Context: an optimization exercise on an open-source flow, tuned for a short achievable clock period and few clock cycles. The choices shown serve that exercise and are no tape-out recipe.
Function was checked by simulation only, so behaviour that the tests miss may differ from the original.
The series may have gaps, and a smaller design here may also do less where the tests do not look.

Fig. 1: run 1, sequential cells colored by netlist name
The bar under the picture is 100 µm long. Other sequential cells in the stronger gray, the rest of the logic in the fainter gray.
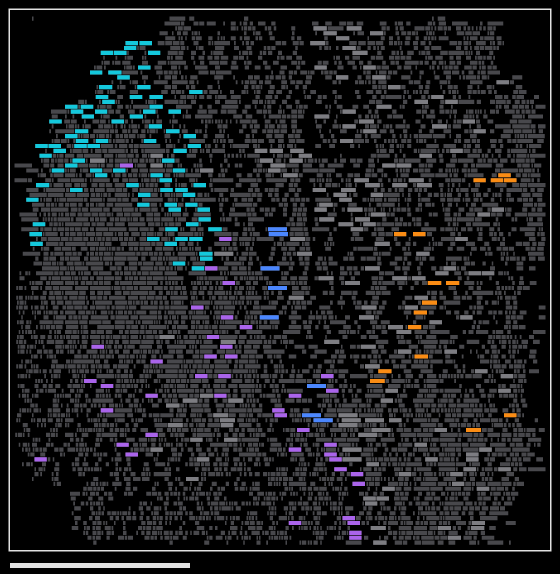
Fig. 2: run 1, local utilization
The bar under the picture is 100 µm long. The die is cut into 30 by 30 equal tiles; dark purple is low, yellow is high, 0 to 100% covered.
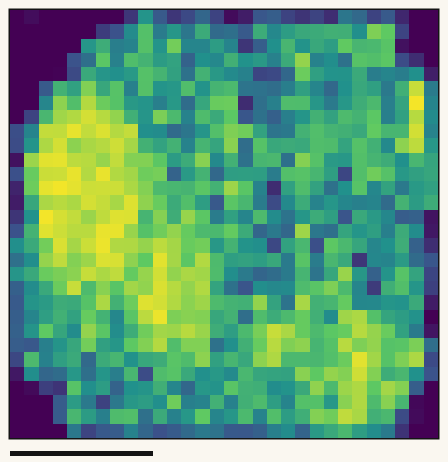
Fig. 3: run 1, met3 routing
Cells faint in the background.
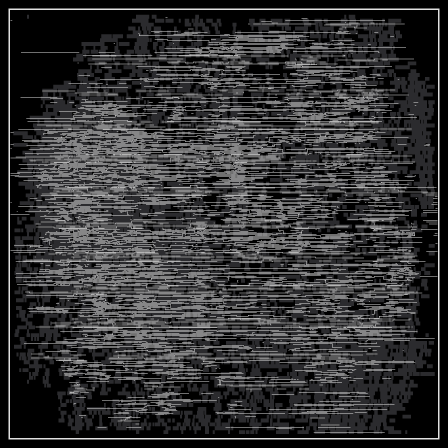
[config.mk]
export PLATFORM = sky130hd
export DESIGN_NAME = CPU
export DESIGN_NICKNAME = CPU
export VERILOG_FILES = /design/flow/design.v
export SDC_FILE = /design/flow/constraint.sdc
export NUM_CORES = 8
export LEC_CHECK = 0
export CAP_MARGIN = 20
export CORE_MARGIN = 2
export CORE_UTILIZATION = 45
export SLEW_MARGIN = 20
export SYNTH_HIERARCHICAL = 1
[constraint.sdc]
create_clock -name core_clock -period 10.0 [get_ports {clk}]
set_input_delay 2.0000 -clock core_clock [delete_from_list [all_inputs] [get_ports {clk}]]
set_output_delay 2.0000 -clock core_clock [all_outputs]
set_load 0.01 [all_outputs]
[flow/run.sh]
#!/bin/bash
# Standard ORFS layout (standard.sh, standard synthesis), with a
# tighter setup target for the timing repair steps so that the layout is
# optimised beyond the 10 ns clock. Make's output goes to flow_make.log.
set -euo pipefail
bash standard.sh SETUP_SLACK_MARGIN=8 finish > flow_make.log 2>&1
[design.v]
module CPU
  ( input             clk
  , input             rst
  , output     [15:0] addr
  , input      [ 7:0] data_in
  , output     [ 7:0] data_out
  , output            rd_enable
  , output            wr_enable
  , input      [7:0]  int_pending
  , output     [7:0]  int_clear
  );
  localparam U_RD    = 0;
  localparam U_WR    = 1;
  localparam U_FETCH = 2;
  localparam U_CBRD  = 3;
  localparam A_PC    = 4;
  localparam A_HL    = 5;
  localparam A_BC    = 6;
  localparam A_DE    = 7;
  localparam A_SP    = 8;
  localparam A_SPM1  = 9;
  localparam A_FFC   = 10;
  localparam A_FFZ   = 11;
  localparam A_WZ    = 12;
  localparam D_A     = 13;
  localparam D_B     = 14;
  localparam D_C     = 15;
  localparam D_D     = 16;
  localparam D_E     = 17;
  localparam D_H     = 18;
  localparam D_L     = 19;
  localparam D_F     = 20;
  localparam D_Z     = 21;
  localparam D_PCH   = 22;
  localparam D_PCL   = 23;
  localparam D_SPL   = 24;
  localparam D_SPH   = 25;
  localparam I_Z     = 26;
  localparam I_W     = 27;
  localparam I_A     = 28;
  localparam I_B     = 29;
  localparam I_C     = 30;
  localparam I_D     = 31;
  localparam I_E     = 32;
  localparam I_H     = 33;
  localparam I_L     = 34;
  localparam I_F     = 35;
  localparam I_SPL   = 36;
  localparam I_SPH   = 37;
  localparam I_ZINC  = 38;
  localparam I_ZDEC  = 39;
  localparam I_ZRES  = 40;
  localparam I_ZSET  = 41;
  localparam I_ZROT  = 42;
  localparam P_INC   = 43;
  localparam P_DZ    = 44;
  localparam P_WZ    = 45;
  localparam P_RST   = 46;
  localparam P_INT   = 47;
  localparam P_JR    = 48;
  localparam P_HL1   = 49;
  localparam S_INC   = 50;
  localparam S_DEC   = 51;
  localparam S_INCC  = 52;
  localparam H_INC   = 53;
  localparam H_DEC   = 54;
  localparam WZ_INC  = 55;
  localparam IME_SET = 56;
  localparam U_TAIL  = 57;
  localparam U_DISP0 = 58;
  localparam U_WAIT  = 59;
  localparam U_HANG  = 60;
  localparam U_DISP1 = 61;
  localparam U_DISP2 = 62;
  localparam U_ACK   = 63;
  localparam U_BND   = 64;    
  localparam U_STEP  = 65;    
  localparam I_ZDAA  = 66;    
  localparam IME_CLR = 67;
  localparam UW      = 68;
  reg [15:0] pc;
  reg [15:0] sp;
  reg [15:0] spm1;     
  reg [7:0]  a, b, c, d, e, h, l;
  reg        zf, nf, hf, cf;
  reg        ime;
  reg [UW-1:0] u;      
  reg        bub;      
  reg [7:0]  ir;       
  reg        cb;
  reg [2:0]  t;        
  reg [7:0]  z, w;     
  reg        tc;       
  reg        irq_r;    
  reg [15:0] addr_r;
  reg [7:0]  dout_r;
  reg        rd_r, wr_r;
  reg [7:0]  iclr;
  assign addr      = addr_r;
  assign data_out  = dout_r;
  assign rd_enable = rd_r;
  assign wr_enable = wr_r;
  assign int_clear = iclr;
  wire [15:0] bc = {b, c};
  wire [15:0] de = {d, e};
  wire [15:0] hl = {h, l};
  wire [15:0] wz = {w, z};
  function [16:0] add16;         
    input [15:0] x;
    input [15:0] y;
    input        ci;
    reg   [15:0] g, p, gg, pp, gn, pn;
    integer i, k;
    begin
      g = x & y;
      p = x ^ y;
      gg = g;
      pp = p;
      gg[0] = g[0] | (p[0] & ci);
      for (k = 1; k < 16; k = k * 2) begin
        gn = gg;
        pn = pp;
        for (i = k; i < 16; i = i + 1) begin
          gn[i] = gg[i] | (pp[i] & gg[i-k]);
          pn[i] = pp[i] & pp[i-k];
        end
        gg = gn;
        pp = pn;
      end
      add16 = {gg[15], p ^ {gg[14:0], ci}};
    end
  endfunction
  function [9:0] add8;           
    input [7:0] x;
    input [7:0] y;
    input       ci;
    reg   [7:0] g, p, gg, pp, gn, pn;
    integer i, k;
    begin
      g = x & y;
      p = x ^ y;
      gg = g;
      pp = p;
      gg[0] = g[0] | (p[0] & ci);
      for (k = 1; k < 8; k = k * 2) begin
        gn = gg;
        pn = pp;
        for (i = k; i < 8; i = i + 1) begin
          gn[i] = gg[i] | (pp[i] & gg[i-k]);
          pn[i] = pp[i] & pp[i-k];
        end
        gg = gn;
        pp = pn;
      end
      add8 = {gg[7], gg[3], p ^ {gg[6:0], ci}};
    end
  endfunction
  function [15:0] inc16;
    input [15:0] x;
    integer i;
    begin
      for (i = 0; i < 16; i = i + 1)
        inc16[i] = x[i] ^ ((x & ((16'd1 << i) - 16'd1)) == ((16'd1 << i) - 16'd1));
    end
  endfunction
  function [15:0] dec16;
    input [15:0] x;
    integer i;
    begin
      for (i = 0; i < 16; i = i + 1)
        dec16[i] = x[i] ^ ((x & ((16'd1 << i) - 16'd1)) == 16'd0);
    end
  endfunction
  function [7:0] inc8;
    input [7:0] x;
    integer i;
    begin
      for (i = 0; i < 8; i = i + 1)
        inc8[i] = x[i] ^ ((x & ((8'd1 << i) - 8'd1)) == ((8'd1 << i) - 8'd1));
    end
  endfunction
  function [7:0] dec8;
    input [7:0] x;
    integer i;
    begin
      for (i = 0; i < 8; i = i + 1)
        dec8[i] = x[i] ^ ((x & ((8'd1 << i) - 8'd1)) == 8'd0);
    end
  endfunction
  function [UW-1:0] ucode;
    input [7:0] op;
    input       cbf;
    input [2:0] st;
    input       cnd;
    reg   [UW-1:0] m;
    reg   [2:0] y;
    reg   [2:0] zz;
    reg   [1:0] p;
    begin
      m  = {UW{1'b0}};
      y  = op[5:3];
      zz = op[2:0];
      p  = op[5:4];
      if (cbf) begin
        if (zz != 3'd6) m[U_BND] = 1'b1;
        else if (op[7:6] == 2'b01) begin
          if (st == 3'd0) begin m[U_RD] = 1; m[A_HL] = 1; m[I_Z] = 1; end
          else m[U_BND] = 1;
        end else begin
          case (st)
            3'd0: begin
              m[U_RD] = 1; m[A_HL] = 1;
              case (op[7:6])
                2'b00: m[I_ZROT] = 1;
                2'b10: m[I_ZRES] = 1;
                default: m[I_ZSET] = 1;
              endcase
            end
            3'd1: begin m[U_WR] = 1; m[A_HL] = 1; m[D_Z] = 1; end
            default: m[U_BND] = 1;
          endcase
        end
      end else begin
        casez (op)
          8'b00??0001: begin
            case (st)
              3'd0: begin
                m[U_RD] = 1; m[A_PC] = 1; m[P_INC] = 1;
                case (p)
                  2'd0: m[I_C] = 1;
                  2'd1: m[I_E] = 1;
                  2'd2: m[I_L] = 1;
                  default: m[I_SPL] = 1;
                endcase
              end
              3'd1: begin
                m[U_RD] = 1; m[A_PC] = 1; m[P_INC] = 1;
                case (p)
                  2'd0: m[I_B] = 1;
                  2'd1: m[I_D] = 1;
                  2'd2: m[I_H] = 1;
                  default: m[I_SPH] = 1;
                endcase
              end
              default: m[U_BND] = 1;
            endcase
          end
          8'b000?0010: begin
            if (st == 3'd0) begin
              m[U_WR] = 1; m[D_A] = 1;
              if (op[4]) m[A_DE] = 1; else m[A_BC] = 1;
            end else m[U_BND] = 1;
          end
          8'b001?0010: begin
            if (st == 3'd0) begin
              m[U_WR] = 1; m[D_A] = 1; m[A_HL] = 1;
              if (op[4]) m[H_DEC] = 1; else m[H_INC] = 1;
            end else m[U_BND] = 1;
          end
          8'b000?1010: begin
            if (st == 3'd0) begin
              m[U_RD] = 1; m[I_A] = 1;
              if (op[4]) m[A_DE] = 1; else m[A_BC] = 1;
            end else m[U_BND] = 1;
          end
          8'b001?1010: begin
            if (st == 3'd0) begin
              m[U_RD] = 1; m[I_A] = 1; m[A_HL] = 1;
              if (op[4]) m[H_DEC] = 1; else m[H_INC] = 1;
            end else m[U_BND] = 1;
          end
          8'b0011010?: begin
            case (st)
              3'd0: begin
                m[U_RD] = 1; m[A_HL] = 1;
                if (op[0]) m[I_ZDEC] = 1; else m[I_ZINC] = 1;
              end
              3'd1: begin m[U_WR] = 1; m[A_HL] = 1; m[D_Z] = 1; end
              default: m[U_BND] = 1;
            endcase
          end
          8'b00110110: begin
            case (st)
              3'd0: begin m[U_RD] = 1; m[A_PC] = 1; m[P_INC] = 1; m[I_Z] = 1; end
              3'd1: begin m[U_WR] = 1; m[A_HL] = 1; m[D_Z] = 1; end
              default: m[U_BND] = 1;
            endcase
          end
          8'b00???110: begin
            if (st == 3'd0) begin
              m[U_RD] = 1; m[A_PC] = 1; m[P_INC] = 1;
              case (y)
                3'd0: m[I_B] = 1;
                3'd1: m[I_C] = 1;
                3'd2: m[I_D] = 1;
                3'd3: m[I_E] = 1;
                3'd4: m[I_H] = 1;
                3'd5: m[I_L] = 1;
                default: m[I_A] = 1;
              endcase
            end else m[U_BND] = 1;
          end
          8'b00001000: begin
            case (st)
              3'd0: begin m[U_RD] = 1; m[A_PC] = 1; m[P_INC] = 1; m[I_Z] = 1; end
              3'd1: begin m[U_RD] = 1; m[A_PC] = 1; m[P_INC] = 1; m[I_W] = 1; end
              3'd2: begin m[U_WR] = 1; m[A_WZ] = 1; m[D_SPL] = 1; m[WZ_INC] = 1; end
              3'd3: begin m[U_WR] = 1; m[A_WZ] = 1; m[D_SPH] = 1; end
              default: m[U_BND] = 1;
            endcase
          end
          8'b00011000, 8'b001??000: begin
            case (st)
              3'd0: begin m[U_RD] = 1; m[A_PC] = 1; m[P_INC] = 1; m[I_Z] = 1; end
              3'd1: begin
                if (cnd || !op[5]) m[P_JR] = 1;
                else m[U_BND] = 1;
              end
              default: m[U_BND] = 1;
            endcase
          end
          8'b00100111: begin
            if (st == 3'd0) m[I_ZDAA] = 1;
            else m[U_BND] = 1;
          end
          8'b00000000, 8'b00???011, 8'b00??1001, 8'b00???10?, 8'b00???111: begin
            m[U_BND] = 1;
          end
          8'b01110110: begin
            m[U_WAIT] = 1;
          end
          8'b01110???: begin
            if (st == 3'd0) begin
              m[U_WR] = 1; m[A_HL] = 1;
              case (zz)
                3'd0: m[D_B] = 1;
                3'd1: m[D_C] = 1;
                3'd2: m[D_D] = 1;
                3'd3: m[D_E] = 1;
                3'd4: m[D_H] = 1;
                3'd5: m[D_L] = 1;
                default: m[D_A] = 1;
              endcase
            end else m[U_BND] = 1;
          end
          8'b01???110: begin
            if (st == 3'd0) begin
              m[U_RD] = 1; m[A_HL] = 1;
              case (y)
                3'd0: m[I_B] = 1;
                3'd1: m[I_C] = 1;
                3'd2: m[I_D] = 1;
                3'd3: m[I_E] = 1;
                3'd4: m[I_H] = 1;
                3'd5: m[I_L] = 1;
                default: m[I_A] = 1;
              endcase
            end else m[U_BND] = 1;
          end
          8'b01??????: m[U_BND] = 1;
          8'b10???110: begin
            if (st == 3'd0) begin m[U_RD] = 1; m[A_HL] = 1; m[I_Z] = 1; end
            else m[U_BND] = 1;
          end
          8'b10??????: m[U_BND] = 1;
          8'b110??000: begin
            case (st)
              3'd0: begin m[U_RD] = 1; m[A_SP] = 1; m[I_Z] = 1; m[S_INCC] = 1; end
              3'd1: begin
                if (cnd) begin m[U_RD] = 1; m[A_SP] = 1; m[S_INC] = 1; m[P_DZ] = 1; end
                else m[U_BND] = 1;
              end
              default: m[U_BND] = 1;
            endcase
          end
          8'b11??0001: begin
            case (st)
              3'd0: begin
                m[U_RD] = 1; m[A_SP] = 1; m[S_INC] = 1;
                case (p)
                  2'd0: m[I_C] = 1;
                  2'd1: m[I_E] = 1;
                  2'd2: m[I_L] = 1;
                  default: m[I_F] = 1;
                endcase
              end
              3'd1: begin
                m[U_RD] = 1; m[A_SP] = 1; m[S_INC] = 1;
                case (p)
                  2'd0: m[I_B] = 1;
                  2'd1: m[I_D] = 1;
                  2'd2: m[I_H] = 1;
                  default: m[I_A] = 1;
                endcase
              end
              default: m[U_BND] = 1;
            endcase
          end
          8'b110??010, 8'b11000011: begin
            case (st)
              3'd0: begin m[U_RD] = 1; m[A_PC] = 1; m[P_INC] = 1; m[I_Z] = 1; end
              3'd1: begin
                m[U_RD] = 1; m[A_PC] = 1;
                if (cnd || op[0]) m[P_DZ] = 1; else m[P_INC] = 1;
              end
              default: m[U_BND] = 1;
            endcase
          end
          8'b110??100, 8'b11001101: begin
            case (st)
              3'd0: begin m[U_RD] = 1; m[A_PC] = 1; m[P_INC] = 1; m[I_Z] = 1; end
              3'd1: begin m[U_RD] = 1; m[A_PC] = 1; m[P_INC] = 1; m[I_W] = 1; end
              3'd2: begin
                if (cnd || op[0]) begin
                  m[U_WR] = 1; m[A_SPM1] = 1; m[D_PCH] = 1; m[S_DEC] = 1;
                end else m[U_BND] = 1;
              end
              3'd3: begin m[U_WR] = 1; m[A_SPM1] = 1; m[D_PCL] = 1; m[S_DEC] = 1; m[P_WZ] = 1; end
              default: m[U_BND] = 1;
            endcase
          end
          8'b11??0101: begin
            case (st)
              3'd0: begin
                m[U_WR] = 1; m[A_SPM1] = 1; m[S_DEC] = 1;
                case (p)
                  2'd0: m[D_B] = 1;
                  2'd1: m[D_D] = 1;
                  2'd2: m[D_H] = 1;
                  default: m[D_A] = 1;
                endcase
              end
              3'd1: begin
                m[U_WR] = 1; m[A_SPM1] = 1; m[S_DEC] = 1;
                case (p)
                  2'd0: m[D_C] = 1;
                  2'd1: m[D_E] = 1;
                  2'd2: m[D_L] = 1;
                  default: m[D_F] = 1;
                endcase
              end
              default: m[U_BND] = 1;
            endcase
          end
          8'b11???110, 8'b11101000, 8'b11111000: begin
            if (st == 3'd0) begin m[U_RD] = 1; m[A_PC] = 1; m[P_INC] = 1; m[I_Z] = 1; end
            else m[U_BND] = 1;
          end
          8'b11???111: begin
            case (st)
              3'd0: begin m[U_WR] = 1; m[A_SPM1] = 1; m[D_PCH] = 1; m[S_DEC] = 1; end
              3'd1: begin m[U_WR] = 1; m[A_SPM1] = 1; m[D_PCL] = 1; m[S_DEC] = 1; m[P_RST] = 1; end
              default: m[U_BND] = 1;
            endcase
          end
          8'b110?1001: begin
            case (st)
              3'd0: begin m[U_RD] = 1; m[A_SP] = 1; m[S_INC] = 1; m[I_Z] = 1; end
              3'd1: begin
                m[U_RD] = 1; m[A_SP] = 1; m[S_INC] = 1; m[P_DZ] = 1;
                if (op[4]) m[IME_SET] = 1;
              end
              default: m[U_BND] = 1;
            endcase
          end
          8'b11001011: begin
            m[U_RD] = 1; m[A_PC] = 1; m[P_INC] = 1; m[U_CBRD] = 1;
          end
          8'b111?0000: begin
            case (st)
              3'd0: begin m[U_RD] = 1; m[A_PC] = 1; m[P_INC] = 1; m[I_Z] = 1; end
              3'd1: begin
                m[A_FFZ] = 1;
                if (op[4]) begin m[U_RD] = 1; m[I_A] = 1; end
                else begin m[U_WR] = 1; m[D_A] = 1; end
              end
              default: m[U_BND] = 1;
            endcase
          end
          8'b111?0010: begin
            if (st == 3'd0) begin
              m[A_FFC] = 1;
              if (op[4]) begin m[U_RD] = 1; m[I_A] = 1; end
              else begin m[U_WR] = 1; m[D_A] = 1; end
            end else m[U_BND] = 1;
          end
          8'b111?1001: m[U_BND] = 1;
          8'b1111?011: begin
            if (st == 3'd0) begin
              if (op[3]) m[IME_SET] = 1; else m[IME_CLR] = 1;
            end else m[U_BND] = 1;
          end
          8'b111?1010: begin
            case (st)
              3'd0: begin m[U_RD] = 1; m[A_PC] = 1; m[P_INC] = 1; m[I_Z] = 1; end
              3'd1: begin m[U_RD] = 1; m[A_PC] = 1; m[P_INC] = 1; m[I_W] = 1; end
              3'd2: begin
                m[A_WZ] = 1;
                if (op[4]) begin m[U_RD] = 1; m[I_A] = 1; end
                else begin m[U_WR] = 1; m[D_A] = 1; end
              end
              default: m[U_BND] = 1;
            endcase
          end
          default: m[U_HANG] = 1;
        endcase
      end
      ucode = m;
    end
  endfunction
  function [UW-1:0] resolve;
    input [UW-1:0] mi;
    input          dsp;
    input          jhl;
    reg   [UW-1:0] m;
    begin
      m = mi;
      if (mi[U_BND]) begin
        m = {UW{1'b0}};
        m[U_TAIL] = 1'b1;
        if (dsp) m[U_DISP0] = 1'b1;
        else begin
          m[U_RD] = 1; m[U_FETCH] = 1;
          if (jhl) begin m[A_HL] = 1; m[P_HL1] = 1; end
          else begin m[A_PC] = 1; m[P_INC] = 1; end
        end
      end else if (!mi[U_WAIT] && !mi[U_HANG] && !mi[U_CBRD]) begin
        m[U_STEP] = 1'b1;
      end
      resolve = m;
    end
  endfunction
  localparam R_A = 0;
  localparam N_A = 8;
  localparam X_SUB = 16, X_CINC = 17, X_CINNC = 18, X_CIN1 = 19, X_DEC = 20;
  localparam Y_A = 21;
  localparam S_A = 28;
  localparam C_ADD = 36, C_AND = 37, C_XOR = 38, C_OR = 39, C_IDU = 40, C_ROT = 41,
             C_RES = 42, C_SET = 43, C_CPL = 44, C_MOV = 45;
  localparam W_A = 46;
  localparam F_ALU = 53, F_INCDEC = 54, F_ROTA = 55, F_CBROT = 56, F_BIT = 57, F_DAA = 58,
             F_CPL = 59, F_SCF = 60, F_CCF = 61, F_ADDHL = 62, F_ADDSP = 63, F_HLID = 64,
             F_CBHL = 65;
  localparam Q_INC16 = 66, Q_DEC16 = 67, Q_BC = 68, Q_DE = 69, Q_HL = 70, Q_SP = 71,
             Q_ADDHL = 72, Q_ADDSP = 73, Q_LDHLSP = 74, Q_LDSPHL = 75;
  localparam T_A = 76;
  localparam TW = 83;
  function [2:0] ridx;
    input [2:0] r;
    begin
      case (r)
        3'd0: ridx = 3'd1;
        3'd1: ridx = 3'd2;
        3'd2: ridx = 3'd3;
        3'd3: ridx = 3'd4;
        3'd4: ridx = 3'd5;
        3'd5: ridx = 3'd6;
        3'd6: ridx = 3'd7;    
        default: ridx = 3'd0;
      endcase
    end
  endfunction
  function [TW-1:0] tdec;
    input [7:0] op;
    input       cbf;
    reg   [TW-1:0] m;
    reg   [2:0] y;
    reg   [2:0] zz;
    reg   [1:0] p;
    begin
      m  = {TW{1'b0}};
      y  = op[5:3];
      zz = op[2:0];
      p  = op[5:4];
      if (cbf) begin
        m[S_A + ridx(zz)] = 1'b1;
        if (zz != 3'd6) begin
          if (op[7:6] != 2'b01) m[W_A + ridx(zz)] = 1'b1;
          case (op[7:6])
            2'b00: begin m[C_ROT] = 1; m[F_CBROT] = 1; end
            2'b01: m[F_BIT] = 1;
            2'b10: m[C_RES] = 1;
            default: m[C_SET] = 1;
          endcase
        end else begin
          case (op[7:6])
            2'b00: m[F_CBHL] = 1;
            2'b01: m[F_BIT] = 1;
            default: ;
          endcase
        end
      end else begin
        casez (op)
          8'b10??????, 8'b11???110: begin
            m[(y == 3'd2 || y == 3'd3 || y == 3'd7 ? N_A : R_A)
              + (op[7:6] == 2'b11 ? 3'd7 : ridx(zz))] = 1'b1;
            case (y)
              3'd0: begin m[C_ADD] = 1; end
              3'd1: begin m[C_ADD] = 1; m[X_CINC] = 1; end
              3'd2: begin m[C_ADD] = 1; m[X_SUB] = 1; m[X_CIN1] = 1; end
              3'd3: begin m[C_ADD] = 1; m[X_SUB] = 1; m[X_CINNC] = 1; end
              3'd4: m[C_AND] = 1;
              3'd5: m[C_XOR] = 1;
              3'd6: m[C_OR] = 1;
              default: begin m[C_ADD] = 1; m[X_SUB] = 1; m[X_CIN1] = 1; end
            endcase
            if (y != 3'd7) m[W_A] = 1;
            m[F_ALU] = 1;
          end
          8'b0011010?: begin
            m[F_HLID] = 1;
          end
          8'b00???10?: begin
            m[Y_A + ridx(y)] = 1'b1;
            m[W_A + ridx(y)] = 1'b1;
            m[C_IDU] = 1; m[F_INCDEC] = 1;
            if (op[0]) m[X_DEC] = 1;
          end
          8'b000??111: begin
            m[S_A] = 1; m[W_A] = 1; m[C_ROT] = 1; m[F_ROTA] = 1;
          end
          8'b00100111: begin m[R_A + 7] = 1; m[W_A] = 1; m[C_ADD] = 1; m[F_DAA] = 1; end
          8'b00101111: begin m[W_A] = 1; m[C_CPL] = 1; m[F_CPL] = 1; end
          8'b00110111: m[F_SCF] = 1;
          8'b00111111: m[F_CCF] = 1;
          8'b00??0011, 8'b00??1011: begin
            if (op[3]) m[Q_DEC16] = 1; else m[Q_INC16] = 1;
            case (p)
              2'd0: m[Q_BC] = 1;
              2'd1: m[Q_DE] = 1;
              2'd2: m[Q_HL] = 1;
              default: m[Q_SP] = 1;
            endcase
          end
          8'b00??1001: begin
            m[Q_ADDHL] = 1; m[F_ADDHL] = 1;
            case (p)
              2'd0: m[Q_BC] = 1;
              2'd1: m[Q_DE] = 1;
              2'd2: m[Q_HL] = 1;
              default: m[Q_SP] = 1;
            endcase
          end
          8'b01110110: ;
          8'b01??????: begin
            if (zz != 3'd6 && y != 3'd6) begin
              m[S_A + ridx(zz)] = 1'b1;
              m[W_A + ridx(y)] = 1'b1;
              m[C_MOV] = 1;
            end
          end
          8'b11101000: begin m[Q_ADDSP] = 1; m[F_ADDSP] = 1; end
          8'b11111000: begin m[Q_LDHLSP] = 1; m[F_ADDSP] = 1; end
          8'b11111001: m[Q_LDSPHL] = 1;
          default: ;
        endcase
      end
      m[T_A + 6:T_A] = m[W_A + 6:W_A];
      if (m[Q_INC16] || m[Q_DEC16]) begin
        if (m[Q_BC]) begin m[T_A + 1] = 1; m[T_A + 2] = 1; end
        if (m[Q_DE]) begin m[T_A + 3] = 1; m[T_A + 4] = 1; end
        if (m[Q_HL]) begin m[T_A + 5] = 1; m[T_A + 6] = 1; end
      end
      if (m[Q_ADDHL] || m[Q_LDHLSP]) begin m[T_A + 5] = 1; m[T_A + 6] = 1; end
      tdec = m;
    end
  endfunction
  reg [TW-1:0] td;      
  wire [UW-1:0] uc_f0, uc_f1, uc_c0, uc_c1;
  wire [TW-1:0] td_f, td_c;
  CPU_dec dec
    ( .d(data_in)
    , .uc_f0(uc_f0), .uc_f1(uc_f1), .uc_c0(uc_c0), .uc_c1(uc_c1)
    , .td_f(td_f), .td_c(td_c)
    );
  wire [7:0] rhs_x = ({8{td[R_A]}}   & a) | ({8{td[R_A+1]}} & b) | ({8{td[R_A+2]}} & c)
                   | ({8{td[R_A+3]}} & d) | ({8{td[R_A+4]}} & e) | ({8{td[R_A+5]}} & h)
                   | ({8{td[R_A+6]}} & l) | ({8{td[R_A+7]}} & z)
                   | ({8{td[N_A]}}   & ~a) | ({8{td[N_A+1]}} & ~b) | ({8{td[N_A+2]}} & ~c)
                   | ({8{td[N_A+3]}} & ~d) | ({8{td[N_A+4]}} & ~e) | ({8{td[N_A+5]}} & ~h)
                   | ({8{td[N_A+6]}} & ~l) | ({8{td[N_A+7]}} & ~z);
  wire       cin    = td[X_CIN1] | (td[X_CINC] & cf) | (td[X_CINNC] & !cf);
  wire [9:0] sum_x  = add8(a, rhs_x, cin);
  wire [7:0] sum    = sum_x[7:0];
  wire       sum_h  = sum_x[8] ^ td[X_SUB];
  wire       sum_c  = sum_x[9] ^ td[X_SUB];
  wire [7:0] add_p  = a ^ rhs_x;
  wire [7:0] add_k  = a | rhs_x;
  wire       z_add  = &(add_p ~^ {add_k[6:0], cin});
  wire [7:0] src_y = ({8{td[Y_A]}}   & a) | ({8{td[Y_A+1]}} & b) | ({8{td[Y_A+2]}} & c)
                   | ({8{td[Y_A+3]}} & d) | ({8{td[Y_A+4]}} & e) | ({8{td[Y_A+5]}} & h)
                   | ({8{td[Y_A+6]}} & l);
  wire [7:0] idu_r = td[X_DEC] ? dec8(src_y) : inc8(src_y);
  wire       z_idu = td[X_DEC] ? (src_y == 8'h01) : (src_y == 8'hff);
  wire       h_idu = td[X_DEC] ? (src_y[3:0] == 4'h0) : (src_y[3:0] == 4'hf);
  wire [7:0] src_r = ({8{td[S_A]}}   & a) | ({8{td[S_A+1]}} & b) | ({8{td[S_A+2]}} & c)
                   | ({8{td[S_A+3]}} & d) | ({8{td[S_A+4]}} & e) | ({8{td[S_A+5]}} & h)
                   | ({8{td[S_A+6]}} & l) | ({8{td[S_A+7]}} & z);
  wire [2:0] rop = cb ? ir[5:3] : {1'b0, ir[4:3]};
  reg  [7:0] rot_r;
  reg        rot_c;
  always @* begin
    case (rop)
      3'd0: begin rot_r = {src_r[6:0], src_r[7]}; rot_c = src_r[7]; end
      3'd1: begin rot_r = {src_r[0], src_r[7:1]}; rot_c = src_r[0]; end
      3'd2: begin rot_r = {src_r[6:0], cf};       rot_c = src_r[7]; end
      3'd3: begin rot_r = {cf, src_r[7:1]};       rot_c = src_r[0]; end
      3'd4: begin rot_r = {src_r[6:0], 1'b0};     rot_c = src_r[7]; end
      3'd5: begin rot_r = {src_r[7], src_r[7:1]}; rot_c = src_r[0]; end
      3'd6: begin rot_r = {src_r[3:0], src_r[7:4]}; rot_c = 1'b0; end
      default: begin rot_r = {1'b0, src_r[7:1]};  rot_c = src_r[0]; end
    endcase
  end
  wire [7:0] bmask = 8'd1 << ir[5:3];
  wire       bit_z = (src_r & bmask) == 8'h00;
  wire [7:0] res8 = ({8{td[C_ADD]}} & sum)
                  | ({8{td[C_AND]}} & (a & rhs_x))
                  | ({8{td[C_XOR]}} & (a ^ rhs_x))
                  | ({8{td[C_OR]}}  & (a | rhs_x))
                  | ({8{td[C_IDU]}} & idu_r)
                  | ({8{td[C_ROT]}} & rot_r)
                  | ({8{td[C_RES]}} & (src_r & ~bmask))
                  | ({8{td[C_SET]}} & (src_r | bmask))
                  | ({8{td[C_CPL]}} & ~a)
                  | ({8{td[C_MOV]}} & src_r);
  wire       res_z = (td[C_ADD] & z_add)
                   | (td[C_AND] & ((a & rhs_x) == 8'h00))
                   | (td[C_XOR] & (a == rhs_x))
                   | (td[C_OR]  & ((a | rhs_x) == 8'h00))
                   | (td[C_IDU] & z_idu)
                   | (td[C_ROT] & (rot_r == 8'h00));
  wire       z_z   = z == 8'h00;
  reg [7:0] daa_k;
  reg       daa_c;
  always @* begin
    daa_k = 8'h00;
    daa_c = cf;
    if (nf) begin
      if (cf && hf)  daa_k = 8'h9a;
      else if (cf)   daa_k = 8'ha0;
      else if (hf)   daa_k = 8'hfa;
    end else begin
      if (cf || a > 8'h99) begin
        daa_c = 1'b1;
        if (hf || a[3:0] > 4'h9) daa_k = 8'h66;
        else                     daa_k = 8'h60;
      end else if (hf || a[3:0] > 4'h9) begin
        daa_k = 8'h06;
      end
    end
  end
  wire [15:0] q_rr = ({16{td[Q_BC]}} & bc) | ({16{td[Q_DE]}} & de)
                   | ({16{td[Q_HL]}} & hl) | ({16{td[Q_SP]}} & sp);
  wire [15:0] q_id    = td[Q_DEC16] ? dec16(q_rr) : inc16(q_rr);
  wire [16:0] q_addhl = add16(hl, q_rr, 1'b0);
  wire [16:0] q_addlo = add16({4'd0, hl[11:0]}, {4'd0, q_rr[11:0]}, 1'b0);
  wire        q_h12   = q_addlo[12];
  wire [15:0] sext_z  = {{8{z[7]}}, z};
  wire [16:0] q_spe_x = add16(sp, sext_z, 1'b0);
  wire [15:0] q_spe   = q_spe_x[15:0];
  wire [9:0]  q_spe_l = add8(sp[7:0], z, 1'b0);
  wire [15:0] sext_zm1 = {z == 8'h00 ? 8'hff : {8{z[7]}}, dec8(z)};
  wire [16:0] q_spem1x = add16(sp, sext_zm1, 1'b0);
  wire [15:0] q_spem1  = q_spem1x[15:0];
  wire [UW-1:0] ue   = u & {UW{!bub}};      
  wire          tail = ue[U_TAIL];
  reg ime_n;
  always @* begin
    ime_n = ime;
    if (ue[IME_SET]) ime_n = 1'b1;
    if (ue[IME_CLR]) ime_n = 1'b0;
    if (ue[U_DISP0]) ime_n = 1'b0;
  end
  reg cond;
  always @* begin
    case (ir[4:3])
      2'd0: cond = !zf;
      2'd1: cond = zf;
      2'd2: cond = !cf;
      default: cond = cf;
    endcase
  end
  wire          disp = ime & irq_r;
  wire [UW-1:0] uc_f = disp ? uc_f1 : uc_f0;
  wire [UW-1:0] uc_c = disp ? uc_c1 : uc_c0;
  wire          disp_n = ((ime | u[IME_SET]) & !u[IME_CLR]) & irq_r;
  wire [UW-1:0] uc_s00, uc_s01, uc_s10, uc_s11;
  CPU_seq seq
    ( .s({cb, t, ir})
    , .uc_s00(uc_s00), .uc_s01(uc_s01), .uc_s10(uc_s10), .uc_s11(uc_s11)
    );
  wire [UW-1:0] uc_b0, uc_b1;
  CPU_dec dec_b
    ( .d(ir)
    , .uc_f0(uc_b0), .uc_f1(uc_b1), .uc_c0(), .uc_c1()
    , .td_f(), .td_c()
    );
  reg [UW-1:0] u_w;       
  reg [UW-1:0] u_d;       
  always @* begin
    u_w = {UW{1'b0}};
    if (irq_r) begin
      if (ime) u_w[U_DISP0] = 1'b1;
      else begin u_w[U_RD] = 1; u_w[U_FETCH] = 1; u_w[A_PC] = 1; u_w[P_INC] = 1; end
    end else u_w[U_WAIT] = 1'b1;
    u_d = {UW{1'b0}};
    if (u[U_HANG]) u_d[U_HANG] = 1'b1;
    if (u[U_DISP0]) begin
      u_d[U_WR] = 1; u_d[A_SPM1] = 1; u_d[D_PCH] = 1; u_d[S_DEC] = 1; u_d[U_DISP1] = 1;
    end
    if (u[U_DISP1]) begin
      u_d[U_WR] = 1; u_d[A_SPM1] = 1; u_d[D_PCL] = 1; u_d[S_DEC] = 1; u_d[P_INT] = 1; u_d[U_DISP2] = 1;
    end
    if (u[U_DISP2]) begin
      u_d[U_RD] = 1; u_d[U_FETCH] = 1; u_d[A_PC] = 1; u_d[P_INC] = 1; u_d[U_TAIL] = 1; u_d[U_ACK] = 1;
    end
  end
  wire g_b0 = bub & !disp;
  wire g_b1 = bub &  disp;
  wire g_f0 = !bub & u[U_FETCH] & !disp;
  wire g_f1 = !bub & u[U_FETCH] &  disp;
  wire g_c0 = !bub & u[U_CBRD]  & !disp;
  wire g_c1 = !bub & u[U_CBRD]  &  disp;
  wire g_n00 = !bub & u[U_STEP] & !cond & !disp_n;
  wire g_n01 = !bub & u[U_STEP] & !cond &  disp_n;
  wire g_n10 = !bub & u[U_STEP] &  cond & !disp_n;
  wire g_n11 = !bub & u[U_STEP] &  cond &  disp_n;
  wire g_w  = !bub & u[U_WAIT];
  wire [UW-1:0] u_n;
  wire [15:0]   addr_n;
  wire [7:0]    dout_n;
  wire          rd_n, wr_n, hz;
  reg [7:0] vec;
  reg [7:0] vbit;
  always @* begin
    vec  = pc[7:0];
    vbit = 8'h00;
    if (int_pending[0])      begin vec = 8'h40; vbit = 8'h01; end
    else if (int_pending[1]) begin vec = 8'h48; vbit = 8'h02; end
    else if (int_pending[2]) begin vec = 8'h50; vbit = 8'h04; end
    else if (int_pending[3]) begin vec = 8'h58; vbit = 8'h08; end
    else if (int_pending[4]) begin vec = 8'h60; vbit = 8'h10; end
  end
  wire [15:0] pc1   = inc16(pc);
  wire [15:0] hl1   = inc16(hl);
  wire [15:0] hlm1  = dec16(hl);
  wire [15:0] sp1   = inc16(sp);
  wire [15:0] spm2  = dec16(spm1);
  wire [15:0] spd   = dec16(sp);
  wire [16:0] pc_jrx = add16(pc, sext_z, 1'b0);
  wire [15:0] pc_jr = pc_jrx[15:0];
  wire [15:0] wz1   = inc16(wz);
  reg [7:0] zrot;
  reg       zrot_c;
  always @* begin
    case (ir[5:3])
      3'd0: begin zrot = {data_in[6:0], data_in[7]}; zrot_c = data_in[7]; end
      3'd1: begin zrot = {data_in[0], data_in[7:1]}; zrot_c = data_in[0]; end
      3'd2: begin zrot = {data_in[6:0], cf};         zrot_c = data_in[7]; end
      3'd3: begin zrot = {cf, data_in[7:1]};         zrot_c = data_in[0]; end
      3'd4: begin zrot = {data_in[6:0], 1'b0};       zrot_c = data_in[7]; end
      3'd5: begin zrot = {data_in[7], data_in[7:1]}; zrot_c = data_in[0]; end
      3'd6: begin zrot = {data_in[3:0], data_in[7:4]}; zrot_c = 1'b0; end
      default: begin zrot = {1'b0, data_in[7:1]};    zrot_c = data_in[0]; end
    endcase
  end
  reg [15:0] pc_n, sp_n, spm1_n;
  reg [7:0]  z_n;
  always @* begin
    pc_n = pc;
    if (ue[P_INC])      pc_n = pc1;
    if (ue[P_DZ])       pc_n = {data_in, z};
    if (ue[P_WZ])       pc_n = wz;
    if (ue[P_RST])      pc_n = {10'd0, ir[5:3], 3'b000};
    if (ue[P_INT])      pc_n = {8'h00, vec};
    if (ue[P_JR])       pc_n = pc_jr;
    if (ue[P_HL1])      pc_n = hl1;
    sp_n = sp;
    spm1_n = spd;
    if (ue[S_INC] || (ue[S_INCC] && cond)) begin sp_n = sp1; spm1_n = sp; end
    if (ue[S_DEC])  begin sp_n = spm1; spm1_n = spm2; end
    if (ue[I_SPL])  sp_n = {sp[15:8], data_in};
    if (ue[I_SPH])  sp_n = {data_in, sp[7:0]};
    if (tail && td[Q_SP] && td[Q_INC16]) begin sp_n = sp1; spm1_n = sp; end
    if (tail && td[Q_SP] && td[Q_DEC16]) begin sp_n = spm1; spm1_n = spm2; end
    if (tail && td[Q_ADDSP])  begin sp_n = q_spe; spm1_n = q_spem1; end
    if (tail && td[Q_LDSPHL]) begin sp_n = hl; spm1_n = hlm1; end
    z_n = z;
    if (ue[I_Z])    z_n = data_in;
    if (ue[I_ZINC]) z_n = inc8(data_in);
    if (ue[I_ZDEC]) z_n = dec8(data_in);
    if (ue[I_ZRES]) z_n = data_in & ~bmask;
    if (ue[I_ZSET]) z_n = data_in | bmask;
    if (ue[I_ZROT]) z_n = zrot;
    if (ue[I_ZDAA]) z_n = daa_k;
    if (ue[WZ_INC]) z_n = wz1[7:0];
  end
  CPU_nxt nxt
    ( .uc_f0(uc_f0), .uc_f1(uc_f1), .uc_c0(uc_c0), .uc_c1(uc_c1)
    , .uc_b0(uc_b0), .uc_b1(uc_b1), .uc_s00(uc_s00), .uc_s01(uc_s01), .uc_s10(uc_s10), .uc_s11(uc_s11)
    , .u_w(u_w), .u_d(u_d)
    , .g_f0(g_f0), .g_f1(g_f1), .g_c0(g_c0), .g_c1(g_c1), .g_b0(g_b0), .g_b1(g_b1)
    , .g_n00(g_n00), .g_n01(g_n01), .g_n10(g_n10), .g_n11(g_n11), .g_w(g_w)
    , .tw(td[T_A+6:T_A])
    , .pc_n(pc_n), .hl(hl), .bc(bc), .de(de), .sp_n(sp_n), .spm1_n(spm1_n)
    , .wza(u[WZ_INC] ? wz1 : {data_in, z}), .ffz(data_in)
    , .a(a), .b(b), .c(c), .d(d), .e(e), .h(h), .l(l), .f({zf, nf, hf, cf, 4'h0})
    , .z_n(z_n), .sp(sp)
    , .u_n(u_n), .addr_n(addr_n), .dout_n(dout_n), .rd_n(rd_n), .wr_n(wr_n), .hz(hz)
    );
  always @(posedge clk) begin
    if (rst) begin
      pc <= 16'h0000; sp <= 16'h0000; spm1 <= 16'hffff;
      a <= 8'h00; b <= 8'h00; c <= 8'h00; d <= 8'h00;
      e <= 8'h00; h <= 8'h00; l <= 8'h00;
      zf <= 1'b0; nf <= 1'b0; hf <= 1'b0; cf <= 1'b0;
      ime <= 1'b0;
      u <= {UW{1'b0}};
      u[U_FETCH] <= 1'b1; u[P_INC] <= 1'b1;
      bub <= 1'b0;
      irq_r <= 1'b0;
      ir <= 8'h00; cb <= 1'b0; t <= 3'd0;
      td <= {TW{1'b0}};
      iclr <= 8'h00;
      addr_r <= 16'h0000; dout_r <= 8'h00; rd_r <= 1'b1; wr_r <= 1'b0;
    end else begin
      u     <= u_n;
      bub   <= hz;
      ime   <= ime_n;
      irq_r <= |(int_pending & ~iclr & ~(u[U_DISP2] ? vbit : 8'h00));
      iclr  <= u[U_DISP2] ? vbit : 8'h00;
      addr_r <= addr_n;
      dout_r <= dout_n;
      rd_r   <= rd_n;
      wr_r   <= wr_n;
      if (ue[U_FETCH]) begin
        ir <= data_in; cb <= 1'b0; t <= 3'd0;
        td <= td_f;
      end else if (ue[U_CBRD]) begin
        ir <= data_in; cb <= 1'b1; t <= 3'd0;
        td <= td_c;
      end else if (ue[U_DISP0]) begin
        ir <= 8'h00; cb <= 1'b0; t <= 3'd0;
        td <= {TW{1'b0}};
      end else if (!bub && !u[U_WAIT] && !u[U_HANG]) begin
        t <= t + 3'd1;
      end
      pc   <= pc_n;
      sp   <= sp_n;
      spm1 <= spm1_n;
      z    <= z_n;
      if (ue[I_ZROT]) tc <= zrot_c;
      if (ue[I_ZDAA]) tc <= daa_c;
      if (ue[I_W])    w <= data_in;
      if (ue[WZ_INC]) w <= wz1[15:8];
      if (ue[I_A]) a <= data_in;
      else if (tail && td[W_A]) a <= res8;
      if (ue[I_B]) b <= data_in;
      else if (tail && td[W_A+1]) b <= res8;
      else if (tail && td[Q_BC] && (td[Q_INC16] || td[Q_DEC16])) b <= q_id[15:8];
      if (ue[I_C]) c <= data_in;
      else if (tail && td[W_A+2]) c <= res8;
      else if (tail && td[Q_BC] && (td[Q_INC16] || td[Q_DEC16])) c <= q_id[7:0];
      if (ue[I_D]) d <= data_in;
      else if (tail && td[W_A+3]) d <= res8;
      else if (tail && td[Q_DE] && (td[Q_INC16] || td[Q_DEC16])) d <= q_id[15:8];
      if (ue[I_E]) e <= data_in;
      else if (tail && td[W_A+4]) e <= res8;
      else if (tail && td[Q_DE] && (td[Q_INC16] || td[Q_DEC16])) e <= q_id[7:0];
      if (ue[I_H]) h <= data_in;
      else if (ue[H_INC]) h <= hl1[15:8];
      else if (ue[H_DEC]) h <= hlm1[15:8];
      else if (tail && td[W_A+5]) h <= res8;
      else if (tail && td[Q_HL] && (td[Q_INC16] || td[Q_DEC16])) h <= q_id[15:8];
      else if (tail && td[Q_ADDHL]) h <= q_addhl[15:8];
      else if (tail && td[Q_LDHLSP]) h <= q_spe[15:8];
      if (ue[I_L]) l <= data_in;
      else if (ue[H_INC]) l <= hl1[7:0];
      else if (ue[H_DEC]) l <= hlm1[7:0];
      else if (tail && td[W_A+6]) l <= res8;
      else if (tail && td[Q_HL] && (td[Q_INC16] || td[Q_DEC16])) l <= q_id[7:0];
      else if (tail && td[Q_ADDHL]) l <= q_addhl[7:0];
      else if (tail && td[Q_LDHLSP]) l <= q_spe[7:0];
      if (ue[I_F]) begin
        zf <= data_in[7]; nf <= data_in[6]; hf <= data_in[5]; cf <= data_in[4];
      end else if (tail) begin
        if (td[F_ALU]) begin
          zf <= res_z; nf <= td[X_SUB];
          hf <= td[C_ADD] ? sum_h : td[C_AND];
          cf <= td[C_ADD] & sum_c;
        end
        if (td[F_INCDEC]) begin
          zf <= res_z; nf <= td[X_DEC]; hf <= h_idu;
        end
        if (td[F_ROTA]) begin
          zf <= 1'b0; nf <= 1'b0; hf <= 1'b0; cf <= rot_c;
        end
        if (td[F_CBROT]) begin
          zf <= res_z; nf <= 1'b0; hf <= 1'b0; cf <= rot_c;
        end
        if (td[F_BIT]) begin
          zf <= bit_z; nf <= 1'b0; hf <= 1'b1;
        end
        if (td[F_DAA]) begin
          zf <= res_z; hf <= 1'b0; cf <= tc;
        end
        if (td[F_CPL]) begin nf <= 1'b1; hf <= 1'b1; end
        if (td[F_SCF]) begin nf <= 1'b0; hf <= 1'b0; cf <= 1'b1; end
        if (td[F_CCF]) begin nf <= 1'b0; hf <= 1'b0; cf <= !cf; end
        if (td[F_ADDHL]) begin nf <= 1'b0; hf <= q_h12; cf <= q_addhl[16]; end
        if (td[F_ADDSP]) begin zf <= 1'b0; nf <= 1'b0; hf <= q_spe_l[8]; cf <= q_spe_l[9]; end
        if (td[F_HLID]) begin
          zf <= z_z; nf <= ir[0];
          hf <= ir[0] ? (z[3:0] == 4'hf) : (z[3:0] == 4'h0);
        end
        if (td[F_CBHL]) begin
          zf <= z_z; nf <= 1'b0; hf <= 1'b0; cf <= tc;
        end
      end
    end
  end
endmodule
module CPU_nxt
  ( input  [67:0] uc_f0, uc_f1, uc_c0, uc_c1, uc_b0, uc_b1, uc_s00, uc_s01, uc_s10, uc_s11
  , input  [67:0] u_w, u_d
  , input         g_f0, g_f1, g_c0, g_c1, g_b0, g_b1, g_n00, g_n01, g_n10, g_n11, g_w
  , input  [6:0]  tw         
  , input  [15:0] pc_n, hl, bc, de, sp_n, spm1_n, wza
  , input  [7:0]  ffz
  , input  [7:0]  a, b, c, d, e, h, l, f, z_n
  , input  [15:0] sp
  , output [67:0] u_n
  , output [15:0] addr_n
  , output [7:0]  dout_n
  , output        rd_n, wr_n, hz
  );
  localparam U_RD    = 0;
  localparam U_WR    = 1;
  localparam U_FETCH = 2;
  localparam U_CBRD  = 3;
  localparam A_PC    = 4;
  localparam A_HL    = 5;
  localparam A_BC    = 6;
  localparam A_DE    = 7;
  localparam A_SP    = 8;
  localparam A_SPM1  = 9;
  localparam A_FFC   = 10;
  localparam A_FFZ   = 11;
  localparam A_WZ    = 12;
  localparam D_A     = 13;
  localparam D_B     = 14;
  localparam D_C     = 15;
  localparam D_D     = 16;
  localparam D_E     = 17;
  localparam D_H     = 18;
  localparam D_L     = 19;
  localparam D_F     = 20;
  localparam D_Z     = 21;
  localparam D_PCH   = 22;
  localparam D_PCL   = 23;
  localparam D_SPL   = 24;
  localparam D_SPH   = 25;
  localparam I_Z     = 26;
  localparam I_W     = 27;
  localparam I_A     = 28;
  localparam I_B     = 29;
  localparam I_C     = 30;
  localparam I_D     = 31;
  localparam I_E     = 32;
  localparam I_H     = 33;
  localparam I_L     = 34;
  localparam I_F     = 35;
  localparam I_SPL   = 36;
  localparam I_SPH   = 37;
  localparam I_ZINC  = 38;
  localparam I_ZDEC  = 39;
  localparam I_ZRES  = 40;
  localparam I_ZSET  = 41;
  localparam I_ZROT  = 42;
  localparam P_INC   = 43;
  localparam P_DZ    = 44;
  localparam P_WZ    = 45;
  localparam P_RST   = 46;
  localparam P_INT   = 47;
  localparam P_JR    = 48;
  localparam P_HL1   = 49;
  localparam S_INC   = 50;
  localparam S_DEC   = 51;
  localparam S_INCC  = 52;
  localparam H_INC   = 53;
  localparam H_DEC   = 54;
  localparam WZ_INC  = 55;
  localparam IME_SET = 56;
  localparam U_TAIL  = 57;
  localparam U_DISP0 = 58;
  localparam U_WAIT  = 59;
  localparam U_HANG  = 60;
  localparam U_DISP1 = 61;
  localparam U_DISP2 = 62;
  localparam U_ACK   = 63;
  localparam U_BND   = 64;    
  localparam U_STEP  = 65;    
  localparam I_ZDAA  = 66;    
  localparam IME_CLR = 67;
  localparam UW      = 68;
  assign u_n = ({UW{g_f0}} & uc_f0) | ({UW{g_f1}} & uc_f1)
             | ({UW{g_c0}} & uc_c0) | ({UW{g_c1}} & uc_c1)
             | ({UW{g_b0}} & uc_b0) | ({UW{g_b1}} & uc_b1)
             | ({UW{g_n00}} & uc_s00) | ({UW{g_n01}} & uc_s01)
             | ({UW{g_n10}} & uc_s10) | ({UW{g_n11}} & uc_s11)
             | ({UW{g_w}}  & u_w)   | u_d;
  function hzd;
    input [UW-1:0] m;
    begin
      hzd = (m[A_HL]  & (tw[5] | tw[6]))
          | (m[A_BC]  & (tw[1] | tw[2]))
          | (m[A_DE]  & (tw[3] | tw[4]))
          | (m[A_FFC] &  tw[2])
          | (m[D_A]   &  tw[0])
          | (m[D_B]   &  tw[1])
          | (m[D_C]   &  tw[2])
          | (m[D_D]   &  tw[3])
          | (m[D_E]   &  tw[4])
          | (m[D_H]   &  tw[5])
          | (m[D_L]   &  tw[6]);
    end
  endfunction
  assign hz = (g_f0 & hzd(uc_f0)) | (g_f1 & hzd(uc_f1));
  assign addr_n = ({16{u_n[A_PC]}}   & pc_n)
                | ({16{u_n[A_HL]}}   & hl)
                | ({16{u_n[A_BC]}}   & bc)
                | ({16{u_n[A_DE]}}   & de)
                | ({16{u_n[A_SP]}}   & sp_n)
                | ({16{u_n[A_SPM1]}} & spm1_n)
                | ({16{u_n[A_FFC]}}  & {8'hff, c})
                | ({16{u_n[A_FFZ]}}  & {8'hff, ffz})
                | ({16{u_n[A_WZ]}}   & wza);
  assign dout_n = ({8{u_n[D_A]}}   & a)
                | ({8{u_n[D_B]}}   & b)
                | ({8{u_n[D_C]}}   & c)
                | ({8{u_n[D_D]}}   & d)
                | ({8{u_n[D_E]}}   & e)
                | ({8{u_n[D_H]}}   & h)
                | ({8{u_n[D_L]}}   & l)
                | ({8{u_n[D_F]}}   & f)
                | ({8{u_n[D_Z]}}   & z_n)
                | ({8{u_n[D_PCH]}} & pc_n[15:8])
                | ({8{u_n[D_PCL]}} & pc_n[7:0])
                | ({8{u_n[D_SPL]}} & sp[7:0])
                | ({8{u_n[D_SPH]}} & sp[15:8]);
  assign rd_n = u_n[U_RD] & !hz;
  assign wr_n = u_n[U_WR] & !hz;
endmodule
module CPU_dec
  ( input  [7:0] d
  , output [67:0] uc_f0
  , output [67:0] uc_f1
  , output [67:0] uc_c0
  , output [67:0] uc_c1
  , output [82:0] td_f
  , output [82:0] td_c
  );
  assign uc_f0[0] = ((d & 8'h92) == 8'h0) | ((d & 8'ha1) == 8'h1) | ((d & 8'h45) == 8'h1) | ((d & 8'h45) == 8'h4) | ((d & 8'h88) == 8'h8) | ((d & 8'h3a) == 8'h8) | ((d & 8'hb) == 8'ha) | ((d & 8'h51) == 8'h11) | ((d & 8'h62) == 8'h20) | ((d & 8'hd0) == 8'h40) | ((d & 8'h61) == 8'h40) | ((d & 8'hc0) == 8'h80) | ((d & 8'hb4) == 8'h80) | ((d & 8'h86) == 8'h80) | ((d & 8'h87) == 8'h86) | ((d & 8'h93) == 8'h92);
  assign uc_f0[1] = ((d & 8'hcf) == 8'h2) | ((d & 8'hfc) == 8'h70) | ((d & 8'hfa) == 8'h70) | ((d & 8'hf9) == 8'h71) | ((d & 8'hcd) == 8'hc5) | ((d & 8'hc7) == 8'hc7) | ((d & 8'hff) == 8'he2);
  assign uc_f0[2] = ((d & 8'hbb) == 8'h0) | ((d & 8'ha3) == 8'h3) | ((d & 8'h47) == 8'h3) | ((d & 8'ha6) == 8'h4) | ((d & 8'h96) == 8'h4) | ((d & 8'h89) == 8'h9) | ((d & 8'h8e) == 8'hc) | ((d & 8'h53) == 8'h13) | ((d & 8'h2f) == 8'h29) | ((d & 8'he4) == 8'h40) | ((d & 8'hd4) == 8'h40) | ((d & 8'hd1) == 8'h41) | ((d & 8'hcc) == 8'h48) | ((d & 8'hc4) == 8'h80) | ((d & 8'hc2) == 8'h80) | ((d & 8'hc1) == 8'h81);
  assign uc_f0[3] = ((d & 8'hff) == 8'hcb);
  assign uc_f0[4] = ((d & 8'h92) == 8'h0) | ((d & 8'ha1) == 8'h1) | ((d & 8'h45) == 8'h1) | ((d & 8'h37) == 8'h3) | ((d & 8'h27) == 8'h4) | ((d & 8'hc7) == 8'h6) | ((d & 8'h8a) == 8'h8) | ((d & 8'h89) == 8'h9) | ((d & 8'h3e) == 8'hc) | ((d & 8'h53) == 8'h13) | ((d & 8'h66) == 8'h20) | ((d & 8'h3e) == 8'h38) | ((d & 8'he2) == 8'h40) | ((d & 8'hd4) == 8'h40) | ((d & 8'hd1) == 8'h41) | ((d & 8'h67) == 8'h42) | ((d & 8'h4f) == 8'h4a) | ((d & 8'hc4) == 8'h80) | ((d & 8'hc2) == 8'h80) | ((d & 8'hc1) == 8'h81) | ((d & 8'ha7) == 8'ha0) | ((d & 8'hc7) == 8'hc6);
  assign uc_f0[5] = ((d & 8'he7) == 8'h22) | ((d & 8'hbe) == 8'h34) | ((d & 8'he7) == 8'h46) | ((d & 8'hd7) == 8'h46) | ((d & 8'hcf) == 8'h4e) | ((d & 8'hfc) == 8'h70) | ((d & 8'hf9) == 8'h71) | ((d & 8'hc7) == 8'h86) | ((d & 8'hff) == 8'he9);
  assign uc_f0[6] = ((d & 8'hf7) == 8'h2);
  assign uc_f0[7] = ((d & 8'hf7) == 8'h12);
  assign uc_f0[8] = ((d & 8'he6) == 8'hc0) | ((d & 8'hcf) == 8'hc1);
  assign uc_f0[9] = ((d & 8'hcd) == 8'hc5) | ((d & 8'hc7) == 8'hc7);
  assign uc_f0[10] = ((d & 8'hef) == 8'he2);
  assign uc_f0[11] = 1'b0;
  assign uc_f0[12] = 1'b0;
  assign uc_f0[13] = ((d & 8'hcf) == 8'h2) | ((d & 8'hff) == 8'h77) | ((d & 8'hff) == 8'he2) | ((d & 8'hff) == 8'hf5);
  assign uc_f0[14] = ((d & 8'hff) == 8'h70) | ((d & 8'hff) == 8'hc5);
  assign uc_f0[15] = ((d & 8'hff) == 8'h71);
  assign uc_f0[16] = ((d & 8'hff) == 8'h72) | ((d & 8'hff) == 8'hd5);
  assign uc_f0[17] = ((d & 8'hff) == 8'h73);
  assign uc_f0[18] = ((d & 8'hff) == 8'h74) | ((d & 8'hff) == 8'he5);
  assign uc_f0[19] = ((d & 8'hff) == 8'h75);
  assign uc_f0[20] = 1'b0;
  assign uc_f0[21] = 1'b0;
  assign uc_f0[22] = ((d & 8'hc7) == 8'hc7);
  assign uc_f0[23] = 1'b0;
  assign uc_f0[24] = 1'b0;
  assign uc_f0[25] = 1'b0;
  assign uc_f0[26] = ((d & 8'hcf) == 8'h8) | ((d & 8'he7) == 8'h20) | ((d & 8'h7f) == 8'h36) | ((d & 8'h87) == 8'h86) | ((d & 8'he1) == 8'hc0) | ((d & 8'hc7) == 8'hc0) | ((d & 8'hfe) == 8'hc2) | ((d & 8'hfa) == 8'hc8) | ((d & 8'hee) == 8'hc8) | ((d & 8'hcb) == 8'hca);
  assign uc_f0[27] = 1'b0;
  assign uc_f0[28] = ((d & 8'hcf) == 8'ha) | ((d & 8'hbf) == 8'h3e) | ((d & 8'hff) == 8'hf2);
  assign uc_f0[29] = ((d & 8'hbf) == 8'h6);
  assign uc_f0[30] = ((d & 8'hff) == 8'h1) | ((d & 8'hbf) == 8'he) | ((d & 8'hff) == 8'hc1);
  assign uc_f0[31] = ((d & 8'hbf) == 8'h16);
  assign uc_f0[32] = ((d & 8'hff) == 8'h11) | ((d & 8'hbf) == 8'h1e) | ((d & 8'hff) == 8'hd1);
  assign uc_f0[33] = ((d & 8'hbf) == 8'h26);
  assign uc_f0[34] = ((d & 8'hff) == 8'h21) | ((d & 8'hbf) == 8'h2e) | ((d & 8'hff) == 8'he1);
  assign uc_f0[35] = ((d & 8'hff) == 8'hf1);
  assign uc_f0[36] = ((d & 8'hff) == 8'h31);
  assign uc_f0[37] = 1'b0;
  assign uc_f0[38] = ((d & 8'hff) == 8'h34);
  assign uc_f0[39] = ((d & 8'hff) == 8'h35);
  assign uc_f0[40] = 1'b0;
  assign uc_f0[41] = 1'b0;
  assign uc_f0[42] = 1'b0;
  assign uc_f0[43] = ((d & 8'h92) == 8'h0) | ((d & 8'ha1) == 8'h1) | ((d & 8'h45) == 8'h1) | ((d & 8'h37) == 8'h3) | ((d & 8'h27) == 8'h4) | ((d & 8'hc7) == 8'h6) | ((d & 8'h8a) == 8'h8) | ((d & 8'h89) == 8'h9) | ((d & 8'h3e) == 8'hc) | ((d & 8'h53) == 8'h13) | ((d & 8'h66) == 8'h20) | ((d & 8'h3e) == 8'h38) | ((d & 8'he2) == 8'h40) | ((d & 8'hd4) == 8'h40) | ((d & 8'hd1) == 8'h41) | ((d & 8'h67) == 8'h42) | ((d & 8'h4f) == 8'h4a) | ((d & 8'hc4) == 8'h80) | ((d & 8'hc2) == 8'h80) | ((d & 8'hc1) == 8'h81) | ((d & 8'ha7) == 8'ha0) | ((d & 8'hc7) == 8'hc6);
  assign uc_f0[44] = 1'b0;
  assign uc_f0[45] = 1'b0;
  assign uc_f0[46] = 1'b0;
  assign uc_f0[47] = 1'b0;
  assign uc_f0[48] = 1'b0;
  assign uc_f0[49] = ((d & 8'hff) == 8'he9);
  assign uc_f0[50] = ((d & 8'he7) == 8'hc1) | ((d & 8'hcf) == 8'hc1);
  assign uc_f0[51] = ((d & 8'hcd) == 8'hc5) | ((d & 8'hc7) == 8'hc7);
  assign uc_f0[52] = ((d & 8'he7) == 8'hc0);
  assign uc_f0[53] = ((d & 8'hf7) == 8'h22);
  assign uc_f0[54] = ((d & 8'hf7) == 8'h32);
  assign uc_f0[55] = 1'b0;
  assign uc_f0[56] = ((d & 8'hff) == 8'hfb);
  assign uc_f0[57] = ((d & 8'hbb) == 8'h0) | ((d & 8'ha3) == 8'h3) | ((d & 8'h47) == 8'h3) | ((d & 8'ha6) == 8'h4) | ((d & 8'h96) == 8'h4) | ((d & 8'h89) == 8'h9) | ((d & 8'h8e) == 8'hc) | ((d & 8'h53) == 8'h13) | ((d & 8'h2f) == 8'h29) | ((d & 8'he4) == 8'h40) | ((d & 8'hd4) == 8'h40) | ((d & 8'hd1) == 8'h41) | ((d & 8'hcc) == 8'h48) | ((d & 8'hc4) == 8'h80) | ((d & 8'hc2) == 8'h80) | ((d & 8'hc1) == 8'h81);
  assign uc_f0[58] = 1'b0;
  assign uc_f0[59] = ((d & 8'hff) == 8'h76);
  assign uc_f0[60] = ((d & 8'hff) == 8'h10) | ((d & 8'hf7) == 8'hd3) | ((d & 8'hdf) == 8'hdd) | ((d & 8'hf7) == 8'he3) | ((d & 8'he7) == 8'he4) | ((d & 8'hee) == 8'hec);
  assign uc_f0[61] = 1'b0;
  assign uc_f0[62] = 1'b0;
  assign uc_f0[63] = 1'b0;
  assign uc_f0[64] = 1'b0;
  assign uc_f0[65] = ((d & 8'hcf) == 8'h1) | ((d & 8'hc3) == 8'h2) | ((d & 8'h47) == 8'h6) | ((d & 8'h27) == 8'h6) | ((d & 8'h17) == 8'h6) | ((d & 8'hcd) == 8'h8) | ((d & 8'hf) == 8'he) | ((d & 8'he5) == 8'h20) | ((d & 8'hfe) == 8'h26) | ((d & 8'hba) == 8'h30) | ((d & 8'h7c) == 8'h70) | ((d & 8'h79) == 8'h71) | ((d & 8'hf8) == 8'hc0) | ((d & 8'he6) == 8'hc0) | ((d & 8'he1) == 8'hc0) | ((d & 8'hc5) == 8'hc0) | ((d & 8'hcb) == 8'hc1) | ((d & 8'hf4) == 8'hc4) | ((d & 8'hc6) == 8'hc6) | ((d & 8'hf2) == 8'hf2);
  assign uc_f0[66] = ((d & 8'hff) == 8'h27);
  assign uc_f0[67] = ((d & 8'hff) == 8'hf3);
  assign uc_f1[0] = ((d & 8'hcf) == 8'h1) | ((d & 8'h47) == 8'h6) | ((d & 8'h27) == 8'h6) | ((d & 8'h17) == 8'h6) | ((d & 8'hcd) == 8'h8) | ((d & 8'hf) == 8'he) | ((d & 8'hee) == 8'h20) | ((d & 8'hfa) == 8'h30) | ((d & 8'hf4) == 8'hc0) | ((d & 8'he6) == 8'hc0) | ((d & 8'he1) == 8'hc0) | ((d & 8'hce) == 8'hc0) | ((d & 8'hfa) == 8'hc8) | ((d & 8'hcd) == 8'hc8) | ((d & 8'hd3) == 8'hd2);
  assign uc_f1[1] = ((d & 8'hcf) == 8'h2) | ((d & 8'hfc) == 8'h70) | ((d & 8'hfa) == 8'h70) | ((d & 8'hf9) == 8'h71) | ((d & 8'hcd) == 8'hc5) | ((d & 8'hc7) == 8'hc7) | ((d & 8'hff) == 8'he2);
  assign uc_f1[2] = 1'b0;
  assign uc_f1[3] = ((d & 8'hff) == 8'hcb);
  assign uc_f1[4] = ((d & 8'hcf) == 8'h1) | ((d & 8'hc7) == 8'h6) | ((d & 8'hcf) == 8'h8) | ((d & 8'he7) == 8'h20) | ((d & 8'hf6) == 8'hc2) | ((d & 8'he3) == 8'hc2) | ((d & 8'he5) == 8'hc4) | ((d & 8'hc7) == 8'hc6) | ((d & 8'hcb) == 8'hca) | ((d & 8'hfe) == 8'hcc) | ((d & 8'he7) == 8'he0);
  assign uc_f1[5] = ((d & 8'he7) == 8'h22) | ((d & 8'hbe) == 8'h34) | ((d & 8'he7) == 8'h46) | ((d & 8'hd7) == 8'h46) | ((d & 8'hcf) == 8'h4e) | ((d & 8'hfc) == 8'h70) | ((d & 8'hf9) == 8'h71) | ((d & 8'hc7) == 8'h86);
  assign uc_f1[6] = ((d & 8'hf7) == 8'h2);
  assign uc_f1[7] = ((d & 8'hf7) == 8'h12);
  assign uc_f1[8] = ((d & 8'he6) == 8'hc0) | ((d & 8'hcf) == 8'hc1);
  assign uc_f1[9] = ((d & 8'hcd) == 8'hc5) | ((d & 8'hc7) == 8'hc7);
  assign uc_f1[10] = ((d & 8'hef) == 8'he2);
  assign uc_f1[11] = 1'b0;
  assign uc_f1[12] = 1'b0;
  assign uc_f1[13] = ((d & 8'hcf) == 8'h2) | ((d & 8'hff) == 8'h77) | ((d & 8'hff) == 8'he2) | ((d & 8'hff) == 8'hf5);
  assign uc_f1[14] = ((d & 8'hff) == 8'h70) | ((d & 8'hff) == 8'hc5);
  assign uc_f1[15] = ((d & 8'hff) == 8'h71);
  assign uc_f1[16] = ((d & 8'hff) == 8'h72) | ((d & 8'hff) == 8'hd5);
  assign uc_f1[17] = ((d & 8'hff) == 8'h73);
  assign uc_f1[18] = ((d & 8'hff) == 8'h74) | ((d & 8'hff) == 8'he5);
  assign uc_f1[19] = ((d & 8'hff) == 8'h75);
  assign uc_f1[20] = 1'b0;
  assign uc_f1[21] = 1'b0;
  assign uc_f1[22] = ((d & 8'hc7) == 8'hc7);
  assign uc_f1[23] = 1'b0;
  assign uc_f1[24] = 1'b0;
  assign uc_f1[25] = 1'b0;
  assign uc_f1[26] = ((d & 8'hcf) == 8'h8) | ((d & 8'he7) == 8'h20) | ((d & 8'h7f) == 8'h36) | ((d & 8'h87) == 8'h86) | ((d & 8'he1) == 8'hc0) | ((d & 8'hc7) == 8'hc0) | ((d & 8'hfe) == 8'hc2) | ((d & 8'hfa) == 8'hc8) | ((d & 8'hee) == 8'hc8) | ((d & 8'hcb) == 8'hca);
  assign uc_f1[27] = 1'b0;
  assign uc_f1[28] = ((d & 8'hcf) == 8'ha) | ((d & 8'hbf) == 8'h3e) | ((d & 8'hff) == 8'hf2);
  assign uc_f1[29] = ((d & 8'hbf) == 8'h6);
  assign uc_f1[30] = ((d & 8'hff) == 8'h1) | ((d & 8'hbf) == 8'he) | ((d & 8'hff) == 8'hc1);
  assign uc_f1[31] = ((d & 8'hbf) == 8'h16);
  assign uc_f1[32] = ((d & 8'hff) == 8'h11) | ((d & 8'hbf) == 8'h1e) | ((d & 8'hff) == 8'hd1);
  assign uc_f1[33] = ((d & 8'hbf) == 8'h26);
  assign uc_f1[34] = ((d & 8'hff) == 8'h21) | ((d & 8'hbf) == 8'h2e) | ((d & 8'hff) == 8'he1);
  assign uc_f1[35] = ((d & 8'hff) == 8'hf1);
  assign uc_f1[36] = ((d & 8'hff) == 8'h31);
  assign uc_f1[37] = 1'b0;
  assign uc_f1[38] = ((d & 8'hff) == 8'h34);
  assign uc_f1[39] = ((d & 8'hff) == 8'h35);
  assign uc_f1[40] = 1'b0;
  assign uc_f1[41] = 1'b0;
  assign uc_f1[42] = 1'b0;
  assign uc_f1[43] = ((d & 8'hcf) == 8'h1) | ((d & 8'hc7) == 8'h6) | ((d & 8'hcf) == 8'h8) | ((d & 8'he7) == 8'h20) | ((d & 8'hf6) == 8'hc2) | ((d & 8'he3) == 8'hc2) | ((d & 8'he5) == 8'hc4) | ((d & 8'hc7) == 8'hc6) | ((d & 8'hcb) == 8'hca) | ((d & 8'hfe) == 8'hcc) | ((d & 8'he7) == 8'he0);
  assign uc_f1[44] = 1'b0;
  assign uc_f1[45] = 1'b0;
  assign uc_f1[46] = 1'b0;
  assign uc_f1[47] = 1'b0;
  assign uc_f1[48] = 1'b0;
  assign uc_f1[49] = 1'b0;
  assign uc_f1[50] = ((d & 8'he7) == 8'hc1) | ((d & 8'hcf) == 8'hc1);
  assign uc_f1[51] = ((d & 8'hcd) == 8'hc5) | ((d & 8'hc7) == 8'hc7);
  assign uc_f1[52] = ((d & 8'he7) == 8'hc0);
  assign uc_f1[53] = ((d & 8'hf7) == 8'h22);
  assign uc_f1[54] = ((d & 8'hf7) == 8'h32);
  assign uc_f1[55] = 1'b0;
  assign uc_f1[56] = ((d & 8'hff) == 8'hfb);
  assign uc_f1[57] = ((d & 8'hbb) == 8'h0) | ((d & 8'ha3) == 8'h3) | ((d & 8'h47) == 8'h3) | ((d & 8'ha6) == 8'h4) | ((d & 8'h96) == 8'h4) | ((d & 8'h89) == 8'h9) | ((d & 8'h8e) == 8'hc) | ((d & 8'h53) == 8'h13) | ((d & 8'h2f) == 8'h29) | ((d & 8'he4) == 8'h40) | ((d & 8'hd4) == 8'h40) | ((d & 8'hd1) == 8'h41) | ((d & 8'hcc) == 8'h48) | ((d & 8'hc4) == 8'h80) | ((d & 8'hc2) == 8'h80) | ((d & 8'hc1) == 8'h81);
  assign uc_f1[58] = ((d & 8'hbb) == 8'h0) | ((d & 8'ha3) == 8'h3) | ((d & 8'h47) == 8'h3) | ((d & 8'ha6) == 8'h4) | ((d & 8'h96) == 8'h4) | ((d & 8'h89) == 8'h9) | ((d & 8'h8e) == 8'hc) | ((d & 8'h53) == 8'h13) | ((d & 8'h2f) == 8'h29) | ((d & 8'he4) == 8'h40) | ((d & 8'hd4) == 8'h40) | ((d & 8'hd1) == 8'h41) | ((d & 8'hcc) == 8'h48) | ((d & 8'hc4) == 8'h80) | ((d & 8'hc2) == 8'h80) | ((d & 8'hc1) == 8'h81);
  assign uc_f1[59] = ((d & 8'hff) == 8'h76);
  assign uc_f1[60] = ((d & 8'hff) == 8'h10) | ((d & 8'hf7) == 8'hd3) | ((d & 8'hdf) == 8'hdd) | ((d & 8'hf7) == 8'he3) | ((d & 8'he7) == 8'he4) | ((d & 8'hee) == 8'hec);
  assign uc_f1[61] = 1'b0;
  assign uc_f1[62] = 1'b0;
  assign uc_f1[63] = 1'b0;
  assign uc_f1[64] = 1'b0;
  assign uc_f1[65] = ((d & 8'hcf) == 8'h1) | ((d & 8'hc3) == 8'h2) | ((d & 8'h47) == 8'h6) | ((d & 8'h27) == 8'h6) | ((d & 8'h17) == 8'h6) | ((d & 8'hcd) == 8'h8) | ((d & 8'hf) == 8'he) | ((d & 8'he5) == 8'h20) | ((d & 8'hfe) == 8'h26) | ((d & 8'hba) == 8'h30) | ((d & 8'h7c) == 8'h70) | ((d & 8'h79) == 8'h71) | ((d & 8'hf8) == 8'hc0) | ((d & 8'he6) == 8'hc0) | ((d & 8'he1) == 8'hc0) | ((d & 8'hc5) == 8'hc0) | ((d & 8'hcb) == 8'hc1) | ((d & 8'hf4) == 8'hc4) | ((d & 8'hc6) == 8'hc6) | ((d & 8'hf2) == 8'hf2);
  assign uc_f1[66] = ((d & 8'hff) == 8'h27);
  assign uc_f1[67] = ((d & 8'hff) == 8'hf3);
  assign uc_c0[0] = 1'b1;
  assign uc_c0[1] = 1'b0;
  assign uc_c0[2] = ((d & 8'h4) == 8'h0) | ((d & 8'h2) == 8'h0) | ((d & 8'h1) == 8'h1);
  assign uc_c0[3] = 1'b0;
  assign uc_c0[4] = ((d & 8'h4) == 8'h0) | ((d & 8'h2) == 8'h0) | ((d & 8'h1) == 8'h1);
  assign uc_c0[5] = ((d & 8'h7) == 8'h6);
  assign uc_c0[6] = 1'b0;
  assign uc_c0[7] = 1'b0;
  assign uc_c0[8] = 1'b0;
  assign uc_c0[9] = 1'b0;
  assign uc_c0[10] = 1'b0;
  assign uc_c0[11] = 1'b0;
  assign uc_c0[12] = 1'b0;
  assign uc_c0[13] = 1'b0;
  assign uc_c0[14] = 1'b0;
  assign uc_c0[15] = 1'b0;
  assign uc_c0[16] = 1'b0;
  assign uc_c0[17] = 1'b0;
  assign uc_c0[18] = 1'b0;
  assign uc_c0[19] = 1'b0;
  assign uc_c0[20] = 1'b0;
  assign uc_c0[21] = 1'b0;
  assign uc_c0[22] = 1'b0;
  assign uc_c0[23] = 1'b0;
  assign uc_c0[24] = 1'b0;
  assign uc_c0[25] = 1'b0;
  assign uc_c0[26] = ((d & 8'hc7) == 8'h46);
  assign uc_c0[27] = 1'b0;
  assign uc_c0[28] = 1'b0;
  assign uc_c0[29] = 1'b0;
  assign uc_c0[30] = 1'b0;
  assign uc_c0[31] = 1'b0;
  assign uc_c0[32] = 1'b0;
  assign uc_c0[33] = 1'b0;
  assign uc_c0[34] = 1'b0;
  assign uc_c0[35] = 1'b0;
  assign uc_c0[36] = 1'b0;
  assign uc_c0[37] = 1'b0;
  assign uc_c0[38] = 1'b0;
  assign uc_c0[39] = 1'b0;
  assign uc_c0[40] = ((d & 8'hc7) == 8'h86);
  assign uc_c0[41] = ((d & 8'hc7) == 8'hc6);
  assign uc_c0[42] = ((d & 8'hc7) == 8'h6);
  assign uc_c0[43] = ((d & 8'h4) == 8'h0) | ((d & 8'h2) == 8'h0) | ((d & 8'h1) == 8'h1);
  assign uc_c0[44] = 1'b0;
  assign uc_c0[45] = 1'b0;
  assign uc_c0[46] = 1'b0;
  assign uc_c0[47] = 1'b0;
  assign uc_c0[48] = 1'b0;
  assign uc_c0[49] = 1'b0;
  assign uc_c0[50] = 1'b0;
  assign uc_c0[51] = 1'b0;
  assign uc_c0[52] = 1'b0;
  assign uc_c0[53] = 1'b0;
  assign uc_c0[54] = 1'b0;
  assign uc_c0[55] = 1'b0;
  assign uc_c0[56] = 1'b0;
  assign uc_c0[57] = ((d & 8'h4) == 8'h0) | ((d & 8'h2) == 8'h0) | ((d & 8'h1) == 8'h1);
  assign uc_c0[58] = 1'b0;
  assign uc_c0[59] = 1'b0;
  assign uc_c0[60] = 1'b0;
  assign uc_c0[61] = 1'b0;
  assign uc_c0[62] = 1'b0;
  assign uc_c0[63] = 1'b0;
  assign uc_c0[64] = 1'b0;
  assign uc_c0[65] = ((d & 8'h7) == 8'h6);
  assign uc_c0[66] = 1'b0;
  assign uc_c0[67] = 1'b0;
  assign uc_c1[0] = ((d & 8'h7) == 8'h6);
  assign uc_c1[1] = 1'b0;
  assign uc_c1[2] = 1'b0;
  assign uc_c1[3] = 1'b0;
  assign uc_c1[4] = 1'b0;
  assign uc_c1[5] = ((d & 8'h7) == 8'h6);
  assign uc_c1[6] = 1'b0;
  assign uc_c1[7] = 1'b0;
  assign uc_c1[8] = 1'b0;
  assign uc_c1[9] = 1'b0;
  assign uc_c1[10] = 1'b0;
  assign uc_c1[11] = 1'b0;
  assign uc_c1[12] = 1'b0;
  assign uc_c1[13] = 1'b0;
  assign uc_c1[14] = 1'b0;
  assign uc_c1[15] = 1'b0;
  assign uc_c1[16] = 1'b0;
  assign uc_c1[17] = 1'b0;
  assign uc_c1[18] = 1'b0;
  assign uc_c1[19] = 1'b0;
  assign uc_c1[20] = 1'b0;
  assign uc_c1[21] = 1'b0;
  assign uc_c1[22] = 1'b0;
  assign uc_c1[23] = 1'b0;
  assign uc_c1[24] = 1'b0;
  assign uc_c1[25] = 1'b0;
  assign uc_c1[26] = ((d & 8'hc7) == 8'h46);
  assign uc_c1[27] = 1'b0;
  assign uc_c1[28] = 1'b0;
  assign uc_c1[29] = 1'b0;
  assign uc_c1[30] = 1'b0;
  assign uc_c1[31] = 1'b0;
  assign uc_c1[32] = 1'b0;
  assign uc_c1[33] = 1'b0;
  assign uc_c1[34] = 1'b0;
  assign uc_c1[35] = 1'b0;
  assign uc_c1[36] = 1'b0;
  assign uc_c1[37] = 1'b0;
  assign uc_c1[38] = 1'b0;
  assign uc_c1[39] = 1'b0;
  assign uc_c1[40] = ((d & 8'hc7) == 8'h86);
  assign uc_c1[41] = ((d & 8'hc7) == 8'hc6);
  assign uc_c1[42] = ((d & 8'hc7) == 8'h6);
  assign uc_c1[43] = 1'b0;
  assign uc_c1[44] = 1'b0;
  assign uc_c1[45] = 1'b0;
  assign uc_c1[46] = 1'b0;
  assign uc_c1[47] = 1'b0;
  assign uc_c1[48] = 1'b0;
  assign uc_c1[49] = 1'b0;
  assign uc_c1[50] = 1'b0;
  assign uc_c1[51] = 1'b0;
  assign uc_c1[52] = 1'b0;
  assign uc_c1[53] = 1'b0;
  assign uc_c1[54] = 1'b0;
  assign uc_c1[55] = 1'b0;
  assign uc_c1[56] = 1'b0;
  assign uc_c1[57] = ((d & 8'h4) == 8'h0) | ((d & 8'h2) == 8'h0) | ((d & 8'h1) == 8'h1);
  assign uc_c1[58] = ((d & 8'h4) == 8'h0) | ((d & 8'h2) == 8'h0) | ((d & 8'h1) == 8'h1);
  assign uc_c1[59] = 1'b0;
  assign uc_c1[60] = 1'b0;
  assign uc_c1[61] = 1'b0;
  assign uc_c1[62] = 1'b0;
  assign uc_c1[63] = 1'b0;
  assign uc_c1[64] = 1'b0;
  assign uc_c1[65] = ((d & 8'h7) == 8'h6);
  assign uc_c1[66] = 1'b0;
  assign uc_c1[67] = 1'b0;
  assign td_f[0] = ((d & 8'hd7) == 8'h87) | ((d & 8'hef) == 8'ha7);
  assign td_f[1] = ((d & 8'hd7) == 8'h80) | ((d & 8'hef) == 8'ha0);
  assign td_f[2] = ((d & 8'hd7) == 8'h81) | ((d & 8'hef) == 8'ha1);
  assign td_f[3] = ((d & 8'hd7) == 8'h82) | ((d & 8'hef) == 8'ha2);
  assign td_f[4] = ((d & 8'hd7) == 8'h83) | ((d & 8'hef) == 8'ha3);
  assign td_f[5] = ((d & 8'hd7) == 8'h84) | ((d & 8'hef) == 8'ha4);
  assign td_f[6] = ((d & 8'hd7) == 8'h85) | ((d & 8'hef) == 8'ha5);
  assign td_f[7] = ((d & 8'hff) == 8'h27) | ((d & 8'h97) == 8'h86) | ((d & 8'haf) == 8'ha6);
  assign td_f[8] = ((d & 8'hf7) == 8'h97) | ((d & 8'hdf) == 8'h9f);
  assign td_f[9] = ((d & 8'hf7) == 8'h90) | ((d & 8'hdf) == 8'h98);
  assign td_f[10] = ((d & 8'hf7) == 8'h91) | ((d & 8'hdf) == 8'h99);
  assign td_f[11] = ((d & 8'hf7) == 8'h92) | ((d & 8'hdf) == 8'h9a);
  assign td_f[12] = ((d & 8'hf7) == 8'h93) | ((d & 8'hdf) == 8'h9b);
  assign td_f[13] = ((d & 8'hf7) == 8'h94) | ((d & 8'hdf) == 8'h9c);
  assign td_f[14] = ((d & 8'hf7) == 8'h95) | ((d & 8'hdf) == 8'h9d);
  assign td_f[15] = ((d & 8'hb7) == 8'h96) | ((d & 8'h9f) == 8'h9e);
  assign td_f[16] = ((d & 8'hf0) == 8'h90) | ((d & 8'hb7) == 8'h96) | ((d & 8'hd8) == 8'h98) | ((d & 8'h9f) == 8'h9e);
  assign td_f[17] = ((d & 8'hf8) == 8'h88) | ((d & 8'hbf) == 8'h8e);
  assign td_f[18] = ((d & 8'hf8) == 8'h98) | ((d & 8'hbf) == 8'h9e);
  assign td_f[19] = ((d & 8'hf8) == 8'h90) | ((d & 8'hbf) == 8'h96) | ((d & 8'hf8) == 8'hb8) | ((d & 8'hbf) == 8'hbe);
  assign td_f[20] = ((d & 8'he7) == 8'h5) | ((d & 8'hd7) == 8'h5) | ((d & 8'hcf) == 8'hd);
  assign td_f[21] = ((d & 8'hfe) == 8'h3c);
  assign td_f[22] = ((d & 8'hfe) == 8'h4);
  assign td_f[23] = ((d & 8'hfe) == 8'hc);
  assign td_f[24] = ((d & 8'hfe) == 8'h14);
  assign td_f[25] = ((d & 8'hfe) == 8'h1c);
  assign td_f[26] = ((d & 8'hfe) == 8'h24);
  assign td_f[27] = ((d & 8'hfe) == 8'h2c);
  assign td_f[28] = ((d & 8'ha7) == 8'h7) | ((d & 8'hd7) == 8'h47) | ((d & 8'hcf) == 8'h4f);
  assign td_f[29] = ((d & 8'he7) == 8'h40) | ((d & 8'hd7) == 8'h40) | ((d & 8'hcf) == 8'h48);
  assign td_f[30] = ((d & 8'he7) == 8'h41) | ((d & 8'hd7) == 8'h41) | ((d & 8'hcf) == 8'h49);
  assign td_f[31] = ((d & 8'he7) == 8'h42) | ((d & 8'hd7) == 8'h42) | ((d & 8'hcf) == 8'h4a);
  assign td_f[32] = ((d & 8'he7) == 8'h43) | ((d & 8'hd7) == 8'h43) | ((d & 8'hcf) == 8'h4b);
  assign td_f[33] = ((d & 8'he7) == 8'h44) | ((d & 8'hd7) == 8'h44) | ((d & 8'hcf) == 8'h4c);
  assign td_f[34] = ((d & 8'he7) == 8'h45) | ((d & 8'hd7) == 8'h45) | ((d & 8'hcf) == 8'h4d);
  assign td_f[35] = 1'b0;
  assign td_f[36] = ((d & 8'hff) == 8'h27) | ((d & 8'he0) == 8'h80) | ((d & 8'ha7) == 8'h86) | ((d & 8'hd8) == 8'h98) | ((d & 8'h9f) == 8'h9e);
  assign td_f[37] = ((d & 8'hf8) == 8'ha0) | ((d & 8'hbf) == 8'ha6);
  assign td_f[38] = ((d & 8'hf8) == 8'ha8) | ((d & 8'hbf) == 8'hae);
  assign td_f[39] = ((d & 8'hf8) == 8'hb0) | ((d & 8'hbf) == 8'hb6);
  assign td_f[40] = ((d & 8'he6) == 8'h4) | ((d & 8'hd6) == 8'h4) | ((d & 8'hce) == 8'hc);
  assign td_f[41] = ((d & 8'he7) == 8'h7);
  assign td_f[42] = 1'b0;
  assign td_f[43] = 1'b0;
  assign td_f[44] = ((d & 8'hff) == 8'h2f);
  assign td_f[45] = ((d & 8'he4) == 8'h40) | ((d & 8'he2) == 8'h40) | ((d & 8'hd4) == 8'h40) | ((d & 8'hd2) == 8'h40) | ((d & 8'he1) == 8'h41) | ((d & 8'hd1) == 8'h41) | ((d & 8'hcc) == 8'h48) | ((d & 8'hca) == 8'h48) | ((d & 8'hc9) == 8'h49);
  assign td_f[46] = ((d & 8'h67) == 8'h7) | ((d & 8'h57) == 8'h7) | ((d & 8'hbe) == 8'h3c) | ((d & 8'hfc) == 8'h78) | ((d & 8'hf9) == 8'h79) | ((d & 8'he0) == 8'h80) | ((d & 8'hd0) == 8'h80) | ((d & 8'hc8) == 8'h80) | ((d & 8'ha7) == 8'h86) | ((d & 8'h97) == 8'h86) | ((d & 8'h8f) == 8'h86);
  assign td_f[47] = ((d & 8'hbe) == 8'h4) | ((d & 8'hfc) == 8'h40) | ((d & 8'hf9) == 8'h41);
  assign td_f[48] = ((d & 8'hbe) == 8'hc) | ((d & 8'hfc) == 8'h48) | ((d & 8'hf9) == 8'h49);
  assign td_f[49] = ((d & 8'hbe) == 8'h14) | ((d & 8'hfc) == 8'h50) | ((d & 8'hf9) == 8'h51);
  assign td_f[50] = ((d & 8'hbe) == 8'h1c) | ((d & 8'hfc) == 8'h58) | ((d & 8'hf9) == 8'h59);
  assign td_f[51] = ((d & 8'hbe) == 8'h24) | ((d & 8'hfc) == 8'h60) | ((d & 8'hf9) == 8'h61);
  assign td_f[52] = ((d & 8'hbe) == 8'h2c) | ((d & 8'hfc) == 8'h68) | ((d & 8'hf9) == 8'h69);
  assign td_f[53] = ((d & 8'hc0) == 8'h80) | ((d & 8'h87) == 8'h86);
  assign td_f[54] = ((d & 8'he6) == 8'h4) | ((d & 8'hd6) == 8'h4) | ((d & 8'hce) == 8'hc);
  assign td_f[55] = ((d & 8'he7) == 8'h7);
  assign td_f[56] = 1'b0;
  assign td_f[57] = 1'b0;
  assign td_f[58] = ((d & 8'hff) == 8'h27);
  assign td_f[59] = ((d & 8'hff) == 8'h2f);
  assign td_f[60] = ((d & 8'hff) == 8'h37);
  assign td_f[61] = ((d & 8'hff) == 8'h3f);
  assign td_f[62] = ((d & 8'hcf) == 8'h9);
  assign td_f[63] = ((d & 8'hef) == 8'he8);
  assign td_f[64] = ((d & 8'hfe) == 8'h34);
  assign td_f[65] = 1'b0;
  assign td_f[66] = ((d & 8'hcf) == 8'h3);
  assign td_f[67] = ((d & 8'hcf) == 8'hb);
  assign td_f[68] = ((d & 8'hf7) == 8'h3) | ((d & 8'hfd) == 8'h9);
  assign td_f[69] = ((d & 8'hf7) == 8'h13) | ((d & 8'hfd) == 8'h19);
  assign td_f[70] = ((d & 8'hf7) == 8'h23) | ((d & 8'hfd) == 8'h29);
  assign td_f[71] = ((d & 8'hf7) == 8'h33) | ((d & 8'hfd) == 8'h39);
  assign td_f[72] = ((d & 8'hcf) == 8'h9);
  assign td_f[73] = ((d & 8'hff) == 8'he8);
  assign td_f[74] = ((d & 8'hff) == 8'hf8);
  assign td_f[75] = ((d & 8'hff) == 8'hf9);
  assign td_f[76] = ((d & 8'h67) == 8'h7) | ((d & 8'h57) == 8'h7) | ((d & 8'hbe) == 8'h3c) | ((d & 8'hfc) == 8'h78) | ((d & 8'hf9) == 8'h79) | ((d & 8'he0) == 8'h80) | ((d & 8'hd0) == 8'h80) | ((d & 8'hc8) == 8'h80) | ((d & 8'ha7) == 8'h86) | ((d & 8'h97) == 8'h86) | ((d & 8'h8f) == 8'h86);
  assign td_f[77] = ((d & 8'hf7) == 8'h3) | ((d & 8'hbe) == 8'h4) | ((d & 8'hfc) == 8'h40) | ((d & 8'hf9) == 8'h41);
  assign td_f[78] = ((d & 8'hf7) == 8'h3) | ((d & 8'hbe) == 8'hc) | ((d & 8'hfc) == 8'h48) | ((d & 8'hf9) == 8'h49);
  assign td_f[79] = ((d & 8'hf7) == 8'h13) | ((d & 8'hbe) == 8'h14) | ((d & 8'hfc) == 8'h50) | ((d & 8'hf9) == 8'h51);
  assign td_f[80] = ((d & 8'hf7) == 8'h13) | ((d & 8'hbe) == 8'h1c) | ((d & 8'hfc) == 8'h58) | ((d & 8'hf9) == 8'h59);
  assign td_f[81] = ((d & 8'hcf) == 8'h9) | ((d & 8'hf7) == 8'h23) | ((d & 8'hbe) == 8'h24) | ((d & 8'hfc) == 8'h60) | ((d & 8'hf9) == 8'h61) | ((d & 8'hff) == 8'hf8);
  assign td_f[82] = ((d & 8'hcf) == 8'h9) | ((d & 8'hf7) == 8'h23) | ((d & 8'hbe) == 8'h2c) | ((d & 8'hfc) == 8'h68) | ((d & 8'hf9) == 8'h69) | ((d & 8'hff) == 8'hf8);
  assign td_c[0] = 1'b0;
  assign td_c[1] = 1'b0;
  assign td_c[2] = 1'b0;
  assign td_c[3] = 1'b0;
  assign td_c[4] = 1'b0;
  assign td_c[5] = 1'b0;
  assign td_c[6] = 1'b0;
  assign td_c[7] = 1'b0;
  assign td_c[8] = 1'b0;
  assign td_c[9] = 1'b0;
  assign td_c[10] = 1'b0;
  assign td_c[11] = 1'b0;
  assign td_c[12] = 1'b0;
  assign td_c[13] = 1'b0;
  assign td_c[14] = 1'b0;
  assign td_c[15] = 1'b0;
  assign td_c[16] = 1'b0;
  assign td_c[17] = 1'b0;
  assign td_c[18] = 1'b0;
  assign td_c[19] = 1'b0;
  assign td_c[20] = 1'b0;
  assign td_c[21] = 1'b0;
  assign td_c[22] = 1'b0;
  assign td_c[23] = 1'b0;
  assign td_c[24] = 1'b0;
  assign td_c[25] = 1'b0;
  assign td_c[26] = 1'b0;
  assign td_c[27] = 1'b0;
  assign td_c[28] = ((d & 8'h7) == 8'h7);
  assign td_c[29] = ((d & 8'h7) == 8'h0);
  assign td_c[30] = ((d & 8'h7) == 8'h1);
  assign td_c[31] = ((d & 8'h7) == 8'h2);
  assign td_c[32] = ((d & 8'h7) == 8'h3);
  assign td_c[33] = ((d & 8'h7) == 8'h4);
  assign td_c[34] = ((d & 8'h7) == 8'h5);
  assign td_c[35] = ((d & 8'h7) == 8'h6);
  assign td_c[36] = 1'b0;
  assign td_c[37] = 1'b0;
  assign td_c[38] = 1'b0;
  assign td_c[39] = 1'b0;
  assign td_c[40] = 1'b0;
  assign td_c[41] = ((d & 8'hc4) == 8'h0) | ((d & 8'hc2) == 8'h0) | ((d & 8'hc1) == 8'h1);
  assign td_c[42] = ((d & 8'hc4) == 8'h80) | ((d & 8'hc2) == 8'h80) | ((d & 8'hc1) == 8'h81);
  assign td_c[43] = ((d & 8'hc4) == 8'hc0) | ((d & 8'hc2) == 8'hc0) | ((d & 8'hc1) == 8'hc1);
  assign td_c[44] = 1'b0;
  assign td_c[45] = 1'b0;
  assign td_c[46] = ((d & 8'h47) == 8'h7) | ((d & 8'h87) == 8'h87);
  assign td_c[47] = ((d & 8'h47) == 8'h0) | ((d & 8'h87) == 8'h80);
  assign td_c[48] = ((d & 8'h47) == 8'h1) | ((d & 8'h87) == 8'h81);
  assign td_c[49] = ((d & 8'h47) == 8'h2) | ((d & 8'h87) == 8'h82);
  assign td_c[50] = ((d & 8'h47) == 8'h3) | ((d & 8'h87) == 8'h83);
  assign td_c[51] = ((d & 8'h47) == 8'h4) | ((d & 8'h87) == 8'h84);
  assign td_c[52] = ((d & 8'h47) == 8'h5) | ((d & 8'h87) == 8'h85);
  assign td_c[53] = 1'b0;
  assign td_c[54] = 1'b0;
  assign td_c[55] = 1'b0;
  assign td_c[56] = ((d & 8'hc4) == 8'h0) | ((d & 8'hc2) == 8'h0) | ((d & 8'hc1) == 8'h1);
  assign td_c[57] = ((d & 8'hc0) == 8'h40);
  assign td_c[58] = 1'b0;
  assign td_c[59] = 1'b0;
  assign td_c[60] = 1'b0;
  assign td_c[61] = 1'b0;
  assign td_c[62] = 1'b0;
  assign td_c[63] = 1'b0;
  assign td_c[64] = 1'b0;
  assign td_c[65] = ((d & 8'hc7) == 8'h6);
  assign td_c[66] = 1'b0;
  assign td_c[67] = 1'b0;
  assign td_c[68] = 1'b0;
  assign td_c[69] = 1'b0;
  assign td_c[70] = 1'b0;
  assign td_c[71] = 1'b0;
  assign td_c[72] = 1'b0;
  assign td_c[73] = 1'b0;
  assign td_c[74] = 1'b0;
  assign td_c[75] = 1'b0;
  assign td_c[76] = ((d & 8'h47) == 8'h7) | ((d & 8'h87) == 8'h87);
  assign td_c[77] = ((d & 8'h47) == 8'h0) | ((d & 8'h87) == 8'h80);
  assign td_c[78] = ((d & 8'h47) == 8'h1) | ((d & 8'h87) == 8'h81);
  assign td_c[79] = ((d & 8'h47) == 8'h2) | ((d & 8'h87) == 8'h82);
  assign td_c[80] = ((d & 8'h47) == 8'h3) | ((d & 8'h87) == 8'h83);
  assign td_c[81] = ((d & 8'h47) == 8'h4) | ((d & 8'h87) == 8'h84);
  assign td_c[82] = ((d & 8'h47) == 8'h5) | ((d & 8'h87) == 8'h85);
endmodule
module CPU_seq
  ( input  [11:0] s    
  , output [67:0] uc_s00
  , output [67:0] uc_s01
  , output [67:0] uc_s10
  , output [67:0] uc_s11
  );
  assign uc_s00[0] = ((s & 12'hb90) == 12'h0) | ((s & 12'h5) == 12'h1) | ((s & 12'h8a2) == 12'h2) | ((s & 12'h88c) == 12'hc) | ((s & 12'h30e) == 12'hc) | ((s & 12'h2a) == 12'h28) | ((s & 12'h34) == 12'h30) | ((s & 12'ha61) == 12'h40) | ((s & 12'hc0) == 12'h40) | ((s & 12'h983) == 12'h82) | ((s & 12'h108) == 12'h100) | ((s & 12'h106) == 12'h106) | ((s & 12'h110) == 12'h110) | ((s & 12'h300) == 12'h300);
  assign uc_s00[1] = ((s & 12'h1fc) == 12'h34) | ((s & 12'h18d) == 12'h85) | ((s & 12'h187) == 12'h87) | ((s & 12'h1bb) == 12'ha0) | ((s & 12'h3ba) == 12'h108) | ((s & 12'h30f) == 12'h10d) | ((s & 12'h136) == 12'h122) | ((s & 12'h302) == 12'h200) | ((s & 12'h940) == 12'h800) | ((s & 12'h980) == 12'h880);
  assign uc_s00[2] = ((s & 12'h8a2) == 12'h2) | ((s & 12'h894) == 12'h4) | ((s & 12'h88c) == 12'hc) | ((s & 12'ha5) == 12'h20) | ((s & 12'h2e) == 12'h22) | ((s & 12'h27) == 12'h23) | ((s & 12'h2a) == 12'h28) | ((s & 12'hc0) == 12'h40) | ((s & 12'h67) == 12'h40) | ((s & 12'h887) == 12'h86) | ((s & 12'h108) == 12'h100) | ((s & 12'h105) == 12'h101) | ((s & 12'h106) == 12'h106) | ((s & 12'h190) == 12'h110) | ((s & 12'h1a1) == 12'h180) | ((s & 12'h220) == 12'h220) | ((s & 12'h300) == 12'h300);
  assign uc_s00[3] = 1'b0;
  assign uc_s00[4] = ((s & 12'hb90) == 12'h0) | ((s & 12'h85) == 12'h1) | ((s & 12'h106) == 12'h2) | ((s & 12'h8a4) == 12'h4) | ((s & 12'h30e) == 12'hc) | ((s & 12'ha4) == 12'h20) | ((s & 12'h929) == 12'h28) | ((s & 12'ha61) == 12'h40) | ((s & 12'hc0) == 12'h40) | ((s & 12'h983) == 12'h82) | ((s & 12'h108) == 12'h100) | ((s & 12'h105) == 12'h101) | ((s & 12'h106) == 12'h106) | ((s & 12'h112) == 12'h110) | ((s & 12'h300) == 12'h300);
  assign uc_s00[5] = ((s & 12'h1fc) == 12'h34) | ((s & 12'h940) == 12'h800) | ((s & 12'h980) == 12'h880);
  assign uc_s00[6] = 1'b0;
  assign uc_s00[7] = 1'b0;
  assign uc_s00[8] = ((s & 12'h187) == 12'h81);
  assign uc_s00[9] = ((s & 12'h18d) == 12'h85) | ((s & 12'h187) == 12'h87) | ((s & 12'h30f) == 12'h10d) | ((s & 12'h304) == 12'h204);
  assign uc_s00[10] = 1'b0;
  assign uc_s00[11] = ((s & 12'h1ab) == 12'ha0);
  assign uc_s00[12] = ((s & 12'h3ba) == 12'h108) | ((s & 12'h126) == 12'h122) | ((s & 12'h380) == 12'h200);
  assign uc_s00[13] = ((s & 12'h1bb) == 12'ha0) | ((s & 12'h136) == 12'h122);
  assign uc_s00[14] = 1'b0;
  assign uc_s00[15] = ((s & 12'h13f) == 12'h5);
  assign uc_s00[16] = 1'b0;
  assign uc_s00[17] = ((s & 12'h137) == 12'h15);
  assign uc_s00[18] = 1'b0;
  assign uc_s00[19] = ((s & 12'h136) == 12'h24);
  assign uc_s00[20] = ((s & 12'h1b6) == 12'hb4);
  assign uc_s00[21] = ((s & 12'h1fc) == 12'h34) | ((s & 12'h940) == 12'h800) | ((s & 12'h980) == 12'h880);
  assign uc_s00[22] = ((s & 12'h30f) == 12'h10d);
  assign uc_s00[23] = ((s & 12'h187) == 12'h87) | ((s & 12'h304) == 12'h204);
  assign uc_s00[24] = ((s & 12'h3ba) == 12'h108);
  assign uc_s00[25] = ((s & 12'h380) == 12'h200);
  assign uc_s00[26] = 1'b0;
  assign uc_s00[27] = ((s & 12'h327) == 12'h4) | ((s & 12'h3ba) == 12'h8) | ((s & 12'h30e) == 12'hc) | ((s & 12'h3af) == 12'haa);
  assign uc_s00[28] = ((s & 12'h1be) == 12'hb0) | ((s & 12'h136) == 12'h132);
  assign uc_s00[29] = ((s & 12'h13f) == 12'h1);
  assign uc_s00[30] = 1'b0;
  assign uc_s00[31] = ((s & 12'h13d) == 12'h11);
  assign uc_s00[32] = 1'b0;
  assign uc_s00[33] = ((s & 12'h135) == 12'h21);
  assign uc_s00[34] = 1'b0;
  assign uc_s00[35] = 1'b0;
  assign uc_s00[36] = 1'b0;
  assign uc_s00[37] = ((s & 12'h175) == 12'h31);
  assign uc_s00[38] = 1'b0;
  assign uc_s00[39] = 1'b0;
  assign uc_s00[40] = 1'b0;
  assign uc_s00[41] = 1'b0;
  assign uc_s00[42] = 1'b0;
  assign uc_s00[43] = ((s & 12'hb90) == 12'h0) | ((s & 12'h85) == 12'h1) | ((s & 12'h8a2) == 12'h2) | ((s & 12'h88c) == 12'hc) | ((s & 12'h30e) == 12'hc) | ((s & 12'h1e) == 12'h12) | ((s & 12'ha4) == 12'h20) | ((s & 12'h12c) == 12'h28) | ((s & 12'ha61) == 12'h40) | ((s & 12'hc0) == 12'h40) | ((s & 12'h983) == 12'h82) | ((s & 12'h108) == 12'h100) | ((s & 12'h105) == 12'h101) | ((s & 12'h106) == 12'h106) | ((s & 12'h112) == 12'h110) | ((s & 12'h300) == 12'h300);
  assign uc_s00[44] = ((s & 12'h117) == 12'h3) | ((s & 12'h12d) == 12'h9);
  assign uc_s00[45] = ((s & 12'h304) == 12'h204);
  assign uc_s00[46] = ((s & 12'h187) == 12'h87);
  assign uc_s00[47] = 1'b0;
  assign uc_s00[48] = ((s & 12'h1ba) == 12'h18);
  assign uc_s00[49] = 1'b0;
  assign uc_s00[50] = ((s & 12'h187) == 12'h81);
  assign uc_s00[51] = ((s & 12'h18d) == 12'h85) | ((s & 12'h187) == 12'h87) | ((s & 12'h30f) == 12'h10d) | ((s & 12'h304) == 12'h204);
  assign uc_s00[52] = 1'b0;
  assign uc_s00[53] = 1'b0;
  assign uc_s00[54] = 1'b0;
  assign uc_s00[55] = ((s & 12'h3ba) == 12'h108);
  assign uc_s00[56] = ((s & 12'h11b) == 12'h19);
  assign uc_s00[57] = ((s & 12'h8a2) == 12'h2) | ((s & 12'h894) == 12'h4) | ((s & 12'h88c) == 12'hc) | ((s & 12'ha5) == 12'h20) | ((s & 12'h2e) == 12'h22) | ((s & 12'h27) == 12'h23) | ((s & 12'h2a) == 12'h28) | ((s & 12'hc0) == 12'h40) | ((s & 12'h67) == 12'h40) | ((s & 12'h887) == 12'h86) | ((s & 12'h108) == 12'h100) | ((s & 12'h105) == 12'h101) | ((s & 12'h106) == 12'h106) | ((s & 12'h190) == 12'h110) | ((s & 12'h1a1) == 12'h180) | ((s & 12'h220) == 12'h220) | ((s & 12'h300) == 12'h300);
  assign uc_s00[58] = 1'b0;
  assign uc_s00[59] = 1'b0;
  assign uc_s00[60] = 1'b0;
  assign uc_s00[61] = 1'b0;
  assign uc_s00[62] = 1'b0;
  assign uc_s00[63] = 1'b0;
  assign uc_s00[64] = 1'b0;
  assign uc_s00[65] = ((s & 12'h2b3) == 12'h0) | ((s & 12'h1a2) == 12'h0) | ((s & 12'h143) == 12'h1) | ((s & 12'h121) == 12'h1) | ((s & 12'h126) == 12'h4) | ((s & 12'h20f) == 12'hd) | ((s & 12'h1fc) == 12'h34) | ((s & 12'h166) == 12'h42) | ((s & 12'h185) == 12'h85) | ((s & 12'h1aa) == 12'ha0) | ((s & 12'h2af) == 12'haa) | ((s & 12'h940) == 12'h800) | ((s & 12'h980) == 12'h880);
  assign uc_s00[66] = 1'b0;
  assign uc_s00[67] = 1'b0;
  assign uc_s01[0] = ((s & 12'h3b2) == 12'h0) | ((s & 12'h145) == 12'h1) | ((s & 12'h327) == 12'h4) | ((s & 12'h30e) == 12'hc) | ((s & 12'h166) == 12'h42) | ((s & 12'h187) == 12'h81) | ((s & 12'h38f) == 12'h8a) | ((s & 12'h1bb) == 12'hb0) | ((s & 12'h136) == 12'h132);
  assign uc_s01[1] = ((s & 12'h1fc) == 12'h34) | ((s & 12'h18d) == 12'h85) | ((s & 12'h187) == 12'h87) | ((s & 12'h1bb) == 12'ha0) | ((s & 12'h3ba) == 12'h108) | ((s & 12'h30f) == 12'h10d) | ((s & 12'h136) == 12'h122) | ((s & 12'h302) == 12'h200) | ((s & 12'h940) == 12'h800) | ((s & 12'h980) == 12'h880);
  assign uc_s01[2] = 1'b0;
  assign uc_s01[3] = 1'b0;
  assign uc_s01[4] = ((s & 12'h3b2) == 12'h0) | ((s & 12'h145) == 12'h1) | ((s & 12'h327) == 12'h4) | ((s & 12'h30e) == 12'hc) | ((s & 12'h166) == 12'h42) | ((s & 12'h38f) == 12'h8a);
  assign uc_s01[5] = ((s & 12'h1fc) == 12'h34) | ((s & 12'h940) == 12'h800) | ((s & 12'h980) == 12'h880);
  assign uc_s01[6] = 1'b0;
  assign uc_s01[7] = 1'b0;
  assign uc_s01[8] = ((s & 12'h187) == 12'h81);
  assign uc_s01[9] = ((s & 12'h18d) == 12'h85) | ((s & 12'h187) == 12'h87) | ((s & 12'h30f) == 12'h10d) | ((s & 12'h304) == 12'h204);
  assign uc_s01[10] = 1'b0;
  assign uc_s01[11] = ((s & 12'h1ab) == 12'ha0);
  assign uc_s01[12] = ((s & 12'h3ba) == 12'h108) | ((s & 12'h126) == 12'h122) | ((s & 12'h380) == 12'h200);
  assign uc_s01[13] = ((s & 12'h1bb) == 12'ha0) | ((s & 12'h136) == 12'h122);
  assign uc_s01[14] = 1'b0;
  assign uc_s01[15] = ((s & 12'h13f) == 12'h5);
  assign uc_s01[16] = 1'b0;
  assign uc_s01[17] = ((s & 12'h137) == 12'h15);
  assign uc_s01[18] = 1'b0;
  assign uc_s01[19] = ((s & 12'h136) == 12'h24);
  assign uc_s01[20] = ((s & 12'h1b6) == 12'hb4);
  assign uc_s01[21] = ((s & 12'h1fc) == 12'h34) | ((s & 12'h940) == 12'h800) | ((s & 12'h980) == 12'h880);
  assign uc_s01[22] = ((s & 12'h30f) == 12'h10d);
  assign uc_s01[23] = ((s & 12'h187) == 12'h87) | ((s & 12'h304) == 12'h204);
  assign uc_s01[24] = ((s & 12'h3ba) == 12'h108);
  assign uc_s01[25] = ((s & 12'h380) == 12'h200);
  assign uc_s01[26] = 1'b0;
  assign uc_s01[27] = ((s & 12'h327) == 12'h4) | ((s & 12'h3ba) == 12'h8) | ((s & 12'h30e) == 12'hc) | ((s & 12'h3af) == 12'haa);
  assign uc_s01[28] = ((s & 12'h1be) == 12'hb0) | ((s & 12'h136) == 12'h132);
  assign uc_s01[29] = ((s & 12'h13f) == 12'h1);
  assign uc_s01[30] = 1'b0;
  assign uc_s01[31] = ((s & 12'h13d) == 12'h11);
  assign uc_s01[32] = 1'b0;
  assign uc_s01[33] = ((s & 12'h135) == 12'h21);
  assign uc_s01[34] = 1'b0;
  assign uc_s01[35] = 1'b0;
  assign uc_s01[36] = 1'b0;
  assign uc_s01[37] = ((s & 12'h175) == 12'h31);
  assign uc_s01[38] = 1'b0;
  assign uc_s01[39] = 1'b0;
  assign uc_s01[40] = 1'b0;
  assign uc_s01[41] = 1'b0;
  assign uc_s01[42] = 1'b0;
  assign uc_s01[43] = ((s & 12'h3b2) == 12'h0) | ((s & 12'h145) == 12'h1) | ((s & 12'h327) == 12'h4) | ((s & 12'h30e) == 12'hc) | ((s & 12'h1a7) == 12'h82) | ((s & 12'h38f) == 12'h8a);
  assign uc_s01[44] = ((s & 12'h117) == 12'h3) | ((s & 12'h12d) == 12'h9);
  assign uc_s01[45] = ((s & 12'h304) == 12'h204);
  assign uc_s01[46] = ((s & 12'h187) == 12'h87);
  assign uc_s01[47] = 1'b0;
  assign uc_s01[48] = ((s & 12'h1ba) == 12'h18);
  assign uc_s01[49] = 1'b0;
  assign uc_s01[50] = ((s & 12'h187) == 12'h81);
  assign uc_s01[51] = ((s & 12'h18d) == 12'h85) | ((s & 12'h187) == 12'h87) | ((s & 12'h30f) == 12'h10d) | ((s & 12'h304) == 12'h204);
  assign uc_s01[52] = 1'b0;
  assign uc_s01[53] = 1'b0;
  assign uc_s01[54] = 1'b0;
  assign uc_s01[55] = ((s & 12'h3ba) == 12'h108);
  assign uc_s01[56] = ((s & 12'h11b) == 12'h19);
  assign uc_s01[57] = ((s & 12'h8a2) == 12'h2) | ((s & 12'h894) == 12'h4) | ((s & 12'h88c) == 12'hc) | ((s & 12'ha5) == 12'h20) | ((s & 12'h2e) == 12'h22) | ((s & 12'h27) == 12'h23) | ((s & 12'h2a) == 12'h28) | ((s & 12'hc0) == 12'h40) | ((s & 12'h67) == 12'h40) | ((s & 12'h887) == 12'h86) | ((s & 12'h108) == 12'h100) | ((s & 12'h105) == 12'h101) | ((s & 12'h106) == 12'h106) | ((s & 12'h190) == 12'h110) | ((s & 12'h1a1) == 12'h180) | ((s & 12'h220) == 12'h220) | ((s & 12'h300) == 12'h300);
  assign uc_s01[58] = ((s & 12'h8a2) == 12'h2) | ((s & 12'h894) == 12'h4) | ((s & 12'h88c) == 12'hc) | ((s & 12'ha5) == 12'h20) | ((s & 12'h2e) == 12'h22) | ((s & 12'h27) == 12'h23) | ((s & 12'h2a) == 12'h28) | ((s & 12'hc0) == 12'h40) | ((s & 12'h67) == 12'h40) | ((s & 12'h887) == 12'h86) | ((s & 12'h108) == 12'h100) | ((s & 12'h105) == 12'h101) | ((s & 12'h106) == 12'h106) | ((s & 12'h190) == 12'h110) | ((s & 12'h1a1) == 12'h180) | ((s & 12'h220) == 12'h220) | ((s & 12'h300) == 12'h300);
  assign uc_s01[59] = 1'b0;
  assign uc_s01[60] = 1'b0;
  assign uc_s01[61] = 1'b0;
  assign uc_s01[62] = 1'b0;
  assign uc_s01[63] = 1'b0;
  assign uc_s01[64] = 1'b0;
  assign uc_s01[65] = ((s & 12'h2b3) == 12'h0) | ((s & 12'h1a2) == 12'h0) | ((s & 12'h143) == 12'h1) | ((s & 12'h121) == 12'h1) | ((s & 12'h126) == 12'h4) | ((s & 12'h20f) == 12'hd) | ((s & 12'h1fc) == 12'h34) | ((s & 12'h166) == 12'h42) | ((s & 12'h185) == 12'h85) | ((s & 12'h1aa) == 12'ha0) | ((s & 12'h2af) == 12'haa) | ((s & 12'h940) == 12'h800) | ((s & 12'h980) == 12'h880);
  assign uc_s01[66] = 1'b0;
  assign uc_s01[67] = 1'b0;
  assign uc_s10[0] = ((s & 12'h334) == 12'h0) | ((s & 12'h5) == 12'h1) | ((s & 12'h892) == 12'h2) | ((s & 12'hb25) == 12'h4) | ((s & 12'h88c) == 12'hc) | ((s & 12'h16) == 12'h12) | ((s & 12'hc0) == 12'h40) | ((s & 12'h64) == 12'h40) | ((s & 12'h34a) == 12'h48) | ((s & 12'h54) == 12'h50) | ((s & 12'h983) == 12'h82) | ((s & 12'h109) == 12'h101) | ((s & 12'h106) == 12'h106) | ((s & 12'h114) == 12'h110) | ((s & 12'h122) == 12'h120) | ((s & 12'h300) == 12'h300);
  assign uc_s10[1] = ((s & 12'h1fc) == 12'h34) | ((s & 12'h18d) == 12'h85) | ((s & 12'h187) == 12'h87) | ((s & 12'h1bb) == 12'ha0) | ((s & 12'h3ba) == 12'h108) | ((s & 12'h30e) == 12'h10c) | ((s & 12'h136) == 12'h122) | ((s & 12'h387) == 12'h184) | ((s & 12'h302) == 12'h200) | ((s & 12'h940) == 12'h800) | ((s & 12'h980) == 12'h880);
  assign uc_s10[2] = ((s & 12'h892) == 12'h2) | ((s & 12'h86) == 12'h2) | ((s & 12'h8a4) == 12'h4) | ((s & 12'h88c) == 12'hc) | ((s & 12'h2e) == 12'h22) | ((s & 12'h27) == 12'h23) | ((s & 12'hc0) == 12'h40) | ((s & 12'h6a) == 12'h68) | ((s & 12'h887) == 12'h86) | ((s & 12'h109) == 12'h101) | ((s & 12'h106) == 12'h106) | ((s & 12'h190) == 12'h110) | ((s & 12'h122) == 12'h120) | ((s & 12'h164) == 12'h140) | ((s & 12'h220) == 12'h220) | ((s & 12'h300) == 12'h300);
  assign uc_s10[3] = 1'b0;
  assign uc_s10[4] = ((s & 12'hb70) == 12'h0) | ((s & 12'h85) == 12'h1) | ((s & 12'h823) == 12'h2) | ((s & 12'h106) == 12'h2) | ((s & 12'h894) == 12'h4) | ((s & 12'h88c) == 12'hc) | ((s & 12'h30e) == 12'hc) | ((s & 12'hc0) == 12'h40) | ((s & 12'h347) == 12'h44) | ((s & 12'h6a) == 12'h68) | ((s & 12'h983) == 12'h82) | ((s & 12'h109) == 12'h101) | ((s & 12'h106) == 12'h106) | ((s & 12'h190) == 12'h110) | ((s & 12'h1a0) == 12'h120) | ((s & 12'h146) == 12'h140) | ((s & 12'h300) == 12'h300);
  assign uc_s10[5] = ((s & 12'h1fc) == 12'h34) | ((s & 12'h940) == 12'h800) | ((s & 12'h980) == 12'h880);
  assign uc_s10[6] = 1'b0;
  assign uc_s10[7] = 1'b0;
  assign uc_s10[8] = ((s & 12'h166) == 12'h40) | ((s & 12'h187) == 12'h81);
  assign uc_s10[9] = ((s & 12'h18d) == 12'h85) | ((s & 12'h187) == 12'h87) | ((s & 12'h30e) == 12'h10c) | ((s & 12'h387) == 12'h184) | ((s & 12'h304) == 12'h204);
  assign uc_s10[10] = 1'b0;
  assign uc_s10[11] = ((s & 12'h1ab) == 12'ha0);
  assign uc_s10[12] = ((s & 12'h3ba) == 12'h108) | ((s & 12'h126) == 12'h122) | ((s & 12'h380) == 12'h200);
  assign uc_s10[13] = ((s & 12'h1bb) == 12'ha0) | ((s & 12'h136) == 12'h122);
  assign uc_s10[14] = 1'b0;
  assign uc_s10[15] = ((s & 12'h13f) == 12'h5);
  assign uc_s10[16] = 1'b0;
  assign uc_s10[17] = ((s & 12'h137) == 12'h15);
  assign uc_s10[18] = 1'b0;
  assign uc_s10[19] = ((s & 12'h136) == 12'h24);
  assign uc_s10[20] = ((s & 12'h1b6) == 12'hb4);
  assign uc_s10[21] = ((s & 12'h1fc) == 12'h34) | ((s & 12'h940) == 12'h800) | ((s & 12'h980) == 12'h880);
  assign uc_s10[22] = ((s & 12'h30e) == 12'h10c) | ((s & 12'h387) == 12'h184);
  assign uc_s10[23] = ((s & 12'h187) == 12'h87) | ((s & 12'h304) == 12'h204);
  assign uc_s10[24] = ((s & 12'h3ba) == 12'h108);
  assign uc_s10[25] = ((s & 12'h380) == 12'h200);
  assign uc_s10[26] = 1'b0;
  assign uc_s10[27] = ((s & 12'h327) == 12'h4) | ((s & 12'h3ba) == 12'h8) | ((s & 12'h30e) == 12'hc) | ((s & 12'h3af) == 12'haa);
  assign uc_s10[28] = ((s & 12'h1be) == 12'hb0) | ((s & 12'h136) == 12'h132);
  assign uc_s10[29] = ((s & 12'h13f) == 12'h1);
  assign uc_s10[30] = 1'b0;
  assign uc_s10[31] = ((s & 12'h13d) == 12'h11);
  assign uc_s10[32] = 1'b0;
  assign uc_s10[33] = ((s & 12'h135) == 12'h21);
  assign uc_s10[34] = 1'b0;
  assign uc_s10[35] = 1'b0;
  assign uc_s10[36] = 1'b0;
  assign uc_s10[37] = ((s & 12'h175) == 12'h31);
  assign uc_s10[38] = 1'b0;
  assign uc_s10[39] = 1'b0;
  assign uc_s10[40] = 1'b0;
  assign uc_s10[41] = 1'b0;
  assign uc_s10[42] = 1'b0;
  assign uc_s10[43] = ((s & 12'hb70) == 12'h0) | ((s & 12'h85) == 12'h1) | ((s & 12'h8a2) == 12'h2) | ((s & 12'h894) == 12'h4) | ((s & 12'h88c) == 12'hc) | ((s & 12'h30e) == 12'hc) | ((s & 12'h126) == 12'h22) | ((s & 12'hc0) == 12'h40) | ((s & 12'h6a) == 12'h68) | ((s & 12'hb85) == 12'h84) | ((s & 12'h109) == 12'h101) | ((s & 12'h106) == 12'h106) | ((s & 12'h190) == 12'h110) | ((s & 12'h122) == 12'h120) | ((s & 12'h164) == 12'h140) | ((s & 12'h300) == 12'h300);
  assign uc_s10[44] = ((s & 12'h117) == 12'h3) | ((s & 12'h12d) == 12'h9) | ((s & 12'h1a5) == 12'h80);
  assign uc_s10[45] = ((s & 12'h304) == 12'h204);
  assign uc_s10[46] = ((s & 12'h187) == 12'h87);
  assign uc_s10[47] = 1'b0;
  assign uc_s10[48] = ((s & 12'h19a) == 12'h18) | ((s & 12'h167) == 12'h20);
  assign uc_s10[49] = 1'b0;
  assign uc_s10[50] = ((s & 12'h166) == 12'h40) | ((s & 12'h187) == 12'h81);
  assign uc_s10[51] = ((s & 12'h18d) == 12'h85) | ((s & 12'h187) == 12'h87) | ((s & 12'h30e) == 12'h10c) | ((s & 12'h387) == 12'h184) | ((s & 12'h304) == 12'h204);
  assign uc_s10[52] = 1'b0;
  assign uc_s10[53] = 1'b0;
  assign uc_s10[54] = 1'b0;
  assign uc_s10[55] = ((s & 12'h3ba) == 12'h108);
  assign uc_s10[56] = ((s & 12'h11b) == 12'h19);
  assign uc_s10[57] = ((s & 12'h892) == 12'h2) | ((s & 12'h86) == 12'h2) | ((s & 12'h8a4) == 12'h4) | ((s & 12'h88c) == 12'hc) | ((s & 12'h2e) == 12'h22) | ((s & 12'h27) == 12'h23) | ((s & 12'hc0) == 12'h40) | ((s & 12'h6a) == 12'h68) | ((s & 12'h887) == 12'h86) | ((s & 12'h109) == 12'h101) | ((s & 12'h106) == 12'h106) | ((s & 12'h190) == 12'h110) | ((s & 12'h122) == 12'h120) | ((s & 12'h164) == 12'h140) | ((s & 12'h220) == 12'h220) | ((s & 12'h300) == 12'h300);
  assign uc_s10[58] = 1'b0;
  assign uc_s10[59] = 1'b0;
  assign uc_s10[60] = 1'b0;
  assign uc_s10[61] = 1'b0;
  assign uc_s10[62] = 1'b0;
  assign uc_s10[63] = 1'b0;
  assign uc_s10[64] = 1'b0;
  assign uc_s10[65] = ((s & 12'h2b3) == 12'h0) | ((s & 12'h142) == 12'h0) | ((s & 12'h227) == 12'h4) | ((s & 12'h20e) == 12'hc) | ((s & 12'h1fc) == 12'h34) | ((s & 12'h164) == 12'h40) | ((s & 12'h18a) == 12'h80) | ((s & 12'h185) == 12'h85) | ((s & 12'h2af) == 12'haa) | ((s & 12'h302) == 12'h200) | ((s & 12'h940) == 12'h800) | ((s & 12'h980) == 12'h880);
  assign uc_s10[66] = 1'b0;
  assign uc_s10[67] = 1'b0;
  assign uc_s11[0] = ((s & 12'h145) == 12'h1) | ((s & 12'h33a) == 12'h8) | ((s & 12'h164) == 12'h40) | ((s & 12'h3a3) == 12'h80) | ((s & 12'h187) == 12'h81) | ((s & 12'h38f) == 12'h8a) | ((s & 12'h19e) == 12'h90) | ((s & 12'h136) == 12'h132);
  assign uc_s11[1] = ((s & 12'h1fc) == 12'h34) | ((s & 12'h18d) == 12'h85) | ((s & 12'h187) == 12'h87) | ((s & 12'h1bb) == 12'ha0) | ((s & 12'h3ba) == 12'h108) | ((s & 12'h30e) == 12'h10c) | ((s & 12'h136) == 12'h122) | ((s & 12'h387) == 12'h184) | ((s & 12'h302) == 12'h200) | ((s & 12'h940) == 12'h800) | ((s & 12'h980) == 12'h880);
  assign uc_s11[2] = 1'b0;
  assign uc_s11[3] = 1'b0;
  assign uc_s11[4] = ((s & 12'h3b2) == 12'h0) | ((s & 12'h145) == 12'h1) | ((s & 12'h327) == 12'h4) | ((s & 12'h30e) == 12'hc) | ((s & 12'h166) == 12'h42) | ((s & 12'h38f) == 12'h8a);
  assign uc_s11[5] = ((s & 12'h1fc) == 12'h34) | ((s & 12'h940) == 12'h800) | ((s & 12'h980) == 12'h880);
  assign uc_s11[6] = 1'b0;
  assign uc_s11[7] = 1'b0;
  assign uc_s11[8] = ((s & 12'h166) == 12'h40) | ((s & 12'h187) == 12'h81);
  assign uc_s11[9] = ((s & 12'h18d) == 12'h85) | ((s & 12'h187) == 12'h87) | ((s & 12'h30e) == 12'h10c) | ((s & 12'h387) == 12'h184) | ((s & 12'h304) == 12'h204);
  assign uc_s11[10] = 1'b0;
  assign uc_s11[11] = ((s & 12'h1ab) == 12'ha0);
  assign uc_s11[12] = ((s & 12'h3ba) == 12'h108) | ((s & 12'h126) == 12'h122) | ((s & 12'h380) == 12'h200);
  assign uc_s11[13] = ((s & 12'h1bb) == 12'ha0) | ((s & 12'h136) == 12'h122);
  assign uc_s11[14] = 1'b0;
  assign uc_s11[15] = ((s & 12'h13f) == 12'h5);
  assign uc_s11[16] = 1'b0;
  assign uc_s11[17] = ((s & 12'h137) == 12'h15);
  assign uc_s11[18] = 1'b0;
  assign uc_s11[19] = ((s & 12'h136) == 12'h24);
  assign uc_s11[20] = ((s & 12'h1b6) == 12'hb4);
  assign uc_s11[21] = ((s & 12'h1fc) == 12'h34) | ((s & 12'h940) == 12'h800) | ((s & 12'h980) == 12'h880);
  assign uc_s11[22] = ((s & 12'h30e) == 12'h10c) | ((s & 12'h387) == 12'h184);
  assign uc_s11[23] = ((s & 12'h187) == 12'h87) | ((s & 12'h304) == 12'h204);
  assign uc_s11[24] = ((s & 12'h3ba) == 12'h108);
  assign uc_s11[25] = ((s & 12'h380) == 12'h200);
  assign uc_s11[26] = 1'b0;
  assign uc_s11[27] = ((s & 12'h327) == 12'h4) | ((s & 12'h3ba) == 12'h8) | ((s & 12'h30e) == 12'hc) | ((s & 12'h3af) == 12'haa);
  assign uc_s11[28] = ((s & 12'h1be) == 12'hb0) | ((s & 12'h136) == 12'h132);
  assign uc_s11[29] = ((s & 12'h13f) == 12'h1);
  assign uc_s11[30] = 1'b0;
  assign uc_s11[31] = ((s & 12'h13d) == 12'h11);
  assign uc_s11[32] = 1'b0;
  assign uc_s11[33] = ((s & 12'h135) == 12'h21);
  assign uc_s11[34] = 1'b0;
  assign uc_s11[35] = 1'b0;
  assign uc_s11[36] = 1'b0;
  assign uc_s11[37] = ((s & 12'h175) == 12'h31);
  assign uc_s11[38] = 1'b0;
  assign uc_s11[39] = 1'b0;
  assign uc_s11[40] = 1'b0;
  assign uc_s11[41] = 1'b0;
  assign uc_s11[42] = 1'b0;
  assign uc_s11[43] = ((s & 12'h3b2) == 12'h0) | ((s & 12'h145) == 12'h1) | ((s & 12'h327) == 12'h4) | ((s & 12'h30e) == 12'hc) | ((s & 12'h3af) == 12'haa);
  assign uc_s11[44] = ((s & 12'h117) == 12'h3) | ((s & 12'h12d) == 12'h9) | ((s & 12'h1a5) == 12'h80);
  assign uc_s11[45] = ((s & 12'h304) == 12'h204);
  assign uc_s11[46] = ((s & 12'h187) == 12'h87);
  assign uc_s11[47] = 1'b0;
  assign uc_s11[48] = ((s & 12'h19a) == 12'h18) | ((s & 12'h167) == 12'h20);
  assign uc_s11[49] = 1'b0;
  assign uc_s11[50] = ((s & 12'h166) == 12'h40) | ((s & 12'h187) == 12'h81);
  assign uc_s11[51] = ((s & 12'h18d) == 12'h85) | ((s & 12'h187) == 12'h87) | ((s & 12'h30e) == 12'h10c) | ((s & 12'h387) == 12'h184) | ((s & 12'h304) == 12'h204);
  assign uc_s11[52] = 1'b0;
  assign uc_s11[53] = 1'b0;
  assign uc_s11[54] = 1'b0;
  assign uc_s11[55] = ((s & 12'h3ba) == 12'h108);
  assign uc_s11[56] = ((s & 12'h11b) == 12'h19);
  assign uc_s11[57] = ((s & 12'h892) == 12'h2) | ((s & 12'h86) == 12'h2) | ((s & 12'h8a4) == 12'h4) | ((s & 12'h88c) == 12'hc) | ((s & 12'h2e) == 12'h22) | ((s & 12'h27) == 12'h23) | ((s & 12'hc0) == 12'h40) | ((s & 12'h6a) == 12'h68) | ((s & 12'h887) == 12'h86) | ((s & 12'h109) == 12'h101) | ((s & 12'h106) == 12'h106) | ((s & 12'h190) == 12'h110) | ((s & 12'h122) == 12'h120) | ((s & 12'h164) == 12'h140) | ((s & 12'h220) == 12'h220) | ((s & 12'h300) == 12'h300);
  assign uc_s11[58] = ((s & 12'h892) == 12'h2) | ((s & 12'h86) == 12'h2) | ((s & 12'h8a4) == 12'h4) | ((s & 12'h88c) == 12'hc) | ((s & 12'h2e) == 12'h22) | ((s & 12'h27) == 12'h23) | ((s & 12'hc0) == 12'h40) | ((s & 12'h6a) == 12'h68) | ((s & 12'h887) == 12'h86) | ((s & 12'h109) == 12'h101) | ((s & 12'h106) == 12'h106) | ((s & 12'h190) == 12'h110) | ((s & 12'h122) == 12'h120) | ((s & 12'h164) == 12'h140) | ((s & 12'h220) == 12'h220) | ((s & 12'h300) == 12'h300);
  assign uc_s11[59] = 1'b0;
  assign uc_s11[60] = 1'b0;
  assign uc_s11[61] = 1'b0;
  assign uc_s11[62] = 1'b0;
  assign uc_s11[63] = 1'b0;
  assign uc_s11[64] = 1'b0;
  assign uc_s11[65] = ((s & 12'h2b3) == 12'h0) | ((s & 12'h142) == 12'h0) | ((s & 12'h227) == 12'h4) | ((s & 12'h20e) == 12'hc) | ((s & 12'h1fc) == 12'h34) | ((s & 12'h164) == 12'h40) | ((s & 12'h18a) == 12'h80) | ((s & 12'h185) == 12'h85) | ((s & 12'h2af) == 12'haa) | ((s & 12'h302) == 12'h200) | ((s & 12'h940) == 12'h800) | ((s & 12'h980) == 12'h880);
  assign uc_s11[66] = 1'b0;
  assign uc_s11[67] = 1'b0;
endmodule
[standard.sh]
#!/bin/bash
# synth_recipe.tcl (not shown) runs the flow's synth.tcl, then flattens the netlist and writes it again
# the make line also repeats each setting of config.mk as NAME=value (left out here)
make -C /OpenROAD-flow-scripts/flow DESIGN_CONFIG=/design/flow/config.mk WORK_HOME=/design/flow/orfs CLKGATE_MAP_FILE= SYNTH_SCRIPT=/design/flow/synth_recipe.tcl "${@:-finish}"
==> flow_summary.yaml, run 1 <==
placement:
  dpl.hpwl_um: 142000
  portBuffers: 48
  dpl.cell_count: 6192
  place_area_um2: 38600
  place_worst_setup_slack_ns: 4.09
setup_path:
  r2r-end: "h[6]"
  worstSetupStartpointType: "input pin"
  cp.buffers_inverters: 6
  cp.arrival_ns: 5.08
  cp_max_fo: 7
  cp.required_ns: 10.52
  timing_worst_setup_path_type: "in -> reg"
  cpMostUsedCell: "buf_6"
  cp.depth: 14
  path_cells: "buf_16 > buf_6 > clkinvlp_4 > buf_8 > nor2_1 > a311oi_1 > o211ai_1 > a22oi_2 > buf_6 > nand3_4 > buf_6 > a22oi_2 > nand4_1 > nor2b_1"
  worst_path_max_delay_cell: "o211ai_1"
  crit_start: "data_in[2]"
  crit_end: "addr_r[13]"
  r2r-start: "z[0]"
worst_hold_path:
  min_from: "td[17]"
  hold-path-endpoint: "td[17]"
routing:
  wirelength_um: 238000
  wire_per_inst_um: 34.9
  drt_first_pass_iters: 14
  antenna_left: 0
  vias_per_cell: 7.20
  drcViolationCount: 0
  vias: 49000
clock_network:
  post-cts-setup-buffers: 354
  htreeDepth: 2
  cts_resized: 1283
  clk_pin_slew_ns: 0.06
final_layout:
  top_regs: "td x83, u x42"
  seq_area_um2: 6330
  num-multi-input-gates: 4451
  seq_share_pct: 12.2
  nFlopsAndLatches: 295
  layout_commonest_cell: "conb_1"
  syn_to_final_growth_pct: 31.2
  diodes: 10
  multi_input_area_um2: 33400
  num-nonclk-inverters: 148
  final_cell_mix: "conb_1 (499), a22oi_1 (418), nor2_1 (404)"
  nets: 5751
  dominant_cells: "multi-input gates"
  top_register: "td"
  final-clk-cell-share_pct: 2.74
sta:
  clock_skew_ns: 0.0365
  finalHoldViolations: 0
  rsz0062_at_grt: "yes"
  setup_tns_ns: 0
  timing.hold.ws_ns: 0.556
  min_period_ns: 4.57
grt:
  use_met1_pct: 59.0
  busiest_layer: "met2"
  gr-total-overflow: 0
  grt_pass1_vias: 44200
  grt_max_degree: 86
floorplan:
  nWellTaps: 1155
  die_area_um2: 89900
  fp-row-count: 108
yosys:
  syn_inst: 5453
  synth.avg_cell_area_um2: 7.23
run_status:
  status: "finished clean"
Testbench counts for the RTL of run 1, summed over its fixed seeds: cycles 1,293,434.
## Picture notes: Fig. 1
[cyan] `td` | sequential cells: 83
[orange] `sp` | sequential cells: 16 | where: east
[purple] `u` | sequential cells: 42
[blue] `z` | sequential cells: 8 | where: center
not colored: 146

## Picture notes: Fig. 2
tiles over 75% full: 25%
fullest tile: 99%
nearly empty tiles: 6.1%
final core utilization: 59.6%
core area: 86800 µm²
Starting Density: 45.4%

## Picture notes: Fig. 3
longest straight run: 150 µm
wire length on this layer: 37.3 mm
share of all routed wire: 16%

Fig. 4: run 1, clock tree after CTS
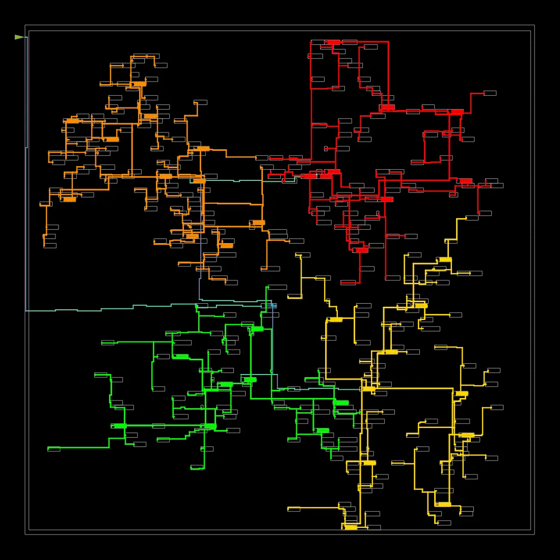

## Run 2: large edit since run 1, in outline
design.v: 1881 -> 1843 lines; modules unchanged: 0
  CPU: edited, 1022 -> 999 lines
  CPU_nxt: edited, 131 -> 207 lines
  CPU_dec: edited, 448 -> 142 lines
  CPU_decb: new, 211 lines
  CPU_seq: edited, 280 -> 284 lines
==> module CPU_nxt as of run 2 <==
module CPU_nxt
  ( input  [68:0] lu, uc_b0, uc_b1, uc_s00, uc_s01, uc_s10, uc_s11
  , input  [68:0] u_w, u_d
  , input         g_b0, g_b1, g_n00, g_n01, g_n10, g_n11, g_w
  , input  [6:0]  tw         
  , input  [6:0]  tq         
  , input  [6:0]  bsel       
  , input  [15:0] pc_n, hl, bc, de, sp_n, spm1_n, wza
  , input  [7:0]  ffz
  , input  [7:0]  a, b, c, d, e, h, l, f
  , input  [15:0] sp
  , input  [7:0]  din, z, opb, res8, daa_k, wz1lo
  , input  [2:0]  rop
  , input         cf
  , input         s_z, s_zinc, s_zdec, s_zres, s_zset, s_zrot, s_zdaa, s_wzinc
  , input         s_fetch, s_cbrd, s_bub, tail
  , input  [6:0]  wsel, bsel_l, bsel_b
  , output [68:0] u_n
  , output [15:0] addr_n
  , output [7:0]  dout_n
  , output        rd_n, wr_n, hz
  , output [7:0]  z_n
  , output        tc_n
  , output [7:0]  opb_n
  );
  localparam U_RD    = 0;
  localparam U_WR    = 1;
  localparam U_FETCH = 2;
  localparam U_CBRD  = 3;
  localparam A_PC    = 4;
  localparam A_HL    = 5;
  localparam A_BC    = 6;
  localparam A_DE    = 7;
  localparam A_SP    = 8;
  localparam A_SPM1  = 9;
  localparam A_FFC   = 10;
  localparam A_FFZ   = 11;
  localparam A_WZ    = 12;
  localparam D_A     = 13;
  localparam D_B     = 14;
  localparam D_C     = 15;
  localparam D_D     = 16;
  localparam D_E     = 17;
  localparam D_H     = 18;
  localparam D_L     = 19;
  localparam D_F     = 20;
  localparam D_Z     = 21;
  localparam D_PCH   = 22;
  localparam D_PCL   = 23;
  localparam D_SPL   = 24;
  localparam D_SPH   = 25;
  localparam I_Z     = 26;
  localparam I_W     = 27;
  localparam I_A     = 28;
  localparam I_B     = 29;
  localparam I_C     = 30;
  localparam I_D     = 31;
  localparam I_E     = 32;
  localparam I_H     = 33;
  localparam I_L     = 34;
  localparam I_F     = 35;
  localparam I_SPL   = 36;
  localparam I_SPH   = 37;
  localparam I_ZINC  = 38;
  localparam I_ZDEC  = 39;
  localparam I_ZRES  = 40;
  localparam I_ZSET  = 41;
  localparam I_ZROT  = 42;
  localparam P_INC   = 43;
  localparam P_DZ    = 44;
  localparam P_WZ    = 45;
  localparam P_RST   = 46;
  localparam P_INT   = 47;
  localparam P_JR    = 48;
  localparam P_HL1   = 49;
  localparam S_INC   = 50;
  localparam S_DEC   = 51;
  localparam S_INCC  = 52;
  localparam H_INC   = 53;
  localparam H_DEC   = 54;
  localparam WZ_INC  = 55;
  localparam IME_SET = 56;
  localparam U_TAIL  = 57;
  localparam U_DISP0 = 58;
  localparam U_WAIT  = 59;
  localparam U_HANG  = 60;
  localparam U_DISP1 = 61;
  localparam U_DISP2 = 62;
  localparam U_ACK   = 63;
  localparam U_BND   = 64;    
  localparam U_STEP  = 65;    
  localparam I_ZDAA  = 66;    
  localparam IME_CLR = 67;
  localparam U_BOOT  = 68;    
  localparam UW      = 69;
  wire [7:0] bmask = 8'd1 << rop;
  reg  [7:0] zrot;
  reg        zrot_c;
  always @* begin
    case (rop)
      3'd0: begin zrot = {din[6:0], din[7]}; zrot_c = din[7]; end
      3'd1: begin zrot = {din[0], din[7:1]}; zrot_c = din[0]; end
      3'd2: begin zrot = {din[6:0], cf};     zrot_c = din[7]; end
      3'd3: begin zrot = {cf, din[7:1]};     zrot_c = din[0]; end
      3'd4: begin zrot = {din[6:0], 1'b0};   zrot_c = din[7]; end
      3'd5: begin zrot = {din[7], din[7:1]}; zrot_c = din[0]; end
      3'd6: begin zrot = {din[3:0], din[7:4]}; zrot_c = 1'b0; end
      default: begin zrot = {1'b0, din[7:1]}; zrot_c = din[0]; end
    endcase
  end
  function [7:0] inc8;
    input [7:0] x;
    integer i;
    begin
      for (i = 0; i < 8; i = i + 1)
        inc8[i] = x[i] ^ ((x & ((8'd1 << i) - 8'd1)) == ((8'd1 << i) - 8'd1));
    end
  endfunction
  function [7:0] dec8;
    input [7:0] x;
    integer i;
    begin
      for (i = 0; i < 8; i = i + 1)
        dec8[i] = x[i] ^ ((x & ((8'd1 << i) - 8'd1)) == 8'd0);
    end
  endfunction
  wire s_zhold = !(s_z | s_zinc | s_zdec | s_zres | s_zset | s_zrot | s_zdaa | s_wzinc);
  assign z_n = ({8{s_z}}    & din)
             | ({8{s_zinc}} & inc8(din))
             | ({8{s_zdec}} & dec8(din))
             | ({8{s_zres}} & (din & ~bmask))
             | ({8{s_zset}} & (din | bmask))
             | ({8{s_zrot}} & zrot)
             | ({8{s_zdaa}} & daa_k)
             | ({8{s_wzinc}} & wz1lo)
             | ({8{s_zhold}} & z);
  assign tc_n = zrot_c;
  wire [6:0] wt = wsel & {7{tail}};
  wire [7:0] fa = wt[0] ? res8 : a;
  wire [7:0] fb = wt[1] ? res8 : b;
  wire [7:0] fc = wt[2] ? res8 : c;
  wire [7:0] fd = wt[3] ? res8 : d;
  wire [7:0] fe = wt[4] ? res8 : e;
  wire [7:0] fh = wt[5] ? res8 : h;
  wire [7:0] fl = wt[6] ? res8 : l;
  function [7:0] rsel7;
    input [6:0] sel;
    input [7:0] ra, rb, rc, rd, re, rh, rl;
    begin
      rsel7 = ({8{sel[0]}} & ra) | ({8{sel[1]}} & rb) | ({8{sel[2]}} & rc)
            | ({8{sel[3]}} & rd) | ({8{sel[4]}} & re) | ({8{sel[5]}} & rh)
            | ({8{sel[6]}} & rl);
    end
  endfunction
  wire s_ohold = !(s_fetch | s_cbrd | s_bub | s_z | s_zdaa);
  assign opb_n = rsel7(bsel_l, fa, fb, fc, fd, fe, fh, fl)
               | ({8{s_bub}}   & rsel7(bsel_b, a, b, c, d, e, h, l))
               | ({8{s_z}}     & din)
               | ({8{s_zdaa}}  & daa_k)
               | ({8{s_ohold}} & opb);
  assign u_n = lu
             | ({UW{g_b0}} & uc_b0) | ({UW{g_b1}} & uc_b1)
             | ({UW{g_n00}} & uc_s00) | ({UW{g_n01}} & uc_s01)
             | ({UW{g_n10}} & uc_s10) | ({UW{g_n11}} & uc_s11)
             | ({UW{g_w}}  & u_w)   | u_d;
  function hzd;
    input [UW-1:0] m;
    begin
      hzd = (m[A_HL]  & (tw[5] | tw[6]))
          | (m[A_BC]  & (tw[1] | tw[2]))
          | (m[A_DE]  & (tw[3] | tw[4]))
          | (m[A_FFC] &  tw[2])
          | (m[D_A]   &  tw[0])
          | (m[D_B]   &  tw[1])
          | (m[D_C]   &  tw[2])
          | (m[D_D]   &  tw[3])
          | (m[D_E]   &  tw[4])
          | (m[D_H]   &  tw[5])
          | (m[D_L]   &  tw[6]);
    end
  endfunction
  assign hz = hzd(lu) | |(bsel & tq);
  assign addr_n = ({16{u_n[A_PC]}}   & pc_n)
                | ({16{u_n[A_HL]}}   & hl)
                | ({16{u_n[A_BC]}}   & bc)
                | ({16{u_n[A_DE]}}   & de)
                | ({16{u_n[A_SP]}}   & sp_n)
                | ({16{u_n[A_SPM1]}} & spm1_n)
                | ({16{u_n[A_FFC]}}  & {8'hff, c})
                | ({16{u_n[A_FFZ]}}  & {8'hff, ffz})
                | ({16{u_n[A_WZ]}}   & wza);
  assign dout_n = ({8{u_n[D_A]}}   & a)
                | ({8{u_n[D_B]}}   & b)
                | ({8{u_n[D_C]}}   & c)
                | ({8{u_n[D_D]}}   & d)
                | ({8{u_n[D_E]}}   & e)
                | ({8{u_n[D_H]}}   & h)
                | ({8{u_n[D_L]}}   & l)
                | ({8{u_n[D_F]}}   & f)
                | ({8{u_n[D_Z]}}   & z_n)
                | ({8{u_n[D_PCH]}} & pc_n[15:8])
                | ({8{u_n[D_PCL]}} & pc_n[7:0])
                | ({8{u_n[D_SPL]}} & sp[7:0])
                | ({8{u_n[D_SPH]}} & sp[15:8]);
  assign rd_n = u_n[U_RD] & !hz;
  assign wr_n = u_n[U_WR] & !hz;
endmodule
==> flow/run.sh (replaced) <==
#!/bin/bash
set -euo pipefail
bash standard.sh SETUP_SLACK_MARGIN=8 ADDER_MAP_FILE= finish > flow_make.log 2>&1
Fig. 5: run 2, clock tree after CTS
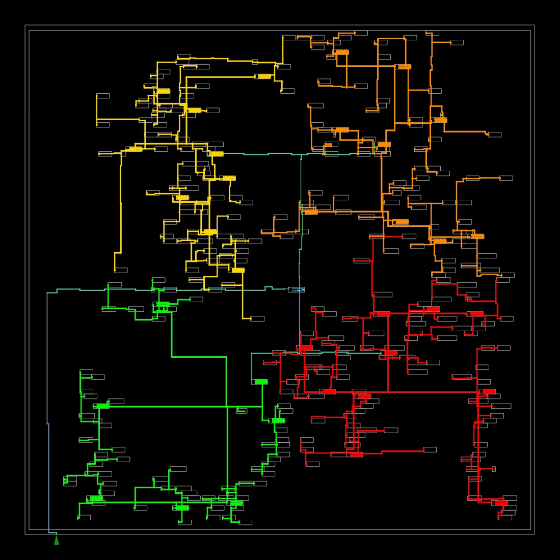
seq_cells: 280
H-Tree Depth: 2
CTS Sinks: 280

==> run 2 against run 1 <==
Effect of this change: via count decreased by 5.1%; core utilization rose by 4.1 points; worst hold slack got worse by 0.075 ns; final cell count is 5.1% lower; routed wire length fell by 7.1%; count of clock-buffer cells in the layout decreased by 3; design area fell by 2.8%; critical path depth unchanged; non-clock buffer count increased by 58; synthesized area shrank 9.2%.
==> flow_summary.yaml, run 2 <==
floorplan:
  fp-row-count: 103
  nWellTaps: 1050
  die_h_um: 286
  core_area_um2: 78900
  initial_core_util_pct: 45.4
  die_w_um: 286
  die_area_um2: 81800
clock_network:
  clk_latency_ns: 0.60
  postCtsHoldBufs: 0
  clk_pin_slew_ns: 0.06
  cts_resized: 1310
  post-cts-setup-buffers: 387
  cts_max_path_buffers: 3
setup_path:
  cp.arrival_ns: 4.43
  crit_start: "data_in[7]"
  path_cells: "buf_12 > buf_16 > buf_12 > clkinvlp_4 > nand2_4 > or3_4 > a21oi_2 > a2111o_1 > a211oi_2 > nand4_1 > buf_6 > a22o_1 > a221oi_2 > nand3_1"
  timing_worst_setup_path_type: "in -> reg"
  r2r-start: "l[1]"
  reg2regPathDepth: 14
  crit_end: "addr_r[1]"
  r2r_slack_ns: 6.07
  worstSetupStartpointType: "input pin"
  worst_path_max_delay_cell: "a2111o_1"
  cp.depth: 14
  cp_max_fo: 8
  r2r-end: "addr_r[14]"
  cp.buffers_inverters: 5
  cpMostUsedCell: "buf_12"
  cp.required_ns: 10.45
placement:
  place_area_um2: 36300
  place_worst_setup_slack_ns: 3.64
  portBuffers: 48
  dpl.cell_count: 5803
  gp_congestion: 1.05
  dpl.hpwl_um: 133000
grt:
  use_met1_pct: 60.8
  grt_pass1_wl_um: 306000
  grt_max_degree: 67
  gr-total-overflow: 0
  grt.total_usage_pct: 50.9
  grt_pass1_vias: 42200
  busiest_layer: "met2"
  grt_use_met2_pct: 70.2
worst_hold_path:
  min_from: "td[1]"
  hold-path-endpoint: "td[1]"
routing:
  drcViolationCount: 0
  vias_per_cell: 7.20
  met3_wirelength_um: 36200
  wl_met1_um: 76000
  drt_first_pass_iters: 15
  wire_per_inst_um: 34.2
  antenna_left: 0
run:
  max-cap-violations: 0
final_layout:
  final_cell_mix: "nor2_1 (365), nand2_1 (352), buf_4 (351)"
  multi_input_area_um2: 32100
  design_area_um2: 50200
  diodes: 7
  nets: 5391
  final-clk-cell-share_pct: 2.45
  seq_area_um2: 5950
  top_register: "td"
  top_regs: "td x59, u x43"
  dominant_cells: "multi-input gates"
  num-multi-input-gates: 4219
  syn_to_final_growth_pct: 40.5
  layout_commonest_cell: "nor2_1"
  seq_share_pct: 11.8
  nClkBuffers: 49
  num-nonclk-inverters: 104
  fin_util_pct: 63.7
sta:
  timing.hold.ws_ns: 0.482
  relSlewSlack_pct: 8.04
  rsz0062_at_grt: "yes"
  period_share_pct: 39.7
  finalHoldViolations: 0
  setup_violations: 0
  clock_skew_ns: 0.0260
  drv_slew: 0
  setup_tns_ns: 0
  min_period_ns: 3.97
yosys:
  syn_inst: 5098
  synth.avg_cell_area_um2: 7.02
run_status:
  status: "finished clean"
Testbench counts for the RTL of run 2, summed over its fixed seeds: cycles 1,298,802.
Fig. 6: run 2, met3 routing
Cells faint in the background.
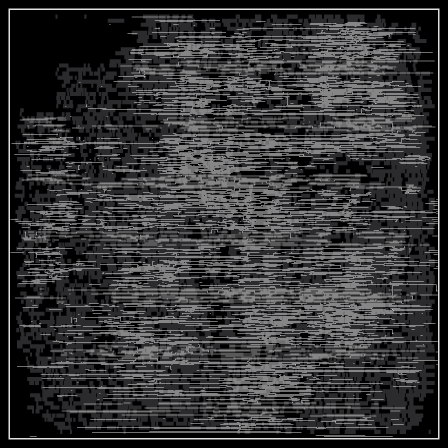
nets with wire on the layer: 1169
longest straight run: 180 µm
wire length on this layer: 36.2 mm
main direction: horizontal
share of all routed wire: 16%
M3 GR Usage: 22.5%
final wirelength: 221000 µm
vias post-DR: 46500

-- port drivers added, routing unchanged --
The results above use ideal ports. As a check the final layouts listed here were re-extracted and re-timed, cells and wires unchanged. Step 1 sets driving cells, clkbuf_16 on the clock port and buf_2 on the other inputs (assumed; they add their load-dependent delay and slew). Step 2 moves the port delays by t, midway between the first and last clock arrival at a register: inputs arrive t later, outputs are due t later. That takes back most of the time a late clock gives input paths. Slacks: no drivers / after step 1 / after step 2; pairs: no drivers / after step 1.
| run | t, ns | setup slack, ns | worst hold slack (ns) |
|---|---|---|---|
| run 1 | 0.669 | 5.435 / 5.413 / 4.743 | 0.556 / 0.556 / 0.556 |
| run 2 | 0.662 | 6.028 / 5.812 / 5.150 | 0.482 / 0.482 / 0.482 |
After both steps every run listed still meets setup and hold. For run 2, which loses most, drivers alone change the setup slack by -0.216 ns; drivers and shift together by -0.878 ns.
